Background: an optimization exercise with open tools, aiming at small area, a short achievable clock period and few clock cycles. Do not read the settings as production practice. The RTL was checked by simulation tests, not by an equivalence proof against the original design. The series may have gaps, and a smaller design here may also do less where the tests do not look. No activity file was given, so power comes from the tool's default toggle rates.

==> design/flow/design.v <==
module alu (Opcode, read1, ALUinput, FuncCode, Bcond, ALUresult, Reset_N);
	input [16-1:0] read1;
	input [16-1:0] ALUinput;
	input [5:0] FuncCode;
    input [3:0] Opcode;
    input Reset_N;
	output [16-1:0] ALUresult;
    output Bcond;
	reg [16-1:0] ALUresult;
    reg Bcond;
    reg [16-1:0] zeroextended;
	always @(*) begin
        ALUresult = 0;
        Bcond = 0;
        zeroextended = 0;
        case(Opcode)
            4'd15:
            begin
                case (FuncCode)
                    3'b000: ALUresult = read1+ALUinput;
                    3'b001: ALUresult = read1-ALUinput;                      	
                    3'b100: ALUresult = ~read1;  
                    3'b010: ALUresult = (read1&ALUinput);  
                    3'b011: ALUresult = read1|ALUinput;  
                    3'b110: ALUresult = read1<<1;  
                    3'b111: ALUresult = $signed(read1)>>>1;  
                    3'b101: ALUresult = ~read1+1;  
                    default: ALUresult=-1;
                endcase
            end
            4'd4: begin
                ALUresult = read1+ALUinput;
            end
            4'd5: begin
                zeroextended[7:0] = ALUinput[7:0];
                ALUresult = read1|zeroextended;
            end
            4'd6: ALUresult = ALUinput<<8;
            4'd7: ALUresult = read1+ALUinput;		  
            4'd8: ALUresult = read1+ALUinput;		
            4'd0: Bcond = (read1 != ALUinput)? 1 : 0;
            4'd1: Bcond = (read1 == ALUinput)? 1 : 0;
            4'd2: Bcond = ($signed(read1) > 0)? 1: 0;
            4'd3: Bcond = ($signed(read1) < 0)? 1: 0;
        endcase
    end
endmodule
module control (Instruction, Reset_N, Opcode, RegDst, Jump, Branch, MemRead, MemtoReg, MemWrite, ALUSrc, RegWrite, FuncCode, isStall,isFlush,isFlushID,isHalted,cacheHit1,cacheHit2,writeToData);
    input [16-1:0] Instruction;
    input Reset_N;
    input isStall;
    input [1:0]isFlush;
	output [3:0] Opcode;
    output RegDst;
    output Jump;
    output MemRead;
    output MemtoReg;
    output MemWrite;
    output ALUSrc;
    output RegWrite;
    output [5:0] FuncCode;
    input [1:0] isFlushID;
    output reg isHalted;
    output reg Branch;
    input cacheHit1;
    input cacheHit2;
    input writeToData;
    wire [3:0] Opcode;
    reg RegDst;
    reg Jump;
    reg MemRead;
    reg MemtoReg;
    reg MemWrite; 
    reg ALUSrc;
    reg RegWrite;
    wire [5:0] FuncCode;
    assign Opcode = Instruction[15:12];
    assign FuncCode = Instruction[5:0];
    always @(*) begin
        RegDst=0;
        Jump=0;
        Branch=0;
        MemRead=0;
        MemtoReg=0;
        MemWrite=0;
        ALUSrc=0;
        RegWrite=0;
        isHalted=0;
        if(Reset_N && !isFlushID && cacheHit1!=0 && cacheHit2!=0&&writeToData==0) begin
            if(Opcode == 4'd15) begin
                if(FuncCode==6'd29) isHalted=1;
                if((FuncCode != 6'd28) &&(FuncCode != 6'd29) && (FuncCode != 6'd25)) begin
                RegDst = 1;
                if(isStall==0) RegWrite = 1;
                end
            end
            if((Opcode == 4'd4)||(Opcode == 4'd5)||(Opcode == 4'd6)) begin
                ALUSrc = 1;
                if(isStall==0) RegWrite = 1;
            end
            if(Opcode ==4'd7) begin
                MemRead = 1;
                ALUSrc = 1;
                if(isStall==0) RegWrite = 1;
                MemtoReg = 1;
            end
            if(Opcode ==4'd8) begin
                if(isStall==0) MemWrite = 1;
                ALUSrc = 1;
            end
            if((Opcode == 4'd0)||(Opcode == 4'd1)||(Opcode == 4'd2)||(Opcode == 4'd3)) begin
                Branch = 1;
            end
            if(Opcode == 4'd9) begin
                Jump = 1;
            end
            if(Opcode == 4'd10) begin
                Jump = 1;
                if(isStall==0) RegWrite = 1;
            end
        end
    end    
endmodule
module datapath(Instruction, Opcode, RegDst, Jump, Branch, MemRead, MemtoReg, MemWrite, ALUSrc, RegWrite, Reset_N,PC,PC_EX,clk,forwardBMEM,realData,FuncCode,
isStall,isFlush,PC_NEXT,MemReadMEM,MemWriteMEM,ALUresultMEM,output_port_reg,PC_PRED_EX,num_inst_reg,isFlushID,is_halted_reg,isHalted,BranchEX,BcondEX,JumpEX,cacheHit1,cacheHit2,writeToData);
input clk;
input [15:0] Instruction;
input [3:0] Opcode;
input RegDst;
input Jump;
input Branch;
input MemRead;
input MemtoReg;
input MemWrite;
input ALUSrc;  
input RegWrite;
input Reset_N;
input [15:0] realData;
input [5:0] FuncCode;
input [15:0] PC;
input [15:0] PC_EX;
input [15:0] PC_PRED_EX;
output reg [1:0] isFlushID;
output reg [15:0] forwardBMEM;
output reg isStall;
output reg [1:0] isFlush;
output reg [15:0] PC_NEXT;
output MemReadMEM;
output MemWriteMEM;
output [15:0] ALUresultMEM;
output reg [15:0] output_port_reg;
output reg [15:0] num_inst_reg;
output reg is_halted_reg;
input isHalted;
output reg BranchEX;
output BcondEX;
output JumpEX;
input cacheHit1;
input cacheHit2;
input writeToData;
wire [16-1:0] writedata;
wire [1:0] rs;
wire [1:0] rt;
wire [1:0] rd;
wire [7:0] imm;
wire [11:0] target;
wire [16-1:0] read1;
wire [16-1:0] read2;
wire [16-1:0] forwardA;
wire [16-1:0] forwardB;
wire [16-1:0] ALUresultEX;
wire [16-1:0] ALUinput2;
wire [15:0] realData;
wire [15:0] extended;
wire BcondEX;
wire isJRL;
wire isJPR;
wire isJAL;
reg [1:0] rsEX;
reg [1:0] rtEX;
reg [1:0] rdEX;
reg RegWriteEX;
reg RegDstEX;
reg MemReadEX;
reg MemWriteEX;
reg MemtoRegEX;
reg isJRLEX;
reg isJPREX;
reg isJALEX;
reg ALUSrcEX;
reg [7:0] immEX;
reg JumpEX;
reg [3:0] OpcodeEX;
reg [11:0]targetEX;
reg [5:0] FuncCodeEX;
reg [1:0] isFlushEX;
reg isHaltedEX;
reg [15:0] read1EX;
reg [15:0] read2EX;
reg wasStallEX;
reg [1:0] rsMEM;
reg [1:0] rtMEM;
reg [1:0] rdMEM;
reg RegWriteMEM;
reg RegDstMEM;
reg MemReadMEM;
reg MemWriteMEM;
reg MemtoRegMEM;
reg [15:0] ALUresultMEM;
reg isJRLMEM;
reg isJPRMEM;
reg isJALMEM;
reg [15:0] PC_MEM;
reg [1:0] isFlushMEM;
reg wasStallMEM;
reg isHaltedMEM;
reg wwdMEM;
reg [15:0]wwdDataMEM;
reg [1:0] rsWB;
reg [1:0] rtWB;
reg [1:0] rdWB;
reg RegWriteWB;
reg RegDstWB;
reg MemtoRegWB;
reg [15:0] ALUresultWB;
reg isJRLWB;
reg isJPRWB;
reg isJALWB;
reg [15:0] PC_WB;
reg [1:0] isFlushWB;
reg wwdWB;
reg wasStallWB;
reg isHaltedWB;
reg [15:0] wwdDataWB;
assign rs = Instruction[11:10];
assign rt = Instruction[9:8];
assign rd = (isJRL||isJAL)? 2: Instruction[7:6];
assign imm = Instruction[7:0];
assign extended = {{8{immEX[7]}},immEX[7:0]};  
assign target = Instruction[11:0];
assign writedata = MemtoRegWB? realData: ((isJRLWB||isJALWB)? PC_WB+1: ALUresultWB);
assign isJRL = ((Opcode==4'd15)&&(FuncCode == 6'd26))? 1:0;
assign isJPR = ((Opcode==4'd15)&&(FuncCode == 6'd25))? 1:0;
assign isJAL = (Opcode==4'd10)? 1:0;
assign ALUinput2 = (ALUSrcEX==1)? extended: forwardB;
Forwarding forwardunitA(rsEX, rdMEM, rdWB, read1EX, ALUresultMEM, writedata, RegWriteMEM, RegWriteWB, forwardA,isFlushMEM,isFlushWB,isJALMEM,isJRLMEM,PC_MEM);
Forwarding forwardunitB(rtEX, rdMEM, rdWB, read2EX, ALUresultMEM, writedata, RegWriteMEM, RegWriteWB, forwardB,isFlushMEM,isFlushWB,isJALMEM,isJRLMEM,PC_MEM);
register Register(rs,rt,rtWB,rdWB, writedata, RegWriteWB, read1, read2, Reset_N, RegDstWB,clk,isJPRWB,isJRLWB,isJALWB);
alu Alu(OpcodeEX, forwardA, ALUinput2, FuncCodeEX, BcondEX, ALUresultEX, Reset_N);
always @(posedge clk) begin 
    if(!Reset_N) begin
        read1EX<=0;
        read2EX<=0;
        num_inst_reg<=0;
        output_port_reg<=0;
        is_halted_reg<=0;
        isFlushID<=2;
        rsEX<=0;
        rtEX<=0;
        rdEX<=0;
        RegWriteEX<=0;
        RegDstEX<=0;
        MemReadEX<=0;
        MemWriteEX<=0;
        MemtoRegEX<=0;
        isJRLEX<=0;
        isJPREX<=0;
        isJALEX<=0;
        ALUSrcEX<=0;
        immEX<=0;
        targetEX<=0;
        FuncCodeEX<=0;
        JumpEX<=0;
        OpcodeEX<=0;
        isFlushEX<=2;
        isHaltedEX<=0;
        wasStallEX<=0;
        BranchEX<=0;
        wwdMEM<=0;
        rsMEM<=0;
        rtMEM<=0;
        rdMEM<=0;
        RegWriteMEM<=0;
        RegDstMEM<=0;
        MemReadMEM<=0;
        MemWriteMEM<=0;
        MemtoRegMEM<=0;
        ALUresultMEM<=0;
        isJRLMEM<=0;
        isJPRMEM<=0;
        isJALMEM<=0;
        PC_MEM<=0;
        forwardBMEM<=0;
        isFlushMEM<=2;
        wasStallMEM<=0;
        isHaltedMEM<=0;
        wwdDataMEM<=0;
        rsWB<=0;
        rtWB<=0;
        rdWB<=0;
        RegWriteWB<=0;
        RegDstWB<=0;
        MemtoRegWB<=0;
        ALUresultWB<=0;
        isJRLWB<=0;
        isJPRWB<=0;
        isJALWB<=0;
        PC_WB<=0;
        isFlushWB<=2;
        wwdWB<=0;
        wasStallWB<=0;
        isHaltedWB<=0;
        wwdDataWB<=0;
    end
    else begin
    if(cacheHit1!=0&&cacheHit2!=0&&writeToData==0) begin
        if(isFlush) begin
        read1EX<=0;
        read2EX<=0;
        rsEX<=0;
        rtEX<=0;
        rdEX<=0;
        RegWriteEX<=0;
        RegDstEX<=0;
        MemReadEX<=0;
        MemWriteEX<=0;
        MemtoRegEX<=0;
        isJRLEX<=0;
        isJPREX<=0;
        isJALEX<=0;
        ALUSrcEX<=0;
        immEX<=0;
        targetEX<=0;
        FuncCodeEX<=0;
        JumpEX<=0;
        OpcodeEX<=0;
        isFlushEX<=1;
        isFlushID<=1;
        isHaltedEX<=0;
        BranchEX<=0;
        end
        else begin
        read1EX<=read1;
        read2EX<=read2;
        rsEX<=rs;
        rtEX<=rt;
        if(RegDst==1) rdEX<=rd;
        else if (isJAL||isJRL) rdEX<=2;
        else rdEX<=rt;
        if(isStall) wasStallEX<=1;
        else wasStallEX<=0;
        RegWriteEX<=RegWrite;
        RegDstEX<=RegDst;
        MemReadEX<=MemRead;
        MemWriteEX<=MemWrite;
        MemtoRegEX<=MemtoReg;
        isJRLEX<=isJRL;
        isJPREX<=isJPR;
        isJALEX<=isJAL;
        ALUSrcEX<=ALUSrc;
        immEX<=imm;
        targetEX<=target;
        FuncCodeEX<=FuncCode;
        OpcodeEX<=Opcode;
        JumpEX<=Jump && !isStall;
        isFlushEX<=isFlushID;
        isFlushID<=isFlush;
        isHaltedEX<=isHalted;
        BranchEX<=Branch && !isStall;
        end
        if(OpcodeEX == 4'd15 && FuncCodeEX==6'd28)begin
            wwdMEM<=1;
            wwdDataMEM<=forwardA;
        end
        else wwdMEM<=0;
        rsMEM<=rsEX;
        rtMEM<=rtEX;
        rdMEM<=rdEX;
        RegWriteMEM<=RegWriteEX;
        RegDstMEM<=RegDstEX;
        MemReadMEM<=MemReadEX;
        MemWriteMEM<=MemWriteEX;
        MemtoRegMEM<=MemtoRegEX;
        ALUresultMEM<=ALUresultEX;
        isJRLMEM<=isJRLEX;
        isJPRMEM<=isJPREX;
        isJALMEM<=isJALEX;
        PC_MEM<=PC_EX;
        forwardBMEM<=forwardB;
        isFlushMEM<=isFlushEX;
        isHaltedMEM<=isHaltedEX;
        wasStallMEM<=wasStallEX;
        rsWB<=rsMEM;
        rtWB<=rtMEM;
        rdWB<=rdMEM;
        RegWriteWB<=RegWriteMEM;
        RegDstWB<=RegDstMEM;
        MemtoRegWB<=MemtoRegMEM;
        ALUresultWB<=ALUresultMEM;
        isJRLWB<=isJRLMEM;
        isJPRWB<=isJPRMEM;
        isJALWB<=isJALMEM;
        PC_WB<=PC_MEM;
        isFlushWB<=isFlushMEM;
        wwdWB<=wwdMEM;
        wasStallWB<=wasStallMEM;
        isHaltedWB<=isHaltedMEM;
        wwdDataWB<=wwdDataMEM;
        if(isFlushWB==0 && wasStallWB==0) begin
        num_inst_reg<=num_inst_reg+1;
        if(isHaltedWB) is_halted_reg<=1;
        if(wwdWB) output_port_reg<=wwdDataWB;
        end
    end
    end
end
always @(*) begin
    isStall = 0;
    if(!Reset_N) begin
    PC_NEXT = 0;
    isFlush = 2;
    end
    else begin
    if(JumpEX) begin
    PC_NEXT = targetEX;    
    end
    else if (BcondEX) begin
    PC_NEXT = PC_EX + (extended+1);
    end
    else if (isJRLEX||isJPREX) PC_NEXT = forwardA;
    else PC_NEXT = PC_EX+1;
    end
    if(PC_NEXT!=PC_PRED_EX && isFlushID!=2 && isFlushEX==0 && wasStallEX==0) isFlush = 1;
    else isFlush = 0;
    if((wasStallEX==0) && (isFlushEX==0))begin
        if((rs==rdEX)&&(MemReadEX==1)) isStall = 1;
        if(Opcode==4'd15) begin
            if((FuncCode==6'd0)||(FuncCode==6'd1)||(FuncCode==6'd2)||(FuncCode==6'd3))begin
                if((rt==rdEX)&&(MemReadEX==1)) isStall = 1;    
            end
        end
        else if((Opcode!=4'd2) && (Opcode!=4'd3) && (Opcode!=4'd9) && (Opcode!=4'd10)) begin
                if((rt==rdEX)&&(MemReadEX==1)) isStall = 1;  
        end
        else if((Opcode==4'd9) || (Opcode==4'd10)) isStall = 0;
    end
    else isStall = 0;
end
endmodule
module Forwarding (rs, rdMEM, rdWB, read, ALUresultMEM, writedata,RegWriteMEM,RegWriteWB,out,isFlushMEM,isFlushWB,isJALMEM,isJRLMEM,PC_MEM);
    input [1:0] rs;
    input [1:0] rdMEM;
    input [1:0] rdWB;
    input [15:0] read;
    input [15:0] ALUresultMEM;
    input [15:0] writedata;
    input RegWriteMEM;
    input RegWriteWB;
    input [1:0]isFlushMEM;
    input [1:0]isFlushWB;
    input isJALMEM;
    input isJRLMEM;
    input [15:0] PC_MEM;
    output reg [15:0] out;
    always @(*) begin
        if((rs==rdMEM) && (RegWriteMEM==1) && (isFlushMEM==0))begin
           if(isJALMEM||isJRLMEM) out = PC_MEM+1;
           else out = ALUresultMEM;
        end
        else if((rs==rdWB) && (RegWriteWB==1) && (isFlushWB==0)) out = writedata;
        else out =read;
    end
endmodule
module MUX (in0, in1, in2, in3, sel, out);
    input [16-1:0] in0;
    input [16-1:0] in1;
    input [16-1:0] in2;
    input [16-1:0] in3;
    input [1:0] sel;
    output reg [16-1:0] out;
    always @(*) begin
        case (sel)
            0: out = in0;
            1: out = in1;
            2: out = in2;
            3: out = in3;
        endcase
    end
endmodule
module register(rs,rt,rtWB,rdWB, writedata, RegWrite, read1, read2, Reset_N, RegDst,clk, isJPR,isJRL,isJAL);
    input clk;
    input [1:0] rs;
    input [1:0] rt;
    input [1:0] rdWB;
    input [1:0] rtWB;
    input [16-1:0]writedata;
    input Reset_N;
    input RegWrite;
    input RegDst;
    input isJPR;
    input isJRL;
    input isJAL;
    output [16-1:0] read1;
    output [16-1:0] read2;
    reg [16-1:0] innerReg0;
    reg [16-1:0] innerReg1;
    reg [16-1:0] innerReg2;
    reg [16-1:0] innerReg3;
    wire [16-1:0] read1;
    wire [16-1:0] read2;
    always @(negedge clk) begin
        if(!Reset_N) begin
            innerReg0 <= 0;
            innerReg1 <= 0;
            innerReg2 <= 0;
            innerReg3 <= 0;
        end
        if((RegWrite==1) && (RegDst==1)) begin
            if(isJRL==1) innerReg2 <= writedata;
            else begin
            case (rdWB)
                0: innerReg0 <= writedata;
                1: innerReg1 <= writedata;
                2: innerReg2 <= writedata;
                3: innerReg3 <= writedata; 
            endcase
            end
        end
        if((RegWrite==1) && (RegDst==0)) begin
            if(isJAL==1) innerReg2 <= writedata;
            else begin
            case (rtWB)
                0: innerReg0 <= writedata;
                1: innerReg1 <= writedata;
                2: innerReg2 <= writedata;
                3: innerReg3 <= writedata; 
            endcase
            end
        end
    end
    MUX muxRS (innerReg0, innerReg1, innerReg2, innerReg3, rs, read1);
    MUX muxRT (innerReg0, innerReg1, innerReg2, innerReg3, rt, read2);
endmodule
module cpu(Clk, Reset_N, readC1, address1, cacheData1, readC2, writeC2, address2, cacheData2, num_inst, output_port, is_halted, cacheHit1,cacheHit2, writeCacheData,writeToData);
	input Clk;
	wire Clk;
	input Reset_N;
	wire Reset_N;
	output readC1;
	wire readC1;
	output [16-1:0] address1;
	wire [16-1:0] address1;
	output readC2;
	wire readC2;
	output writeC2;
	wire writeC2;
	output [16-1:0] address2;
	wire [16-1:0] address2;
	input [16-1:0] cacheData1;
	wire [16-1:0] cacheData1;
	input [16-1:0] cacheData2;
	wire [16-1:0] cacheData2;
	output wire [15:0] writeCacheData;
	output [16-1:0] num_inst;
	wire [16-1:0] num_inst;
	output [16-1:0] output_port;
	wire [16-1:0] output_port;
	output is_halted;
	wire is_halted;
	input cacheHit1;
	input cacheHit2;
	input writeToData;
	reg [15:0] Instruction;
	reg [15:0] realData;
	wire [15:0] num_inst_reg;
	wire [15:0] PC_PRED;
	reg [15:0] PC;
	reg [15:0] PC_EX;
	reg [15:0] PC_ID;
	reg [15:0] PC_PRED_EX;
	reg [15:0] PC_PRED_ID;
	wire [3:0]Opcode;
	wire RegDst;
	wire Jump;
	wire Branch;
	wire MemRead;
	wire MemtoReg;
	wire MemWrite;
	wire ALUSrc;
	wire RegWrite;
	wire [15:0] forwardBMEM;
	wire [5:0]FuncCode;
	wire isStall;
	wire [1:0] isFlush;
	wire [15:0]PC_NEXT;
	wire MemReadMEM;
	wire MemWriteMEM;
	wire [15:0] ALUresultMEM;
	wire [15:0] forwardA;
	wire is_halted_reg;
	wire [15:0]output_port_reg;
	reg [15:0] address1_reg;
	wire [1:0] isFlushID;
	wire isHalted;
	wire BranchEX;
	wire BcondEX;
	wire JumpEX;
	PCPred pcpred(PC,PC_PRED,Reset_N,PC_EX,PC_NEXT,BcondEX,JumpEX,BranchEX,Clk);
	datapath datapathA (Instruction, Opcode, RegDst, Jump, Branch, MemRead, MemtoReg, MemWrite, ALUSrc, RegWrite, Reset_N,PC,PC_EX,Clk,forwardBMEM,realData,FuncCode,
	isStall,isFlush,PC_NEXT,MemReadMEM,MemWriteMEM,ALUresultMEM,output_port_reg,PC_PRED_EX,num_inst_reg,isFlushID,is_halted_reg,isHalted,BranchEX,BcondEX,JumpEX,cacheHit1,cacheHit2,writeToData);
	control controlA (Instruction, Reset_N, Opcode, RegDst, Jump, Branch, MemRead, MemtoReg, MemWrite, ALUSrc, RegWrite, FuncCode, isStall,isFlush,isFlushID,isHalted,cacheHit1,cacheHit2,writeToData);
	assign num_inst = num_inst_reg;
	assign readC1 = (!isStall&&cacheHit1!=0&&cacheHit2!=0&&writeToData==0);
	assign readC2 = (MemReadMEM);
	assign writeC2 = (MemWriteMEM);
	assign address2 = ALUresultMEM;
	assign writeCacheData = MemWriteMEM? forwardBMEM:0;
	assign address1 = address1_reg;
	assign is_halted = is_halted_reg;
	assign output_port = output_port_reg;
	always @(posedge Clk) begin
		if(Reset_N==0) begin
			Instruction <=0;
			realData <=0;
			PC<=0;
			PC_EX<=0;
			PC_PRED_EX<=0;
			address1_reg<=0;
		end
		else begin
			if(isStall==0 && cacheHit1!=0&&cacheHit2!=0&&writeToData==0) begin		
				Instruction <= cacheData1;
				if(isFlush!=1) begin
					address1_reg <= PC_PRED;
					PC <= PC_PRED;
				end
				else begin
					address1_reg<=PC_NEXT;
					PC <= PC_NEXT;
				end
				PC_ID<=PC;
				PC_EX<=PC_ID;
				PC_PRED_ID<=PC_PRED;
				PC_PRED_EX<=PC_PRED_ID;
			end
			if(MemReadMEM==1&&cacheHit1!=0&&cacheHit2!=0&&writeToData==0) realData <= cacheData2;
		end
	end
endmodule
module PCPred(PC,out,Reset_N,UpdatePC,UpdatePred,Bcond,Jump,Branch,clk);
	input [15:0] PC;
	input Reset_N;
	input [15:0] UpdatePC;
	input [15:0] UpdatePred;
	input Bcond;
	input Jump;
	input Branch;
	input clk;
	output reg [15:0] out;
	reg [2:0] State;
	reg [15:0] PCentry[0:7];
	reg [15:0] Predentry[0:7];
	reg valid[0:7];
	integer i;
	always @(*) begin
		if(!Reset_N) out = 0;
		else if(PCentry[PC[2:0]]==PC && valid[PC[2:0]] && (State==2 || State==3)) out = Predentry[PC[2:0]];
		else out = PC+1;
	end
	always @(posedge clk) begin
		if(!Reset_N) begin
			for(i=0;i<8;i=i+1) begin
				PCentry[i] <= 0;
				Predentry[i] <= 0;
				valid[i] <= 0;
			end
			State <= 3;
		end
		else if(Jump||Branch) begin
			if(Branch) begin
			case (State) 
				0: begin
					if(Bcond) State <= 1;
					else State <= 0; 
				end
				1: begin
					if(Bcond) State <= 3;
					else State <= 0; 	
				end
				2: begin
					if(Bcond) State <= 3;
					else State <= 0; 
				end
				3: begin
					if(Bcond) State <= 3;
					else State <= 2; 
				end				
			endcase
			end
			PCentry[UpdatePC[2:0]] <= UpdatePC;
			Predentry[UpdatePC[2:0]] <= UpdatePred;
			valid[UpdatePC[2:0]] <= 1;
		end	
	end
endmodule
module cache (Clk,Reset_N,readC1,readC2,writeC2, address1, address2, writeCacheData,
instData00, instData01, instData10, instData11, memData00, memData01, memData10, memData11, instReady, memReadReady, memWriteReady,
cacheHit1, cacheHit2, cacheData1, cacheData2, readM1, readM2, writeM2, writeToData,
evicted2_00, evicted2_01, evicted2_10, evicted2_11,evicted2_address);
input Clk;
input Reset_N;
input readC1;
input readC2;
input writeC2;
input [15:0] address1;
input [15:0] address2;
input [15:0] writeCacheData;
input [15:0] instData00;
input [15:0] instData01;
input [15:0] instData10;
input [15:0] instData11;
input [15:0] memData00;
input [15:0] memData01;
input [15:0] memData10;
input [15:0] memData11;
input [1:0] instReady;
input [1:0] memReadReady;
input [1:0] memWriteReady;
output reg cacheHit1;
output reg cacheHit2;
output reg [15:0] cacheData1;
output reg [15:0] cacheData2;
output reg writeToData;
output reg readM1;
output reg readM2;
output reg writeM2;
output reg[15:0] evicted2_00;
output reg[15:0] evicted2_01;
output reg[15:0] evicted2_10;
output reg[15:0] evicted2_11;
output reg [15:0] evicted2_address;
reg [15:0] Iway0_data[0:1][0:3];
reg [15:0] Iway1_data[0:1][0:3];
reg [15:0] Dway0_data[0:1][0:3];
reg [15:0] Dway1_data[0:1][0:3];
reg [12:0] Iway0_tag[0:1];
reg [12:0] Iway1_tag[0:1];
reg [12:0] Dway0_tag[0:1];
reg [12:0] Dway1_tag[0:1];
reg Iway0_valid[0:1];
reg Iway1_valid[0:1];
reg ILRU[0:1];
reg Dway0_valid[0:1];
reg Dway1_valid[0:1];
reg Dway0_dirty[0:1];
reg Dway1_dirty[0:1];
reg DLRU[0:1];
reg fill2_way; 
integer i,j;
always @(negedge Clk) begin
    if(!Reset_N) begin
        for(i=0;i<2;i=i+1) begin
            for(j=0;j<4;j=j+1)begin
                Iway0_data[i][j] <= 0;
                Iway1_data[i][j] <= 0;
                Dway0_data[i][j] <= 0;
                Dway1_data[i][j] <= 0;
            end
            Iway0_tag[i] <= 0;
            Iway1_tag[i] <= 0;
            Iway0_valid[i] <= 0;
            Iway1_valid[i] <= 0;
            ILRU[i] <= 0;
            Dway0_tag[i] <= 0;
            Dway1_tag[i] <= 0;
            Dway0_valid[i] <= 0;
            Dway1_valid[i] <= 0;
            Dway0_dirty[i] <= 0;
            Dway1_dirty[i] <= 0;
            DLRU[i] <= 0;
        end
        cacheData1<=0;
        cacheData2<=0;
        evicted2_address<=0;
        cacheHit1<=1;
        cacheHit2<=1;
        readM1<=0;
        readM2<=0;
        writeM2<=0;
        evicted2_00<=0;
        evicted2_01<=0;
        evicted2_10<=0;
        evicted2_11<=0;
        writeToData<=0;
        fill2_way<=0;
    end
    else begin
        if(readC1) begin
            if(Iway0_tag[address1[2]] == address1[15:3] && Iway0_valid[address1[2]]) begin
                cacheHit1 <=1;
                cacheData1 <= Iway0_data[address1[2]][address1[1:0]];
                ILRU[address1[2]] <= 1;
            end
            else if(Iway1_tag[address1[2]] == address1[15:3] && Iway1_valid[address1[2]])begin
                cacheHit1 <=1;
                cacheData1 <= Iway1_data[address1[2]][address1[1:0]];
                ILRU[address1[2]] <= 0;
            end
            else begin  
                cacheHit1<=0;
                readM1<=1;
            end
        end
        if(readC2 && cacheHit2 && !writeToData) begin
            if(Dway0_tag[address2[2]] == address2[15:3] && Dway0_valid[address2[2]]) begin
                cacheHit2 <= 1;
                cacheData2 <= Dway0_data[address2[2]][address2[1:0]];
                DLRU[address2[2]] <= 1;
            end
            else if(Dway1_tag[address2[2]] == address2[15:3] && Dway1_valid[address2[2]])begin
                cacheHit2 <=1;
                cacheData2 <= Dway1_data[address2[2]][address2[1:0]];
                DLRU[address2[2]] <= 0;
            end
            else begin  
                cacheHit2<=0;
                fill2_way <= !Dway0_valid[address2[2]] ? 1'b0 : !Dway1_valid[address2[2]] ? 1'b1 : DLRU[address2[2]];
                if(DLRU[address2[2]]==0 && Dway0_dirty[address2[2]] && Dway0_valid[address2[2]]) begin  
                   evicted2_00 <= Dway0_data[address2[2]][0];
                   evicted2_01 <= Dway0_data[address2[2]][1];
                   evicted2_10 <= Dway0_data[address2[2]][2];
                   evicted2_11 <= Dway0_data[address2[2]][3];
                   writeM2<=1;
                   evicted2_address <= {Dway0_tag[address2[2]], address2[2], 2'b00};
                   writeToData<=1;
                   fill2_way<=0;
                   DLRU[address2[2]] <=1;                   
                end
                else if(DLRU[address2[2]]==1 && Dway1_dirty[address2[2]] && Dway1_valid[address2[2]]) begin  
                   evicted2_00 <= Dway1_data[address2[2]][0];
                   evicted2_01 <= Dway1_data[address2[2]][1];
                   evicted2_10 <= Dway1_data[address2[2]][2];
                   evicted2_11 <= Dway1_data[address2[2]][3];
                   writeM2<=1;
                   evicted2_address <= {Dway1_tag[address2[2]], address2[2], 2'b00};
                   writeToData<=1;
                   fill2_way<=1;
                   DLRU[address2[2]] <=0;                       
                end
                readM2 <= 1;
            end    
        end
        else if (writeC2 && cacheHit2 && !writeToData) begin
            if(Dway0_tag[address2[2]] == address2[15:3] && Dway0_valid[address2[2]]) begin
                cacheHit2 <= 1;
                Dway0_data[address2[2]][address2[1:0]] <= writeCacheData;
                DLRU[address2[2]] <= 1;
                Dway0_dirty[address2[2]]<=1;
            end
            else if(Dway1_tag[address2[2]] == address2[15:3] && Dway1_valid[address2[2]])begin
                cacheHit2 <=1;
                Dway1_data[address2[2]][address2[1:0]] <= writeCacheData;
                DLRU[address2[2]] <= 0;
                Dway1_dirty[address2[2]]<=1;
            end
            else begin
                cacheHit2<=0;
                fill2_way <= !Dway0_valid[address2[2]] ? 1'b0 : !Dway1_valid[address2[2]] ? 1'b1 : DLRU[address2[2]];
                if(DLRU[address2[2]]==0 && Dway0_dirty[address2[2]] && Dway0_valid[address2[2]]) begin  
                   evicted2_00 <= Dway0_data[address2[2]][0];
                   evicted2_01 <= Dway0_data[address2[2]][1];
                   evicted2_10 <= Dway0_data[address2[2]][2];
                   evicted2_11 <= Dway0_data[address2[2]][3];
                   evicted2_address <= {Dway0_tag[address2[2]], address2[2], 2'b00};                   
                   writeM2<=1;
                   writeToData<=1;
                   fill2_way<=0;
                   DLRU[address2[2]]<=1;                   
                end
                else if(DLRU[address2[2]]==1 && Dway1_dirty[address2[2]] && Dway1_valid[address2[2]]) begin  
                   evicted2_00 <= Dway1_data[address2[2]][0];
                   evicted2_01 <= Dway1_data[address2[2]][1];
                   evicted2_10 <= Dway1_data[address2[2]][2];
                   evicted2_11 <= Dway1_data[address2[2]][3];
                   evicted2_address <= {Dway1_tag[address2[2]], address2[2], 2'b00};                   
                   writeM2<=1;
                   writeToData<=1;
                   fill2_way<=1;
                   DLRU[address2[2]]<=0;                   
                end
                readM2<=1;
            end
        end
        if(instReady==1) begin
            if(Iway0_valid[address1[2]]==0) begin
                Iway0_data[address1[2]][0] <= instData00;
                Iway0_data[address1[2]][1] <= instData01;
                Iway0_data[address1[2]][2] <= instData10;
                Iway0_data[address1[2]][3] <= instData11;
                Iway0_tag[address1[2]] <= address1[15:3];
                Iway0_valid[address1[2]] <=1;
            end
            else begin
                Iway1_data[address1[2]][0] <= instData00;
                Iway1_data[address1[2]][1] <= instData01;
                Iway1_data[address1[2]][2] <= instData10;
                Iway1_data[address1[2]][3] <= instData11;
                Iway1_tag[address1[2]] <= address1[15:3];
                Iway1_valid[address1[2]] <=1;
            end
            case (address1[1:0])
                0:cacheData1<=instData00; 
                1:cacheData1<=instData01;
                2:cacheData1<=instData10;
                3:cacheData1<=instData11;
            endcase
            cacheHit1<=1;
            readM1<=0;
        end
        if(memReadReady==1) begin
            if(fill2_way==0) begin
                Dway0_data[address2[2]][0] <= memData00;
                Dway0_data[address2[2]][1] <= memData01;
                Dway0_data[address2[2]][2] <= memData10;
                Dway0_data[address2[2]][3] <= memData11;
                Dway0_tag[address2[2]] <= address2[15:3];
                Dway0_valid[address2[2]] <=1;
                Dway0_dirty[address2[2]] <=0;
            end
            else begin
                Dway1_data[address2[2]][0] <= memData00;
                Dway1_data[address2[2]][1] <= memData01;
                Dway1_data[address2[2]][2] <= memData10;
                Dway1_data[address2[2]][3] <= memData11;
                Dway1_tag[address2[2]] <= address2[15:3];
                Dway1_valid[address2[2]] <=1;
                Dway1_dirty[address2[2]] <=0;
            end
            if(readC2) begin
                case (address2[1:0])
                    0:cacheData2<=memData00; 
                    1:cacheData2<=memData01;
                    2:cacheData2<=memData10;
                    3:cacheData2<=memData11;
                endcase
            end
            else if(writeC2) begin
                if(fill2_way==0) begin
                    Dway0_data[address2[2]][address2[1:0]] <= writeCacheData;
                    Dway0_dirty[address2[2]] <= 1;
                end
                else begin
                    Dway1_data[address2[2]][address2[1:0]] <= writeCacheData;
                    Dway1_dirty[address2[2]] <= 1;
                end
            end
            cacheHit2<=1;
            readM2<=0;
        end
        if(memWriteReady==1) begin
            writeM2<=0;
            writeToData<=0;
        end
    end
end
endmodule
module cpu_cache (
	input clk,
	input reset_n,
	output readM1,
	output [15:0] address1,
	input [15:0] instData00,
	input [15:0] instData01,
	input [15:0] instData10,
	input [15:0] instData11,
	input [1:0] instReady,
	output readM2,
	output writeM2,
	output [15:0] address2,
	input [15:0] memData00,
	input [15:0] memData01,
	input [15:0] memData10,
	input [15:0] memData11,
	input [1:0] memReadReady,
	input [1:0] memWriteReady,
	output [15:0] evicted2_address,
	output [15:0] evicted2_00,
	output [15:0] evicted2_01,
	output [15:0] evicted2_10,
	output [15:0] evicted2_11,
	output [15:0] num_inst,
	output [15:0] output_port,
	output is_halted
);
	wire readC1, readC2, writeC2;
	wire [15:0] cacheData1, cacheData2, writeCacheData;
	wire cacheHit1, cacheHit2, writeToData;
	cpu UUT (clk, reset_n, readC1, address1, cacheData1, readC2, writeC2, address2, cacheData2,
		num_inst, output_port, is_halted, cacheHit1, cacheHit2, writeCacheData, writeToData);
	cache cacheA (clk, reset_n, readC1, readC2, writeC2, address1, address2, writeCacheData,
		instData00, instData01, instData10, instData11, memData00, memData01, memData10, memData11,
		instReady, memReadReady, memWriteReady,
		cacheHit1, cacheHit2, cacheData1, cacheData2, readM1, readM2, writeM2, writeToData,
		evicted2_00, evicted2_01, evicted2_10, evicted2_11, evicted2_address);
endmodule
==> design/flow/run.sh <==
#!/bin/bash
# synth_recipe.tcl (not shown) runs the flow's synth.tcl, then flattens the netlist and writes it again
# the make line also repeats each setting of config.mk as NAME=value (left out here)
make -C /OpenROAD-flow-scripts/flow DESIGN_CONFIG=/design/flow/config.mk WORK_HOME=/design/flow/orfs CLKGATE_MAP_FILE= SYNTH_SCRIPT=/design/flow/synth_recipe.tcl finish
==> design/flow/config.mk <==
export PLATFORM = sky130hd
export DESIGN_NAME = cpu_cache
export DESIGN_NICKNAME = cpu_cache
export VERILOG_FILES = /design/flow/design.v
export SDC_FILE = /design/flow/constraint.sdc
export NUM_CORES = 8
export LEC_CHECK = 0
export CAP_MARGIN = 20
export CORE_MARGIN = 2
export CORE_UTILIZATION = 40
export SLEW_MARGIN = 20
==> design/flow/constraint.sdc <==
create_clock -name core_clock -period 11.0 [get_ports {clk}]
set_input_delay 2.2000 -clock core_clock [delete_from_list [all_inputs] [get_ports {clk}]]
set_output_delay 2.2000 -clock core_clock [all_outputs]
set_load 0.01 [all_outputs]
==> run notes, run 1 <==
- Status: no timing/DRC/antenna violations
- Max Slew Vio Count: 0
- GR peak layer: met2
- Clock group power: 0.00671 W
- Area share of the largest cell type after synthesis: 38.0%
- Die height: 427 um
- Largest cell class: registers
- Number of global-route vias before repair: 56,601
- Hold Violations, Final: 0
- Worst hold margin: 0.446 ns
- Netlist cell types: 99
- Reg2reg start: UUT.datapathA.ALUresultMEM[2]
- Non-CTS buffers: 479
- R2R Path End: cacheA.Dway1_data[7][11]
- Sink Count: 1,432
- Clk slew on worst S/H paths: 0.05 ns
- Final nets: 7,659
- Post-CTS Setup Bufs: 0
- Full die area: 182,000 um^2
- Setup TNS: 0 ns
- Fraction of area in registers: 44.2%
- I/O Buffers: 281
- Clock Skews: 0.0675 ns
- Clock share of power: 47.7%
- ANT nets after route: 0
- YS warnings: 9
- Seq cells post-synth: 1,432
- Root buffer cell: clkbuf_16
- Commonest cells in the netlist: nand2_1 (990), edfxtp_1 (904), dfxtp_1 (528)
- DP Area: 77,000 um^2
- Most frequent CP cell: buf_4
- Leading cell type in the layout, fill and taps excluded: nand2_1
- Seq cells: 1,432
- N_diodes: 1
- Row count: 155
- Total chip power: 0.0141 W
- Pint: 0.0100 W
- Buffering overhead: 5.15%
- Worst Max-Slew Pin Slew: 1.19 ns
- Post-synth EDFFs: 904
- DP Worst Slack: 0.509 ns
- Mux contribution to synthesized area: 13.2%
- Part of the power in registers: 43.5%
- P_sw: 0.00405 W
- # hold bufs at CTS: 0
- Worst path cell trace: mux2i_1, xnor2_1, nor4_1, nand4_1, nand2b_1, buf_4, o21a_1, nor2_1, nand2_1, nand3b_1, buf_4
- Seq. pwr: 0.00612 W
- Share of layout cells above drive strength 1: 11.8%
- Met2 GRT Util: 41.4%
- CP Capture Point: cacheA.Dway1_data[7][11]
- Worst Path Required: 5.97 ns
- RSZ-0062 raised after global routing: false
- Met1 Resource Use GR: 33.4%
- First-pass GRT wire length: 358,000 um
- Max cap viols: 0
- I/O pin total: 284
- Antenna violations before repair: 0
- Post-synth design cell area: 71,500 um^2
- Peak VDD IR: 0.133 mV
- Longest Clk Path Bufs: 3
- Clock tree from TritonCTS: built
- Hold WC Path Type: reg2reg
- Power in combinational cells: 0.00125 W
- Post-CTS Resized: 0
- Adder-Cell Fraction of Synth Area: 1.36%
- CORE AREA: 178,000 um^2
- Non-Filler Instances: 9,940
- Vias per cell: 5.76
- Residual DRC count: 0
- Top sig layer: met4
- Post-synthesis compound-gate area fraction: 11.4%
- Gr ovfl total: 0
- Die X: 427 um
- Lkg Pwr: 32.8 nW
- RD Place Congestion: 0.977
- XOR/XNOR Fraction of Synth Area: 2.23%
- Crit path kind: reg2reg
- Crit start category: register
- Async S/R FF share, synth: 0%
Testbench counts for the RTL of run 1, summed over its fixed seeds: cycles 393,617.
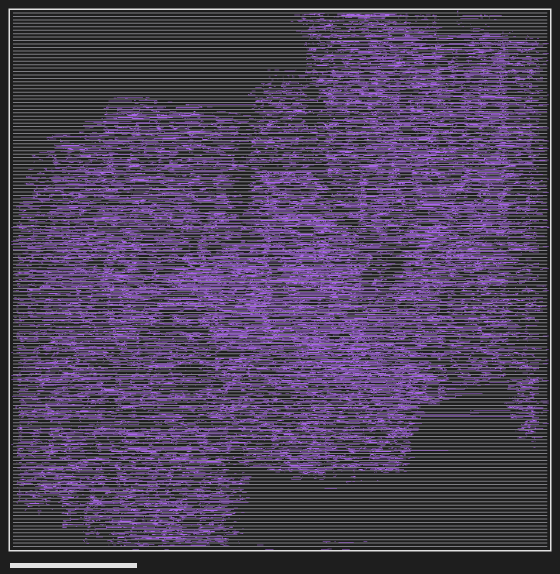
Figure 1: run 1, met1 routing.
The bar under the picture is 100 um long. Supply wires on this layer in gray.
The wires run mostly horizontal. The layer carries 95.7 mm of wire.

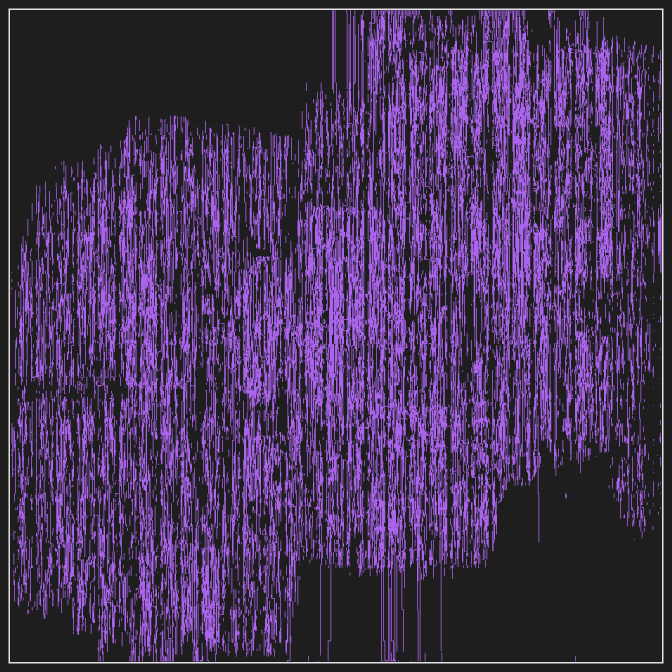
Figure 2: run 1, the metal 2 layer.
The longest straight run is 142 um. The layer holds 47% of the routed length. 6,330 nets have wire on it.

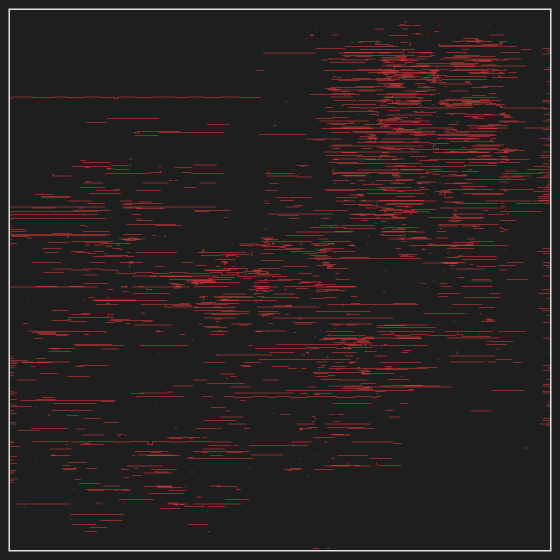
Figure 3: run 1, the metal 3 layer.
The layer holds 8.6% of the routed length. The layer carries 20.8 mm of wire. The longest straight run is 100 um. The wires run mostly horizontal.

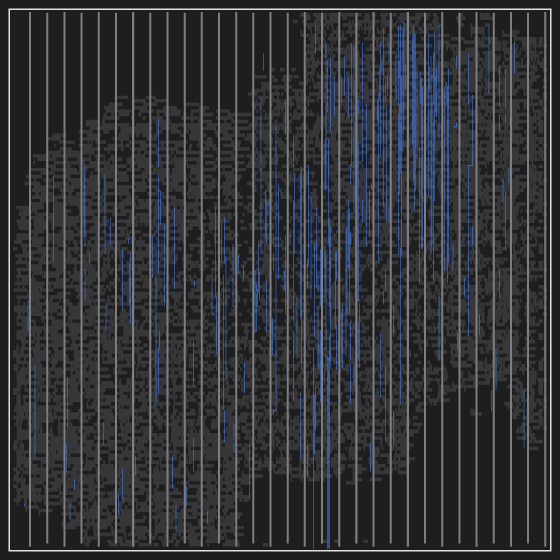
Figure 4: run 1, signal wires on met4.
Supply wires on this layer in gray. Cells faint in the background.
The longest straight run is 225 um. The wires run mostly vertical. The layer carries 11,500 um of wire. The layer holds 4.8% of the routed length. 162 nets have wire on it.

--- run 2 (changed files replaced; the others as in run 1) ---
==> design/flow/design.v <==
module cpu_cache (
	input clk,
	input reset_n,
	output readM1,
	output [15:0] address1,
	input [15:0] instData00,
	input [15:0] instData01,
	input [15:0] instData10,
	input [15:0] instData11,
	input [1:0] instReady,
	output readM2,
	output writeM2,
	output [15:0] address2,
	input [15:0] memData00,
	input [15:0] memData01,
	input [15:0] memData10,
	input [15:0] memData11,
	input [1:0] memReadReady,
	input [1:0] memWriteReady,
	output [15:0] evicted2_address,
	output [15:0] evicted2_00,
	output [15:0] evicted2_01,
	output [15:0] evicted2_10,
	output [15:0] evicted2_11,
	output reg [15:0] num_inst,
	output reg [15:0] output_port,
	output reg is_halted
);
	reg [1:0] st1, st2r, st2w;
	always @(posedge clk) begin
		st1 <= instReady;
		st2r <= memReadReady;
		st2w <= memWriteReady;
	end
	wire idle1 = (st1 == 2'd2);
	wire idle2r = (st2r == 2'd2);
	wire idle2w = (st2w == 2'd2);
	wire wbusy = (st2w == 2'd0);
	wire rdy1 = (instReady == 2'd1);
	wire rdy2 = (memReadReady == 2'd1);
	reg [15:0] pc;
	reg id_v;
	reg [15:0] id_ins;
	reg [15:0] id_pcn;
	reg mem_v, mem_wen, mem_ld, mem_st, mem_wwd, mem_hlt;
	reg [1:0] mem_rd;
	reg [15:0] mem_res;
	reg [15:0] mem_sd;
	reg [15:0] rf0, rf1, rf2, rf3;
	reg [13:0] tagI;      
	reg hasI;             
	reg vI;               
	reg [13:0] tagS;
	reg vS;
	reg [15:0] iS0, iS1, iS2, iS3;
	wire [13:0] pcb = pc[15:2];
	wire mS = vS & (tagS == pcb);
	wire mI = hasI & (tagI == pcb);
	wire ihit = mS | (mI & (vI | rdy1));
	reg [15:0] wS, wI;
	always @(*) begin
		case (pc[1:0])
			2'd0: begin wS = iS0; wI = instData00; end
			2'd1: begin wS = iS1; wI = instData01; end
			2'd2: begin wS = iS2; wI = instData10; end
			default: begin wS = iS3; wI = instData11; end
		endcase
	end
	wire [15:0] fetched = mS ? wS : wI;
	wire [3:0] id_op = id_ins[15:12];
	wire [5:0] id_fn = id_ins[5:0];
	wire id_flow = id_v & ((id_op == 4'd9) | (id_op == 4'd10) |
		((id_op == 4'd15) & ((id_fn == 6'd25) | (id_fn == 6'd26) | (id_fn == 6'd29))) |
		((id_op[3:2] == 2'b00) & id_ins[7]));
	wire [13:0] pfb = pcb + 14'd1;
	wire demand = ~mS & ~mI & ~id_flow;
	wire pf = ~demand & ~id_flow & (mS | (mI & vI)) &
		~(vS & (tagS == pfb)) & ~(hasI & (tagI == pfb));
	assign readM1 = demand | pf;
	assign address1 = demand ? pc : {pfb, 2'b00};
	wire take1 = readM1 & idle1;
	always @(posedge clk) begin
		if (!reset_n) begin
			hasI <= 1'b0;
			vI <= 1'b0;
			vS <= 1'b0;
		end else if (take1) begin
			tagI <= address1[15:2];
			hasI <= 1'b1;
			vI <= 1'b0;
			if (vI & ~mS) begin
				vS <= 1'b1;
				tagS <= tagI;
				iS0 <= instData00;
				iS1 <= instData01;
				iS2 <= instData10;
				iS3 <= instData11;
			end
		end else if (hasI & rdy1) begin
			vI <= 1'b1;
		end
	end
	wire [3:0] op = id_op;
	wire [1:0] rs = id_ins[11:10];
	wire [1:0] rt = id_ins[9:8];
	wire [1:0] rd = id_ins[7:6];
	wire [5:0] fn = id_fn;
	wire [7:0] imm = id_ins[7:0];
	wire [15:0] simm = {{8{imm[7]}}, imm};
	wire isR = (op == 4'd15);
	wire isAlu = isR & (fn[5:3] == 3'd0);
	wire isJPR = isR & (fn == 6'd25);
	wire isJRL = isR & (fn == 6'd26);
	wire isWWD = isR & (fn == 6'd28);
	wire isHLT = isR & (fn == 6'd29);
	wire isADI = (op == 4'd4);
	wire isORI = (op == 4'd5);
	wire isLHI = (op == 4'd6);
	wire isLWD = (op == 4'd7);
	wire isSWD = (op == 4'd8);
	wire isBr = (op[3:2] == 2'b00);
	wire isJMP = (op == 4'd9);
	wire isJAL = (op == 4'd10);
	wire uses_rs = ~(isLHI | isJMP | isJAL | (op == 4'd11) | (op == 4'd12) | (op == 4'd13) | (op == 4'd14));
	wire uses_rt = (isAlu & (fn[2:1] == 2'b00)) | (isAlu & (fn[2:1] == 2'b01)) | isSWD | (op == 4'd0) | (op == 4'd1);
	reg [15:0] rfa, rfb;
	always @(*) begin
		case (rs)
			2'd0: rfa = rf0;
			2'd1: rfa = rf1;
			2'd2: rfa = rf2;
			default: rfa = rf3;
		endcase
		case (rt)
			2'd0: rfb = rf0;
			2'd1: rfb = rf1;
			2'd2: rfb = rf2;
			default: rfb = rf3;
		endcase
	end
	wire fwd_ok = mem_v & mem_wen & ~mem_ld;
	wire [15:0] a = (fwd_ok & (mem_rd == rs)) ? mem_res : rfa;
	wire [15:0] b = (fwd_ok & (mem_rd == rt)) ? mem_res : rfb;
	wire luse = mem_v & mem_ld & ((uses_rs & (mem_rd == rs)) | (uses_rt & (mem_rd == rt)));
	wire aSub = isAlu & (fn[2:0] == 3'd1);
	wire aTcp = isAlu & (fn[2:0] == 3'd5);
	wire useImm = ~isR;
	wire [15:0] ax = aTcp ? ~a : a;
	wire [15:0] ay = useImm ? simm : (aSub ? ~b : (aTcp ? 16'd0 : b));
	wire [15:0] sum = ax + ay + {15'd0, aSub | aTcp};
	reg [15:0] res;
	always @(*) begin
		if (isAlu) begin
			case (fn[2:0])
				3'd2: res = a & b;
				3'd3: res = a | b;
				3'd4: res = ~a;
				3'd6: res = {a[14:0], 1'b0};
				3'd7: res = {a[15], a[15:1]};
				default: res = sum;
			endcase
		end else if (isORI) res = a | {8'd0, imm};
		else if (isLHI) res = {imm, 8'd0};
		else if (isJAL | isJRL) res = id_pcn;
		else if (isWWD) res = a;
		else res = sum;
	end
	wire a_eq_b = (a == b);
	wire a_zero = (a == 16'd0);
	reg bcond;
	always @(*) begin
		case (op[1:0])
			2'd0: bcond = ~a_eq_b;
			2'd1: bcond = a_eq_b;
			2'd2: bcond = ~a[15] & ~a_zero;
			default: bcond = a[15];
		endcase
	end
	wire [15:0] btarget = id_pcn + simm;
	wire taken = (isBr & bcond) | isJMP | isJAL | isJPR | isJRL;
	wire [15:0] target = isBr ? btarget : ((isJMP | isJAL) ? {4'd0, id_ins[11:0]} : a);
	wire wen = isAlu | isADI | isORI | isLHI | isLWD | isJAL | isJRL;
	wire [1:0] wrd = (isJAL | isJRL) ? 2'd2 : (isR ? rd : rt);
	reg [13:0] tagR;      
	reg hasR;
	reg vR;               
	reg [13:0] tagD;      
	reg vD, dirtyD;
	reg [15:0] dS0, dS1, dS2, dS3;
	wire [13:0] ab = mem_res[15:2];
	wire [1:0] aw = mem_res[1:0];
	wire hD = vD & (tagD == ab);
	wire mR = hasR & (tagR == ab);
	wire rok = vR | rdy2;
	wire memop = mem_v & (mem_ld | mem_st);
	wire st_wb = mem_v & mem_st & ~hD & vD & dirtyD;       
	assign writeM2 = st_wb & idle2w;
	assign evicted2_address = {tagD, 2'b00};
	assign evicted2_00 = dS0;
	assign evicted2_01 = dS1;
	assign evicted2_10 = dS2;
	assign evicted2_11 = dS3;
	wire st_alloc = mem_v & mem_st & ~hD & mR & rok & (~(vD & dirtyD) | idle2w);
	assign readM2 = memop & ~hD & ~mR & ~wbusy;
	assign address2 = mem_res;
	wire take2 = readM2 & idle2r;
	reg [15:0] wD, wR;
	always @(*) begin
		case (aw)
			2'd0: begin wD = dS0; wR = memData00; end
			2'd1: begin wD = dS1; wR = memData01; end
			2'd2: begin wD = dS2; wR = memData10; end
			default: begin wD = dS3; wR = memData11; end
		endcase
	end
	wire [15:0] ldata = hD ? wD : wR;
	wire mem_done = ~mem_v | (mem_ld ? (hD | (mR & rok)) : (mem_st ? (hD | st_alloc) : 1'b1));
	wire mem_stall = ~mem_done;
	wire retire = mem_v & mem_done & ~is_halted;
	always @(posedge clk) begin
		if (!reset_n) begin
			hasR <= 1'b0;
			vR <= 1'b0;
			vD <= 1'b0;
			dirtyD <= 1'b0;
		end else begin
			if (take2) begin
				tagR <= ab;
				hasR <= 1'b1;
				vR <= 1'b0;
			end else if (hasR & rdy2) begin
				vR <= 1'b1;
			end
			if (writeM2) dirtyD <= 1'b0;
			if (mem_v & mem_st & hD) begin
				dirtyD <= 1'b1;
				case (aw)
					2'd0: dS0 <= mem_sd;
					2'd1: dS1 <= mem_sd;
					2'd2: dS2 <= mem_sd;
					default: dS3 <= mem_sd;
				endcase
			end else if (st_alloc) begin
				vD <= 1'b1;
				dirtyD <= 1'b1;
				tagD <= ab;
				dS0 <= (aw == 2'd0) ? mem_sd : memData00;
				dS1 <= (aw == 2'd1) ? mem_sd : memData01;
				dS2 <= (aw == 2'd2) ? mem_sd : memData10;
				dS3 <= (aw == 2'd3) ? mem_sd : memData11;
			end
		end
	end
	wire ex_fire = id_v & ~mem_stall & ~luse;
	wire redirect = ex_fire & taken;
	wire id_free = ~id_v | ex_fire;
	always @(posedge clk) begin
		if (!reset_n) begin
			pc <= 16'd0;
			id_v <= 1'b0;
			mem_v <= 1'b0;
			num_inst <= 16'd0;
			output_port <= 16'd0;
			is_halted <= 1'b0;
			rf0 <= 16'd0;
			rf1 <= 16'd0;
			rf2 <= 16'd0;
			rf3 <= 16'd0;
		end else begin
			if (redirect) begin
				pc <= target;
				id_v <= 1'b0;
			end else if (id_free) begin
				id_v <= ihit;
				id_ins <= fetched;
				id_pcn <= pc + 16'd1;
				if (ihit) pc <= pc + 16'd1;
			end
			if (~mem_stall) begin
				mem_v <= ex_fire;
				mem_wen <= wen;
				mem_ld <= isLWD;
				mem_st <= isSWD;
				mem_wwd <= isWWD;
				mem_hlt <= isHLT;
				mem_rd <= wrd;
				mem_res <= res;
				mem_sd <= b;
			end
			if (retire) begin
				num_inst <= num_inst + 16'd1;
				if (mem_wwd) output_port <= mem_res;
				if (mem_hlt) is_halted <= 1'b1;
			end
			if (mem_v & mem_done & mem_wen) begin
				case (mem_rd)
					2'd0: rf0 <= mem_ld ? ldata : mem_res;
					2'd1: rf1 <= mem_ld ? ldata : mem_res;
					2'd2: rf2 <= mem_ld ? ldata : mem_res;
					default: rf3 <= mem_ld ? ldata : mem_res;
				endcase
			end
		end
	end
endmodule
==> run 2 against run 1 <==
  * Highest routed layer unchanged
  * Register-to-register slack better by 4.0 ns
  * Cell count fell by 69%
  * Largest power group is now registers
  * Count of clock-buffer cells in the layout down 135
  * Power decreased by 75%
==> run notes, run 2 <==
- Max cap viols: 0 (unchanged)
- R2R Path End: mem_res[14]
- Power in combinational cells: 0.000380 W (-70%)
- Seq cells: 383 (-73%)
- Clock share of power: 43.8% (-3.9 points)
- Clk slew on worst S/H paths: 0.06 ns (about the same)
- Peak VDD IR: 0.112 mV (-16%)
- Full die area: 58,800 um^2 (-68%)
- Worst Path Required: 8.80 ns (+2.83 ns)
- Part of the power in registers: 45.3% (+1.8 points)
- Largest cell class: multi-input combinational cells
- Post-CTS Resized: 0 (unchanged)
- CORE AREA: 56,300 um^2 (-68%)
- Total chip power: 0.00349 W (-75%)
- Buffering overhead: 11.7% (+6.5 points)
- Max Slew Vio Count: 0 (unchanged)
- Non-Filler Instances: 3,066 (-69%)
- Seq cells post-synth: 383 (-73%)
- Worst path cell trace: ha_1, nand3_1, nor4_1, xor2_1, nand4_1, a2111oi_0, a221o_2, nor2b_1, clkdlybuf4s50_1
- ANT nets after route: 0 (unchanged)
- Clock tree from TritonCTS: built
- Leading cell type in the layout, fill and taps excluded: clkdlybuf4s50_1
- Async S/R FF share, synth: 0% (unchanged)
- Post-synth EDFFs: 255 (-72%)
- RD Place Congestion: 1.02 (+4.0%)
- Met1 Resource Use GR: 34.8% (+1.4 points)
- Status: no timing/DRC/antenna violations
- Clock Skews: 0.0282 ns (-0.0393 ns)
- P_sw: 0.000843 W (-79%)
- Antenna violations before repair: 0 (unchanged)
- YS warnings: 1 (-8)
- I/O pin total: 284 (unchanged)
- XOR/XNOR Fraction of Synth Area: 6.28% (+4.0 points)
- DP Worst Slack: 4.64 ns (+4.13 ns)
- # hold bufs at CTS: 0 (unchanged)
- Met2 GRT Util: 40.6% (-0.78 points)
- Crit path kind: reg2out
- Die X: 242 um (-43%)
- Adder-Cell Fraction of Synth Area: 3.12% (+1.8 points)
- N_diodes: 0 (-1)
Testbench counts for the RTL of run 2, summed over its fixed seeds: cycles 259,322.
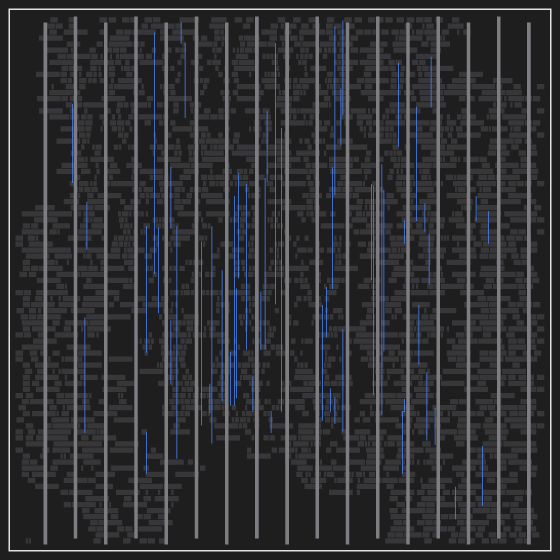
Figure 5: run 2, signal wires on met4.
Supply wires on this layer in gray. Cells faint in the background.
The wires run mostly vertical. 40 nets have wire on it. The longest straight run is 127 um. The layer holds 3.3% of the routed length.
DR vias: 18,320
Total Wirelength: 75,800 um

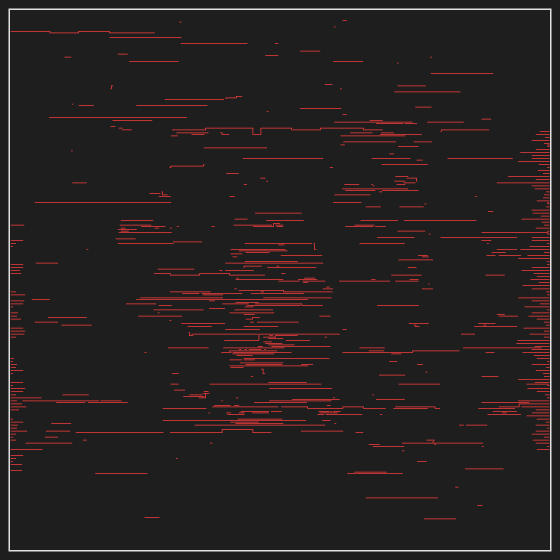
Figure 6: run 2, the metal 3 layer.
The longest straight run is 76.8 um. The wires run mostly horizontal.
GR met3 Demand/Resource: 3.84%

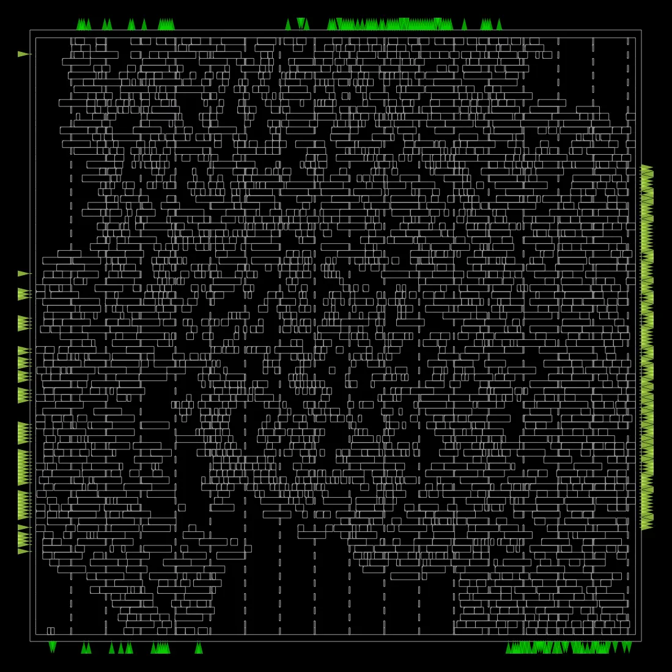
Figure 7: run 2, cell placement.
Finished Core Util: 49.4%
FILL cells: 5,133

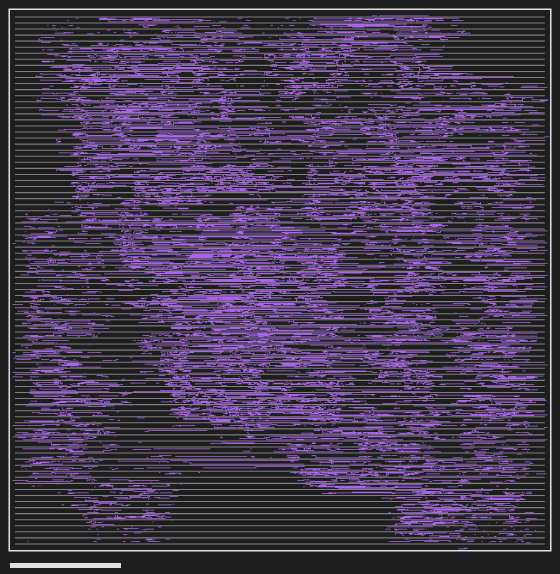
Figure 8: run 2, met1 routing.
The bar under the picture is 50 um long. Supply wires on this layer in gray.
2,301 nets have wire on it. The longest straight run is 57.5 um. The layer carries 33.1 mm of wire. The layer holds 44% of the routed length.

--- run 3 (changed files replaced; the others as in run 2) ---
removed: design/flow/run.sh
==> design/flow/design.v <==
module cpu_cache (
	input clk,
	input reset_n,
	output readM1,
	output [15:0] address1,
	input [15:0] instData00,
	input [15:0] instData01,
	input [15:0] instData10,
	input [15:0] instData11,
	input [1:0] instReady,
	output readM2,
	output writeM2,
	output [15:0] address2,
	input [15:0] memData00,
	input [15:0] memData01,
	input [15:0] memData10,
	input [15:0] memData11,
	input [1:0] memReadReady,
	input [1:0] memWriteReady,
	output [15:0] evicted2_address,
	output [15:0] evicted2_00,
	output [15:0] evicted2_01,
	output [15:0] evicted2_10,
	output [15:0] evicted2_11,
	output reg [15:0] num_inst,
	output reg [15:0] output_port,
	output reg is_halted
);
	function flow;
		input [15:0] w;
		flow = (w[15:12] == 4'd9) | (w[15:12] == 4'd10) |
			((w[15:12] == 4'd15) & ((w[5:0] == 6'd25) | (w[5:0] == 6'd26) | (w[5:0] == 6'd29))) |
			((w[15:14] == 2'b00) & w[7]);
	endfunction
	function reads;
		input [15:0] w;
		input [1:0] r;
		reads = ((w[11:10] == r) & ~((w[15:12] == 4'd6) | (w[15:12] == 4'd9) | (w[15:12] == 4'd10) |
				(w[15:12] == 4'd11) | (w[15:12] == 4'd12) | (w[15:12] == 4'd13) | (w[15:12] == 4'd14))) |
			((w[9:8] == r) & (((w[15:12] == 4'd15) & (w[5:2] == 4'd0)) | (w[15:12] == 4'd8) |
				(w[15:12] == 4'd0) | (w[15:12] == 4'd1)));
	endfunction
	function sumeq;
		input [15:0] x, y;
		input [13:0] k;
		reg [14:0] r;
		reg c2;
		integer i;
		begin
			c2 = (x[1] & y[1]) | ((x[1] ^ y[1]) & x[0] & y[0]);
			r = {1'b0, x[15:2] ^ y[15:2] ^ k};
			sumeq = (r[0] == c2);
			for (i = 0; i < 13; i = i + 1)
				sumeq = sumeq & (r[i + 1] == ((x[i + 2] & y[i + 2]) | ((x[i + 2] ^ y[i + 2]) & r[i])));
		end
	endfunction
	reg [1:0] st1, st2r, st2w;
	always @(posedge clk) begin
		st1 <= instReady;
		st2r <= memReadReady;
		st2w <= memWriteReady;
	end
	wire idle1 = (st1 == 2'd2);
	wire idle2r = (st2r == 2'd2);
	wire rdy1 = (instReady == 2'd1);
	wire rdy2 = (memReadReady == 2'd1);
	reg [15:0] pc;
	reg id_v;
	reg [15:0] id_ins;
	reg fa, fb;           
	reg [3:0] ra, rb;     
	reg luse;             
	reg mem_v, mem_fw, mem_ld, mem_st, mem_wwd, mem_hlt;
	reg [1:0] mem_rd;
	reg [15:0] mem_res;
	reg [15:0] mem_sd;
	reg mem_hD, mem_mR;   
	reg [15:0] rf0, rf1, rf2, rf3;
	reg [13:0] tagI;      
	reg hasI;             
	reg vI;               
	reg [3:0] flI;        
	reg [13:0] tagS;
	reg vS;
	reg [15:0] iS0, iS1, iS2, iS3;
	reg [3:0] flS;
	reg rq1;              
	reg [15:0] a1;        
	reg rq2;              
	reg wq;               
	reg [13:0] tagR;      
	reg hasR;
	reg vR;               
	reg [13:0] tagD;      
	reg vD, dirtyD;
	reg [15:0] dS0, dS1, dS2, dS3;
	wire [13:0] pcb = pc[15:2];
	wire mS = vS & (tagS == pcb);
	wire mI = hasI & (tagI == pcb);
	wire ihit = mS | (mI & (vI | rdy1));
	reg [15:0] wS, wI;
	always @(*) begin
		case (pc[1:0])
			2'd0: begin wS = iS0; wI = instData00; end
			2'd1: begin wS = iS1; wI = instData01; end
			2'd2: begin wS = iS2; wI = instData10; end
			default: begin wS = iS3; wI = instData11; end
		endcase
	end
	wire [15:0] fetched = mS ? wS : wI;
	wire [3:0] flcur = mS ? flS : flI;
	wire fetched_fl = (mS | vI) & flcur[pc[1:0]];
	assign readM1 = rq1;
	assign address1 = a1;
	wire take1 = rq1 & idle1;
	wire copy = take1 & vI & ~mS;
	wire [3:0] op = id_ins[15:12];
	wire [1:0] rs = id_ins[11:10];
	wire [1:0] rt = id_ins[9:8];
	wire [1:0] rd = id_ins[7:6];
	wire [5:0] fn = id_ins[5:0];
	wire [7:0] imm = id_ins[7:0];
	wire [15:0] simm = {{8{imm[7]}}, imm};
	wire isR = (op == 4'd15);
	wire isAlu = isR & (fn[5:3] == 3'd0);
	wire isJPR = isR & (fn == 6'd25);
	wire isJRL = isR & (fn == 6'd26);
	wire isWWD = isR & (fn == 6'd28);
	wire isHLT = isR & (fn == 6'd29);
	wire isADI = (op == 4'd4);
	wire isORI = (op == 4'd5);
	wire isLHI = (op == 4'd6);
	wire isLWD = (op == 4'd7);
	wire isSWD = (op == 4'd8);
	wire isBr = (op[3:2] == 2'b00);
	wire isJMP = (op == 4'd9);
	wire isJAL = (op == 4'd10);
	wire [15:0] rfa = ({16{ra[3]}} & rf3) | ({16{ra[2]}} & rf2) | ({16{ra[1]}} & rf1) | ({16{ra[0]}} & rf0);
	wire [15:0] rfb = ({16{rb[3]}} & rf3) | ({16{rb[2]}} & rf2) | ({16{rb[1]}} & rf1) | ({16{rb[0]}} & rf0);
	wire [15:0] a = fa ? mem_res : rfa;
	wire [15:0] b = fb ? mem_res : rfb;
	wire [15:0] addr;
	add16 u_addr (.x(a), .y(simm), .ci(1'b0), .s(addr));
	wire aSub = fn[2:0] == 3'd1;
	wire aTcp = fn[2:0] == 3'd5;
	wire [15:0] ax = aTcp ? 16'd0 : a;
	wire [15:0] ay = aTcp ? a : b;
	wire [15:0] asum;
	add16 u_asum (.x(ax), .y((aSub | aTcp) ? ~ay : ay), .ci(aSub | aTcp), .s(asum));
	reg [15:0] other;
	always @(*) begin
		if (isAlu) begin
			case (fn[2:0])
				3'd2: other = a & b;
				3'd3: other = a | b;
				3'd4: other = ~a;
				3'd6: other = {a[14:0], 1'b0};
				default: other = {a[15], a[15:1]};
			endcase
		end else if (isORI) other = a | {8'd0, imm};
		else if (isLHI) other = {imm, 8'd0};
		else if (isWWD) other = a;
		else other = pc;     
	end
	wire selAddr = isADI | isLWD | isSWD;
	wire selSum = isAlu & ((fn[2:0] == 3'd0) | aSub | aTcp);
	wire [15:0] res = selAddr ? addr : (selSum ? asum : other);
	wire a_eq_b = (a == b);
	wire a_zero = (a == 16'd0);
	reg bcond;
	always @(*) begin
		case (op[1:0])
			2'd0: bcond = ~a_eq_b;
			2'd1: bcond = a_eq_b;
			2'd2: bcond = ~a[15] & ~a_zero;
			default: bcond = a[15];
		endcase
	end
	wire [15:0] btarget;
	add16 u_btarget (.x(pc), .y(simm), .ci(1'b0), .s(btarget));
	wire taken = (isBr & bcond) | isJMP | isJAL | isJPR | isJRL;
	wire [15:0] target = isBr ? btarget : ((isJMP | isJAL) ? {4'd0, id_ins[11:0]} : a);
	wire wen = isAlu | isADI | isORI | isLHI | isLWD | isJAL | isJRL;
	wire ex_fw = wen & ~isLWD;
	wire [1:0] wrd = (isJAL | isJRL) ? 2'd2 : (isR ? rd : rt);
	wire [13:0] ab = mem_res[15:2];
	wire [1:0] aw = mem_res[1:0];
	wire rok = vR | rdy2;
	assign readM2 = rq2;
	assign writeM2 = wq;
	assign address2 = mem_res;
	assign evicted2_address = {tagD, 2'b00};
	assign evicted2_00 = dS0;
	assign evicted2_01 = dS1;
	assign evicted2_10 = dS2;
	assign evicted2_11 = dS3;
	wire take2 = rq2 & idle2r;
	wire st_hit = mem_v & mem_st & mem_hD;
	wire st_alloc = mem_v & mem_st & ~mem_hD & mem_mR & rok & (~(vD & dirtyD) | wq);
	reg [15:0] wD, wR;
	always @(*) begin
		case (aw)
			2'd0: begin wD = dS0; wR = memData00; end
			2'd1: begin wD = dS1; wR = memData01; end
			2'd2: begin wD = dS2; wR = memData10; end
			default: begin wD = dS3; wR = memData11; end
		endcase
	end
	wire [15:0] ldata = mem_hD ? wD : wR;
	wire mem_done = ~mem_v | (mem_ld ? (mem_hD | (mem_mR & rok)) : (mem_st ? (mem_hD | st_alloc) : 1'b1));
	wire mem_stall = ~mem_done;
	wire retire = mem_v & mem_done & ~is_halted;
	wire wb_en = mem_v & mem_done & (mem_fw | mem_ld);
	wire [13:0] tagR_n = take2 ? ab : tagR;
	wire hasR_n = hasR | take2;
	wire dirtyD_n = st_hit | st_alloc | (dirtyD & ~wq);
	wire ex_go = id_v & ~luse;              
	wire ex_fire = ex_go & ~mem_stall;
	wire redirect = ex_fire & taken;
	wire hold = id_v & ~ex_fire;            
	wire adv = ihit & ~hold & ~redirect;    
	wire [15:0] pc_inc = pc + 16'd1;
	wire [15:0] pc_n = redirect ? target : (adv ? pc_inc : pc);
	wire id_v_n = hold | (ihit & ~redirect);
	wire [15:0] id_ins_n = adv ? fetched : id_ins;
	wire faS = mem_v & mem_fw & (mem_rd == (id_v ? rs : fetched[11:10]));
	wire fbS = mem_v & mem_fw & (mem_rd == (id_v ? rt : fetched[9:8]));
	wire luS = mem_v & mem_ld & (id_v ? reads(id_ins, mem_rd) : reads(fetched, mem_rd));
	wire faG = ex_go & ex_fw & (wrd == fetched[11:10]);
	wire fbG = ex_go & ex_fw & (wrd == fetched[9:8]);
	wire luG = ex_go & isLWD & reads(fetched, wrd);
	wire fa_n = mem_stall ? faS : faG;
	wire fb_n = mem_stall ? fbS : fbG;
	wire luse_n = mem_stall ? luS : luG;
	wire [3:0] ra_n = hold ? ra : (4'd1 << fetched[11:10]);
	wire [3:0] rb_n = hold ? rb : (4'd1 << fetched[9:8]);
	wire hDg_old = vD & sumeq(a, simm, tagD);
	wire mRg = hasR_n & sumeq(a, simm, tagR_n);
	wire hDg = st_alloc ? mRg : hDg_old;     
	wire memG = ex_go & (isLWD | isSWD);
	wire hD_n = mem_stall ? mem_hD : hDg;
	wire mR_n = mem_stall ? (mem_mR | take2) : mRg;
	wire rq2S = mem_v & (mem_ld | mem_st) & ~mem_hD & ~mem_mR & ~take2;
	wire rq2G = memG & ~hDg & ~mRg;
	wire rq2_n = (memWriteReady != 2'd0) & (mem_stall ? rq2S : rq2G);
	wire wqS = mem_v & mem_st & ~mem_hD & vD & dirtyD & ~wq;
	wire wqG = ex_go & isSWD & ~hDg & (vD | st_alloc) & dirtyD_n;
	wire wq_n = (memWriteReady == 2'd2) & (mem_stall ? wqS : wqG);
	wire [13:0] pfb = pcb + 14'd1;
	wire m_nxt = (vS & (tagS == pfb)) | (hasI & (tagI == pfb));
	wire m_cur = mS | mI;
	wire [13:0] tb = target[15:2];
	wire m_tgt = (vS & (tagS == tb)) | (hasI & (tagI == tb));
	wire demR = ~m_tgt;
	wire demA = ~((pc[1:0] == 2'd3) ? m_nxt : m_cur) & ~fetched_fl;
	wire demH = ~m_cur & ~(id_v & flow(id_ins));
	wire demE = ~m_cur;
	wire dem_n = redirect ? demR : (adv ? demA : (hold ? demH : demE));
	wire [3:0] ahead = {1'b1, pc[1:0] != 2'd3, ~pc[1], pc[1:0] == 2'd0};
	wire pf = ~take1 & ~(id_v & flow(id_ins)) & (mS | (mI & vI)) & ~|(flcur & ahead) & ~m_nxt;
	wire [15:0] pfa = {pfb, 2'b00};
	wire [15:0] a1R = demR ? target : pfa;
	wire [15:0] a1A = demA ? pc_inc : pfa;
	wire [15:0] a1H = (hold ? demH : demE) ? pc : pfa;
	wire [15:0] a1_n = redirect ? a1R : (adv ? a1A : a1H);
	always @(posedge clk) begin
		if (!reset_n) begin
			pc <= 16'd0;
			id_v <= 1'b0;
			fa <= 1'b0;
			fb <= 1'b0;
			ra <= 4'd0;
			rb <= 4'd0;
			luse <= 1'b0;
			mem_v <= 1'b0;
			num_inst <= 16'd0;
			output_port <= 16'd0;
			is_halted <= 1'b0;
			rf0 <= 16'd0;
			rf1 <= 16'd0;
			rf2 <= 16'd0;
			rf3 <= 16'd0;
			hasI <= 1'b0;
			vI <= 1'b0;
			vS <= 1'b0;
			rq1 <= 1'b1;
			a1 <= 16'd0;
			rq2 <= 1'b0;
			wq <= 1'b0;
			hasR <= 1'b0;
			vR <= 1'b0;
			vD <= 1'b0;
			dirtyD <= 1'b0;
			mem_hD <= 1'b0;
			mem_mR <= 1'b0;
		end else begin
			if (take1) begin
				tagI <= a1[15:2];
				hasI <= 1'b1;
				vI <= 1'b0;
			end else if (hasI & rdy1) begin
				vI <= 1'b1;
			end
			if (hasI & rdy1) flI <= {flow(instData11), flow(instData10), flow(instData01), flow(instData00)};
			if (copy) begin
				tagS <= tagI;
				vS <= 1'b1;
				flS <= flI;
				iS0 <= instData00;
				iS1 <= instData01;
				iS2 <= instData10;
				iS3 <= instData11;
			end
			rq1 <= dem_n | pf;
			a1 <= a1_n;
			pc <= pc_n;
			id_v <= id_v_n;
			id_ins <= id_ins_n;
			fa <= fa_n;
			fb <= fb_n;
			ra <= ra_n;
			rb <= rb_n;
			luse <= luse_n;
			if (~mem_stall) begin
				mem_v <= ex_fire;
				mem_fw <= ex_fw;
				mem_ld <= isLWD;
				mem_st <= isSWD;
				mem_wwd <= isWWD;
				mem_hlt <= isHLT;
				mem_rd <= wrd;
				mem_res <= res;
				mem_sd <= b;
			end
			mem_hD <= hD_n;
			mem_mR <= mR_n;
			rq2 <= rq2_n;
			wq <= wq_n;
			tagR <= tagR_n;
			hasR <= hasR_n;
			if (take2) vR <= 1'b0;
			else if (hasR & rdy2) vR <= 1'b1;
			dirtyD <= dirtyD_n;
			if (st_hit) begin
				case (aw)
					2'd0: dS0 <= mem_sd;
					2'd1: dS1 <= mem_sd;
					2'd2: dS2 <= mem_sd;
					default: dS3 <= mem_sd;
				endcase
			end else if (st_alloc) begin
				vD <= 1'b1;
				tagD <= ab;
				dS0 <= (aw == 2'd0) ? mem_sd : memData00;
				dS1 <= (aw == 2'd1) ? mem_sd : memData01;
				dS2 <= (aw == 2'd2) ? mem_sd : memData10;
				dS3 <= (aw == 2'd3) ? mem_sd : memData11;
			end
			if (retire) begin
				num_inst <= num_inst + 16'd1;
				if (mem_wwd) output_port <= mem_res;
				if (mem_hlt) is_halted <= 1'b1;
			end
			if (wb_en) begin
				case (mem_rd)
					2'd0: rf0 <= mem_ld ? ldata : mem_res;
					2'd1: rf1 <= mem_ld ? ldata : mem_res;
					2'd2: rf2 <= mem_ld ? ldata : mem_res;
					default: rf3 <= mem_ld ? ldata : mem_res;
				endcase
			end
		end
	end
endmodule
module add16 (
	input [15:0] x,
	input [15:0] y,
	input ci,
	output [15:0] s
);
	wire [15:0] p0 = x ^ y;
	wire [15:0] g0 = x & y;
	wire [15:0] g1, p1, g2, p2, g3, p3, g4;
	wire [15:0] gi = {g0[15:1], g0[0] | (p0[0] & ci)};
	genvar i;
	generate
		for (i = 0; i < 16; i = i + 1) begin : l1
			if (i >= 1) begin
				assign g1[i] = gi[i] | (p0[i] & gi[i - 1]);
				assign p1[i] = p0[i] & p0[i - 1];
			end else begin
				assign g1[i] = gi[i];
				assign p1[i] = p0[i];
			end
		end
		for (i = 0; i < 16; i = i + 1) begin : l2
			if (i >= 2) begin
				assign g2[i] = g1[i] | (p1[i] & g1[i - 2]);
				assign p2[i] = p1[i] & p1[i - 2];
			end else begin
				assign g2[i] = g1[i];
				assign p2[i] = p1[i];
			end
		end
		for (i = 0; i < 16; i = i + 1) begin : l3
			if (i >= 4) begin
				assign g3[i] = g2[i] | (p2[i] & g2[i - 4]);
				assign p3[i] = p2[i] & p2[i - 4];
			end else begin
				assign g3[i] = g2[i];
				assign p3[i] = p2[i];
			end
		end
		for (i = 0; i < 16; i = i + 1) begin : l4
			if (i >= 8) begin
				assign g4[i] = g3[i] | (p3[i] & g3[i - 8]);
			end else begin
				assign g4[i] = g3[i];
			end
		end
	endgenerate
	assign s = p0 ^ {g4[14:0], ci};
endmodule
==> design/flow/flow/run.sh <==
#!/bin/bash
# The standard layout (standard.sh), with three changes to how it is made:
#  - ports are buffered with sky130_fd_sc_hd__buf_1 instead of the delay buffer
#    that buffer_ports picks by default,
#  - timing repair aims for 7 ns of setup slack (the SDC is unchanged),
#  - the clock tree clusters up to 25 sinks within 80 um.
# The make output goes to flow.log in this folder; ORFS keeps each step's log
# under orfs/logs.
set -euo pipefail
bash standard.sh \
  "BUFFER_PORTS_ARGS=-buffer_cell sky130_fd_sc_hd__buf_1" \
  SETUP_SLACK_MARGIN=7 \
  CTS_CLUSTER_SIZE=25 \
  CTS_CLUSTER_DIAMETER=80 \
  finish > flow.log 2>&1
==> design/flow/standard.sh <==
#!/bin/bash
# synth_recipe.tcl (not shown) runs the flow's synth.tcl, then flattens the netlist and writes it again
# the make line also repeats each setting of config.mk as NAME=value (left out here)
make -C /OpenROAD-flow-scripts/flow DESIGN_CONFIG=/design/flow/config.mk WORK_HOME=/design/flow/orfs CLKGATE_MAP_FILE= SYNTH_SCRIPT=/design/flow/synth_recipe.tcl "${@:-finish}"
==> run 3 against run 2 <==
  * Still clean on timing, DRC and antenna
  * Power decreased by 12%
  * Wire length up 52%
  * Via count rose by 41%
  * Sequential power grew 4%
  * Cell count rose by 34%
  * Critical path type is now reg2reg
  * Largest power group unchanged
==> run notes, run 3 <==
- Max cap viols: 0 (unchanged)
- Post-CTS Resized: 193 (+193)
- Power in combinational cells: 0.000186 W (-51%)
- Top Family by Delay on Critical Path: compound AO/OA/AOI/OAI gates
- GR met3 Demand/Resource: 5.28% (+1.4 points)
- Fraction of area in registers: 32.3%
- Seq. pwr: 0.00164 W
- First-pass GRT wire length: 166,000 um
- RD Place Congestion: 1.02 (+0.27%)
- Async S/R FF share, synth: 0% (unchanged)
- Seq cells post-synth: 405 (+5.7%)
- WL met3: 10,500 um
- Part of the power in registers: 53.3% (+8.0 points)
- Finished Core Util: 49.1% (-0.33 points)
- Max FO, Critical Path: 4
- Clock Skews: 0.0214 ns (-0.00681 ns)
- Slowest Stage Delay on Critical Path: 0.62 ns
- Antenna violations before repair: 3 (+3)
- DP Worst Slack: 5.62 ns (+0.976 ns)
- Worst Max-Slew Pin Slew: 1.14 ns
- GR peak layer: met2
- Adder-Cell Fraction of Synth Area: 6.34% (+3.2 points)
- FILL cells: 6,262 (+22%)
- Post-synth EDFFs: 247 (-3.1%)
- Die X: 263 um (+8.6%)
- Area share of the largest cell type after synthesis: 27.6%
- Mux contribution to synthesized area: 7.95%
- Vias per cell: 6.29
- Final instance area: 32,900 um^2
- CP Capture Point: a1[7]
- Full die area: 69,400 um^2 (+18%)
- Final nets: 3,461
- # hold bufs at CTS: 0 (unchanged)
- Worst hold margin: 0.454 ns
- Share of layout cells above drive strength 1: 19.9%
- XOR/XNOR Fraction of Synth Area: 6.92% (+0.64 points)
- Fraction of area in multi-input gates: 50.0%
- Met2 GRT Util: 51.3% (+11 points)
- Max Slew Vio Count: 0 (unchanged)
- Sink Count: 405
- P_sw: 0.000826 W (-2.1%)
- Row count: 95
- Non-Filler Instances: 4,106 (+34%)
- Stages on the worst setup path: 16
- Avg Synthesized Cell Area: 9.35 um^2
- Setup crit end kind: register
- Leading cell type in the layout, fill and taps excluded: nand2_1
- N_diodes: 3 (+3)
- Largest net degree at the start of global routing: 83
- Layout clock buffer count: 30
- Buffering overhead: 9.60% (-2.1 points)
- Clock-cell share: 3.34%
- Netlist cell types: 98
- I/O pin total: 284 (unchanged)
- Worst path cell trace: buf_12, ha_4, fa_2, a211o_4, o21ai_4, nor4_1, nand2b_1, a2111oi_4, o2111ai_2, or4_4, a2bb2oi_4, mux2i_4, buf_12, buf_12, mux2_4, o22ai_2
- Clk slew on worst S/H paths: 0.09 ns (+0.03 ns)
- Pwr dens: 93.5 nW/um^2
- CORE AREA: 66,900 um^2 (+19%)
- Worst Path Required: 11.55 ns (+2.75 ns)
- Most frequent cell after synthesis: nand2_1
- Placed cells: 3,895
- Crit path kind: reg2reg
- ANT nets after route: 0 (unchanged)
- Largest cell class: multi-input combinational cells
- Status: no timing/DRC/antenna violations
- Most frequent cells in the layout: nand2_1 (330), buf_1 (280), edfxtp_1 (247)
- YS warnings: 1 (unchanged)
- Total chip power: 0.00307 W (-12%)
- R2R Path End: a1[7]
- Clock share of power: 40.7% (-3.1 points)
- Clock tree from TritonCTS: built
- Post-synth design cell area: 26,900 um^2
- Seq cells: 405 (+5.7%)
- Register area share after synthesis: 39.3%
- Peak VDD IR: 0.106 mV (-5.8%)
- Fin crit share: 37.9%
Testbench counts for the RTL of run 3, summed over its fixed seeds: cycles 251,425.
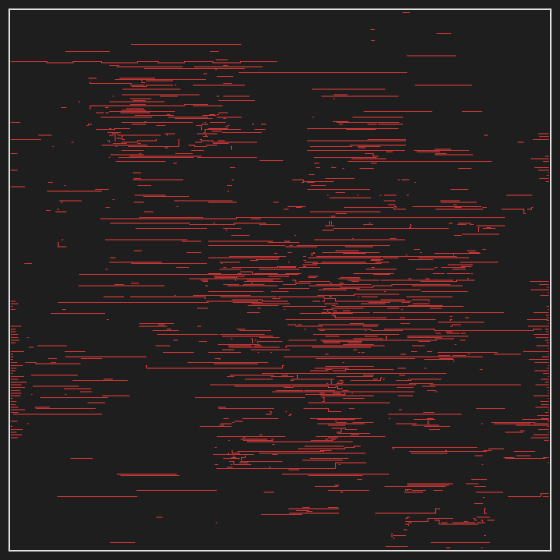
Figure 9: run 3, the metal 3 layer.
The wires run mostly horizontal. The longest straight run is 131 um. 553 nets have wire on it.

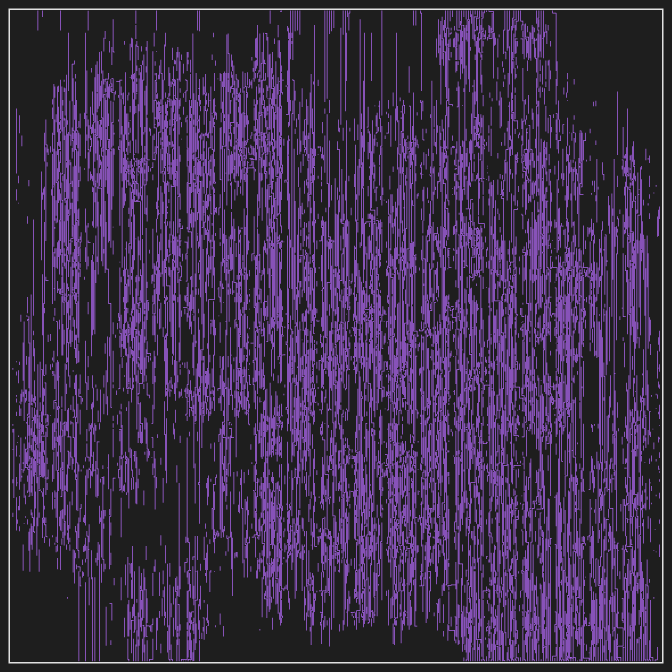
Figure 10: run 3, the metal 2 layer.
The wires run mostly vertical. The layer holds 46% of the routed length. The longest straight run is 111 um. 2,994 nets have wire on it. The layer carries 52.9 mm of wire.

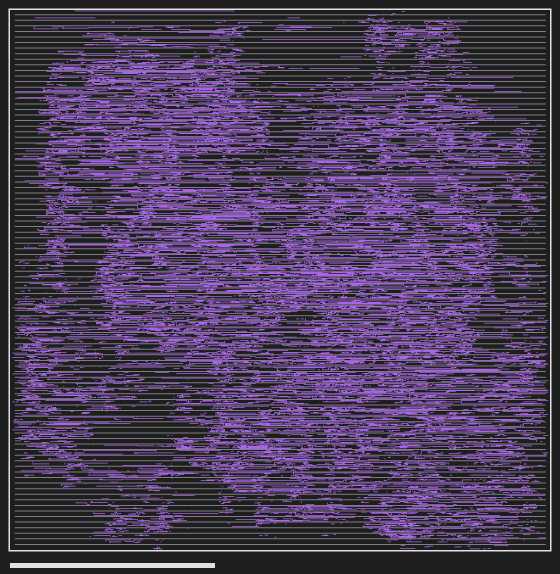
Figure 11: run 3, met1 routing.
The bar under the picture is 100 um long. Supply wires on this layer in gray.
The wires run mostly horizontal. 3,215 nets have wire on it.
Total Wirelength: 115,000 um
met1 Resource Use GR: 42.0%
DR vias: 25,824

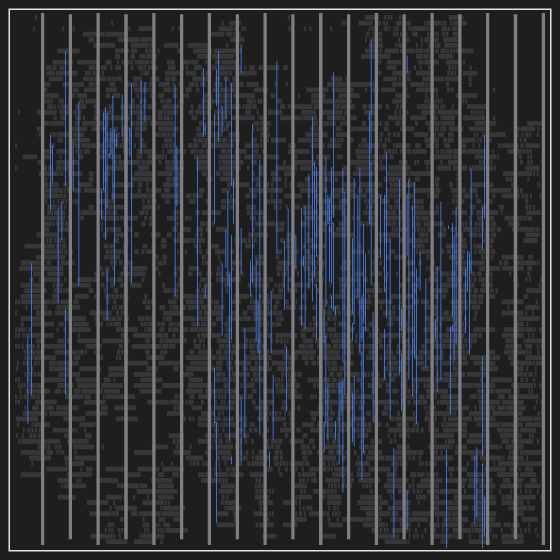
Figure 12: run 3, signal wires on met4.
Supply wires on this layer in gray. Cells faint in the background.
The wires run mostly vertical. The layer carries 6,050 um of wire. The longest straight run is 134 um.

==> inputs of run 4 (changes only) <==
--- a/design/flow/design.v
+++ b/design/flow/design.v
@@ -144,7 +144,5 @@
 	wire aSub = fn[2:0] == 3'd1;
-	wire aTcp = fn[2:0] == 3'd5;
-	wire [15:0] ax = aTcp ? 16'd0 : a;
-	wire [15:0] ay = aTcp ? a : b;
 	wire [15:0] asum;
-	add16 u_asum (.x(ax), .y((aSub | aTcp) ? ~ay : ay), .ci(aSub | aTcp), .s(asum));
+	add16 u_asum (.x(a), .y(b ^ {16{aSub}}), .ci(aSub), .s(asum));
+	wire [15:0] neg = ~a + 16'd1;
 	reg [15:0] other;
@@ -156,2 +154,3 @@
 				3'd4: other = ~a;
+				3'd5: other = neg;
 				3'd6: other = {a[14:0], 1'b0};
@@ -165,4 +164,5 @@
 	wire selAddr = isADI | isLWD | isSWD;
-	wire selSum = isAlu & ((fn[2:0] == 3'd0) | aSub | aTcp);
-	wire [15:0] res = selAddr ? addr : (selSum ? asum : other);
+	wire selSum = isAlu & ((fn[2:0] == 3'd0) | aSub);
+	wire selOther = ~selAddr & ~selSum;
+	wire [15:0] res = ({16{selAddr}} & addr) | ({16{selSum}} & asum) | ({16{selOther}} & other);
 	wire a_eq_b = (a == b);
@@ -198,3 +198,4 @@
 	wire st_hit = mem_v & mem_st & mem_hD;
-	wire st_alloc = mem_v & mem_st & ~mem_hD & mem_mR & rok & (~(vD & dirtyD) | wq);
+	wire st_fill = mem_v & mem_st & ~mem_hD & mem_mR & (~(vD & dirtyD) | wq);    
+	wire st_alloc = st_fill & rok;                                                 
 	reg [15:0] wD, wR;
@@ -212,3 +213,3 @@
 	wire retire = mem_v & mem_done & ~is_halted;
-	wire wb_en = mem_v & mem_done & (mem_fw | mem_ld);
+	wire wb_en = mem_v & (mem_fw | mem_ld);
 	wire [13:0] tagR_n = take2 ? ab : tagR;
@@ -251,4 +252,6 @@
 	wire m_cur = mS | mI;
-	wire [13:0] tb = target[15:2];
-	wire m_tgt = (vS & (tagS == tb)) | (hasI & (tagI == tb));
+	wire [13:0] tk = (isJMP | isJAL) ? {4'd0, id_ins[11:2]} : a[15:2];
+	wire m_tgtS = vS & (isBr ? sumeq(pc, simm, tagS) : (tagS == tk));
+	wire m_tgtI = hasI & (isBr ? sumeq(pc, simm, tagI) : (tagI == tk));
+	wire m_tgt = m_tgtS | m_tgtI;
 	wire demR = ~m_tgt;
@@ -259,8 +262,4 @@
 	wire [3:0] ahead = {1'b1, pc[1:0] != 2'd3, ~pc[1], pc[1:0] == 2'd0};
-	wire pf = ~take1 & ~(id_v & flow(id_ins)) & (mS | (mI & vI)) & ~|(flcur & ahead) & ~m_nxt;
-	wire [15:0] pfa = {pfb, 2'b00};
-	wire [15:0] a1R = demR ? target : pfa;
-	wire [15:0] a1A = demA ? pc_inc : pfa;
-	wire [15:0] a1H = (hold ? demH : demE) ? pc : pfa;
-	wire [15:0] a1_n = redirect ? a1R : (adv ? a1A : a1H);
+	wire pf = ~take1 & ~(id_v & (flow(id_ins) | isBr)) & (mS | (mI & vI)) & ~|(flcur & ahead) & ~m_nxt;
+	wire [15:0] a1_n = pf ? {pfb, 2'b00} : pc_n;
 	always @(posedge clk) begin
@@ -343,2 +342,6 @@
 			dirtyD <= dirtyD_n;
+			if (st_alloc) begin
+				vD <= 1'b1;
+				tagD <= ab;
+			end
 			if (st_hit) begin
@@ -350,5 +353,3 @@
 				endcase
-			end else if (st_alloc) begin
-				vD <= 1'b1;
-				tagD <= ab;
+			end else if (st_fill) begin
 				dS0 <= (aw == 2'd0) ? mem_sd : memData00;
--- a/design/flow/flow/run.sh
+++ b/design/flow/flow/run.sh
@@ -4,3 +4,3 @@
 #    that buffer_ports picks by default,
-#  - timing repair aims for 7 ns of setup slack (the SDC is unchanged),
+#  - timing repair aims for 7.5 ns of setup slack (the SDC is unchanged),
 #  - the clock tree clusters up to 25 sinks within 80 um.
@@ -11,3 +11,3 @@
   "BUFFER_PORTS_ARGS=-buffer_cell sky130_fd_sc_hd__buf_1" \
-  SETUP_SLACK_MARGIN=7 \
+  SETUP_SLACK_MARGIN=7.5 \
   CTS_CLUSTER_SIZE=25 \
==> run 4 against run 3 <==
  * Worst hold slack gained 0.0051 ns
  * Clock power is essentially flat
  * Critical endpoint is now a1[11]
  * Sequential share of layout area shrank 0.37 points
  * Power shrank 0.11%
  * Non-clock buffer count grew 37
  * Largest cell class unchanged
  * Critical path type unchanged
  * Flip-flop and latch count is the same
==> run notes, run 4 <==
- Status: no timing/DRC/antenna violations
- Netlist cell types: 96 (-2.0%)
- Most frequent cells in the layout: nand2_1 (319), buf_1 (262), edfxtp_1 (247)
- Met2 GRT Util: 49.7% (-1.7 points)
- Crit path kind: reg2reg
- Placed cells: 3,797 (-2.5%)
- Fin crit share: 38.7% (+0.82 points)
- Most frequent cell after synthesis: nand2_1
- P_sw: 0.000832 W (+0.76%)
- Clock Skews: 0.0318 ns (+0.0104 ns)
- First-pass GRT wire length: 166,000 um (-0.43%)
- RD Place Congestion: 0.998 (-2.1%)
- YS warnings: 1 (unchanged)
- Largest net degree at the start of global routing: 68 (-18%)
- Setup crit end kind: register
- Worst path cell trace: buf_8, a22o_1, nor2_2, a21boi_1, buf_4, ha_4, nor4_4, nand4_1, xor2_2, a21oi_2, or4b_4, o32ai_4, buf_12, nand2_8, buf_4, buf_6, o21a_1, o311a_1
- R2R Path End: a1[11]
- Fraction of area in registers: 31.9% (-0.37 points)
- N_diodes: 0 (-3)
- Worst Path Required: 11.52 ns (-0.03 ns)
- Full die area: 69,000 um^2 (-0.55%)
- Vias per cell: 6.33 (+0.62%)
- Seq. pwr: 0.00164 W (about the same)
- Clock tree from TritonCTS: built
- Pwr dens: 92.2 nW/um^2 (-1.4%)
- Leading cell type in the layout, fill and taps excluded: nand2_1
- GR met3 Demand/Resource: 5.93% (+0.66 points)
- Slowest Stage Delay on Critical Path: 0.49 ns (-0.13 ns)
- Max FO, Critical Path: 7 (+3)
- Total chip power: 0.00307 W (-0.11%)
- Async S/R FF share, synth: 0% (unchanged)
- I/O pin total: 284 (unchanged)
- Max Slew Vio Count: 0 (unchanged)
- Top Family by Delay on Critical Path: simple AND/OR/NAND/NOR gates
- Final nets: 3,459 (-0.058%)
- Clk slew on worst S/H paths: 0.10 ns (about the same)
- Layout clock buffer count: 32 (+6.7%)
- Post-CTS Resized: 270 (+40%)
- Peak VDD IR: 0.112 mV (+5.7%)
- # hold bufs at CTS: 0 (unchanged)
- Seq cells post-synth: 405 (unchanged)
- Area share of the largest cell type after synthesis: 27.7% (+0.15 points)
- Clock-cell share: 3.11% (-0.23 points)
- Clock share of power: 39.9% (-0.8 points)
- Die X: 263 um (-0.27%)
- Largest cell class: multi-input combinational cells
- Seq cells: 405 (unchanged)
- Worst hold margin: 0.459 ns (+0.00515 ns)
- Avg Synthesized Cell Area: 9.63 um^2 (+3.1%)
Testbench counts for the RTL of run 4, summed over its fixed seeds: cycles 252,199.
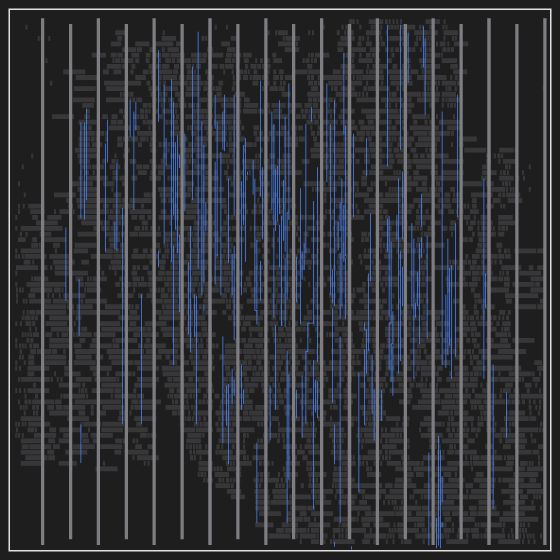
Figure 13: run 4, signal wires on met4.
Supply wires on this layer in gray. Cells faint in the background.
The longest straight run is 123 um. The layer carries 6,610 um of wire. The wires run mostly vertical. 133 nets have wire on it.
Total Wirelength: 114,000 um
DR vias: 25,712

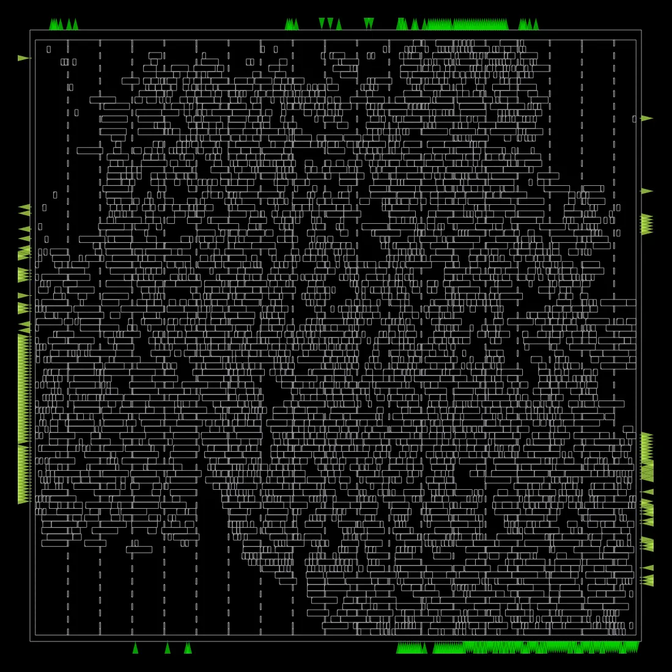
Figure 14: run 4, cell placement.
Non-Filler Instances: 4,063
Finished Core Util: 50.5%
CORE AREA: 66,000 um^2
row count: 94
FILL cells: 6,065

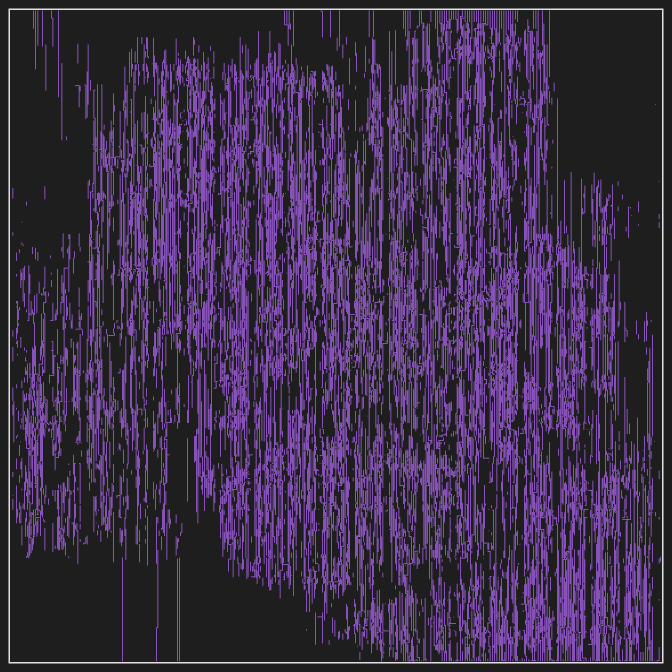
Figure 15: run 4, the metal 2 layer.
The layer holds 44% of the routed length. The longest straight run is 85.2 um. 2,984 nets have wire on it. The layer carries 50.5 mm of wire.

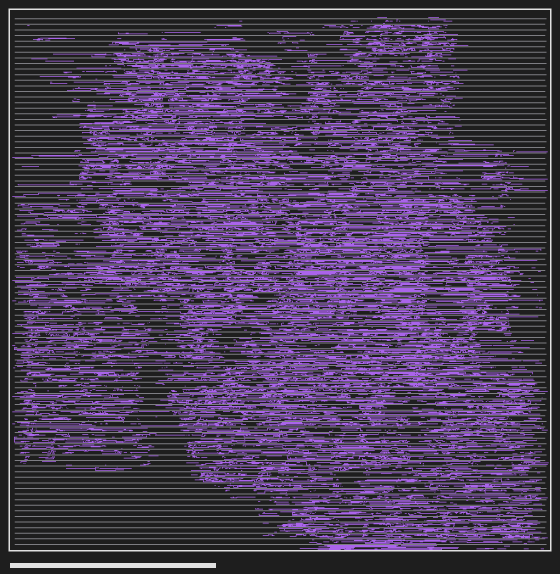
Figure 16: run 4, met1 routing.
The bar under the picture is 100 um long. Supply wires on this layer in gray.
3,186 nets have wire on it. The layer holds 40% of the routed length. The layer carries 45.2 mm of wire.

==> inputs of run 5 (changes only) <==
--- a/design/flow/design.v
+++ b/design/flow/design.v
@@ -96,2 +96,4 @@
 	reg [15:0] dS0, dS1, dS2, dS3;
+	reg pk;               
+	reg [1:0] pk_w;       
 	wire [13:0] pcb = pc[15:2];
@@ -197,5 +199,8 @@
 	wire take2 = rq2 & idle2r;
-	wire st_hit = mem_v & mem_st & mem_hD;
-	wire st_fill = mem_v & mem_st & ~mem_hD & mem_mR & (~(vD & dirtyD) | wq);    
-	wire st_alloc = st_fill & rok;                                                 
+	wire st_hit = mem_v & mem_st & mem_hD & ~pk;
+	wire okW = ~(vD & dirtyD) | wq;            
+	wire st_fill = mem_v & mem_st & ~mem_hD & mem_mR & okW & ~pk;    
+	wire st_alloc = st_fill & rok;                                   
+	wire park = mem_v & mem_st & ~mem_hD & ~pk & okW & (take2 | (mem_mR & ~rok));
+	wire pk_alloc = pk & rok;
 	reg [15:0] wD, wR;
@@ -210,3 +215,3 @@
 	wire [15:0] ldata = mem_hD ? wD : wR;
-	wire mem_done = ~mem_v | (mem_ld ? (mem_hD | (mem_mR & rok)) : (mem_st ? (mem_hD | st_alloc) : 1'b1));
+	wire mem_done = ~mem_v | (mem_ld ? (~pk & (mem_hD | (mem_mR & rok))) : (mem_st ? (~pk & (mem_hD | st_alloc | park)) : 1'b1));
 	wire mem_stall = ~mem_done;
@@ -216,3 +221,4 @@
 	wire hasR_n = hasR | take2;
-	wire dirtyD_n = st_hit | st_alloc | (dirtyD & ~wq);
+	wire dirtyD_n = st_hit | st_alloc | pk_alloc | (dirtyD & ~wq);
+	wire pk_n = (pk & ~pk_alloc) | park;
 	wire ex_go = id_v & ~luse;              
@@ -239,5 +245,5 @@
 	wire mRg = hasR_n & sumeq(a, simm, tagR_n);
-	wire hDg = st_alloc ? mRg : hDg_old;     
+	wire hDg = (st_alloc | pk_alloc) ? mRg : hDg_old;     
 	wire memG = ex_go & (isLWD | isSWD);
-	wire hD_n = mem_stall ? mem_hD : hDg;
+	wire hD_n = mem_stall ? (pk_alloc ? mem_mR : mem_hD) : hDg;
 	wire mR_n = mem_stall ? (mem_mR | take2) : mRg;
@@ -245,3 +251,3 @@
 	wire rq2G = memG & ~hDg & ~mRg;
-	wire rq2_n = (memWriteReady != 2'd0) & (mem_stall ? rq2S : rq2G);
+	wire rq2_n = (memWriteReady != 2'd0) & ~pk_n & (mem_stall ? rq2S : rq2G);
 	wire wqS = mem_v & mem_st & ~mem_hD & vD & dirtyD & ~wq;
@@ -292,2 +298,3 @@
 			dirtyD <= 1'b0;
+			pk <= 1'b0;
 			mem_hD <= 1'b0;
@@ -345,4 +352,9 @@
 				tagD <= ab;
+			end else if (pk_alloc) begin
+				vD <= 1'b1;
+				tagD <= tagR;
 			end
-			if (st_hit) begin
+			pk <= pk_n;
+			if (park) pk_w <= aw;
+			if (st_hit | park) begin
 				case (aw)
@@ -358,2 +370,7 @@
 				dS3 <= (aw == 2'd3) ? mem_sd : memData11;
+			end else if (pk) begin
+				if (pk_w != 2'd0) dS0 <= memData00;
+				if (pk_w != 2'd1) dS1 <= memData01;
+				if (pk_w != 2'd2) dS2 <= memData10;
+				if (pk_w != 2'd3) dS3 <= memData11;
 			end
==> run 5 against run 4 <==
  * Still clean on timing, DRC and antenna
  * Sequential share of layout area decreased by 1.4 points
  * Via count increased by 1.6%
  * First-iteration DRC count decreased by 14%
  * Core utilization increased by 0.70 points
  * Clock power about the same
  * Count of clock-buffer cells in the layout unchanged
  * Power increased by 0.61%
  * Wire length about the same
  * Worst setup slack improved by 0.24 ns
  * Area after synthesis increased by 3.2%
  * Critical path depth decreased by 3
  * Critical endpoint is now rq2
  * Largest power group unchanged
==> run notes, run 5 <==
- Status: no timing/DRC/antenna violations
- I/O pin total: 284 (unchanged)
- Clock Skews: 0.0388 ns (+0.00697 ns)
- Worst hold endpoint: output_port[13]
- Layout clock buffer count: 32 (unchanged)
- Part of the power in registers: 53.4%
- Die X: 267 um (+1.6%)
- Placed cells: 3,890 (+2.4%)
- Netlist cell types: 98 (+2.1%)
- Leading cell type in the layout, fill and taps excluded: nand2_1
- Full die area: 71,200 um^2 (+3.2%)
- WL met1: 43,500 um
- Max FO, Critical Path: 6 (-1)
- Tapcell Cnt: 882
- Row count: 96 (+2.1%)
- # hold bufs at CTS: 0 (unchanged)
- Max Slew Vio Count: 0 (unchanged)
- Post-DP HPWL: 78,100 um
- Most frequent cells in the layout: nand2_1 (294), buf_1 (260), edfxtp_1 (249)
- Storage element area: 10,700 um^2
- R2R Path End: rq2
- Seq cells post-synth: 408 (+0.74%)
- Stages on the worst setup path: 15
- Worst Path Required: 11.51 ns (about the same)
- Clock share of power: 39.5% (-0.4 points)
- Fraction of area in registers: 30.5% (-1.4 points)
- Crit path kind: reg2reg
- Combinational family with the most area after synthesis: compound AO/OA/AOI/OAI gates
- Total chip power: 0.00309 W (+0.61%)
- Setup crit end kind: register
- Share of layout cells above drive strength 1: 23.4%
- YS warnings: 1 (unchanged)
- Top sig layer: met5
- DP Worst Slack: 5.68 ns
- Clock-cell share: 2.94% (-0.17 points)
- Met2 GRT Util: 50.2% (+0.52 points)
- CTS Buf Count: 28
- Top Family by Delay on Critical Path: simple AND/OR/NAND/NOR gates
- Number of global-route vias before repair: 25,153
- Worst hold margin: 0.461 ns (+0.00178 ns)
- CORE AREA: 68,500 um^2 (+3.8%)
- Async S/R FF share, synth: 0% (unchanged)
- Slew headroom: 14.6%
- Buffering overhead: 12.4%
- DP Area: 29,700 um^2
- FILL cells: 6,199 (+2.2%)
- Largest cell class: multi-input combinational cells
- Final nets: 3,579 (+3.5%)
- Clk slew on worst S/H paths: 0.10 ns (about the same)
- Pint: 0.00229 W
- Most frequent cell after synthesis: nand2_1
- RD Place Congestion: 0.962 (-3.6%)
- Fin crit share: 36.5% (-2.2 points)
- Avg Synthesized Cell Area: 9.63 um^2 (about the same)
- Post-CTS Resized: 275 (+1.9%)
- Slowest Stage Delay on Critical Path: 0.56 ns (+0.07 ns)
- Vias per cell: 6.22 (-1.7%)
- First-pass GRT wire length: 165,000 um (-0.53%)
- Pwr dens: 88.1 nW/um^2 (-4.4%)
- Largest net degree at the start of global routing: 110 (+62%)
- Area share of the largest cell type after synthesis: 27.1% (-0.65 points)
- Worst path cell trace: buf_12, buf_8, a22o_1, o31a_1, buf_8, inv_1, fa_1, xnor2_1, nor4_1, nand3_1, or4_1, o21ai_1, nor3_1, a31oi_1, nor2_1
- Final instance area: 35,000 um^2
- GR met3 Demand/Resource: 4.36% (-1.6 points)
- WL met3: 9730 um
- N_diodes: 2 (+2)
- Synth area leaders: edfxtp_1 (27%), dfxtp_1 (12%), xnor2_1 (5.5%)
- Finished Core Util: 51.2% (+0.70 points)
- P_sw: 0.000800 W (-3.8%)
- Peak VDD IR: 0.162 mV (+45%)
- Seq. pwr: 0.00165 W (about the same)
- Post-synthesis compound-gate area fraction: 16.2%
- Combinational power share: 7.2%
- Clock tree from TritonCTS: built
Testbench counts for the RTL of run 5, summed over its fixed seeds: cycles 243,786.
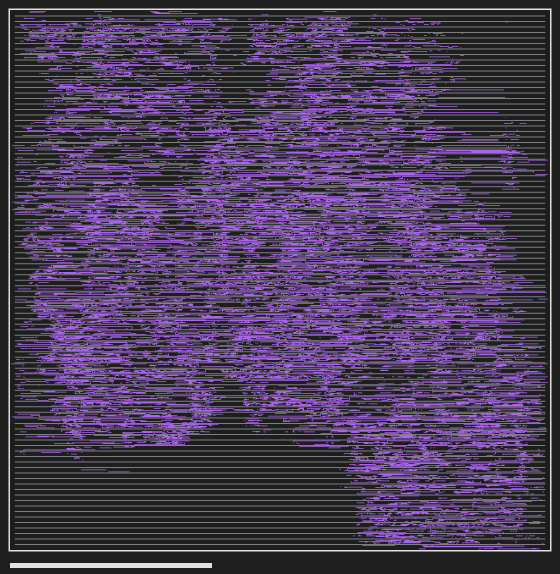
Figure 17: run 5, met1 routing.
The bar under the picture is 100 um long. Supply wires on this layer in gray.
The longest straight run is 67.2 um. The layer holds 38% of the routed length. The layer carries 43.5 mm of wire.
met1 Resource Use GR: 39.0%
DR vias: 26,135
Total Wirelength: 114,000 um

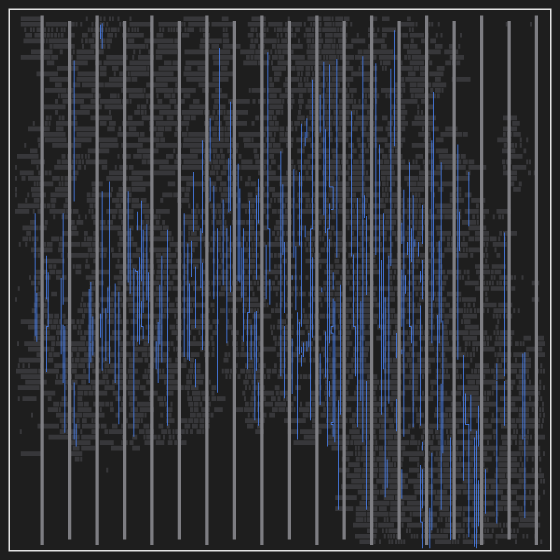
Figure 18: run 5, signal wires on met4.
Supply wires on this layer in gray. Cells faint in the background.
The layer holds 6.9% of the routed length. 147 nets have wire on it.

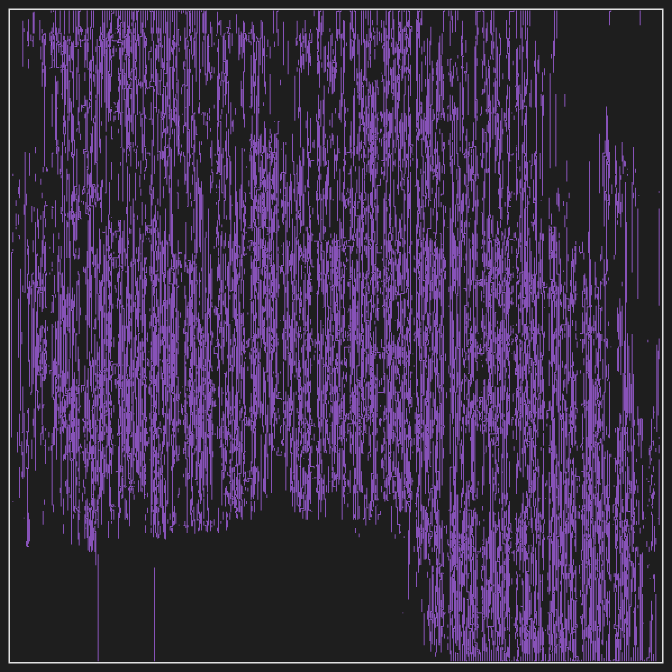
Figure 19: run 5, the metal 2 layer.
The layer carries 53.2 mm of wire. The wires run mostly vertical. 3,088 nets have wire on it. The layer holds 47% of the routed length. The longest straight run is 109 um.

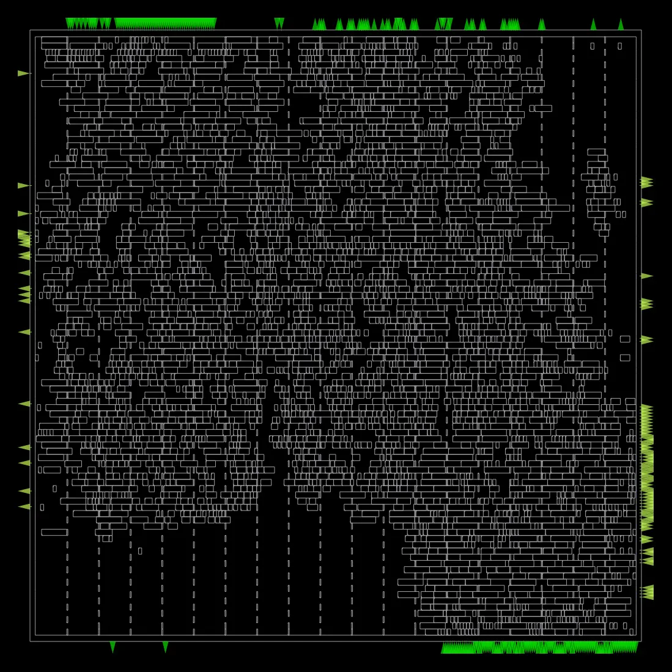
Figure 20: run 5, cell placement.
Seq cells: 408
Non-Filler Instances: 4,203

==> inputs of run 6 (changes only) <==
--- a/design/flow/design.v
+++ b/design/flow/design.v
@@ -42,16 +42,2 @@
 	endfunction
-	function sumeq;
-		input [15:0] x, y;
-		input [13:0] k;
-		reg [14:0] r;
-		reg c2;
-		integer i;
-		begin
-			c2 = (x[1] & y[1]) | ((x[1] ^ y[1]) & x[0] & y[0]);
-			r = {1'b0, x[15:2] ^ y[15:2] ^ k};
-			sumeq = (r[0] == c2);
-			for (i = 0; i < 13; i = i + 1)
-				sumeq = sumeq & (r[i + 1] == ((x[i + 2] & y[i + 2]) | ((x[i + 2] ^ y[i + 2]) & r[i])));
-		end
-	endfunction
 	reg [1:0] st1, st2r, st2w;
@@ -243,4 +229,4 @@
 	wire [3:0] rb_n = hold ? rb : (4'd1 << fetched[9:8]);
-	wire hDg_old = vD & sumeq(a, simm, tagD);
-	wire mRg = hasR_n & sumeq(a, simm, tagR_n);
+	wire hDg_old = vD & (addr[15:2] == tagD);
+	wire mRg = hasR_n & (addr[15:2] == tagR_n);
 	wire hDg = (st_alloc | pk_alloc) ? mRg : hDg_old;     
@@ -258,5 +244,5 @@
 	wire m_cur = mS | mI;
-	wire [13:0] tk = (isJMP | isJAL) ? {4'd0, id_ins[11:2]} : a[15:2];
-	wire m_tgtS = vS & (isBr ? sumeq(pc, simm, tagS) : (tagS == tk));
-	wire m_tgtI = hasI & (isBr ? sumeq(pc, simm, tagI) : (tagI == tk));
+	wire [13:0] tk = isBr ? btarget[15:2] : (isJMP | isJAL) ? {4'd0, id_ins[11:2]} : a[15:2];
+	wire m_tgtS = vS & (tagS == tk);
+	wire m_tgtI = hasI & (tagI == tk);
 	wire m_tgt = m_tgtS | m_tgtI;
==> run 6 against run 5 <==
  * Still clean
  * Non-clock buffer count down 16
  * Count of clock-buffer cells in the layout rose by 3
  * Register-to-register slack worse by 0.15 ns
  * Critical path depth unchanged
  * Sequential power about the same
  * Die area shrank 5.5%
  * Worst setup slack lost 0.15 ns
  * Core utilization is 1.5 points higher
  * Clock skew shrank 0.0094 ns
  * First-iteration DRC count is 5.2% higher
  * Critical endpoint is now a1[15]
==> run notes, run 6 <==
- # hold bufs at CTS: 0 (unchanged)
- Worst hold margin: 0.447 ns (-0.0140 ns)
- Tmin final: 4.17 ns
- Stages on the worst setup path: 15 (unchanged)
- Async S/R FF share, synth: 0% (unchanged)
- Avg Synthesized Cell Area: 9.26 um^2 (-3.8%)
- Slew headroom: 29.7% (+15 points)
- Post-CTS Setup Bufs: 149
- Register area share after synthesis: 40.9%
- WL met3: 9350 um (-3.9%)
- Combinational power share: 6.7% (-0.5 points)
- Clock tree from TritonCTS: built
- Critical path arrival: 4.69 ns
- Leading cell type in the layout, fill and taps excluded: nand2_1
- Peak VDD IR: 0.115 mV (-29%)
- Post-DR wirelength/cell: 26.6 um
- Row count: 93 (-3.1%)
- GR met3 Demand/Resource: 4.50% (+0.14 points)
- Full die area: 67,300 um^2 (-5.5%)
- Sw Ratio: 26.0%
- Tapcell Cnt: 855 (-3.1%)
- Met2 GRT Util: 49.9% (-0.26 points)
- Adder-Cell Fraction of Synth Area: 4.59%
- FILL cells: 5,746 (-7.3%)
- Final nets: 3,458 (-3.4%)
- Number of global-route vias before repair: 24,879 (-1.1%)
- Clk slew on worst S/H paths: 0.10 ns (about the same)
- CTS Buf Count: 30 (+7.1%)
- P_sw: 0.000824 W (+3.0%)
- Finished Core Util: 52.6% (+1.5 points)
- Seq cells post-synth: 408 (unchanged)
- Fin crit share: 37.9% (+1.3 points)
- Storage element area: 10,700 um^2 (-0.13%)
- Share of layout cells above drive strength 1: 24.1% (+0.64 points)
- Most frequent cells in the layout: nand2_1 (318), buf_1 (263), edfxtp_1 (249)
- Crit path kind: reg2reg
- First-pass GRT wire length: 159,000 um (-3.3%)
- Setup crit end kind: register
- Initial Utilization: 40.5%
- Hold Crit Start: a1[13]
- Largest cell class: multi-input combinational cells
- Final instance area: 33,900 um^2 (-3.1%)
- CP Capture Point: a1[15]
- Pint: 0.00235 W (+2.7%)
- Setup ws final: 6.83 ns
- Synth area leaders: edfxtp_1 (29%), dfxtp_1 (12%), nand2_1 (4.9%)
- Post-synth design cell area: 26,100 um^2
- N_diodes: 0 (-2)
- I/O pin total: 284 (unchanged)
- I/O Buffers: 281
- DR pass1 iterations: 9
- Setup Viol. Count Final: 0
- Total chip power: 0.00317 W (+2.8%)
- Buffering overhead: 12.2% (-0.18 points)
- CORE AREA: 64,500 um^2 (-5.8%)
- Clock-cell share: 3.48% (+0.54 points)
- Vias per cell: 6.30 (+1.3%)
- Worst hold endpoint: tagI[11]
- Placed cells: 3,816 (-1.9%)
- Area share of the largest cell type after synthesis: 28.7% (+1.6 points)
- Worst Path Required: 11.53 ns (+0.02 ns)
- Worst path cell trace: buf_8, a222oi_1, a2bb2oi_4, buf_6, buf_6, buf_6, or4_4, nor3_4, buf_4, a41o_4, a31oi_4, or4_4, or3_4, mux2i_1, o21a_1
- RD Place Congestion: 1.02 (+5.7%)
- Max Slew Vio Count: 0 (unchanged)
- YS warnings: 1 (unchanged)
- Fraction of area in registers: 31.5% (+0.95 points)
- Seq. pwr: 0.00165 W (about the same)
- Hold Violations, Final: 0
- WL met1: 42,900 um (-1.5%)
- Post-DP HPWL: 74,400 um (-4.8%)
- Non-Filler Instances: 4,107 (-2.3%)
- Fmax: 240 MHz
- Initial DRC Count: 3,201
- Largest net degree at the start of global routing: 132 (+20%)
- DP Worst Slack: 5.55 ns (-0.135 ns)
- Top Family by Delay on Critical Path: simple AND/OR/NAND/NOR gates
- Netlist cell types: 90 (-8.2%)
- Post-synthesis compound-gate area fraction: 18.6% (+2.5 points)
- Most frequent cell after synthesis: nand2_1
- Combinational family with the most area after synthesis: compound AO/OA/AOI/OAI gates
- DP Area: 28,700 um^2 (-3.6%)
- Top sig layer: met5
- Area of the multi-input gates: 16,400 um^2
- R2R Path End: a1[15]
- Antenna violations before repair: 1
- Clock Skews: 0.0293 ns (-0.00941 ns)
- Clock share of power: 41.5% (+2.0 points)
- Layout clock buffer count: 35 (+9.4%)
- GR peak layer: met2
- Max FO, Critical Path: 8 (+2)
- Seq cells: 408 (unchanged)
- Post-CTS Resized: 268 (-2.5%)
- Reg-to-reg setup timing slack: 6.83 ns
- Part of the power in registers: 51.8% (-1.6 points)
- Die X: 259 um (-2.8%)
- Pwr dens: 93.5 nW/um^2 (+6.1%)
- Longest Clk Path Bufs: 3
- Slowest Stage Delay on Critical Path: 0.51 ns (-0.05 ns)
- Status: no timing/DRC/antenna violations
- H-tree levels: 1
- Most frequent CP cell: buf_6
- Multi-input gate count: 2,107
Testbench counts for the RTL of run 6, summed over its fixed seeds: cycles 243,786.
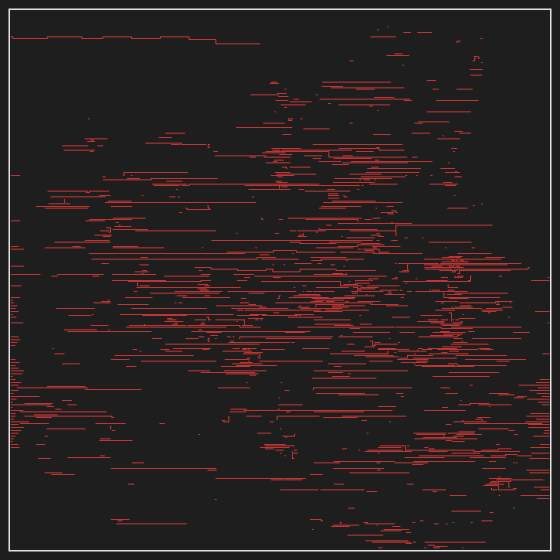
Figure 21: run 6, the metal 3 layer.
The wires run mostly horizontal. The layer holds 8.6% of the routed length. 558 nets have wire on it.

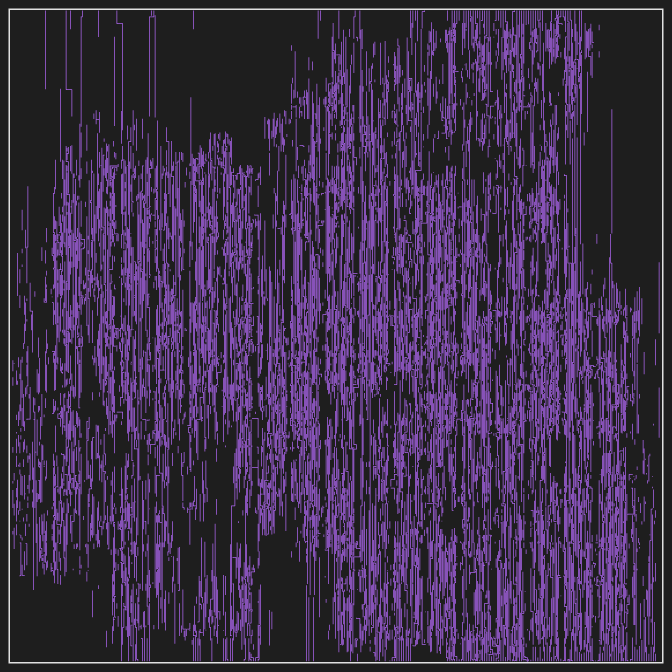
Figure 22: run 6, the metal 2 layer.
The layer holds 46% of the routed length. The layer carries 50.4 mm of wire.

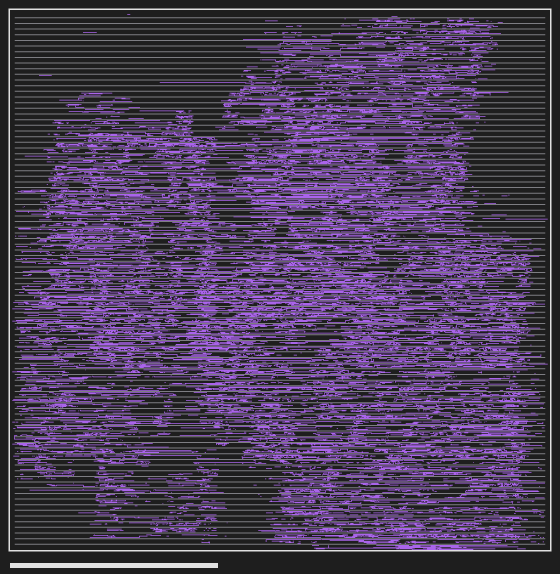
Figure 23: run 6, met1 routing.
The bar under the picture is 100 um long. Supply wires on this layer in gray.
The layer carries 42.9 mm of wire. The wires run mostly horizontal. 3,195 nets have wire on it. The longest straight run is 65.3 um. The layer holds 39% of the routed length.
DR vias: 25,866
met1 Resource Use GR: 40.2%
Total Wirelength: 109,000 um

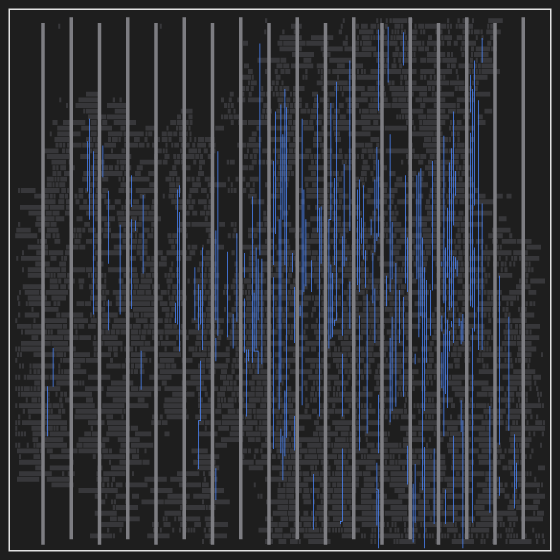
Figure 24: run 6, signal wires on met4.
Supply wires on this layer in gray. Cells faint in the background.
125 nets have wire on it. The layer holds 6.1% of the routed length. The longest straight run is 158 um.

==> inputs of run 7 (changes only) <==
--- a/design/flow/flow/run.sh
+++ b/design/flow/flow/run.sh
@@ -4,3 +4,3 @@
 #    that buffer_ports picks by default,
-#  - timing repair aims for 7.5 ns of setup slack (the SDC is unchanged),
+#  - timing repair aims for 7 ns of setup slack (the SDC is unchanged),
 #  - the clock tree clusters up to 25 sinks within 80 um.
@@ -11,3 +11,3 @@
   "BUFFER_PORTS_ARGS=-buffer_cell sky130_fd_sc_hd__buf_1" \
-  SETUP_SLACK_MARGIN=7.5 \
+  SETUP_SLACK_MARGIN=7 \
   CTS_CLUSTER_SIZE=25 \
==> run 7 against run 6 <==
  * Combinational power decreased by 21%
  * Synthesized cell count unchanged
  * Cell count decreased by 3.6%
  * Cell area decreased by 8.5%
  * Critical path depth unchanged
==> run notes, run 7 <==
- Sw Ratio: 26.0% (about the same)
- Lkg Pwr: 11.0 nW
- Seq. pwr: 0.00165 W (about the same)
- Setup crit end kind: register
- Clk slew on worst S/H paths: 0.09 ns (about the same)
- Reg-to-reg setup timing slack: 6.81 ns (-0.03 ns)
- Max FO, Critical Path: 6 (-2)
- Gate Count Post-Synth: 2,817
- Post-CTS Resized: 147 (-45%)
- Reg2reg start: ra[0]
- Reg2Reg Depth: 15
- Critical path arrival: 4.67 ns (-0.02 ns)
- Initial DRC Count: 2,930 (-8.5%)
- Post-CTS Setup Bufs: 62 (-58%)
- Post-DR wirelength/cell: 25.8 um (-2.9%)
- DP Area: 28,100 um^2 (-1.8%)
- Full die area: 67,300 um^2 (unchanged)
- Hold Crit Start: a1[9]
- Tmin final: 4.19 ns (+0.0264 ns)
- Crit path kind: reg2reg
- N_diodes: 1 (+1)
- Multi-input gate count: 2,104 (-0.14%)
- Number of global-route vias before repair: 24,050 (-3.3%)
- Clock-cell share: 3.25% (-0.23 points)
- Max Slew Vio Count: 0 (unchanged)
- Fmax: 239 MHz (-0.63%)
- Post-synthesis compound-gate area fraction: 18.6% (unchanged)
- Setup ws final: 6.81 ns (-0.0264 ns)
- Top sig layer: met4
- Layout clock buffer count: 32 (-8.6%)
- Top Family by Delay on Critical Path: simple AND/OR/NAND/NOR gates
- Non-Filler Instances: 3,960 (-3.6%)
- Peak VDD IR: 0.116 mV (+1.0%)
- Worst hold margin: 0.438 ns (-0.00939 ns)
- Setup Viol. Count Final: 0 (unchanged)
- P_sw: 0.000785 W (-4.7%)
- Clock share of power: 39.8% (-1.7 points)
- Clock Skews: 0.0373 ns (+0.00800 ns)
- Async S/R FF share, synth: 0% (unchanged)
- Avg Synthesized Cell Area: 9.26 um^2 (unchanged)
- Initial Utilization: 40.5% (unchanged)
- CP Capture Point: pc[15]
- Fin crit share: 38.1% (+0.24 points)
- Vias per cell: 6.26 (-0.57%)
- Slowest Stage Delay on Critical Path: 0.52 ns (about the same)
- Hold Violations, Final: 0 (unchanged)
- Worst path cell trace: buf_6, a222oi_1, a2bb2oi_4, buf_12, buf_4, buf_4, or4_4, nor3_4, a41o_2, a31oi_4, or4_4, or3_4, xnor2_2, nand2_1, a21oi_2
- Most frequent cell after synthesis: nand2_1
- H-tree levels: 1 (unchanged)
- Total chip power: 0.00302 W (-4.8%)
- Sink Count: 408
- First-pass GRT wire length: 151,000 um (-5.1%)
- Worst Max-Slew Pin Slew: 1.09 ns
- Fraction of area in multi-input gates: 49.5%
- GR met3 Demand/Resource: 3.57% (-0.93 points)
- Fraction of area in registers: 34.5% (+3.0 points)
- Residual DRC count: 0
- Most frequent cells in the layout: nand2_1 (333), buf_1 (278), edfxtp_1 (249)
- WL met1: 40,400 um (-5.8%)
- Area share of the largest cell type after synthesis: 28.7% (unchanged)
- YS warnings: 1 (unchanged)
- RSZ-0062 raised after global routing: true
- Clock tree from TritonCTS: built
- Netlist cell types: 90 (unchanged)
- I/O Buffers: 281 (unchanged)
- Worst hold endpoint: tagI[7]
- Seq cells post-synth: 408 (unchanged)
- Setup TNS: 0 ns
- Area of the multi-input gates: 15,400 um^2 (-6.3%)
- Buffering overhead: 7.79% (-4.4 points)
- Worst Path Required: 11.48 ns (-0.05 ns)
- I/O pin total: 284 (unchanged)
- Storage element area: 10,700 um^2 (+0.25%)
- Final instance area: 31,000 um^2 (-8.5%)
- Largest cell class: multi-input combinational cells
- Slew headroom: 27.2% (-2.4 points)
- Pwr dens: 97.3 nW/um^2 (+4.1%)
- Die X: 259 um (unchanged)
- Stages on the worst setup path: 15 (unchanged)
- Antenna violations before repair: 1 (unchanged)
- Met2 GRT Util: 48.2% (-1.7 points)
- DR pass1 iterations: 9 (unchanged)
- Synth area leaders: edfxtp_1 (29%), dfxtp_1 (12%), nand2_1 (4.9%)
- Status: no timing/DRC/antenna violations
- Placed cells: 3,809 (-0.18%)
- CTS Buf Count: 28 (-6.7%)
- Part of the power in registers: 54.6% (+2.8 points)
- RD Place Congestion: 0.999 (-1.9%)
- Share of layout cells above drive strength 1: 16.8% (-7.3 points)
- Leading cell type in the layout, fill and taps excluded: nand2_1
- Seq cells: 408 (unchanged)
- Pint: 0.00224 W (-4.8%)
- Combinational power share: 5.5% (-1.2 points)
- # hold bufs at CTS: 0 (unchanged)
- R2R Path End: pc[15]
- Final nets: 3,312 (-4.2%)
- GR peak layer: met2
- Post-synth EDFFs: 249
- Adder-Cell Fraction of Synth Area: 4.59% (unchanged)
- Largest net degree at the start of global routing: 131 (-0.76%)
- Post-synth design cell area: 26,100 um^2 (unchanged)
- FILL cells: 6,195 (+7.8%)
- Register area share after synthesis: 40.9% (unchanged)
- Combinational family with the most area after synthesis: compound AO/OA/AOI/OAI gates
- DP Worst Slack: 5.68 ns (+0.132 ns)
- WL met3: 8300 um (-11%)
- Post-DP HPWL: 72,800 um (-2.1%)
- Longest Clk Path Bufs: 3 (unchanged)
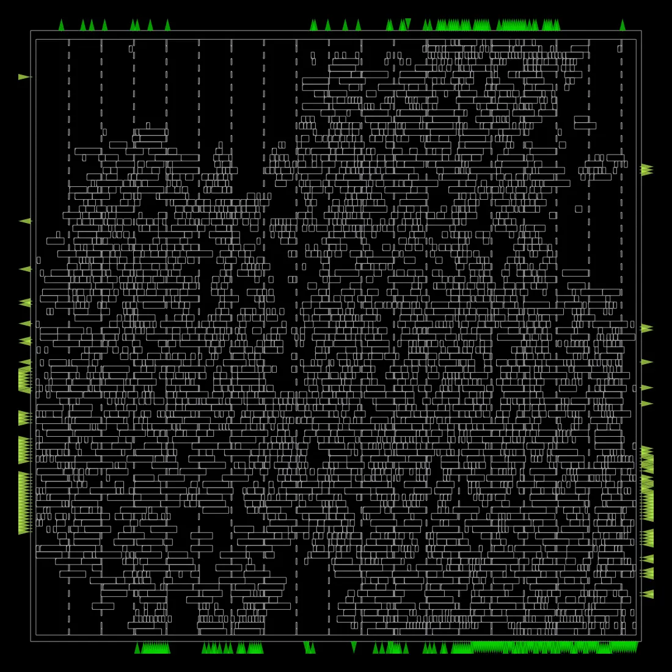
Figure 25: run 7, cell placement.
Finished Core Util: 48.1%
CORE AREA: 64,500 um^2
Tapcell Cnt: 855
row count: 93

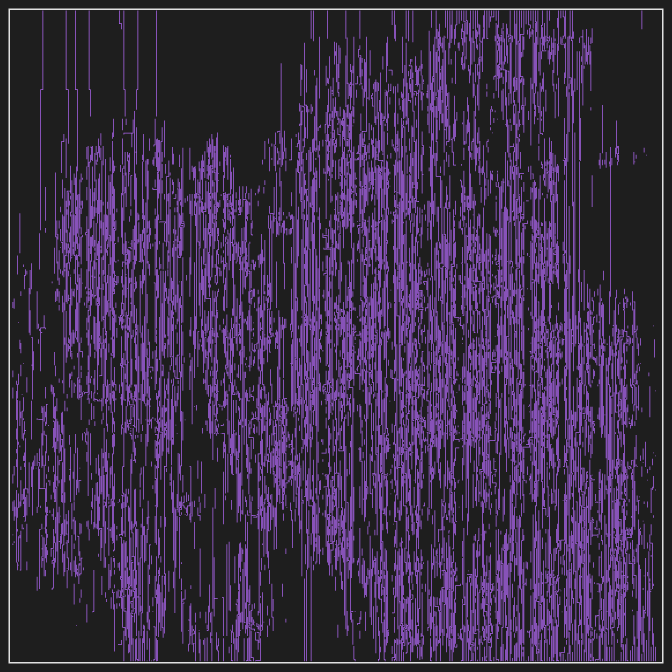
Figure 26: run 7, the metal 2 layer.
The longest straight run is 85.0 um. The layer carries 48.1 mm of wire.

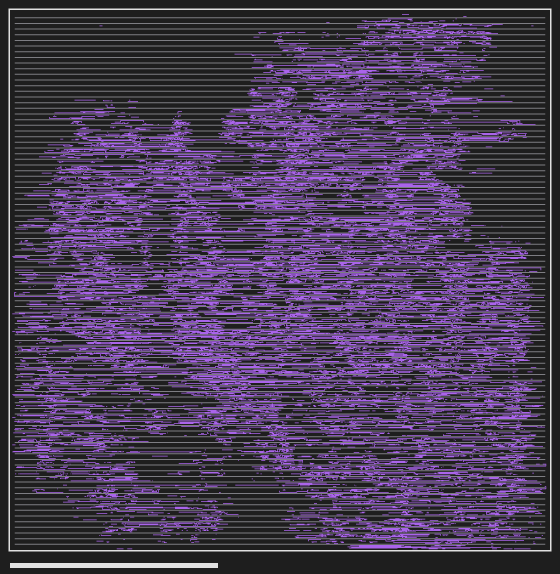
Figure 27: run 7, met1 routing.
The bar under the picture is 100 um long. Supply wires on this layer in gray.
The wires run mostly horizontal. 3,063 nets have wire on it. The layer carries 40.4 mm of wire. The longest straight run is 71.8 um.
Total Wirelength: 102,000 um
met1 Resource Use GR: 38.3%
DR vias: 24,798

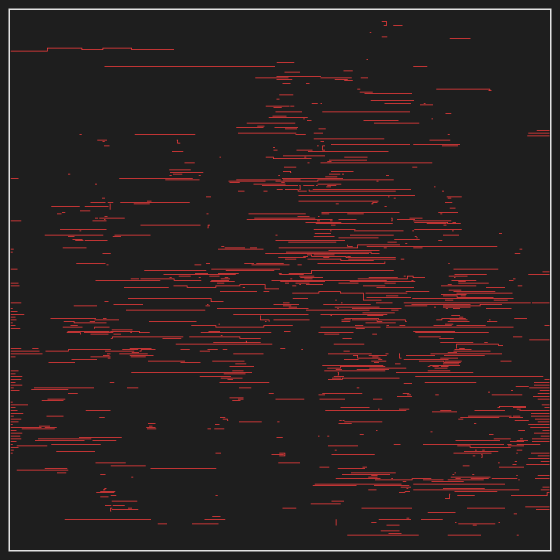
Figure 28: run 7, the metal 3 layer.
The layer carries 8,300 um of wire. 512 nets have wire on it. The layer holds 8.1% of the routed length.

==> inputs of run 8 (changes only) <==
--- a/design/flow/flow/run.sh
+++ b/design/flow/flow/run.sh
@@ -4,3 +4,3 @@
 #    that buffer_ports picks by default,
-#  - timing repair aims for 7 ns of setup slack (the SDC is unchanged),
+#  - timing repair aims for 6 ns of setup slack (the SDC is unchanged),
 #  - the clock tree clusters up to 25 sinks within 80 um.
@@ -11,3 +11,3 @@
   "BUFFER_PORTS_ARGS=-buffer_cell sky130_fd_sc_hd__buf_1" \
-  SETUP_SLACK_MARGIN=7 \
+  SETUP_SLACK_MARGIN=6 \
   CTS_CLUSTER_SIZE=25 \
==> run 8 against run 7 <==
  * Clock skew decreased by 0.0069 ns
  * First-iteration DRC count up 3.8%
  * Flip-flop and latch count is the same
  * Synthesized cell count did not move
  * Fmax shrank 12%
  * Power increased by 0.49%
  * Die area unchanged
  * Sequential share of layout area increased by 2.0 points
  * Global-route usage decreased by 0.80 points
  * Area after synthesis did not move
  * Critical endpoint is now mem_res[14]
  * Largest power group unchanged
  * Highest routed layer is now met5
==> run notes, run 8 <==
- Reg2reg start: id_ins[0]
- Share of layout cells above drive strength 1: 9.71% (-7.1 points)
- Post-synthesis compound-gate area fraction: 18.6% (unchanged)
- I/O Buffers: 281 (unchanged)
- CP Capture Point: mem_res[14]
- Multi-input gate count: 2,103 (-0.048%)
- Sw Ratio: 26.3% (+0.35 points)
- Total chip power: 0.00304 W (+0.49%)
- Combinational family with the most area after synthesis: compound AO/OA/AOI/OAI gates
- Finished Core Util: 45.3% (-2.8 points)
- Residual DRC count: 0 (unchanged)
- Clock-cell share: 3.66% (+0.41 points)
- WL met1: 40,700 um (+0.81%)
- Sink Count: 408 (unchanged)
- Placed cells: 3,814 (+0.13%)
- First-pass GRT wire length: 148,000 um (-2.4%)
- Status: no timing/DRC/antenna violations
- Lkg Pwr: 10.3 nW (-6.6%)
- Clock share of power: 40.5% (+0.7 points)
- Top sig layer: met5
- Setup Viol. Count Final: 0 (unchanged)
- R2R Path End: mem_res[14]
- Die X: 259 um (unchanged)
- Fmax: 210 MHz (-12%)
- Reg2Reg Depth: 17 (+2)
- DP Area: 28,000 um^2 (-0.59%)
- Setup ws final: 6.24 ns (-0.566 ns)
- Combinational power share: 5.0% (-0.5 points)
- Slowest Stage Delay on Critical Path: 0.47 ns (-0.05 ns)
- WL met3: 7290 um (-12%)
- GR peak layer: met2
- Register area share after synthesis: 40.9% (unchanged)
- Vias per cell: 6.19 (-1.2%)
- Largest cell class: multi-input combinational cells
- Post-synth design cell area: 26,100 um^2 (unchanged)
- Area of the multi-input gates: 14,400 um^2 (-6.0%)
- Netlist cell types: 90 (unchanged)
- CTS Buf Count: 29 (+3.6%)
- Top Family by Delay on Critical Path: compound AO/OA/AOI/OAI gates
- Worst Path Required: 11.33 ns (-0.15 ns)
- Setup crit end kind: register
- Post-CTS Setup Bufs: 2 (-97%)
- Final instance area: 29,200 um^2 (-5.8%)
- Worst hold endpoint: tagI[7]
- CORE AREA: 64,500 um^2 (unchanged)
- Antenna violations before repair: 1 (unchanged)
- H-tree levels: 1 (unchanged)
- Post-synth EDFFs: 249 (unchanged)
- Clk slew on worst S/H paths: 0.09 ns (about the same)
- Met2 GRT Util: 47.1% (-1.1 points)
- Layout clock buffer count: 34 (+6.3%)
- Buffering overhead: 5.22% (-2.6 points)
- Peak VDD IR: 0.127 mV (+8.8%)
- Post-DR wirelength/cell: 25.5 um (-1.2%)
- Slew headroom: 28.1% (+0.82 points)
- Seq. pwr: 0.00165 W (about the same)
- Gate Count Post-Synth: 2,817 (unchanged)
- Row count: 93 (unchanged)
- Post-DP HPWL: 72,700 um (-0.21%)
- Pwr dens: 104 nW/um^2 (+6.7%)
- Crit path kind: reg2reg
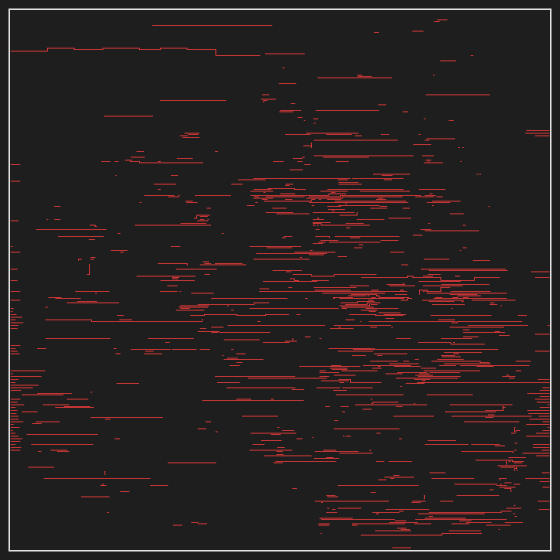
Figure 29: run 8, the metal 3 layer.
The wires run mostly horizontal. The layer carries 7,290 um of wire. The layer holds 7.4% of the routed length. 456 nets have wire on it.
Total Wirelength: 98,800 um
GR met3 Demand/Resource: 3.41%

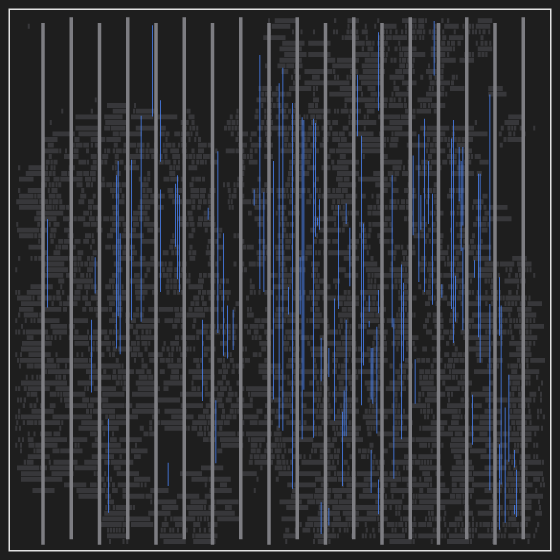
Figure 30: run 8, signal wires on met4.
Supply wires on this layer in gray. Cells faint in the background.
The layer holds 4.8% of the routed length. 77 nets have wire on it. The longest straight run is 185 um. The wires run mostly vertical.
DR vias: 23,956

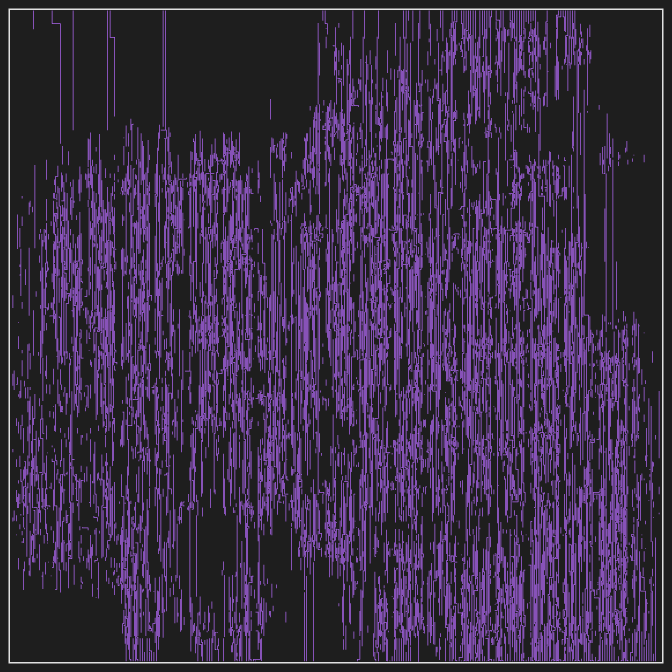
Figure 31: run 8, the metal 2 layer.
The longest straight run is 91.5 um. The wires run mostly vertical. The layer holds 47% of the routed length. The layer carries 46.0 mm of wire.

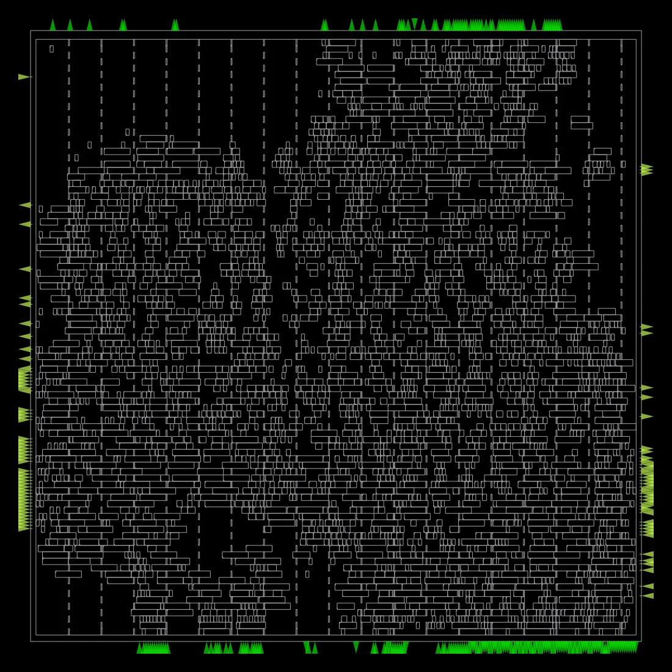
Figure 32: run 8, cell placement.
fraction of area in registers: 36.5%
Non-Filler Instances: 3,873

==> inputs of run 9 (changes only) <==
--- a/design/flow/flow/run.sh
+++ b/design/flow/flow/run.sh
@@ -4,3 +4,3 @@
 #    that buffer_ports picks by default,
-#  - timing repair aims for 6 ns of setup slack (the SDC is unchanged),
+#  - timing repair aims for 6.5 ns of setup slack (the SDC is unchanged),
 #  - the clock tree clusters up to 25 sinks within 80 um.
@@ -11,3 +11,3 @@
   "BUFFER_PORTS_ARGS=-buffer_cell sky130_fd_sc_hd__buf_1" \
-  SETUP_SLACK_MARGIN=6 \
+  SETUP_SLACK_MARGIN=6.5 \
   CTS_CLUSTER_SIZE=25 \
==> run 9 against run 8 <==
  * Power shrank 1.6%
  * Worst hold slack lost 0.0030 ns
  * Area after synthesis is the same
  * Combinational power grew 6%
  * Count of clock-buffer cells in the layout is the same
  * Highest routed layer is now met4
  * Global-route usage grew 0.15 points
  * Critical path type unchanged
  * Register-to-register slack gained 0.35 ns
==> run notes, run 9 <==
- Status: no timing/DRC/antenna violations
- DP Area: 28,000 um^2 (+0.20%)
- Share of layout cells above drive strength 1: 11.5% (+1.8 points)
- Setup crit end kind: register
- Met2 GRT Util: 47.8% (+0.73 points)
- Sw Ratio: 25.6% (-0.75 points)
- Slowest Stage Delay on Critical Path: 0.56 ns (+0.09 ns)
- Slew headroom: 28.3% (+0.23 points)
- I/O Buffers: 281 (unchanged)
- Largest cell class: multi-input combinational cells
- Combinational power share: 5.4% (+0.4 points)
- Register area share after synthesis: 40.9% (unchanged)
- Reg2Reg Depth: 17 (unchanged)
- Crit path kind: reg2reg
- Row count: 93 (unchanged)
- Post-DR wirelength/cell: 25.5 um (+0.17%)
- Worst Path Required: 11.55 ns (+0.22 ns)
- Placed cells: 3,817 (+0.079%)
- CP Capture Point: pc[15]
- R2R Path End: pc[15]
- Total chip power: 0.00299 W (-1.6%)
- Final instance area: 29,700 um^2 (+1.6%)
- Die X: 259 um (unchanged)
- Post-synthesis compound-gate area fraction: 18.6% (unchanged)
- Post-DP HPWL: 72,200 um (-0.66%)
- Post-synth design cell area: 26,100 um^2 (unchanged)
- Post-synth EDFFs: 249 (unchanged)
- First-pass GRT wire length: 149,000 um (+0.81%)
- Combinational family with the most area after synthesis: compound AO/OA/AOI/OAI gates
- Vias per cell: 6.20 (+0.23%)
- Clock share of power: 39.4% (-1.1 points)
- Setup Viol. Count Final: 0 (unchanged)
- Antenna violations before repair: 1 (unchanged)
- Pwr dens: 101 nW/um^2 (-3.2%)
- Top Family by Delay on Critical Path: simple AND/OR/NAND/NOR gates
- Worst hold endpoint: tagI[11]
- WL met3: 7170 um (-1.7%)
- Clock-cell share: 3.34% (-0.33 points)
- Area of the multi-input gates: 14,600 um^2 (+1.4%)
- CORE AREA: 64,500 um^2 (unchanged)
- Post-CTS Setup Bufs: 10 (+8)
- Lkg Pwr: 10.5 nW (+1.9%)
- Peak VDD IR: 0.136 mV (+7.1%)
- GR met3 Demand/Resource: 2.81% (-0.60 points)
- Netlist cell types: 90 (unchanged)
- Gate Count Post-Synth: 2,817 (unchanged)
- WL met1: 41,000 um (+0.78%)
- Fmax: 227 MHz (+8.0%)
- Reg2reg start: ra[1]
- Layout clock buffer count: 34 (unchanged)
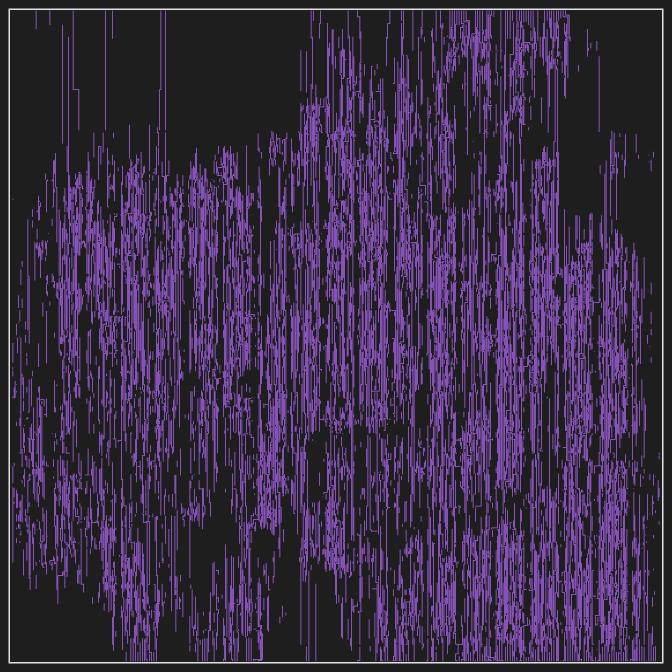
Figure 33: run 9, the metal 2 layer.
2,766 nets have wire on it. The wires run mostly vertical. The layer holds 47% of the routed length.

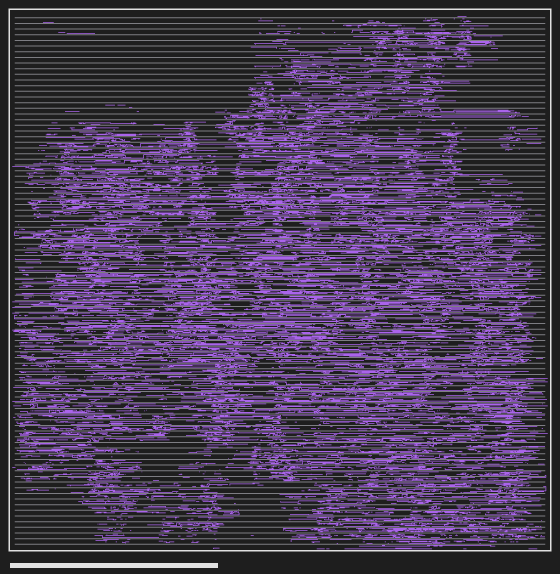
Figure 34: run 9, met1 routing.
The bar under the picture is 100 um long. Supply wires on this layer in gray.
The longest straight run is 64.9 um. The layer holds 41% of the routed length. 3,016 nets have wire on it. The layer carries 41.0 mm of wire.
DR vias: 24,192
Total Wirelength: 99,700 um
met1 Resource Use GR: 38.1%

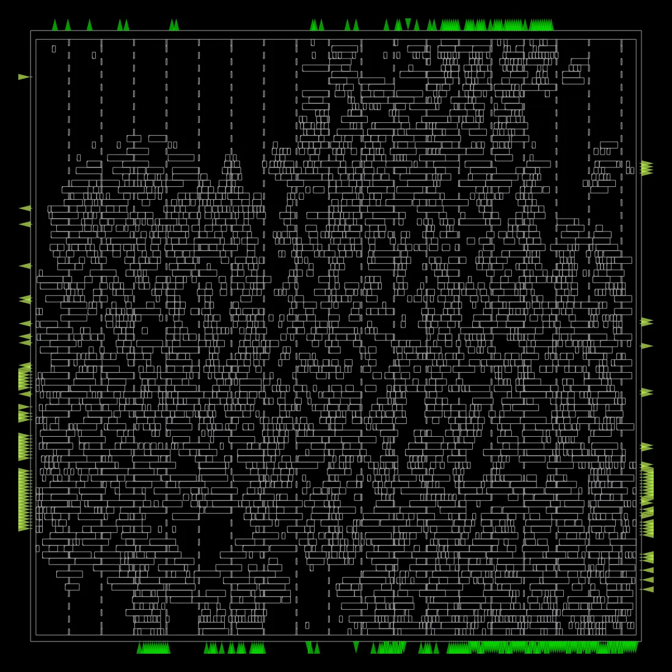
Figure 35: run 9, cell placement.
FILL cells: 6,230
Non-Filler Instances: 3,902

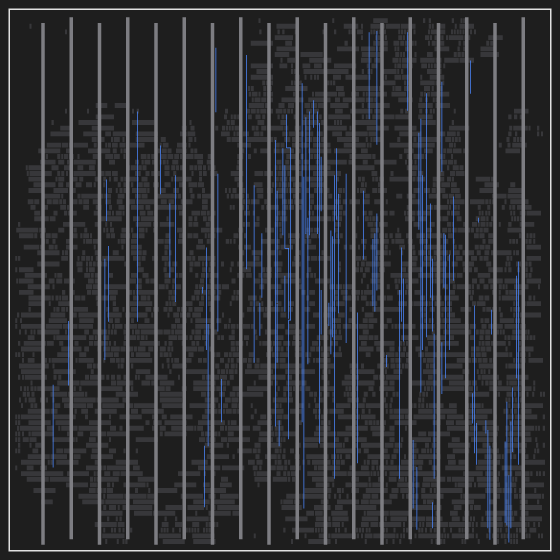
Figure 36: run 9, signal wires on met4.
Supply wires on this layer in gray. Cells faint in the background.
The longest straight run is 163 um. The wires run mostly vertical. The layer holds 4.6% of the routed length. 76 nets have wire on it.

==> inputs of run 10 (changes only) <==
--- a/design/flow/flow/run.sh
+++ b/design/flow/flow/run.sh
@@ -4,3 +4,3 @@
 #    that buffer_ports picks by default,
-#  - timing repair aims for 6.5 ns of setup slack (the SDC is unchanged),
+#  - timing repair aims for 7.25 ns of setup slack (the SDC is unchanged),
 #  - the clock tree clusters up to 25 sinks within 80 um.
@@ -11,3 +11,3 @@
   "BUFFER_PORTS_ARGS=-buffer_cell sky130_fd_sc_hd__buf_1" \
-  SETUP_SLACK_MARGIN=6.5 \
+  SETUP_SLACK_MARGIN=7.25 \
   CTS_CLUSTER_SIZE=25 \
==> run 10 against run 9 <==
  * Still clean on timing, DRC and antenna
  * Worst setup slack improved by 0.24 ns
  * Sequential power about the same
  * Cell area rose by 9.1%
  * Worst hold slack hardly changed
  * Global-route usage rose by 0.95 points
  * Via count grew 3.6%
  * Flip-flop and latch count unchanged
  * Highest routed layer unchanged
==> run notes, run 10 <==
- Status: no timing/DRC/antenna violations
- Combinational family with the most area after synthesis: compound AO/OA/AOI/OAI gates
- Antenna violations before repair: 0 (-1)
- Clock-cell share: 3.25% (-0.082 points)
- I/O Buffers: 281 (unchanged)
- GRT Total Usage: 29.6%
- Post-DR wirelength/cell: 25.9 um (+1.6%)
- Reg2reg start: ra[0]
- Die height: 259 um
- Clock latency (worst-skew pair): 0.66 ns
- Max FO, Critical Path: 9
- RSZ-0062 raised after global routing: true
- RD Place Congestion: 0.983
- Setup Viol. Count Final: 0 (unchanged)
- Placed cells: 3,815 (-0.052%)
- GR met3 Demand/Resource: 3.52% (+0.71 points)
- XOR/XNOR Fraction of Synth Area: 7.06%
- Setup crit end kind: register
- Post-DP HPWL: 73,500 um (+1.8%)
- Sw Ratio: 26.5% (+0.87 points)
- GR peak layer: met2
- Critical path arrival: 4.73 ns
- Worst hold endpoint: tagI[6]
- Row count: 93 (unchanged)
- Lkg Pwr: 11.8 nW (+12%)
- Sink Count: 408
- Layout clock buffer count: 30 (-12%)
- CP Capture Point: pc[15]
- Reg2Reg Depth: 17 (unchanged)
- Vias per cell: 6.23 (+0.49%)
- Peak VDD IR: 0.125 mV (-7.9%)
- Combinational power share: 6.2% (+0.8 points)
- Fin crit share: 37.9%
- Netlist cell types: 90 (unchanged)
- WL met1: 41,500 um (+1.2%)
- Post-synthesis compound-gate area fraction: 18.6% (unchanged)
- WL met3: 8680 um (+21%)
- Crit path kind: reg2reg
- Slew headroom: 22.6% (-5.7 points)
- Post-synth EDFFs: 249 (unchanged)
- R2R Path End: pc[15]
- Clock share of power: 39.8% (+0.4 points)
- Top Family by Delay on Critical Path: simple AND/OR/NAND/NOR gates
- Post-CTS Setup Bufs: 88 (+78)
- Largest cell class: multi-input combinational cells
- Pwr dens: 94.0 nW/um^2 (-6.5%)
- Post-synth design cell area: 26,100 um^2 (unchanged)
- Logic inverters: 112
- Share of layout cells above drive strength 1: 20.4% (+8.9 points)
- Register area share after synthesis: 40.9% (unchanged)
- Final instance area: 32,400 um^2 (+9.1%)
- First-pass GRT wire length: 153,000 um (+3.0%)
- Met1 Resource Use GR: 38.9% (+0.86 points)
- Slowest Stage Delay on Critical Path: 0.48 ns (-0.08 ns)
- Final nets: 3,377
- Gate Count Post-Synth: 2,817 (unchanged)
- Area of the multi-input gates: 16,000 um^2 (+9.2%)
- Die X: 259 um (unchanged)
- Total Wirelength: 104,000 um (+4.7%)
- Total chip power: 0.00305 W (+2.0%)
- Worst Path Required: 11.56 ns (about the same)
- Fmax: 240 MHz (+5.8%)
- Pint: 0.00224 W
- Met2 GRT Util: 48.4% (+0.54 points)
- CORE AREA: 64,500 um^2 (unchanged)
- DR vias: 25,071 (+3.6%)
- Clk slew on worst S/H paths: 0.09 ns
- CP bufs+invs: 3
- DP Area: 28,500 um^2 (+1.7%)
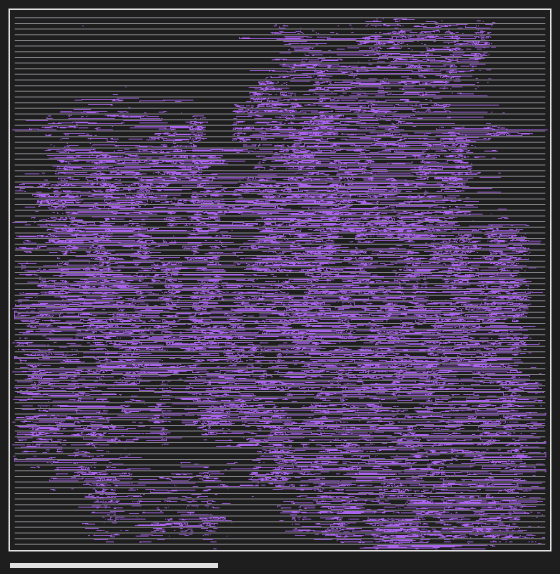
Figure 37: run 10, met1 routing.
The bar under the picture is 100 um long. Supply wires on this layer in gray.
The wires run mostly horizontal. The longest straight run is 52.9 um. 3,112 nets have wire on it. The layer carries 41.5 mm of wire.

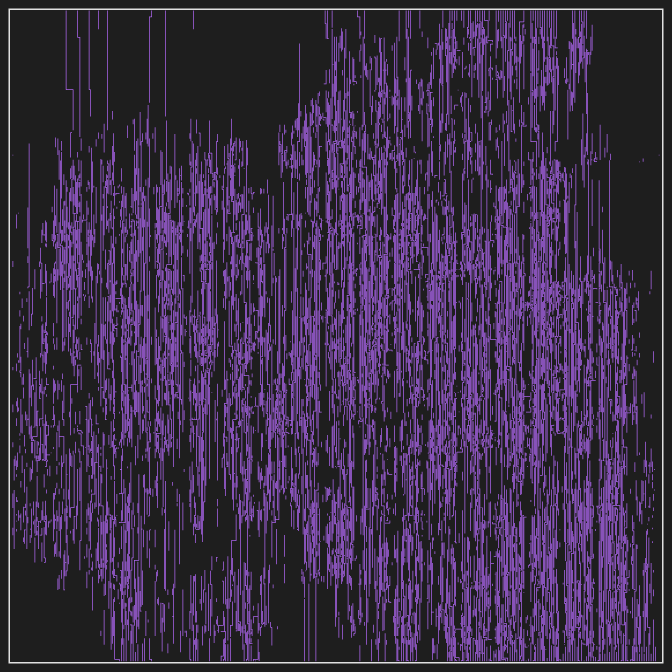
Figure 38: run 10, the metal 2 layer.
The layer carries 47.9 mm of wire. The longest straight run is 98.3 um. The layer holds 46% of the routed length. The wires run mostly vertical. 2,945 nets have wire on it.

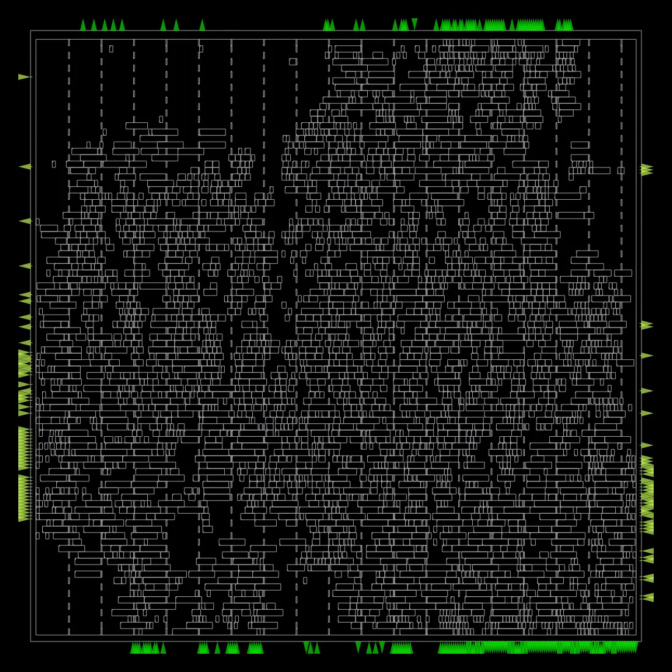
Figure 39: run 10, cell placement.
fraction of area in registers: 33.0%
FILL cells: 6,000
Finished Core Util: 50.3%
Non-Filler Instances: 4,024

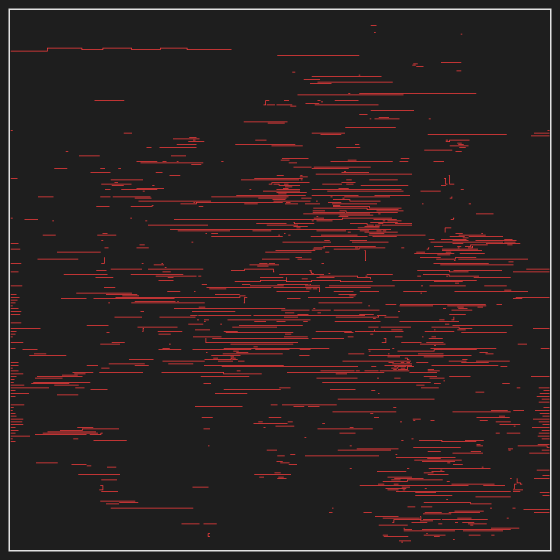
Figure 40: run 10, the metal 3 layer.
528 nets have wire on it. The layer holds 8.3% of the routed length.

==> inputs of run 11 (changes only) <==
==> design/flow/flow/run.sh (replaced) <==
#!/bin/bash
# The standard layout (standard.sh), with three changes to how it is made:
#  - ports are buffered with sky130_fd_sc_hd__buf_1 instead of the delay buffer
#    that buffer_ports picks by default,
#  - timing repair aims for 7 ns of setup slack (the SDC is unchanged),
#  - the clock tree clusters up to 25 sinks within 80 um,
#  - the core is sized for 50% utilization.
# The make output goes to flow.log in this folder; ORFS keeps each step's log
# under orfs/logs.
set -euo pipefail
bash standard.sh \
  "BUFFER_PORTS_ARGS=-buffer_cell sky130_fd_sc_hd__buf_1" \
  SETUP_SLACK_MARGIN=7 \
  CTS_CLUSTER_SIZE=25 \
  CORE_UTILIZATION=50 \
  CTS_CLUSTER_DIAMETER=80 \
  finish > flow.log 2>&1
==> run 11 against run 10 <==
  * Still clean on timing, DRC and antenna
  * Area after synthesis unchanged
  * Critical path depth rose by 1
  * Clock power grew 4%
  * Count of clock-buffer cells in the layout is 2 higher
  * First-iteration DRC count shrank 5.8%
  * Wire length down 5.5%
  * Combinational power decreased by 12%
  * Clock skew shrank 0.014 ns
  * Critical path type unchanged
  * Largest power group unchanged
==> run notes, run 11 <==
- Status: no timing/DRC/antenna violations
- Post-synth EDFFs: 249 (unchanged)
- Async S/R FF share, synth: 0%
- Logic inverters: 113 (+0.89%)
- Combinational family with the most area after synthesis: compound AO/OA/AOI/OAI gates
- Top Family by Delay on Critical Path: simple AND/OR/NAND/NOR gates
- Tmin final: 4.31 ns
- Reg-to-reg setup timing slack: 6.69 ns
- Antenna violations before repair: 0 (unchanged)
- Commonest cells in the netlist: nand2_1 (343), edfxtp_1 (249), a21oi_1 (226)
- Part of the power in registers: 53.7%
- CP bufs+invs: 4 (+1)
- Clock tree from TritonCTS: built
- Fin crit share: 39.2% (+1.4 points)
- Final nets: 3,351 (-0.77%)
- R2R Path End: pc[15]
- RSZ-0062 raised after global routing: true
- Critical path arrival: 4.88 ns (+0.15 ns)
- Largest net degree at the start of global routing: 80
- Storage element area: 10,700 um^2
- YS warnings: 1
- Reg2reg start: ra[1]
- Clock-cell share: 3.52% (+0.26 points)
- Worst Path Required: 11.57 ns (about the same)
- Post-DP HPWL: 69,300 um (-5.8%)
- Combinational power share: 5.4% (-0.8 points)
- Slew headroom: 29.4% (+6.9 points)
- Pint: 0.00227 W (+1.1%)
- Gr ovfl total: 0
- Clock latency (worst-skew pair): 0.63 ns (-0.03 ns)
- Hold Crit Start: a1[14]
- Crit path kind: reg2reg
- Sw Ratio: 26.2% (-0.22 points)
- Setup Viol. Count Final: 0 (unchanged)
- GR peak layer: met2
- Area of the multi-input gates: 15,400 um^2 (-3.4%)
- Clk slew on worst S/H paths: 0.10 ns (about the same)
- Post-DR wirelength/cell: 25.8 um (-0.63%)
- Post-synthesis compound-gate area fraction: 18.6% (unchanged)
- Die X: 232 um (-10%)
- Clock share of power: 40.9% (+1.1 points)
- Worst hold endpoint: tagI[12]
- GR met3 Demand/Resource: 4.71% (+1.2 points)
- DP Area: 28,000 um^2 (-2.0%)
- XOR/XNOR Fraction of Synth Area: 7.06% (unchanged)
- Setup TNS: 0 ns
- Met2 GRT Util: 57.2% (+8.9 points)
- Power in combinational cells: 0.000166 W
- Residual DRC count: 0
- CP Capture Point: pc[15]
- Slowest Stage Delay on Critical Path: 0.49 ns (about the same)
- GRT Total Usage: 35.0% (+5.4 points)
- Placed cells: 3,637 (-4.7%)
- Peak VDD IR: 0.134 mV (+7.3%)
- H-tree levels: 1
- WL met3: 8360 um (-3.6%)
- Top sig layer: met4
- Non-Filler Instances: 3,825 (-4.9%)
- Gate Count Post-Synth: 2,817 (unchanged)
- Register area share after synthesis: 40.9% (unchanged)
- Final instance area: 31,400 um^2 (-3.3%)
- Pwr dens: 97.9 nW/um^2 (+4.2%)
- Vias per cell: 6.50 (+4.4%)
- Seq cells post-synth: 408
- Hold WC Path Type: reg2reg
- Number of global-route vias before repair: 23,569
- Max cap viols: 0
- Die height: 232 um (-10%)
- Sink Count: 408 (unchanged)
- WL met1: 38,800 um (-6.5%)
- Adder-Cell Fraction of Synth Area: 4.59%
- Fraction of area in multi-input gates: 49.2%
- I/O Buffers: 281 (unchanged)
- Crit. Startpoint: ra[1]
- Largest cell class: multi-input combinational cells
- Reg2Reg Depth: 18 (+1)
- FILL cells: 4,461 (-26%)
- Area grow syn2layout: 20.2%
- Post-synth design cell area: 26,100 um^2 (unchanged)
- Most frequent cell after synthesis: nand2_1
- Seq cells: 408
- Synth area leaders: edfxtp_1 (29%), dfxtp_1 (12%), nand2_1 (4.9%)
- Layout clock buffer count: 32 (+6.7%)
- Netlist cell types: 90 (unchanged)
- Finished Core Util: 61.0% (+11 points)
- Post-CTS Setup Bufs: 51 (-42%)
- CORE AREA: 51,400 um^2 (-20%)
- Max FO, Critical Path: 8 (-1)
- Total chip power: 0.00307 W (+0.78%)
- First-pass GRT wire length: 145,000 um (-5.2%)
- Setup crit end kind: register
- Share of layout cells above drive strength 1: 18.1% (-2.4 points)
- Fmax: 232 MHz (-3.5%)
- N_diodes: 0
- Lkg Pwr: 11.3 nW (-4.1%)
- RD Place Congestion: 0.991 (+0.78%)
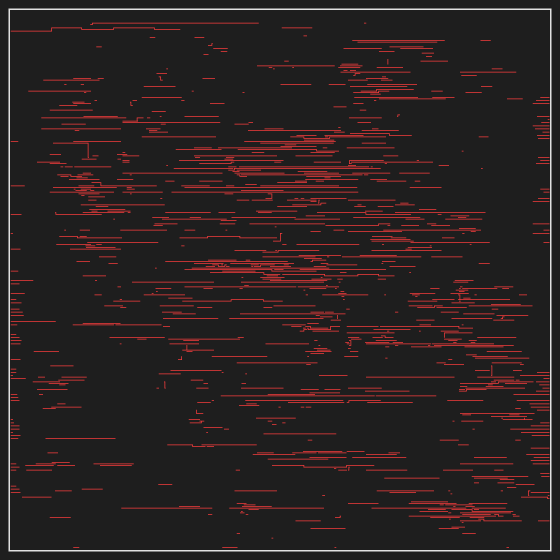
Figure 41: run 11, the metal 3 layer.
The layer carries 8,360 um of wire. The wires run mostly horizontal. 529 nets have wire on it.

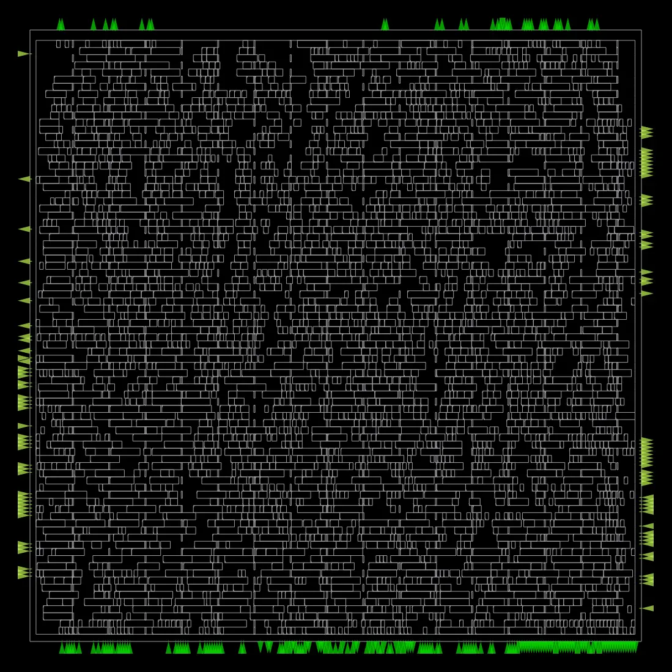
Figure 42: run 11, cell placement.
row count: 83
fraction of area in registers: 34.1%

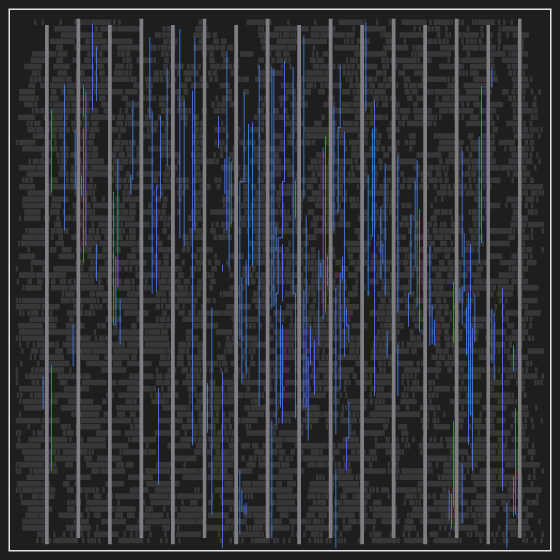
Figure 43: run 11, signal wires on met4.
Supply wires on this layer in gray. Cells faint in the background.
The layer carries 5,320 um of wire. The wires run mostly vertical. The layer holds 5.4% of the routed length. 102 nets have wire on it. The longest straight run is 152 um.
Total Wirelength: 98,600 um
DR vias: 24,876

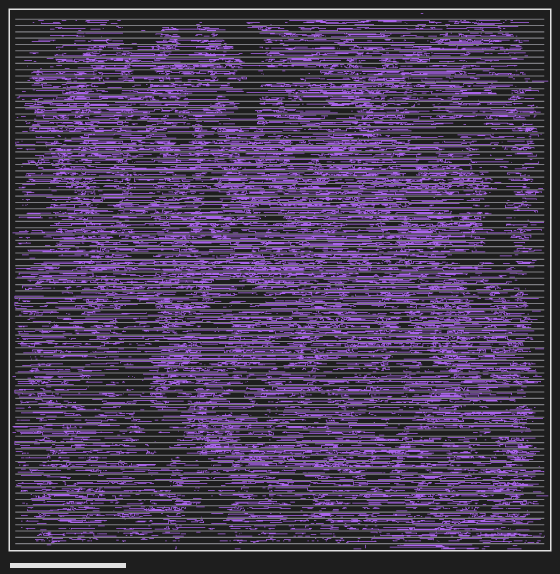
Figure 44: run 11, met1 routing.
The bar under the picture is 50 um long. Supply wires on this layer in gray.
The wires run mostly horizontal. 3,085 nets have wire on it. The layer carries 38.8 mm of wire. The layer holds 39% of the routed length.
met1 Resource Use GR: 46.1%

==> inputs of run 12 (changes only) <==
--- a/design/flow/flow/run.sh
+++ b/design/flow/flow/run.sh
@@ -6,3 +6,3 @@
 #  - the clock tree clusters up to 25 sinks within 80 um,
-#  - the core is sized for 50% utilization.
+#  - timing repair works on the worst 30% of the failing endpoints.
 # The make output goes to flow.log in this folder; ORFS keeps each step's log
@@ -14,3 +14,3 @@
   CTS_CLUSTER_SIZE=25 \
-  CORE_UTILIZATION=50 \
+  TNS_END_PERCENT=30 \
   CTS_CLUSTER_DIAMETER=80 \
==> run 12 against run 11 <==
  * Global-route usage is 5.4 points lower
  * Clock skew is 0.013 ns higher
  * Sequential share of layout area is 0.15 points lower
==> run notes, run 12 <==
- Most frequent cell after synthesis: nand2_1
- Sink Count: 408 (unchanged)
- Final nets: 3,353 (+0.060%)
- Top Family by Delay on Critical Path: simple AND/OR/NAND/NOR gates
- Synth area leaders: edfxtp_1 (29%), dfxtp_1 (12%), nand2_1 (4.9%)
- Final instance area: 31,400 um^2 (+0.26%)
- CORE AREA: 64,500 um^2 (+25%)
- Vias per cell: 6.26 (-3.7%)
- Lkg Pwr: 11.3 nW (about the same)
- Finished Core Util: 48.8% (-12 points)
- Pwr dens: 95.4 nW/um^2 (-2.6%)
- Die height: 259 um (+12%)
- Fraction of area in multi-input gates: 48.8% (-0.49 points)
- Hold Crit Start: a1[5]
- Slew headroom: 26.3% (-3.1 points)
- Share of layout cells above drive strength 1: 17.9% (-0.19 points)
- GRT Total Usage: 29.6% (-5.4 points)
- WL met3: 8160 um (-2.4%)
- N_diodes: 3 (+3)
- Async S/R FF share, synth: 0% (unchanged)
- CP Capture Point: pc[15]
- Post-DP HPWL: 72,500 um (+4.7%)
- Reg2reg start: ra[3]
- Netlist cell types: 90 (unchanged)
- I/O Buffers: 281 (unchanged)
- Register area share after synthesis: 40.9% (unchanged)
- H-tree levels: 1 (unchanged)
- Part of the power in registers: 54.9% (+1.2 points)
- Worst hold endpoint: tagI[3]
- Combinational power share: 5.9% (+0.5 points)
- Post-synth EDFFs: 249 (unchanged)
- Largest net degree at the start of global routing: 131 (+64%)
- Status: no timing/DRC/antenna violations
- Total chip power: 0.00300 W (-2.3%)
- Area of the multi-input gates: 15,300 um^2 (-0.73%)
- Fraction of area in registers: 34.0% (-0.15 points)
- Crit path kind: in2reg
- Antenna violations before repair: 3 (+3)
- Commonest cells in the netlist: nand2_1 (343), edfxtp_1 (249), a21oi_1 (226)
- Hold WC Path Type: reg2reg
- Layout clock buffer count: 31 (-3.1%)
- Max cap viols: 0 (unchanged)
- First-pass GRT wire length: 154,000 um (+5.8%)
- XOR/XNOR Fraction of Synth Area: 7.06% (unchanged)
- Fin crit share: 38.3% (-0.94 points)
- Clock-cell share: 3.12% (-0.39 points)
- Top sig layer: met5
- Post-synthesis compound-gate area fraction: 18.6% (unchanged)
- Setup Viol. Count Final: 0 (unchanged)
- Setup TNS: 0 ns (unchanged)
- RD Place Congestion: 0.996 (+0.51%)
- Peak VDD IR: 0.123 mV (-8.3%)
- DP Area: 28,100 um^2 (+0.43%)
- Fmax: 237 MHz (+2.4%)
- Seq cells post-synth: 408 (unchanged)
- Crit. Startpoint: memReadReady[0]
- Pint: 0.00223 W (-1.4%)
- WL met1: 42,100 um (+8.4%)
- Area grow syn2layout: 20.5%
- CP bufs+invs: 1 (-3)
- Worst Path Required: 11.53 ns (-0.04 ns)
- Storage element area: 10,700 um^2 (-0.16%)
- Reg-to-reg setup timing slack: 6.82 ns (+0.13 ns)
- Seq cells: 408 (unchanged)
- Sw Ratio: 25.6% (-0.67 points)
- R2R Path End: pc[15]
- Clock tree from TritonCTS: built
- Post-synth design cell area: 26,100 um^2 (unchanged)
- Clock latency (worst-skew pair): 0.64 ns (about the same)
- YS warnings: 1 (unchanged)
- Adder-Cell Fraction of Synth Area: 4.59% (unchanged)
- Gr ovfl total: 0 (unchanged)
- Slowest Stage Delay on Critical Path: 0.49 ns (about the same)
- Largest cell class: multi-input combinational cells
- Clock share of power: 39.2% (-1.7 points)
- Clk slew on worst S/H paths: 0.08 ns (-0.02 ns)
- RSZ-0062 raised after global routing: true
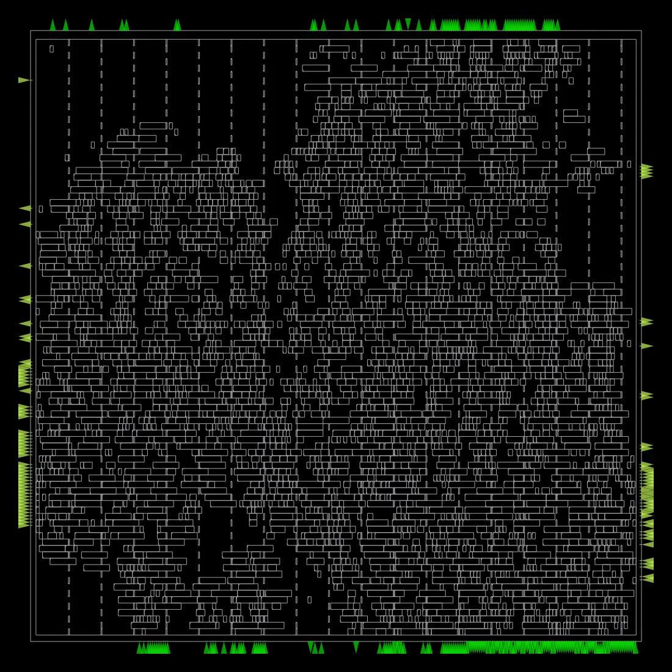
Figure 45: run 12, cell placement.
Non-Filler Instances: 4,002
row count: 93
FILL cells: 6,082

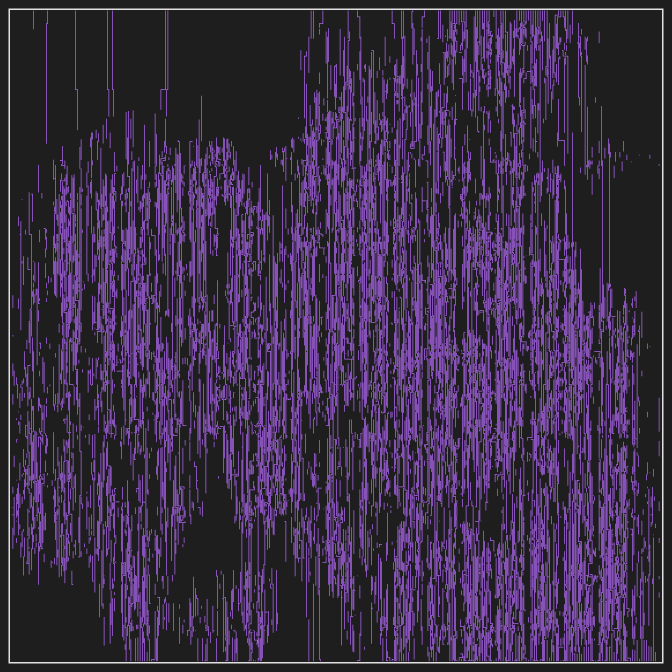
Figure 46: run 12, the metal 2 layer.
The wires run mostly vertical. The longest straight run is 75.1 um.
DR vias: 25,067
met2 GRT Util: 48.3%
Total Wirelength: 104,000 um

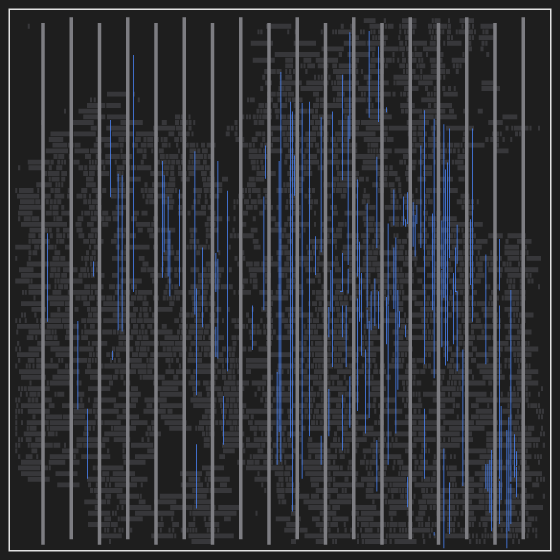
Figure 47: run 12, signal wires on met4.
Supply wires on this layer in gray. Cells faint in the background.
The wires run mostly vertical. The layer carries 5,490 um of wire. The layer holds 5.3% of the routed length. The longest straight run is 192 um.

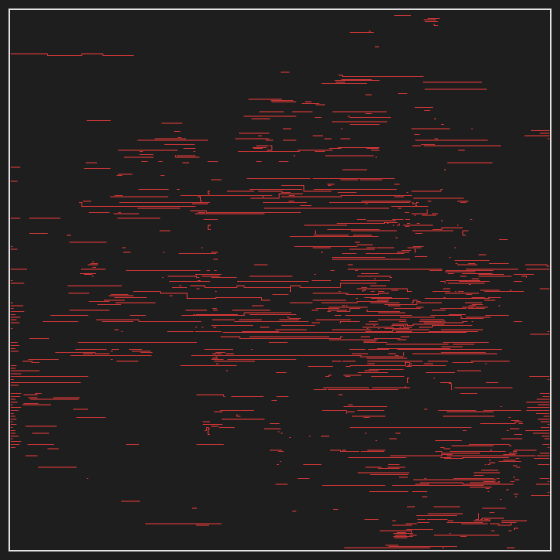
Figure 48: run 12, the metal 3 layer.
The wires run mostly horizontal. The longest straight run is 117 um. The layer holds 7.8% of the routed length. The layer carries 8,160 um of wire. 505 nets have wire on it.
GR met3 Demand/Resource: 4.25%

==> inputs of run 13 (changes only) <==
--- a/design/flow/flow/run.sh
+++ b/design/flow/flow/run.sh
@@ -5,4 +5,3 @@
 #  - timing repair aims for 7 ns of setup slack (the SDC is unchanged),
-#  - the clock tree clusters up to 25 sinks within 80 um,
-#  - timing repair works on the worst 30% of the failing endpoints.
+#  - the clock tree clusters up to 25 sinks within 70 um.
 # The make output goes to flow.log in this folder; ORFS keeps each step's log
@@ -14,4 +13,3 @@
   CTS_CLUSTER_SIZE=25 \
-  TNS_END_PERCENT=30 \
-  CTS_CLUSTER_DIAMETER=80 \
+  CTS_CLUSTER_DIAMETER=70 \
   finish > flow.log 2>&1
==> run 13 against run 12 <==
  * Worst setup slack better by 0.086 ns
  * Wire length down 1.2%
  * Die area unchanged
  * Clock skew down 0.0049 ns
  * Non-clock buffer count down 42
  * Flip-flop and latch count unchanged
  * Largest cell class unchanged
  * Cell area down 0.19%
  * Synthesized cell count unchanged
  * Worst hold slack worse by 0.0048 ns
==> run notes, run 13 <==
- Pwr dens: 103 nW/um^2 (+7.6%)
- Synth area leaders: edfxtp_1 (29%), dfxtp_1 (12%), nand2_1 (4.9%)
- Crit path kind: reg2reg
- XOR/XNOR Fraction of Synth Area: 7.06% (unchanged)
- Vias per cell: 6.24 (-0.34%)
- Final nets: 3,321 (-0.95%)
- N_diodes: 2 (-1)
- Combinational power share: 5.1% (-0.8 points)
- Status: no timing/DRC/antenna violations
- Seq cells: 408 (unchanged)
- Antenna violations before repair: 1 (-2)
- Worst Path Required: 11.44 ns (-0.09 ns)
- RSZ-0062 raised after global routing: true
- Met2 GRT Util: 48.3% (about the same)
- RD Place Congestion: 0.999 (+0.24%)
- Fraction of area in registers: 34.1% (+0.12 points)
- Top sig layer: met4
- Lkg Pwr: 11.2 nW (-0.91%)
- Pint: 0.00238 W (+6.8%)
- Hold WC Path Type: reg2reg
- Storage element area: 10,700 um^2 (+0.15%)
- Hold Crit Start: a1[9]
- FILL cells: 6,168 (+1.4%)
- Post-synth EDFFs: 249 (unchanged)
- H-tree levels: 2 (+1)
- Worst hold endpoint: tagI[7]
- Clock-cell share: 4.11% (+0.99 points)
- Adder-Cell Fraction of Synth Area: 4.59% (unchanged)
- Commonest cells in the netlist: nand2_1 (343), edfxtp_1 (249), a21oi_1 (226)
- Post-synth design cell area: 26,100 um^2 (unchanged)
- CP Capture Point: pc[15]
- Largest net degree at the start of global routing: 131 (unchanged)
- Part of the power in registers: 51.3% (-3.6 points)
- Peak VDD IR: 0.0977 mV (-21%)
- Clock tree from TritonCTS: built
- Reg2reg start: ra[1]
- Layout clock buffer count: 39 (+26%)
- Slew headroom: 23.6% (-2.7 points)
- CORE AREA: 64,500 um^2 (unchanged)
- CP bufs+invs: 1 (unchanged)
- Critical path arrival: 4.56 ns
- R2R Path End: pc[15]
- Seq cells post-synth: 408 (unchanged)
- Final instance area: 31,400 um^2 (-0.19%)
- GR met3 Demand/Resource: 4.22% (-0.029 points)
- Fraction of area in multi-input gates: 49.1% (+0.31 points)
- Sw Ratio: 26.0% (+0.43 points)
- Post-DP HPWL: 72,800 um (+0.41%)
- WL met3: 8070 um (-1.1%)
- Clock latency (worst-skew pair): 0.61 ns (-0.03 ns)
- DP Area: 28,100 um^2 (+0.27%)
- Gr ovfl total: 0 (unchanged)
- Area of the multi-input gates: 15,400 um^2 (+0.44%)
- Clk slew on worst S/H paths: 0.08 ns (about the same)
- Reg-to-reg setup timing slack: 6.88 ns (+0.06 ns)
- WL met1: 41,000 um (-2.5%)
- Finished Core Util: 48.7% (-0.093 points)
- Die height: 259 um (unchanged)
- Slowest Stage Delay on Critical Path: 0.50 ns (about the same)
- YS warnings: 1 (unchanged)
- Post-synthesis compound-gate area fraction: 18.6% (unchanged)
- Sink Count: 408 (unchanged)
- Share of layout cells above drive strength 1: 17.4% (-0.47 points)
- Residual DRC count: 0
- Fin crit share: 37.5% (-0.78 points)
- GRT Total Usage: 29.6% (-0.065 points)
- Fmax: 242 MHz (+2.1%)
- Clock share of power: 43.6% (+4.4 points)
- Area grow syn2layout: 20.3%
- Async S/R FF share, synth: 0% (unchanged)
- Crit. Startpoint: ra[1]
- Top Family by Delay on Critical Path: simple AND/OR/NAND/NOR gates
- Register area share after synthesis: 40.9% (unchanged)
- Setup TNS: 0 ns (unchanged)
- Most frequent cell after synthesis: nand2_1
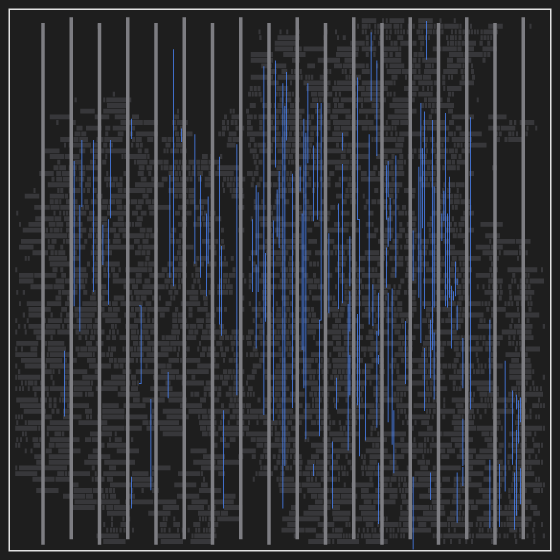
Figure 49: run 13, signal wires on met4.
Supply wires on this layer in gray. Cells faint in the background.
The layer holds 5.4% of the routed length. The layer carries 5,580 um of wire. 104 nets have wire on it.
DR vias: 24,819
Total Wirelength: 103,000 um

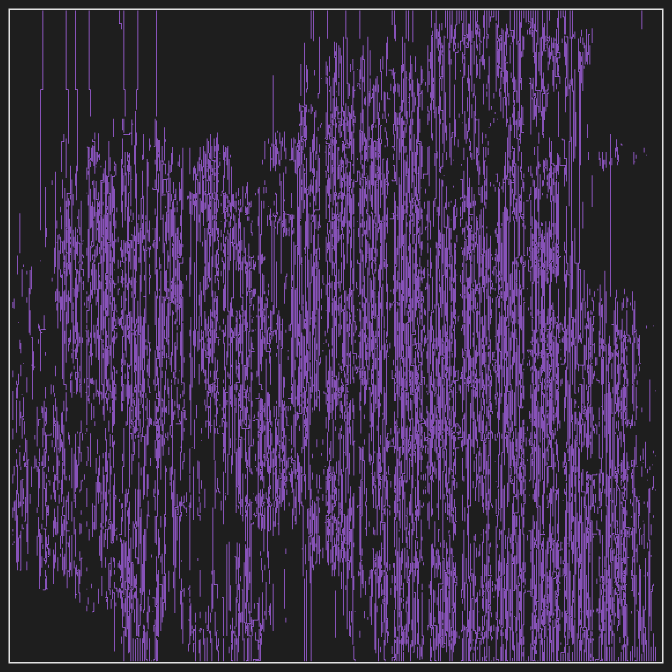
Figure 50: run 13, the metal 2 layer.
The wires run mostly vertical. The longest straight run is 79.9 um. The layer holds 47% of the routed length.

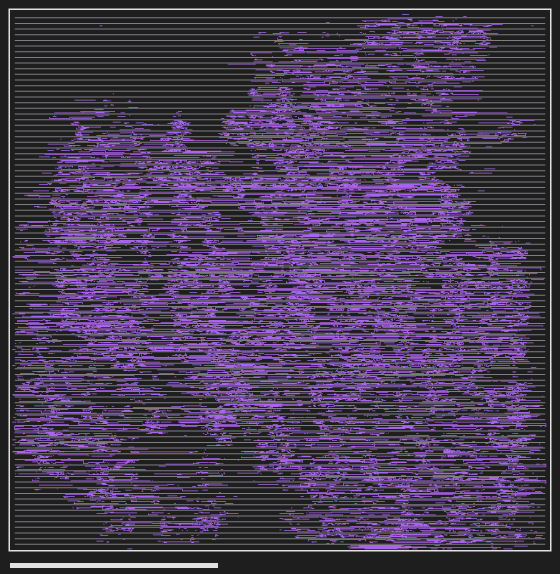
Figure 51: run 13, met1 routing.
The bar under the picture is 100 um long. Supply wires on this layer in gray.
The layer carries 41.0 mm of wire. The layer holds 40% of the routed length. 3,080 nets have wire on it. The wires run mostly horizontal.
met1 Resource Use GR: 38.4%

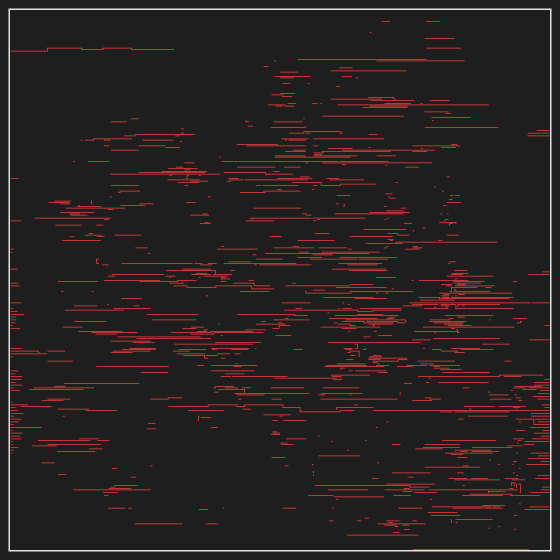
Figure 52: run 13, the metal 3 layer.
The longest straight run is 72.2 um. The layer carries 8,070 um of wire. 508 nets have wire on it. The wires run mostly horizontal.

==> inputs of run 14 (changes only) <==
--- a/design/flow/design.v
+++ b/design/flow/design.v
@@ -129,7 +129,5 @@
 	wire [15:0] b = fb ? mem_res : rfb;
+	wire aSub = isR & (fn[2:0] == 3'd1);
 	wire [15:0] addr;
-	add16 u_addr (.x(a), .y(simm), .ci(1'b0), .s(addr));
-	wire aSub = fn[2:0] == 3'd1;
-	wire [15:0] asum;
-	add16 u_asum (.x(a), .y(b ^ {16{aSub}}), .ci(aSub), .s(asum));
+	add16 u_addr (.x(a), .y(isR ? (b ^ {16{aSub}}) : simm), .ci(aSub), .s(addr));
 	wire [15:0] neg = ~a + 16'd1;
@@ -151,6 +149,4 @@
 	end
-	wire selAddr = isADI | isLWD | isSWD;
-	wire selSum = isAlu & ((fn[2:0] == 3'd0) | aSub);
-	wire selOther = ~selAddr & ~selSum;
-	wire [15:0] res = ({16{selAddr}} & addr) | ({16{selSum}} & asum) | ({16{selOther}} & other);
+	wire selAddr = isADI | isLWD | isSWD | (isAlu & ((fn[2:0] == 3'd0) | (fn[2:0] == 3'd1)));
+	wire [15:0] res = selAddr ? addr : other;
 	wire a_eq_b = (a == b);
--- a/design/flow/flow/run.sh
+++ b/design/flow/flow/run.sh
@@ -4,3 +4,3 @@
 #    that buffer_ports picks by default,
-#  - timing repair aims for 7 ns of setup slack (the SDC is unchanged),
+#  - timing repair aims for 6.8 ns of setup slack (the SDC is unchanged),
 #  - the clock tree clusters up to 25 sinks within 70 um.
@@ -11,3 +11,3 @@
   "BUFFER_PORTS_ARGS=-buffer_cell sky130_fd_sc_hd__buf_1" \
-  SETUP_SLACK_MARGIN=7 \
+  SETUP_SLACK_MARGIN=6.8 \
   CTS_CLUSTER_SIZE=25 \
==> run 14 against run 13 <==
  * Cell area fell by 5.4%
  * Register-to-register slack worse by 0.11 ns
  * Flip-flop and latch count is the same
  * Worst setup slack got worse by 0.11 ns
  * Non-clock buffer count down 31
  * Area after synthesis is 2.2% lower
  * Combinational power barely moved
  * Fmax fell by 2.5%
  * Critical endpoint is now rq2
==> run notes, run 14 <==
- Fraction of area in multi-input gates: 47.7% (-1.4 points)
- Top Family by Delay on Critical Path: compound AO/OA/AOI/OAI gates
- RD Place Congestion: 0.971 (-2.8%)
- Clock-cell share: 3.87% (-0.25 points)
- Storage element area: 10,700 um^2 (-0.18%)
- Residual DRC count: 0 (unchanged)
- Reg2reg start: ra[0]
- Part of the power in registers: 53.2% (+1.9 points)
- Clk slew on worst S/H paths: 0.09 ns (about the same)
- Final instance area: 29,700 um^2 (-5.4%)
- Area of the multi-input gates: 14,100 um^2 (-8.1%)
- Pwr dens: 104 nW/um^2 (+1.7%)
- Final nets: 3,108 (-6.4%)
- Vias per cell: 6.18 (-0.97%)
- Peak VDD IR: 0.134 mV (+37%)
- Seq cells: 408 (unchanged)
- Slowest Stage Delay on Critical Path: 0.39 ns (-0.11 ns)
- CP bufs+invs: 1 (unchanged)
- Async S/R FF share, synth: 0% (unchanged)
- Area grow syn2layout: 16.4%
- Fin crit share: 38.5% (+0.97 points)
- Combinational power share: 5.3% (+0.2 points)
- Hold Crit Start: a1[14]
- GR met3 Demand/Resource: 4.97% (+0.75 points)
- Clock tree from TritonCTS: built
- R2R Path End: rq2
- Largest net degree at the start of global routing: 76 (-42%)
- Sw Ratio: 26.2% (+0.26 points)
- Gr ovfl total: 0 (unchanged)
- Most frequent cell after synthesis: nand2_1
- Crit. Startpoint: ra[0]
- Adder-Cell Fraction of Synth Area: 3.57% (-1.0 points)
- Seq cells post-synth: 408 (unchanged)
- Slew headroom: 31.5% (+7.9 points)
- Status: no timing/DRC/antenna violations
- Post-DP HPWL: 67,900 um (-6.7%)
- Pint: 0.00229 W (-4.1%)
- CP Capture Point: rq2
- Layout clock buffer count: 34 (-13%)
- N_diodes: 0 (-2)
- WL met1: 38,600 um (-5.9%)
- RSZ-0062 raised after global routing: true
- Clock share of power: 41.5% (-2.1 points)
- Die height: 257 um (-1.1%)
- Sink Count: 408 (unchanged)
- Worst Path Required: 11.57 ns (+0.13 ns)
- YS warnings: 1 (unchanged)
- Commonest cells in the netlist: nand2_1 (305), edfxtp_1 (249), a21oi_1 (213)
- Met2 GRT Util: 45.4% (-2.9 points)
- Post-synthesis compound-gate area fraction: 18.5% (-0.091 points)
- DP Area: 27,400 um^2 (-2.7%)
Testbench counts for the RTL of run 14, summed over its fixed seeds: cycles 243,786.
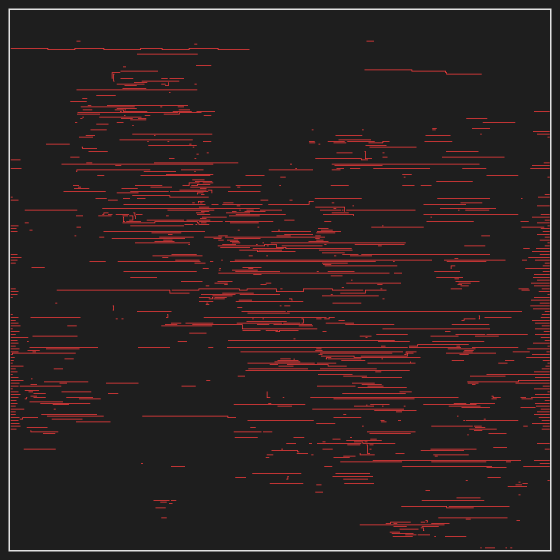
Figure 53: run 14, the metal 3 layer.
541 nets have wire on it. The layer holds 9.0% of the routed length.

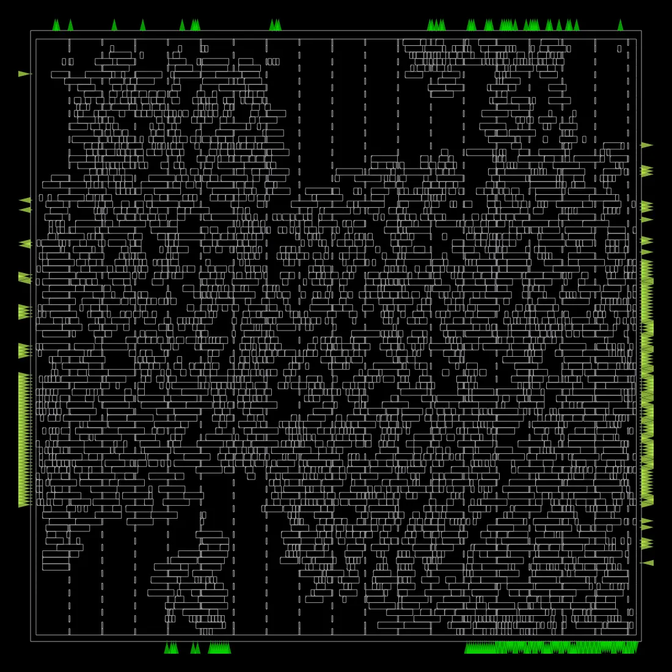
Figure 54: run 14, cell placement.
FILL cells: 6,049
Tapcell Cnt: 846
CORE AREA: 63,100 um^2
row count: 92
Finished Core Util: 47.1%

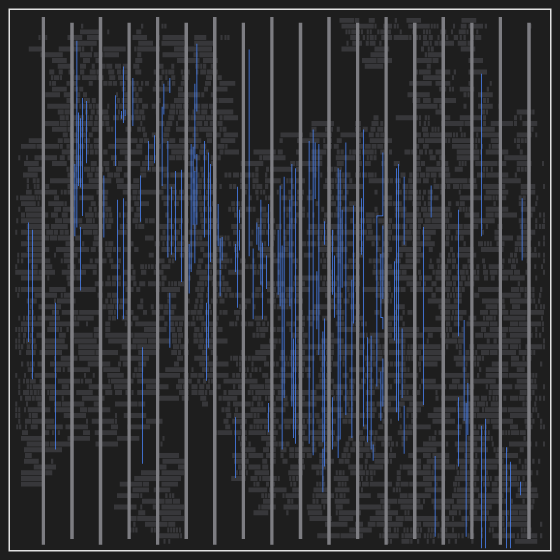
Figure 55: run 14, signal wires on met4.
Supply wires on this layer in gray. Cells faint in the background.
The wires run mostly vertical. The layer carries 5,470 um of wire.

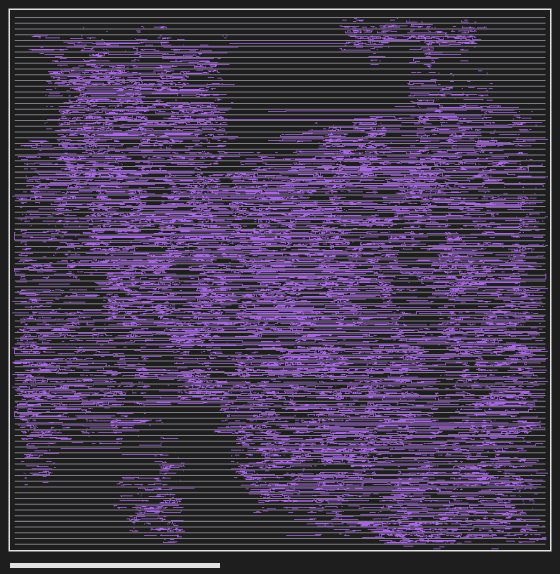
Figure 56: run 14, met1 routing.
The bar under the picture is 100 um long. Supply wires on this layer in gray.
The layer carries 38.6 mm of wire. The longest straight run is 82.8 um. 2,842 nets have wire on it.
DR vias: 23,312
Total Wirelength: 96,700 um
met1 Resource Use GR: 36.8%

==> inputs of run 15 (changes only) <==
--- a/design/flow/flow/run.sh
+++ b/design/flow/flow/run.sh
@@ -5,3 +5,3 @@
 #  - timing repair aims for 6.8 ns of setup slack (the SDC is unchanged),
-#  - the clock tree clusters up to 25 sinks within 70 um.
+#  - the clock tree clusters up to 25 sinks within 75 um.
 # The make output goes to flow.log in this folder; ORFS keeps each step's log
@@ -13,3 +13,3 @@
   CTS_CLUSTER_SIZE=25 \
-  CTS_CLUSTER_DIAMETER=70 \
+  CTS_CLUSTER_DIAMETER=75 \
   finish > flow.log 2>&1
==> run 15 against run 14 <==
  * Worst setup slack gained 0.0047 ns
  * Wire length grew 0.19%
  * Core utilization is essentially flat
  * Largest cell class unchanged
  * Still clean on timing, DRC and antenna
  * Power shrank 0.17%
  * Register-to-register slack is essentially flat
  * Cell area is essentially flat
  * Die area is the same
  * Highest routed layer is now met5
  * Global-route usage is essentially flat
==> run notes, run 15 <==
- Die X: 257 um
- Vias per cell: 6.20 (+0.26%)
- CORE AREA: 63,100 um^2 (unchanged)
- Seq cells: 408 (unchanged)
- XOR/XNOR Fraction of Synth Area: 7.12%
- Main power group: registers
- Pint: 0.00227 W (-0.64%)
- Max cap viols: 0
- Dominant synthesized flop cell: edfxtp_1
- Post-CTS Setup Bufs: 60
- Power in combinational cells: 0.000166 W
- Reg2reg start: ra[0]
- Clock-cell share: 3.81% (-0.062 points)
- Logic inverters: 109
- Adder-Cell Fraction of Synth Area: 3.57% (unchanged)
- Fraction of area in multi-input gates: 47.7% (+0.060 points)
- Area grow syn2layout: 16.3% (about the same)
- Tmin final: 4.23 ns
- Final instance area: 29,700 um^2 (about the same)
- First-pass GRT wire length: 143,000 um
- Top Family by Delay on Critical Path: compound AO/OA/AOI/OAI gates
- CP bufs+invs: 1 (unchanged)
- Status: no timing/DRC/antenna violations
- Sink Count: 408 (unchanged)
- DP Area: 27,400 um^2 (unchanged)
- YS warnings: 1 (unchanged)
- Crit-path slowest cell: fa_2
- Hold Violations, Final: 0
- Seq cells post-synth: 408 (unchanged)
- Synth area leader: edfxtp_1
- Slowest Stage Delay on Critical Path: 0.39 ns (about the same)
- Antenna violations before repair: 1
- Max Slew Vio Count: 0
- Max FO, Critical Path: 14
- Sw Ratio: 26.6% (+0.35 points)
- Multi-input gate count: 1,953
- R2R Path End: rq2
- Crit start category: register
- Worst path cell trace: buf_6, a22o_1, o31a_1, fa_2, fa_2, a21o_4, a221o_1, a211o_1, a31o_2, a21oi_4, xor2_2, xor2_1, and4b_2, or3_1, a21oi_1
- Reg-to-reg setup timing slack: 6.77 ns
- Setup Viol. Count Final: 0
- Pwr dens: 104 nW/um^2 (-0.14%)
- Tapcell Cnt: 846 (unchanged)
- Longest Clk Path Bufs: 3
- Crit. Startpoint: ra[0]
- Mux contribution to synthesized area: 9.20%
- Critical path arrival: 4.80 ns
- Part of the power in registers: 53.3% (about the same)
- Clock group power: 0.00128 W
- ANT nets after route: 0
- Slew headroom: 33.2% (+1.6 points)
- DR pass1 iterations: 6
- Clk slew on worst S/H paths: 0.10 ns (about the same)
- Reg2Reg Depth: 15
- Combinational power share: 5.3% (about the same)
- Gate Count Post-Synth: 2,652
- CTS Buf Count: 31
- Setup ws final: 6.77 ns
- Netlist cell types: 93
- CP Capture Point: rq2
- Most frequent CP cell: fa_2
- Post-DR wirelength/cell: 25.7 um
- Worst hold margin: 0.437 ns
- Clock latency (worst-skew pair): 0.64 ns
- Clock Skews: 0.0258 ns
- Lkg Pwr: 10.5 nW
- Root buffer cell: clkbuf_16
- Commonest cells in the netlist: nand2_1 (305), edfxtp_1 (249), a21oi_1 (213)
- Top sig layer: met5
- Number of global-route vias before repair: 22,458
- Area of the multi-input gates: 14,200 um^2 (about the same)
- Post-synthesis compound-gate area fraction: 18.5% (unchanged)
- Peak VDD IR: 0.134 mV (about the same)
- WL met1: 39,000 um (+1.0%)
- Share of layout cells above drive strength 1: 14.0%
- Worst Path Required: 11.57 ns (about the same)
- DP Worst Slack: 5.65 ns
- Fin crit share: 38.4% (-0.043 points)
- Met2 GRT Util: 45.5% (+0.11 points)
- Die height: 257 um (unchanged)
- RD Place Congestion: 0.971 (unchanged)
- Storage element area: 10,700 um^2 (unchanged)
- Post-synth design cell area: 25,500 um^2
- RSZ-0062 raised after global routing: true
- Largest net degree at the start of global routing: 76 (unchanged)
- P_sw: 0.000823 W
- # hold bufs at CTS: 0
- Fmax: 237 MHz
- Hold WC Path Type: reg2reg
- Clock tree from TritonCTS: built
- GR met3 Demand/Resource: 4.56% (-0.42 points)
- Layout clock buffer count: 32 (-5.9%)
- Post-synth EDFFs: 249
- Combinational family with the most area after synthesis: compound AO/OA/AOI/OAI gates
- Gr ovfl total: 0 (unchanged)
- Async S/R FF share, synth: 0% (unchanged)
- Stages on the worst setup path: 15
- Residual DRC count: 0 (unchanged)
- Row count: 92 (unchanged)
- Post-DP HPWL: 67,900 um (unchanged)
- Hold Crit Start: a1[14]
- Final nets: 3,109 (+0.032%)
- N_diodes: 1 (+1)
- Most frequent cell after synthesis: nand2_1
- Clock share of power: 41.4% (about the same)
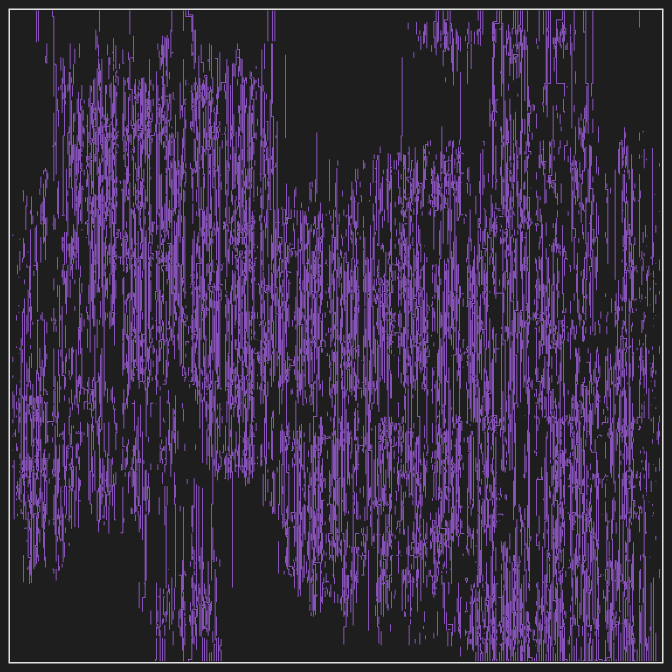
Figure 57: run 15, the metal 2 layer.
The longest straight run is 85.3 um. The wires run mostly vertical. The layer holds 46% of the routed length. 2,664 nets have wire on it. The layer carries 44.2 mm of wire.

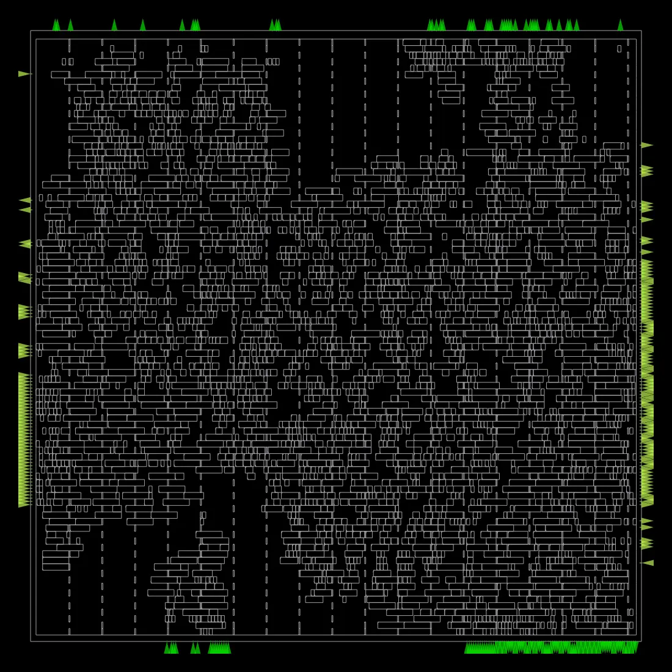
Figure 58: run 15, cell placement.
Finished Core Util: 47.0%
Non-Filler Instances: 3,773
FILL cells: 6,060
fraction of area in registers: 36.0%

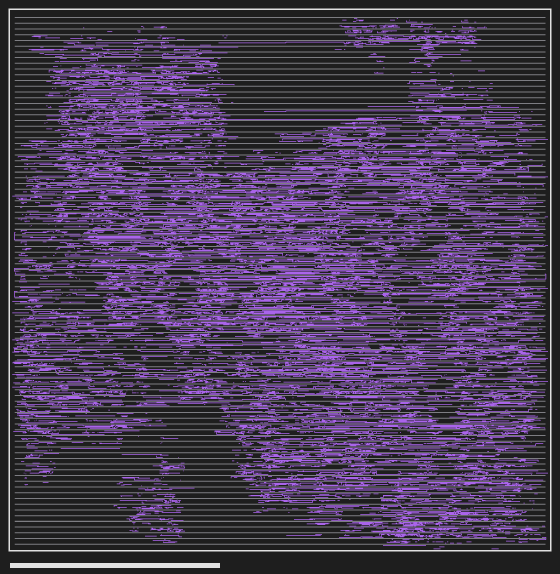
Figure 59: run 15, met1 routing.
The bar under the picture is 100 um long. Supply wires on this layer in gray.
The longest straight run is 83.7 um. The layer holds 40% of the routed length. The layer carries 39.0 mm of wire. 2,835 nets have wire on it. The wires run mostly horizontal.
met1 Resource Use GR: 37.1%
Total Wirelength: 96,800 um
DR vias: 23,386

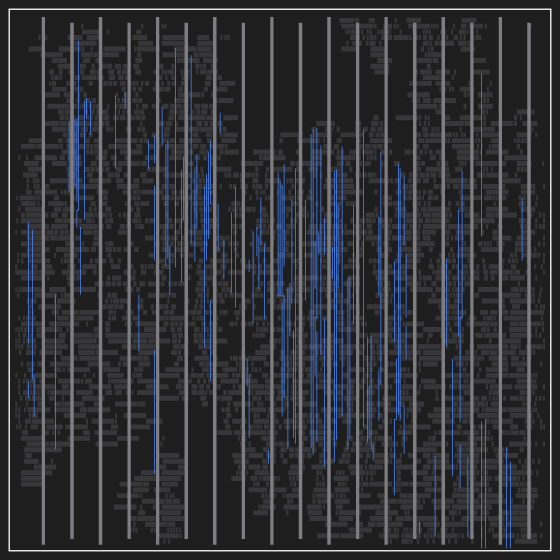
Figure 60: run 15, signal wires on met4.
Supply wires on this layer in gray. Cells faint in the background.
87 nets have wire on it. The layer carries 5,430 um of wire. The longest straight run is 154 um. The layer holds 5.6% of the routed length.

==> inputs of run 16 (changes only) <==
==> design/flow/flow/run.sh (replaced) <==
#!/bin/bash
# The standard layout (standard.sh), with four changes to how it is made:
#  - ports are buffered with sky130_fd_sc_hd__buf_1 instead of the delay buffer
#    that buffer_ports picks by default,
#  - timing repair aims for 6.8 ns of setup slack (the SDC is unchanged),
#  - the clock tree clusters up to 25 sinks within 70 um,
#  - repair_design aims 5% (not 20%) below the library's max-slew limits.
# The make output goes to flow.log in this folder; ORFS keeps each step's log
# under orfs/logs.
set -euo pipefail
bash standard.sh \
  "BUFFER_PORTS_ARGS=-buffer_cell sky130_fd_sc_hd__buf_1" \
  SETUP_SLACK_MARGIN=6.8 \
  CTS_CLUSTER_SIZE=25 \
  CTS_CLUSTER_DIAMETER=70 \
  SLEW_MARGIN=5 \
  finish > flow.log 2>&1
==> run 16 against run 15 <==
  * Still clean
  * Cell area grew 0.65%
  * Sequential power is essentially flat
  * Via count grew 0.60%
  * First-iteration DRC count grew 1.4%
  * Register-to-register slack gained 0.03 ns
  * Non-clock buffer count is the same
  * Cell count grew 0.16%
  * Area after synthesis is the same
  * Clock skew grew 0.023 ns
  * Combinational power is essentially flat
  * Critical path type unchanged
  * Largest cell class unchanged
  * Largest power group unchanged
==> run notes, run 16 <==
- Antenna violations before repair: 1 (unchanged)
- Tapcell Cnt: 846 (unchanged)
- CTS Buf Count: 35 (+13%)
- Die X: 257 um (unchanged)
- Async S/R FF share, synth: 0% (unchanged)
- Fmax: 238 MHz (+0.70%)
- Fraction of area in multi-input gates: 47.6% (-0.077 points)
- Row count: 92 (unchanged)
- Seq cells: 408 (unchanged)
- Combinational family with the most area after synthesis: compound AO/OA/AOI/OAI gates
- Root buffer cell: clkbuf_16
- Crit-path slowest cell: edfxtp_1
- Logic inverters: 109 (unchanged)
- Peak VDD IR: 0.134 mV (-0.37%)
- Hold Crit Start: a1[14]
- Top Family by Delay on Critical Path: compound AO/OA/AOI/OAI gates
- CP bufs+invs: 1 (unchanged)
- Area grow syn2layout: 17.1%
- Longest Clk Path Bufs: 3 (unchanged)
- Clock Skews: 0.0490 ns (+0.0232 ns)
- Final instance area: 29,900 um^2 (+0.65%)
- Commonest cells in the netlist: nand2_1 (305), edfxtp_1 (249), a21oi_1 (213)
- Sw Ratio: 26.2% (-0.43 points)
- RD Place Congestion: 0.971 (unchanged)
- Main power group: registers
- Pwr dens: 108 nW/um^2 (+3.6%)
- Slowest Stage Delay on Critical Path: 0.44 ns (+0.05 ns)
- Post-DR wirelength/cell: 25.5 um (-0.51%)
- Gr ovfl total: 0 (unchanged)
- Die height: 257 um (unchanged)
- Combinational power share: 5.1% (-0.2 points)
- # hold bufs at CTS: 0 (unchanged)
- P_sw: 0.000844 W (+2.6%)
- Reg2reg start: mem_res[0]
- First-pass GRT wire length: 144,000 um (+0.28%)
- Area of the multi-input gates: 14,200 um^2 (+0.49%)
- Reg-to-reg setup timing slack: 6.80 ns (+0.03 ns)
- Storage element area: 10,700 um^2 (about the same)
- Residual DRC count: 0 (unchanged)
- Clock tree from TritonCTS: built
- Power in combinational cells: 0.000164 W (about the same)
- Status: no timing/DRC/antenna violations
- WL met1: 39,200 um (+0.48%)
- Number of global-route vias before repair: 22,492 (+0.15%)
- Synth area leader: edfxtp_1
- YS warnings: 1 (unchanged)
- Largest net degree at the start of global routing: 76 (unchanged)
- Reg2Reg Depth: 16 (+1)
- Crit start category: register
- Stages on the worst setup path: 16 (+1)
- Multi-input gate count: 1,953 (unchanged)
- Netlist cell types: 93 (unchanged)
- Dominant synthesized flop cell: edfxtp_1
- Seq cells post-synth: 408 (unchanged)
- Vias per cell: 6.23 (+0.44%)
- Clock-cell share: 4.34% (+0.53 points)
- Clock latency (worst-skew pair): 0.61 ns (-0.03 ns)
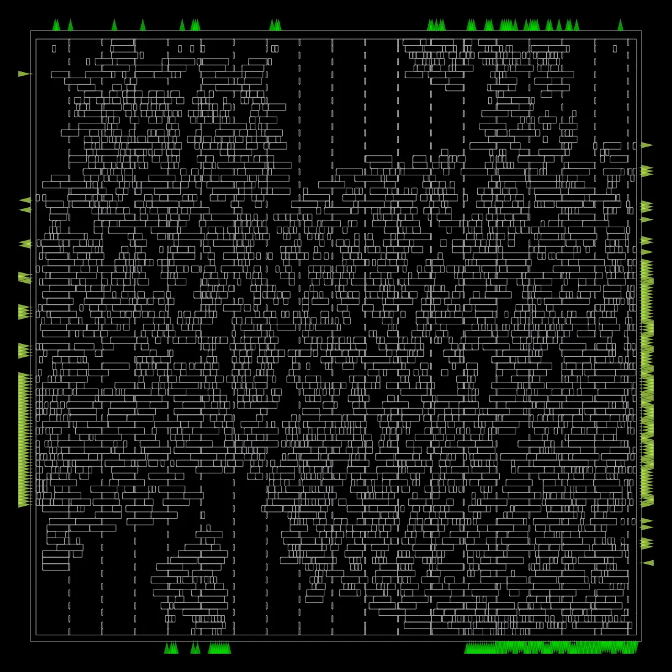
Figure 61: run 16, cell placement.
Non-Filler Instances: 3,779
Finished Core Util: 47.3%
FILL cells: 6,078
fraction of area in registers: 35.8%

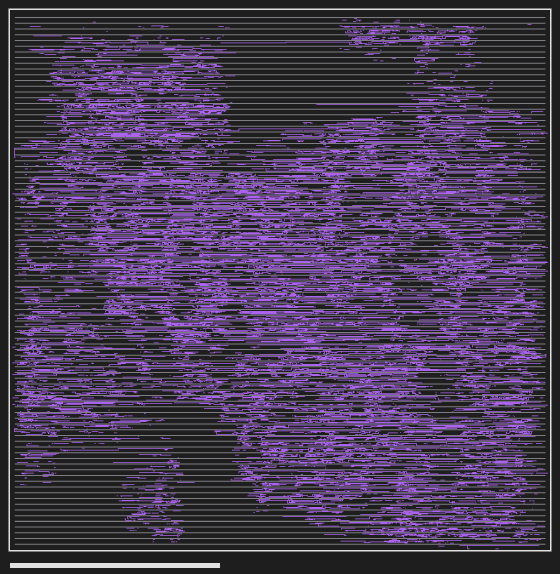
Figure 62: run 16, met1 routing.
The bar under the picture is 100 um long. Supply wires on this layer in gray.
The layer holds 41% of the routed length. 2,866 nets have wire on it. The wires run mostly horizontal. The longest straight run is 63.5 um.
met1 Resource Use GR: 37.8%
DR vias: 23,527
Total Wirelength: 96,500 um

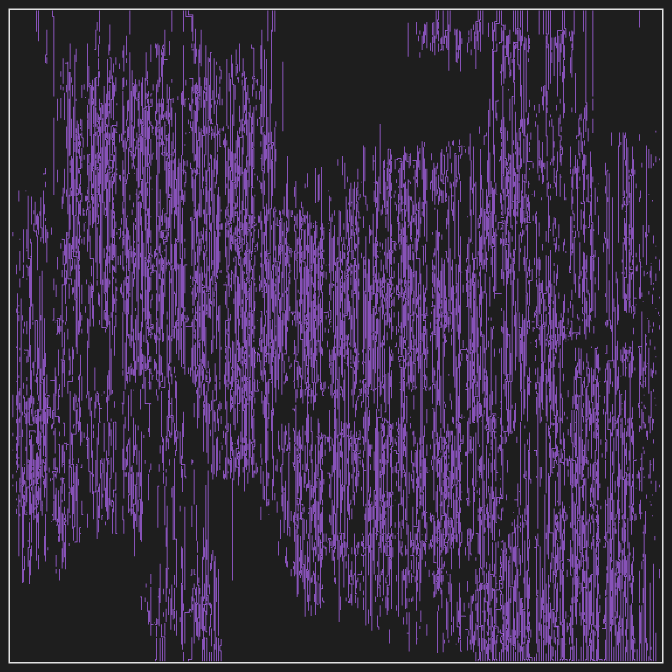
Figure 63: run 16, the metal 2 layer.
The layer carries 43.7 mm of wire. The wires run mostly vertical. The longest straight run is 72.8 um. 2,662 nets have wire on it.
met2 GRT Util: 44.8%

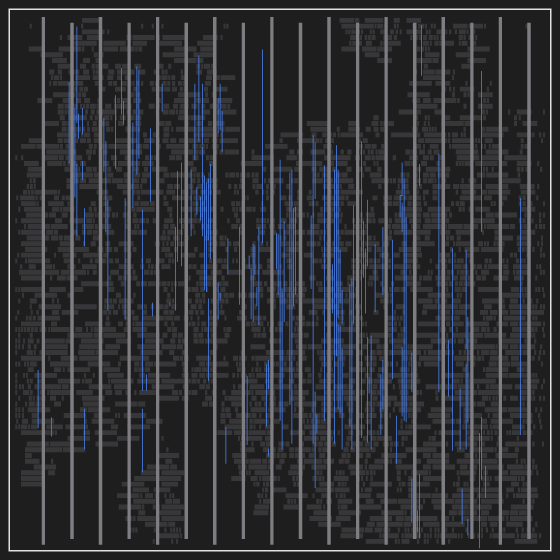
Figure 64: run 16, signal wires on met4.
Supply wires on this layer in gray. Cells faint in the background.
The layer holds 5.4% of the routed length. The wires run mostly vertical. The layer carries 5,180 um of wire. 99 nets have wire on it. The longest straight run is 146 um.

==> inputs of run 17 (changes only) <==
--- a/design/flow/flow/run.sh
+++ b/design/flow/flow/run.sh
@@ -5,3 +5,3 @@
 #  - timing repair aims for 6.8 ns of setup slack (the SDC is unchanged),
-#  - the clock tree clusters up to 25 sinks within 70 um,
+#  - the clock tree clusters up to 25 sinks within 80 um,
 #  - repair_design aims 5% (not 20%) below the library's max-slew limits.
@@ -14,3 +14,3 @@
   CTS_CLUSTER_SIZE=25 \
-  CTS_CLUSTER_DIAMETER=70 \
+  CTS_CLUSTER_DIAMETER=80 \
   SLEW_MARGIN=5 \
==> run 17 against run 16 <==
  * Die area stayed put
  * Worst setup slack better by 0.0041 ns
  * First-iteration DRC count is 3.7% lower
  * Non-clock buffer count rose by 4
  * Count of clock-buffer cells in the layout is 4 lower
  * Largest power group unchanged
==> run notes, run 17 <==
- Status: no timing/DRC/antenna violations
- Power in combinational cells: 0.000165 W (about the same)
- Number of global-route vias before repair: 22,432 (-0.27%)
- Pwr dens: 103 nW/um^2 (-4.3%)
- Main power group: registers
- Post-Synth Simple-Gate Area: 15.1%
- R2R Path End: rq2
- YS warnings: 1 (unchanged)
- Sw Ratio: 26.0% (-0.20 points)
- Reg2Reg Depth: 15 (-1)
- Area of the multi-input gates: 14,200 um^2 (+0.11%)
- Initial DRC Count: 2,610
- Post-synth design cell area: 25,500 um^2
- Antenna violations before repair: 0 (-1)
- Crit start category: register
- Residual DRC count: 0 (unchanged)
- CTS Buf Count: 30 (-14%)
- Fraction of area in multi-input gates: 47.9% (+0.24 points)
- Top Family by Delay on Critical Path: compound AO/OA/AOI/OAI gates
- Hold Crit Start: a1[14]
- Storage element area: 10,700 um^2 (about the same)
- Reg2reg start: ra[0]
- Crit-path slowest cell: fa_2
- RD Place Congestion: 0.971 (unchanged)
- Logic inverters: 109 (unchanged)
- Synth area leader: edfxtp_1
- Area grow syn2layout: 16.6%
- Multi-input gate count: 1,953 (unchanged)
- Die X: 257 um (unchanged)
- Commonest cells in the netlist: nand2_1 (305), edfxtp_1 (249), a21oi_1 (213)
- Clock-cell share: 3.70% (-0.64 points)
- # hold bufs at CTS: 0 (unchanged)
- Crit. Startpoint: ra[0]
- P_sw: 0.000799 W (-5.4%)
- Largest net degree at the start of global routing: 76 (unchanged)
- Clock latency (worst-skew pair): 0.64 ns (+0.03 ns)
- Clock Skews: 0.0251 ns (-0.0239 ns)
- Seq cells post-synth: 408 (unchanged)
- Final instance area: 29,700 um^2 (-0.38%)
- WL met1: 39,300 um (+0.21%)
- Longest Clk Path Bufs: 3 (unchanged)
- Die height: 257 um (unchanged)
- Row count: 92 (unchanged)
- Met2 GRT Util: 45.5% (+0.62 points)
- Dominant synthesized flop cell: edfxtp_1
- Root buffer cell: clkbuf_16
- Peak VDD IR: 0.127 mV (-4.9%)
- Slowest Stage Delay on Critical Path: 0.39 ns (-0.05 ns)
- Tapcell Cnt: 846 (unchanged)
- First-pass GRT wire length: 143,000 um (-0.22%)
- Post-DR wirelength/cell: 25.5 um (about the same)
- Gr ovfl total: 0 (unchanged)
- Total chip power: 0.00308 W
- Stages on the worst setup path: 15 (-1)
- Fmax: 238 MHz (about the same)
- CP bufs+invs: 1 (unchanged)
- FILL cells: 6,072 (-0.099%)
- Async S/R FF share, synth: 0% (unchanged)
- Sink Count: 408
- Non-CTS buffers: 403
- Combinational family with the most area after synthesis: compound AO/OA/AOI/OAI gates
- Clock tree from TritonCTS: built
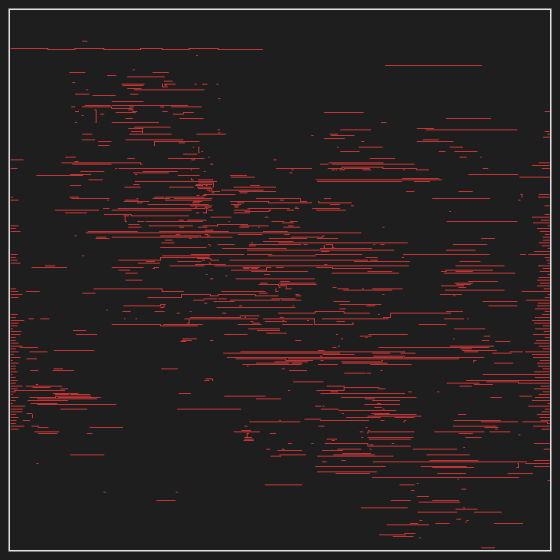
Figure 65: run 17, the metal 3 layer.
The layer carries 8,090 um of wire. 523 nets have wire on it. The layer holds 8.4% of the routed length. The longest straight run is 131 um.
GR met3 Demand/Resource: 3.98%
DR vias: 23,390
Total Wirelength: 96,400 um

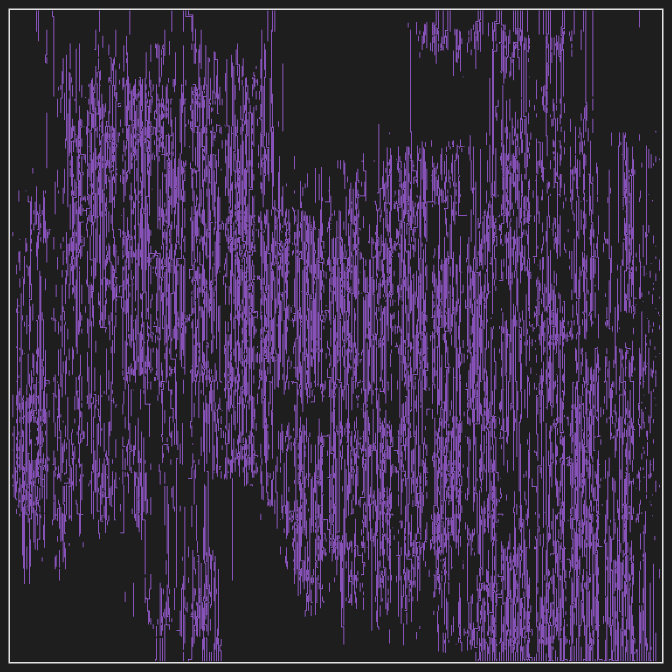
Figure 66: run 17, the metal 2 layer.
The layer holds 46% of the routed length. The longest straight run is 85.2 um. 2,654 nets have wire on it. The wires run mostly vertical. The layer carries 44.1 mm of wire.

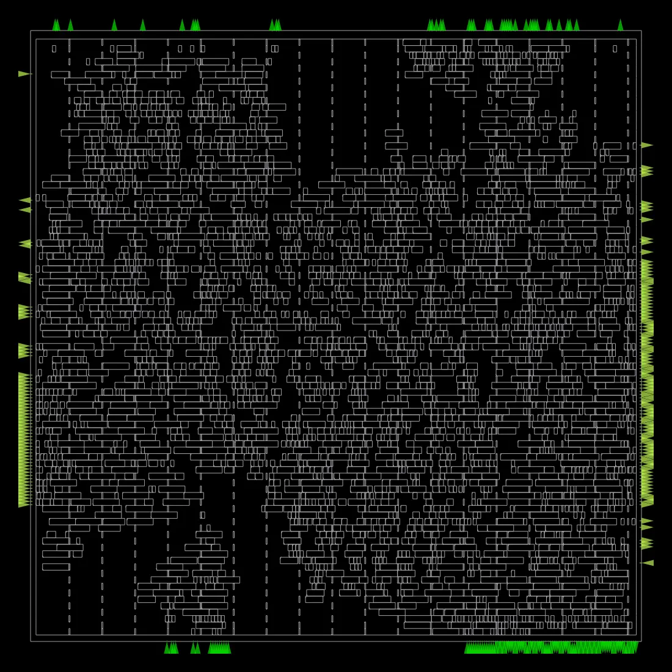
Figure 67: run 17, cell placement.
Finished Core Util: 47.2%
fraction of area in registers: 35.9%
Non-Filler Instances: 3,775

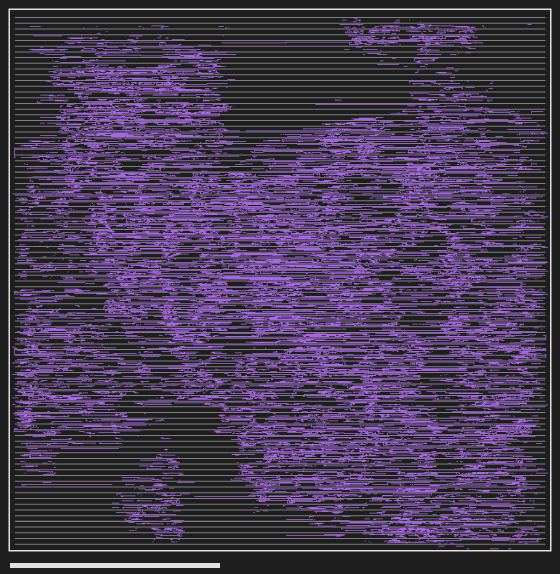
Figure 68: run 17, met1 routing.
The bar under the picture is 100 um long. Supply wires on this layer in gray.
The wires run mostly horizontal. The longest straight run is 81.0 um. The layer holds 41% of the routed length. The layer carries 39.3 mm of wire. 2,869 nets have wire on it.
met1 Resource Use GR: 37.7%

==> inputs of run 18 (changes only) <==
--- a/design/flow/design.v
+++ b/design/flow/design.v
@@ -64,2 +64,3 @@
 	reg [15:0] rf0, rf1, rf2, rf3;
+	reg [3:0] rv;          
 	reg [13:0] tagI;      
@@ -125,9 +126,13 @@
 	wire isJAL = (op == 4'd10);
-	wire [15:0] rfa = ({16{ra[3]}} & rf3) | ({16{ra[2]}} & rf2) | ({16{ra[1]}} & rf1) | ({16{ra[0]}} & rf0);
-	wire [15:0] rfb = ({16{rb[3]}} & rf3) | ({16{rb[2]}} & rf2) | ({16{rb[1]}} & rf1) | ({16{rb[0]}} & rf0);
+	wire [3:0] rae = ra & rv;
+	wire [3:0] rbe = rb & rv;
+	wire [15:0] rfa = ({16{rae[3]}} & rf3) | ({16{rae[2]}} & rf2) | ({16{rae[1]}} & rf1) | ({16{rae[0]}} & rf0);
+	wire [15:0] rfb = ({16{rbe[3]}} & rf3) | ({16{rbe[2]}} & rf2) | ({16{rbe[1]}} & rf1) | ({16{rbe[0]}} & rf0);
 	wire [15:0] a = fa ? mem_res : rfa;
 	wire [15:0] b = fb ? mem_res : rfb;
-	wire aSub = isR & (fn[2:0] == 3'd1);
 	wire [15:0] addr;
-	add16 u_addr (.x(a), .y(isR ? (b ^ {16{aSub}}) : simm), .ci(aSub), .s(addr));
+	add16 u_addr (.x(a), .y(simm), .ci(1'b0), .s(addr));
+	wire aSub = fn[2:0] == 3'd1;
+	wire [15:0] asum;
+	add16 u_asum (.x(a), .y(b ^ {16{aSub}}), .ci(aSub), .s(asum));
 	wire [15:0] neg = ~a + 16'd1;
@@ -149,4 +154,6 @@
 	end
-	wire selAddr = isADI | isLWD | isSWD | (isAlu & ((fn[2:0] == 3'd0) | (fn[2:0] == 3'd1)));
-	wire [15:0] res = selAddr ? addr : other;
+	wire selAddr = isADI | isLWD | isSWD;
+	wire selSum = isAlu & ((fn[2:0] == 3'd0) | aSub);
+	wire selOther = ~selAddr & ~selSum;
+	wire [15:0] res = ({16{selAddr}} & addr) | ({16{selSum}} & asum) | ({16{selOther}} & other);
 	wire a_eq_b = (a == b);
@@ -265,6 +272,3 @@
 			is_halted <= 1'b0;
-			rf0 <= 16'd0;
-			rf1 <= 16'd0;
-			rf2 <= 16'd0;
-			rf3 <= 16'd0;
+			rv <= 4'd0;
 			hasI <= 1'b0;
@@ -363,10 +367,13 @@
 			end
-			if (wb_en) begin
-				case (mem_rd)
-					2'd0: rf0 <= mem_ld ? ldata : mem_res;
-					2'd1: rf1 <= mem_ld ? ldata : mem_res;
-					2'd2: rf2 <= mem_ld ? ldata : mem_res;
-					default: rf3 <= mem_ld ? ldata : mem_res;
-				endcase
-			end
+			if (wb_en) rv[mem_rd] <= 1'b1;
+		end
+	end
+	always @(posedge clk) begin
+		if (wb_en) begin
+			case (mem_rd)
+				2'd0: rf0 <= mem_ld ? ldata : mem_res;
+				2'd1: rf1 <= mem_ld ? ldata : mem_res;
+				2'd2: rf2 <= mem_ld ? ldata : mem_res;
+				default: rf3 <= mem_ld ? ldata : mem_res;
+			endcase
 		end
==> design/flow/flow/run.sh (replaced) <==
#!/bin/bash
# The standard layout (standard.sh), with three changes to how it is made:
#  - ports are buffered with sky130_fd_sc_hd__buf_1 instead of the delay buffer
#    that buffer_ports picks by default,
#  - timing repair aims for 7 ns of setup slack (the SDC is unchanged),
#  - the clock tree clusters up to 25 sinks within 80 um.
# The make output goes to flow.log in this folder; ORFS keeps each step's log
# under orfs/logs.
set -euo pipefail
bash standard.sh \
  "BUFFER_PORTS_ARGS=-buffer_cell sky130_fd_sc_hd__buf_1" \
  SETUP_SLACK_MARGIN=7 \
  CTS_CLUSTER_SIZE=25 \
  CTS_CLUSTER_DIAMETER=80 \
  finish > flow.log 2>&1
==> run 18 against run 17 <==
  * Power is 0.36% lower
  * Highest routed layer unchanged
  * Non-clock buffer count is 67 higher
  * Critical endpoint is now wq
  * Wire length is 12% higher
  * Largest cell class unchanged
  * Global-route usage is 1.0 points higher
==> run notes, run 18 <==
- Status: no timing/DRC/antenna violations
- Pint: 0.00228 W
- Most frequent cells in the layout: edfxtp_1 (313), buf_1 (279), nand2_1 (186)
- Async S/R FF share, synth: 0% (unchanged)
- Buffering overhead: 8.63%
- CTS Buf Count: 29 (-3.3%)
- Area grow syn2layout: 19.5%
- Synth area leader: edfxtp_1
- Lkg Pwr: 11.7 nW
- Post-Synth Simple-Gate Area: 16.4% (+1.2 points)
- Logic inverters: 100 (-8.3%)
- Die X: 265 um (+3.3%)
- Seq cells post-synth: 412 (+0.98%)
- Post-DR wirelength/cell: 27.4 um (+7.3%)
- Pwr dens: 94.1 nW/um^2 (-9.0%)
- Stages on the worst setup path: 17 (+2)
- CP bufs+invs: 3 (+2)
- Crit-path slowest cell: or4b_4
- WL met1: 43,700 um (+11%)
- Fmax: 245 MHz (+2.8%)
- Largest net degree at the start of global routing: 47 (-38%)
- Root buffer cell: clkbuf_16
- Peak VDD IR: 0.107 mV (-16%)
- Non-CTS buffers: 470 (+17%)
- Met1 Resource Use GR: 38.8% (+1.1 points)
- Post-synth design cell area: 27,200 um^2 (+6.8%)
- Power in combinational cells: 0.000168 W (about the same)
- DP Worst Slack: 5.87 ns
- Sw Ratio: 25.6% (-0.34 points)
- Multi-input gate count: 2,032 (+4.0%)
- Most frequent cell after synthesis: edfxtp_1
- Crit start category: register
- Clock tree from TritonCTS: built
- # hold bufs at CTS: 0 (unchanged)
- Final instance area: 32,600 um^2 (+9.5%)
- Commonest cells in the netlist: edfxtp_1 (313), nor2_1 (195), nand2_1 (189)
- R2R Path End: wq
- Crit. Startpoint: rv[2]
- Initial DRC Count: 3,419 (+31%)
- FILL cells: 6,214 (+2.3%)
- Fraction of area in multi-input gates: 48.4% (+0.54 points)
- Residual DRC count: 0 (unchanged)
- GR met3 Demand/Resource: 4.74% (+0.75 points)
- Combinational family with the most area after synthesis: compound AO/OA/AOI/OAI gates
- Top Family by Delay on Critical Path: simple AND/OR/NAND/NOR gates
- P_sw: 0.000785 W (-1.7%)
- Longest Clk Path Bufs: 3 (unchanged)
- Dominant synthesized flop cell: edfxtp_1
- Antenna violations before repair: 1 (+1)
- CP Capture Point: wq
- Hold Crit Start: a1[7]
- YS warnings: 1 (unchanged)
- Worst Max-Slew Pin Slew: 1.04 ns
- Total chip power: 0.00306 W (-0.36%)
- Row count: 95 (+3.3%)
- First-pass GRT wire length: 157,000 um (+9.5%)
- Combinational power share: 5.5%
- Clock Skews: 0.0311 ns (+0.00603 ns)
- Clock latency (worst-skew pair): 0.63 ns (about the same)
- Sink Count: 412 (+0.98%)
- Finished Core Util: 48.4% (+1.2 points)
- Non-Filler Instances: 3,941 (+4.4%)
- Fraction of area in registers: 35.1% (-0.83 points)
- Number of global-route vias before repair: 23,983 (+6.9%)
- RD Place Congestion: 1.04 (+6.6%)
- Main power group: registers
- Area of the multi-input gates: 15,800 um^2 (+11%)
- Gr ovfl total: 0 (unchanged)
- Reg2Reg Depth: 17 (+2)
- Clock-cell share: 3.14% (-0.56 points)
- Die height: 265 um (+3.3%)
Testbench counts for the RTL of run 18, summed over its fixed seeds: cycles 243,786.
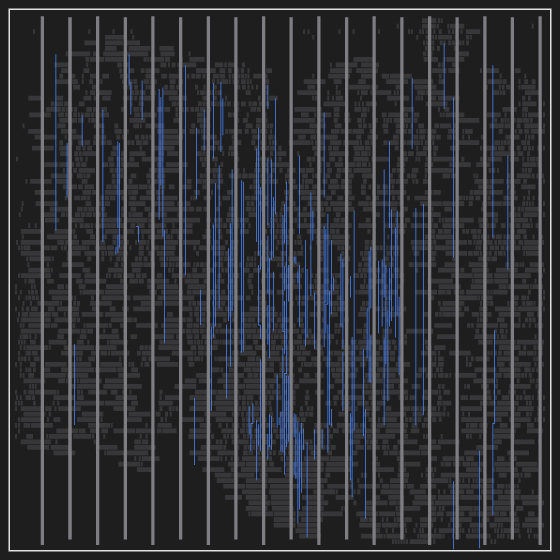
Figure 69: run 18, signal wires on met4.
Supply wires on this layer in gray. Cells faint in the background.
The layer carries 5,290 um of wire. The wires run mostly vertical. The layer holds 4.9% of the routed length. The longest straight run is 107 um.

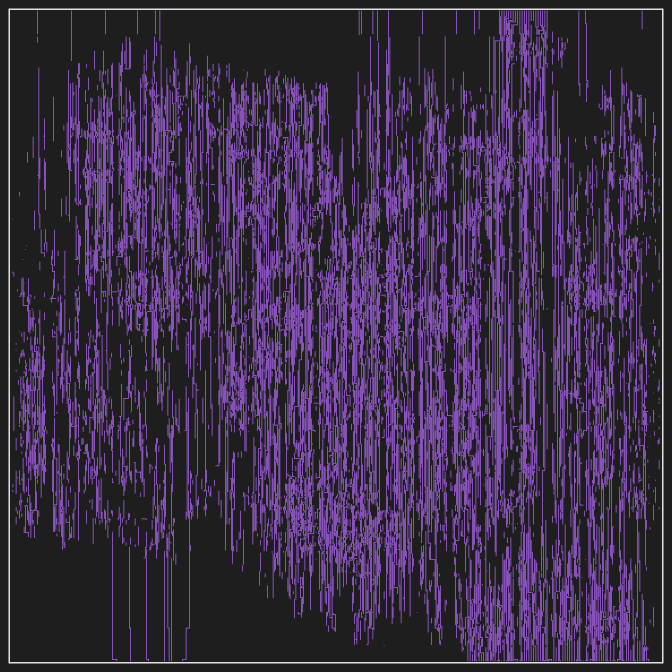
Figure 70: run 18, the metal 2 layer.
The layer holds 46% of the routed length. The longest straight run is 84.7 um. The wires run mostly vertical. 2,855 nets have wire on it. The layer carries 49.2 mm of wire.
DR vias: 25,094
Total Wirelength: 108,000 um
met2 GRT Util: 47.1%

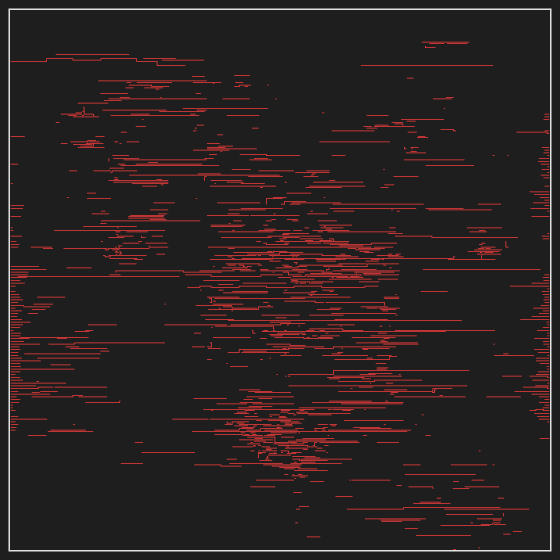
Figure 71: run 18, the metal 3 layer.
The layer holds 9.1% of the routed length. The longest straight run is 114 um.

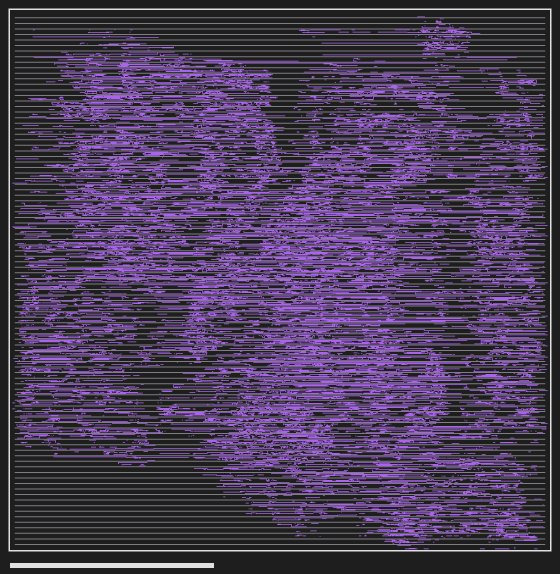
Figure 72: run 18, met1 routing.
The bar under the picture is 100 um long. Supply wires on this layer in gray.
The layer carries 43.7 mm of wire. The longest straight run is 121 um. The wires run mostly horizontal. 3,005 nets have wire on it.

==> inputs of run 19 (changes only) <==
--- a/design/flow/flow/run.sh
+++ b/design/flow/flow/run.sh
@@ -5,3 +5,4 @@
 #  - timing repair aims for 7 ns of setup slack (the SDC is unchanged),
-#  - the clock tree clusters up to 25 sinks within 80 um.
+#  - the clock tree clusters up to 25 sinks within 80 um,
+#  - timing repair works on the worst 30% of the failing endpoints.
 # The make output goes to flow.log in this folder; ORFS keeps each step's log
@@ -13,2 +14,3 @@
   CTS_CLUSTER_SIZE=25 \
+  TNS_END_PERCENT=30 \
   CTS_CLUSTER_DIAMETER=80 \
==> run 19 against run 18 <==
  * Synthesized cell count stayed put
  * Via count about the same
  * Clock skew grew 0.00052 ns
  * Sequential power is essentially flat
  * Power shrank 1.6%
  * Cell area fell by 0.85%
  * Combinational power about the same
  * Fmax fell by 2.2%
  * Count of clock-buffer cells in the layout decreased by 1
  * Core utilization is 0.41 points lower
  * Non-clock buffer count grew 3
==> run notes, run 19 <==
- Status: no timing/DRC/antenna violations
- RD Place Congestion: 1.03 (-0.57%)
- Gr ovfl total: 0 (unchanged)
- Combinational power share: 5.5% (about the same)
- DP Worst Slack: 5.61 ns (-0.253 ns)
- Combinational family with the most area after synthesis: compound AO/OA/AOI/OAI gates
- Total chip power: 0.00301 W (-1.6%)
- Fraction of area in multi-input gates: 48.3% (-0.12 points)
- Met2 GRT Util: 46.1% (-1.1 points)
- CP bufs+invs: 2 (-1)
- Stages on the worst setup path: 16 (-1)
- P_sw: 0.000749 W (-4.6%)
- First-pass GRT wire length: 153,000 um (-2.5%)
- Buffering overhead: 8.64% (+0.012 points)
- Sw Ratio: 24.8% (-0.78 points)
- Largest net degree at the start of global routing: 47 (unchanged)
- YS warnings: 1 (unchanged)
- Die X: 265 um (unchanged)
- Area grow syn2layout: 18.5%
- CP Capture Point: wq
- Number of global-route vias before repair: 23,500 (-2.0%)
- Worst Max-Slew Pin Slew: 1.14 ns (+0.103 ns)
- Crit-path slowest cell: or4b_4
- R2R Path End: wq
- Synth area leader: edfxtp_1
- Lkg Pwr: 11.6 nW (-0.57%)
- Post-Synth Simple-Gate Area: 16.4% (unchanged)
- Dominant synthesized flop cell: edfxtp_1
- WL met1: 42,800 um (-2.1%)
- Multi-input gate count: 2,032 (unchanged)
- Power in combinational cells: 0.000166 W (about the same)
- Finished Core Util: 48.0% (-0.41 points)
- Initial DRC Count: 3,115 (-8.9%)
- Clock tree from TritonCTS: built
- Die height: 265 um (unchanged)
- Peak VDD IR: 0.0858 mV (-20%)
- Row count: 95 (unchanged)
- Pint: 0.00227 W (-0.60%)
- Reg2Reg Depth: 16 (-1)
- Longest Clk Path Bufs: 3 (unchanged)
- Fraction of area in registers: 35.4% (+0.29 points)
- Most frequent cells in the layout: edfxtp_1 (313), buf_1 (280), nor2_1 (188), nand2_1 (188), a21oi_1 (166)
- Final instance area: 32,300 um^2 (-0.85%)
- Logic inverters: 98 (-2.0%)
- Residual DRC count: 0 (unchanged)
- Clock Skews: 0.0316 ns (+0.000517 ns)
- Crit. Startpoint: ra[0]
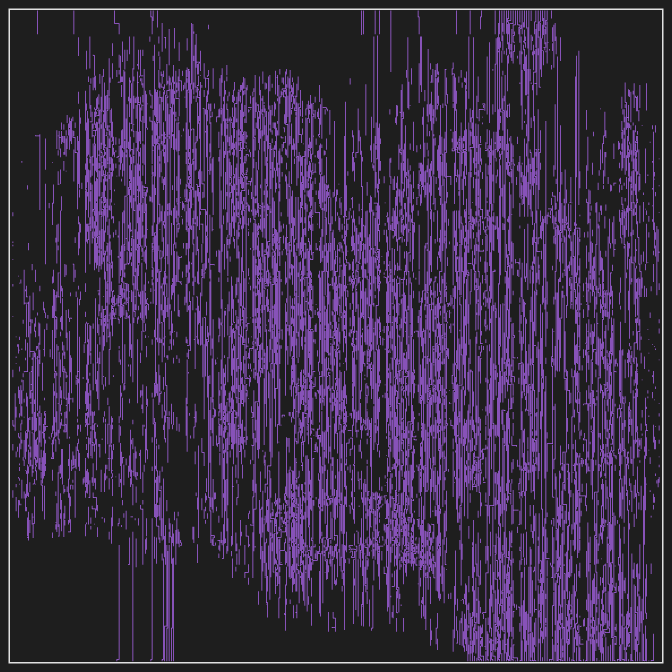
Figure 73: run 19, the metal 2 layer.
The longest straight run is 81.3 um. The wires run mostly vertical. The layer holds 46% of the routed length.

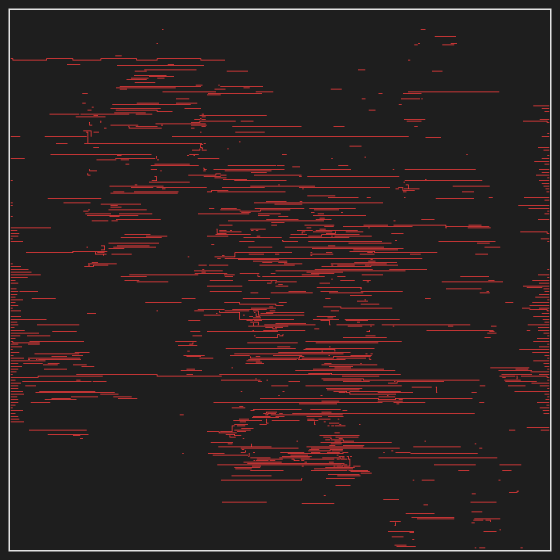
Figure 74: run 19, the metal 3 layer.
606 nets have wire on it. The layer holds 8.9% of the routed length. The longest straight run is 116 um. The layer carries 9,480 um of wire.
Total Wirelength: 106,000 um
DR vias: 25,096
GR met3 Demand/Resource: 3.92%

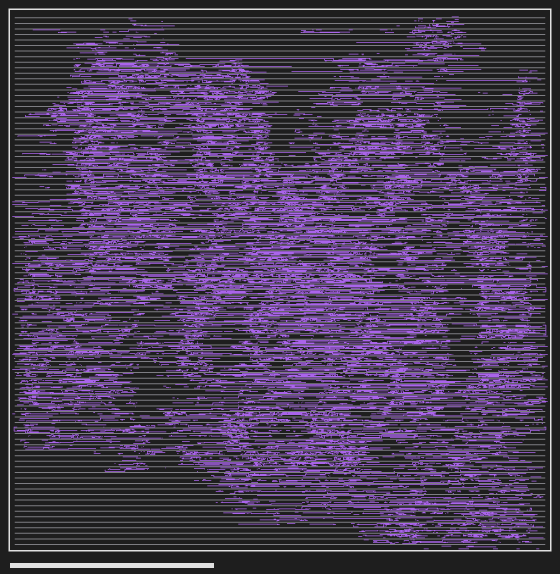
Figure 75: run 19, met1 routing.
The bar under the picture is 100 um long. Supply wires on this layer in gray.
3,024 nets have wire on it. The layer holds 40% of the routed length.
met1 Resource Use GR: 38.3%

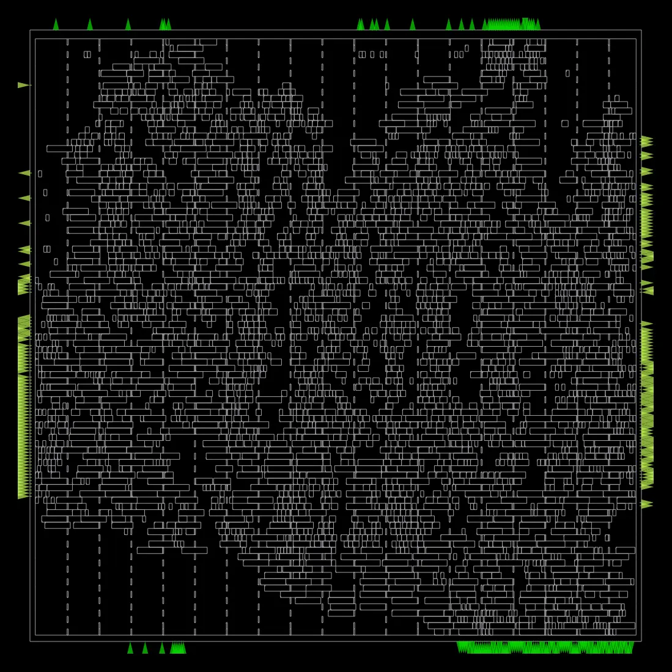
Figure 76: run 19, cell placement.
FILL cells: 6,363
Seq cells: 412
Non-Filler Instances: 3,940


==> gallery <==
The metal 2 layer.
(a)
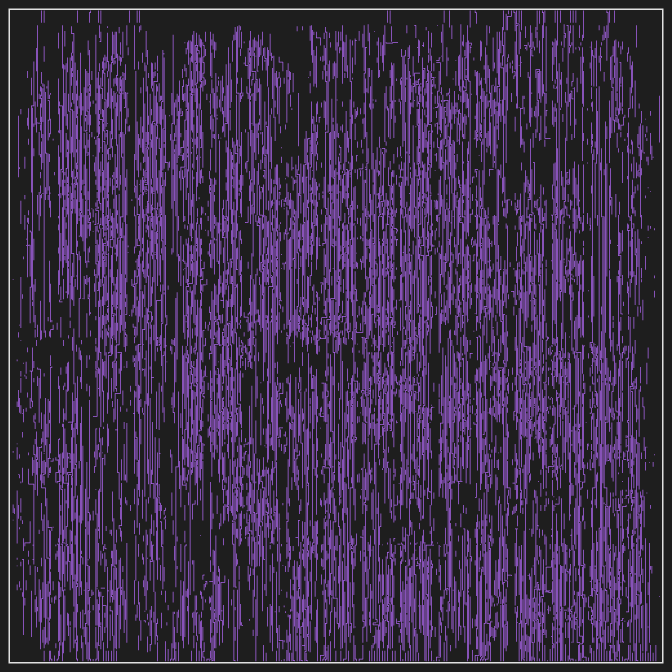
(b)
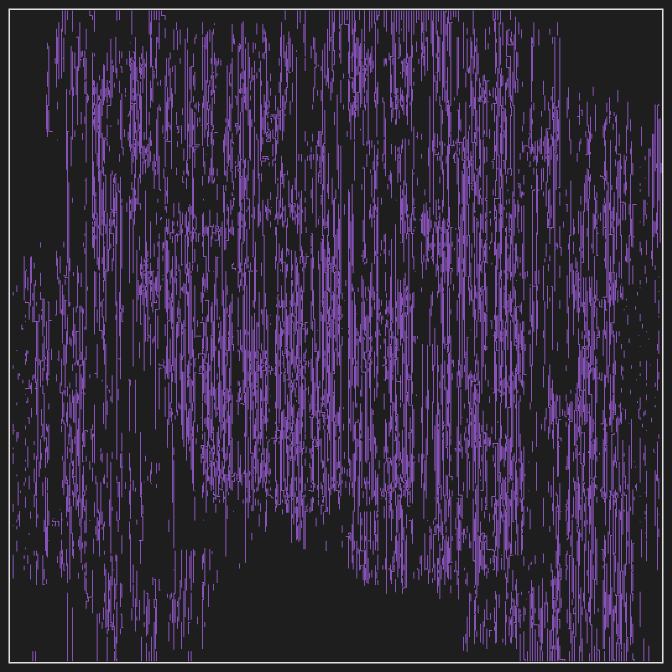
(c)
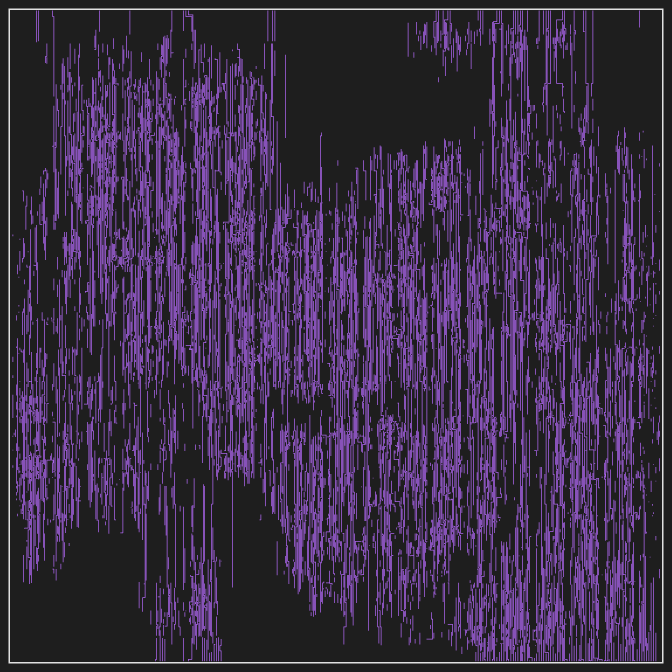
| picture | from |
|---|---|
| (b) | run 2 |
| (c) | run 14 |
| (a) | run 11 |

afterwards: timing with drivers on the ports:
In the flow no input, the clock included, has a driving cell. The finished layouts below were timed again as built, in two steps.
Step 1: set_driving_cell puts a clkbuf_16 on clk and a buf_2 on each other input, an assumption about the parent block.
Step 2, shift: input delay + t, output delay - t, t = (earliest + latest rising clock arrival at the registers) / 2. This alone moves slack from input paths to output paths.
a / b / c = no drivers / after step 1 / after step 2; a / b = the first two.
run | t, ns | slack for setup (ns) | worst hold slack (ns) | worst setup path at the end | pins driven straight from the clock port
run 2 | 0.638 | 4.102 / 4.041 / 4.679 | 0.475 / 0.475 / 0.475 | register to output | 1
run 3 | 0.687 | 6.828 / 6.828 / 6.290 | 0.454 / 0.454 / 0.454 | input to register | 1
run 4 | 0.686 | 6.738 / 6.738 / 6.215 | 0.459 / 0.459 / 0.459 | input to register | 1
run 5 | 0.689 | 6.981 / 6.981 / 6.382 | 0.461 / 0.461 / 0.461 | input to register | 1
run 6 | 0.696 | 6.835 / 6.835 / 6.182 | 0.447 / 0.447 / 0.447 | input to register | 1
run 7 | 0.679 | 6.808 / 6.808 / 6.163 | 0.438 / 0.438 / 0.438 | input to register | 1
run 8 | 0.692 | 6.242 / 6.242 / 5.583 | 0.441 / 0.441 / 0.441 | input to register | 1
run 9 | 0.672 | 6.595 / 6.595 / 5.951 | 0.438 / 0.438 / 0.438 | input to register | 1
run 10 | 0.693 | 6.836 / 6.836 / 6.369 | 0.438 / 0.438 / 0.438 | input to register | 1
run 11 | 0.675 | 6.686 / 6.686 / 6.190 | 0.435 / 0.435 / 0.435 | input to register | 1
run 12 | 0.684 | 6.789 / 6.815 / 6.131 | 0.437 / 0.437 / 0.437 | input to register | 1
run 13 | 0.647 | 6.875 / 6.875 / 6.269 | 0.432 / 0.432 / 0.432 | input to register | 1
run 14 | 0.683 | 6.769 / 6.769 / 6.293 | 0.439 / 0.439 / 0.439 | input to register | 1
run 15 | 0.692 | 6.773 / 6.773 / 6.312 | 0.437 / 0.437 / 0.437 | input to register | 1
run 16 | 0.645 | 6.803 / 6.803 / 6.360 | 0.434 / 0.434 / 0.434 | input to register | 1
run 17 | 0.686 | 6.807 / 6.807 / 6.327 | 0.436 / 0.436 / 0.436 | input to register | 1
run 18 | 0.682 | 6.922 / 6.922 / 6.347 | 0.442 / 0.442 / 0.442 | input to register | 1
run 19 | 0.667 | 6.830 / 6.830 / 6.234 | 0.439 / 0.439 / 0.439 | input to register | 1
After both steps every run listed still meets setup and hold. For run 8, which loses most, drivers alone change the setup slack by 0.000 ns; drivers and shift together by -0.659 ns.
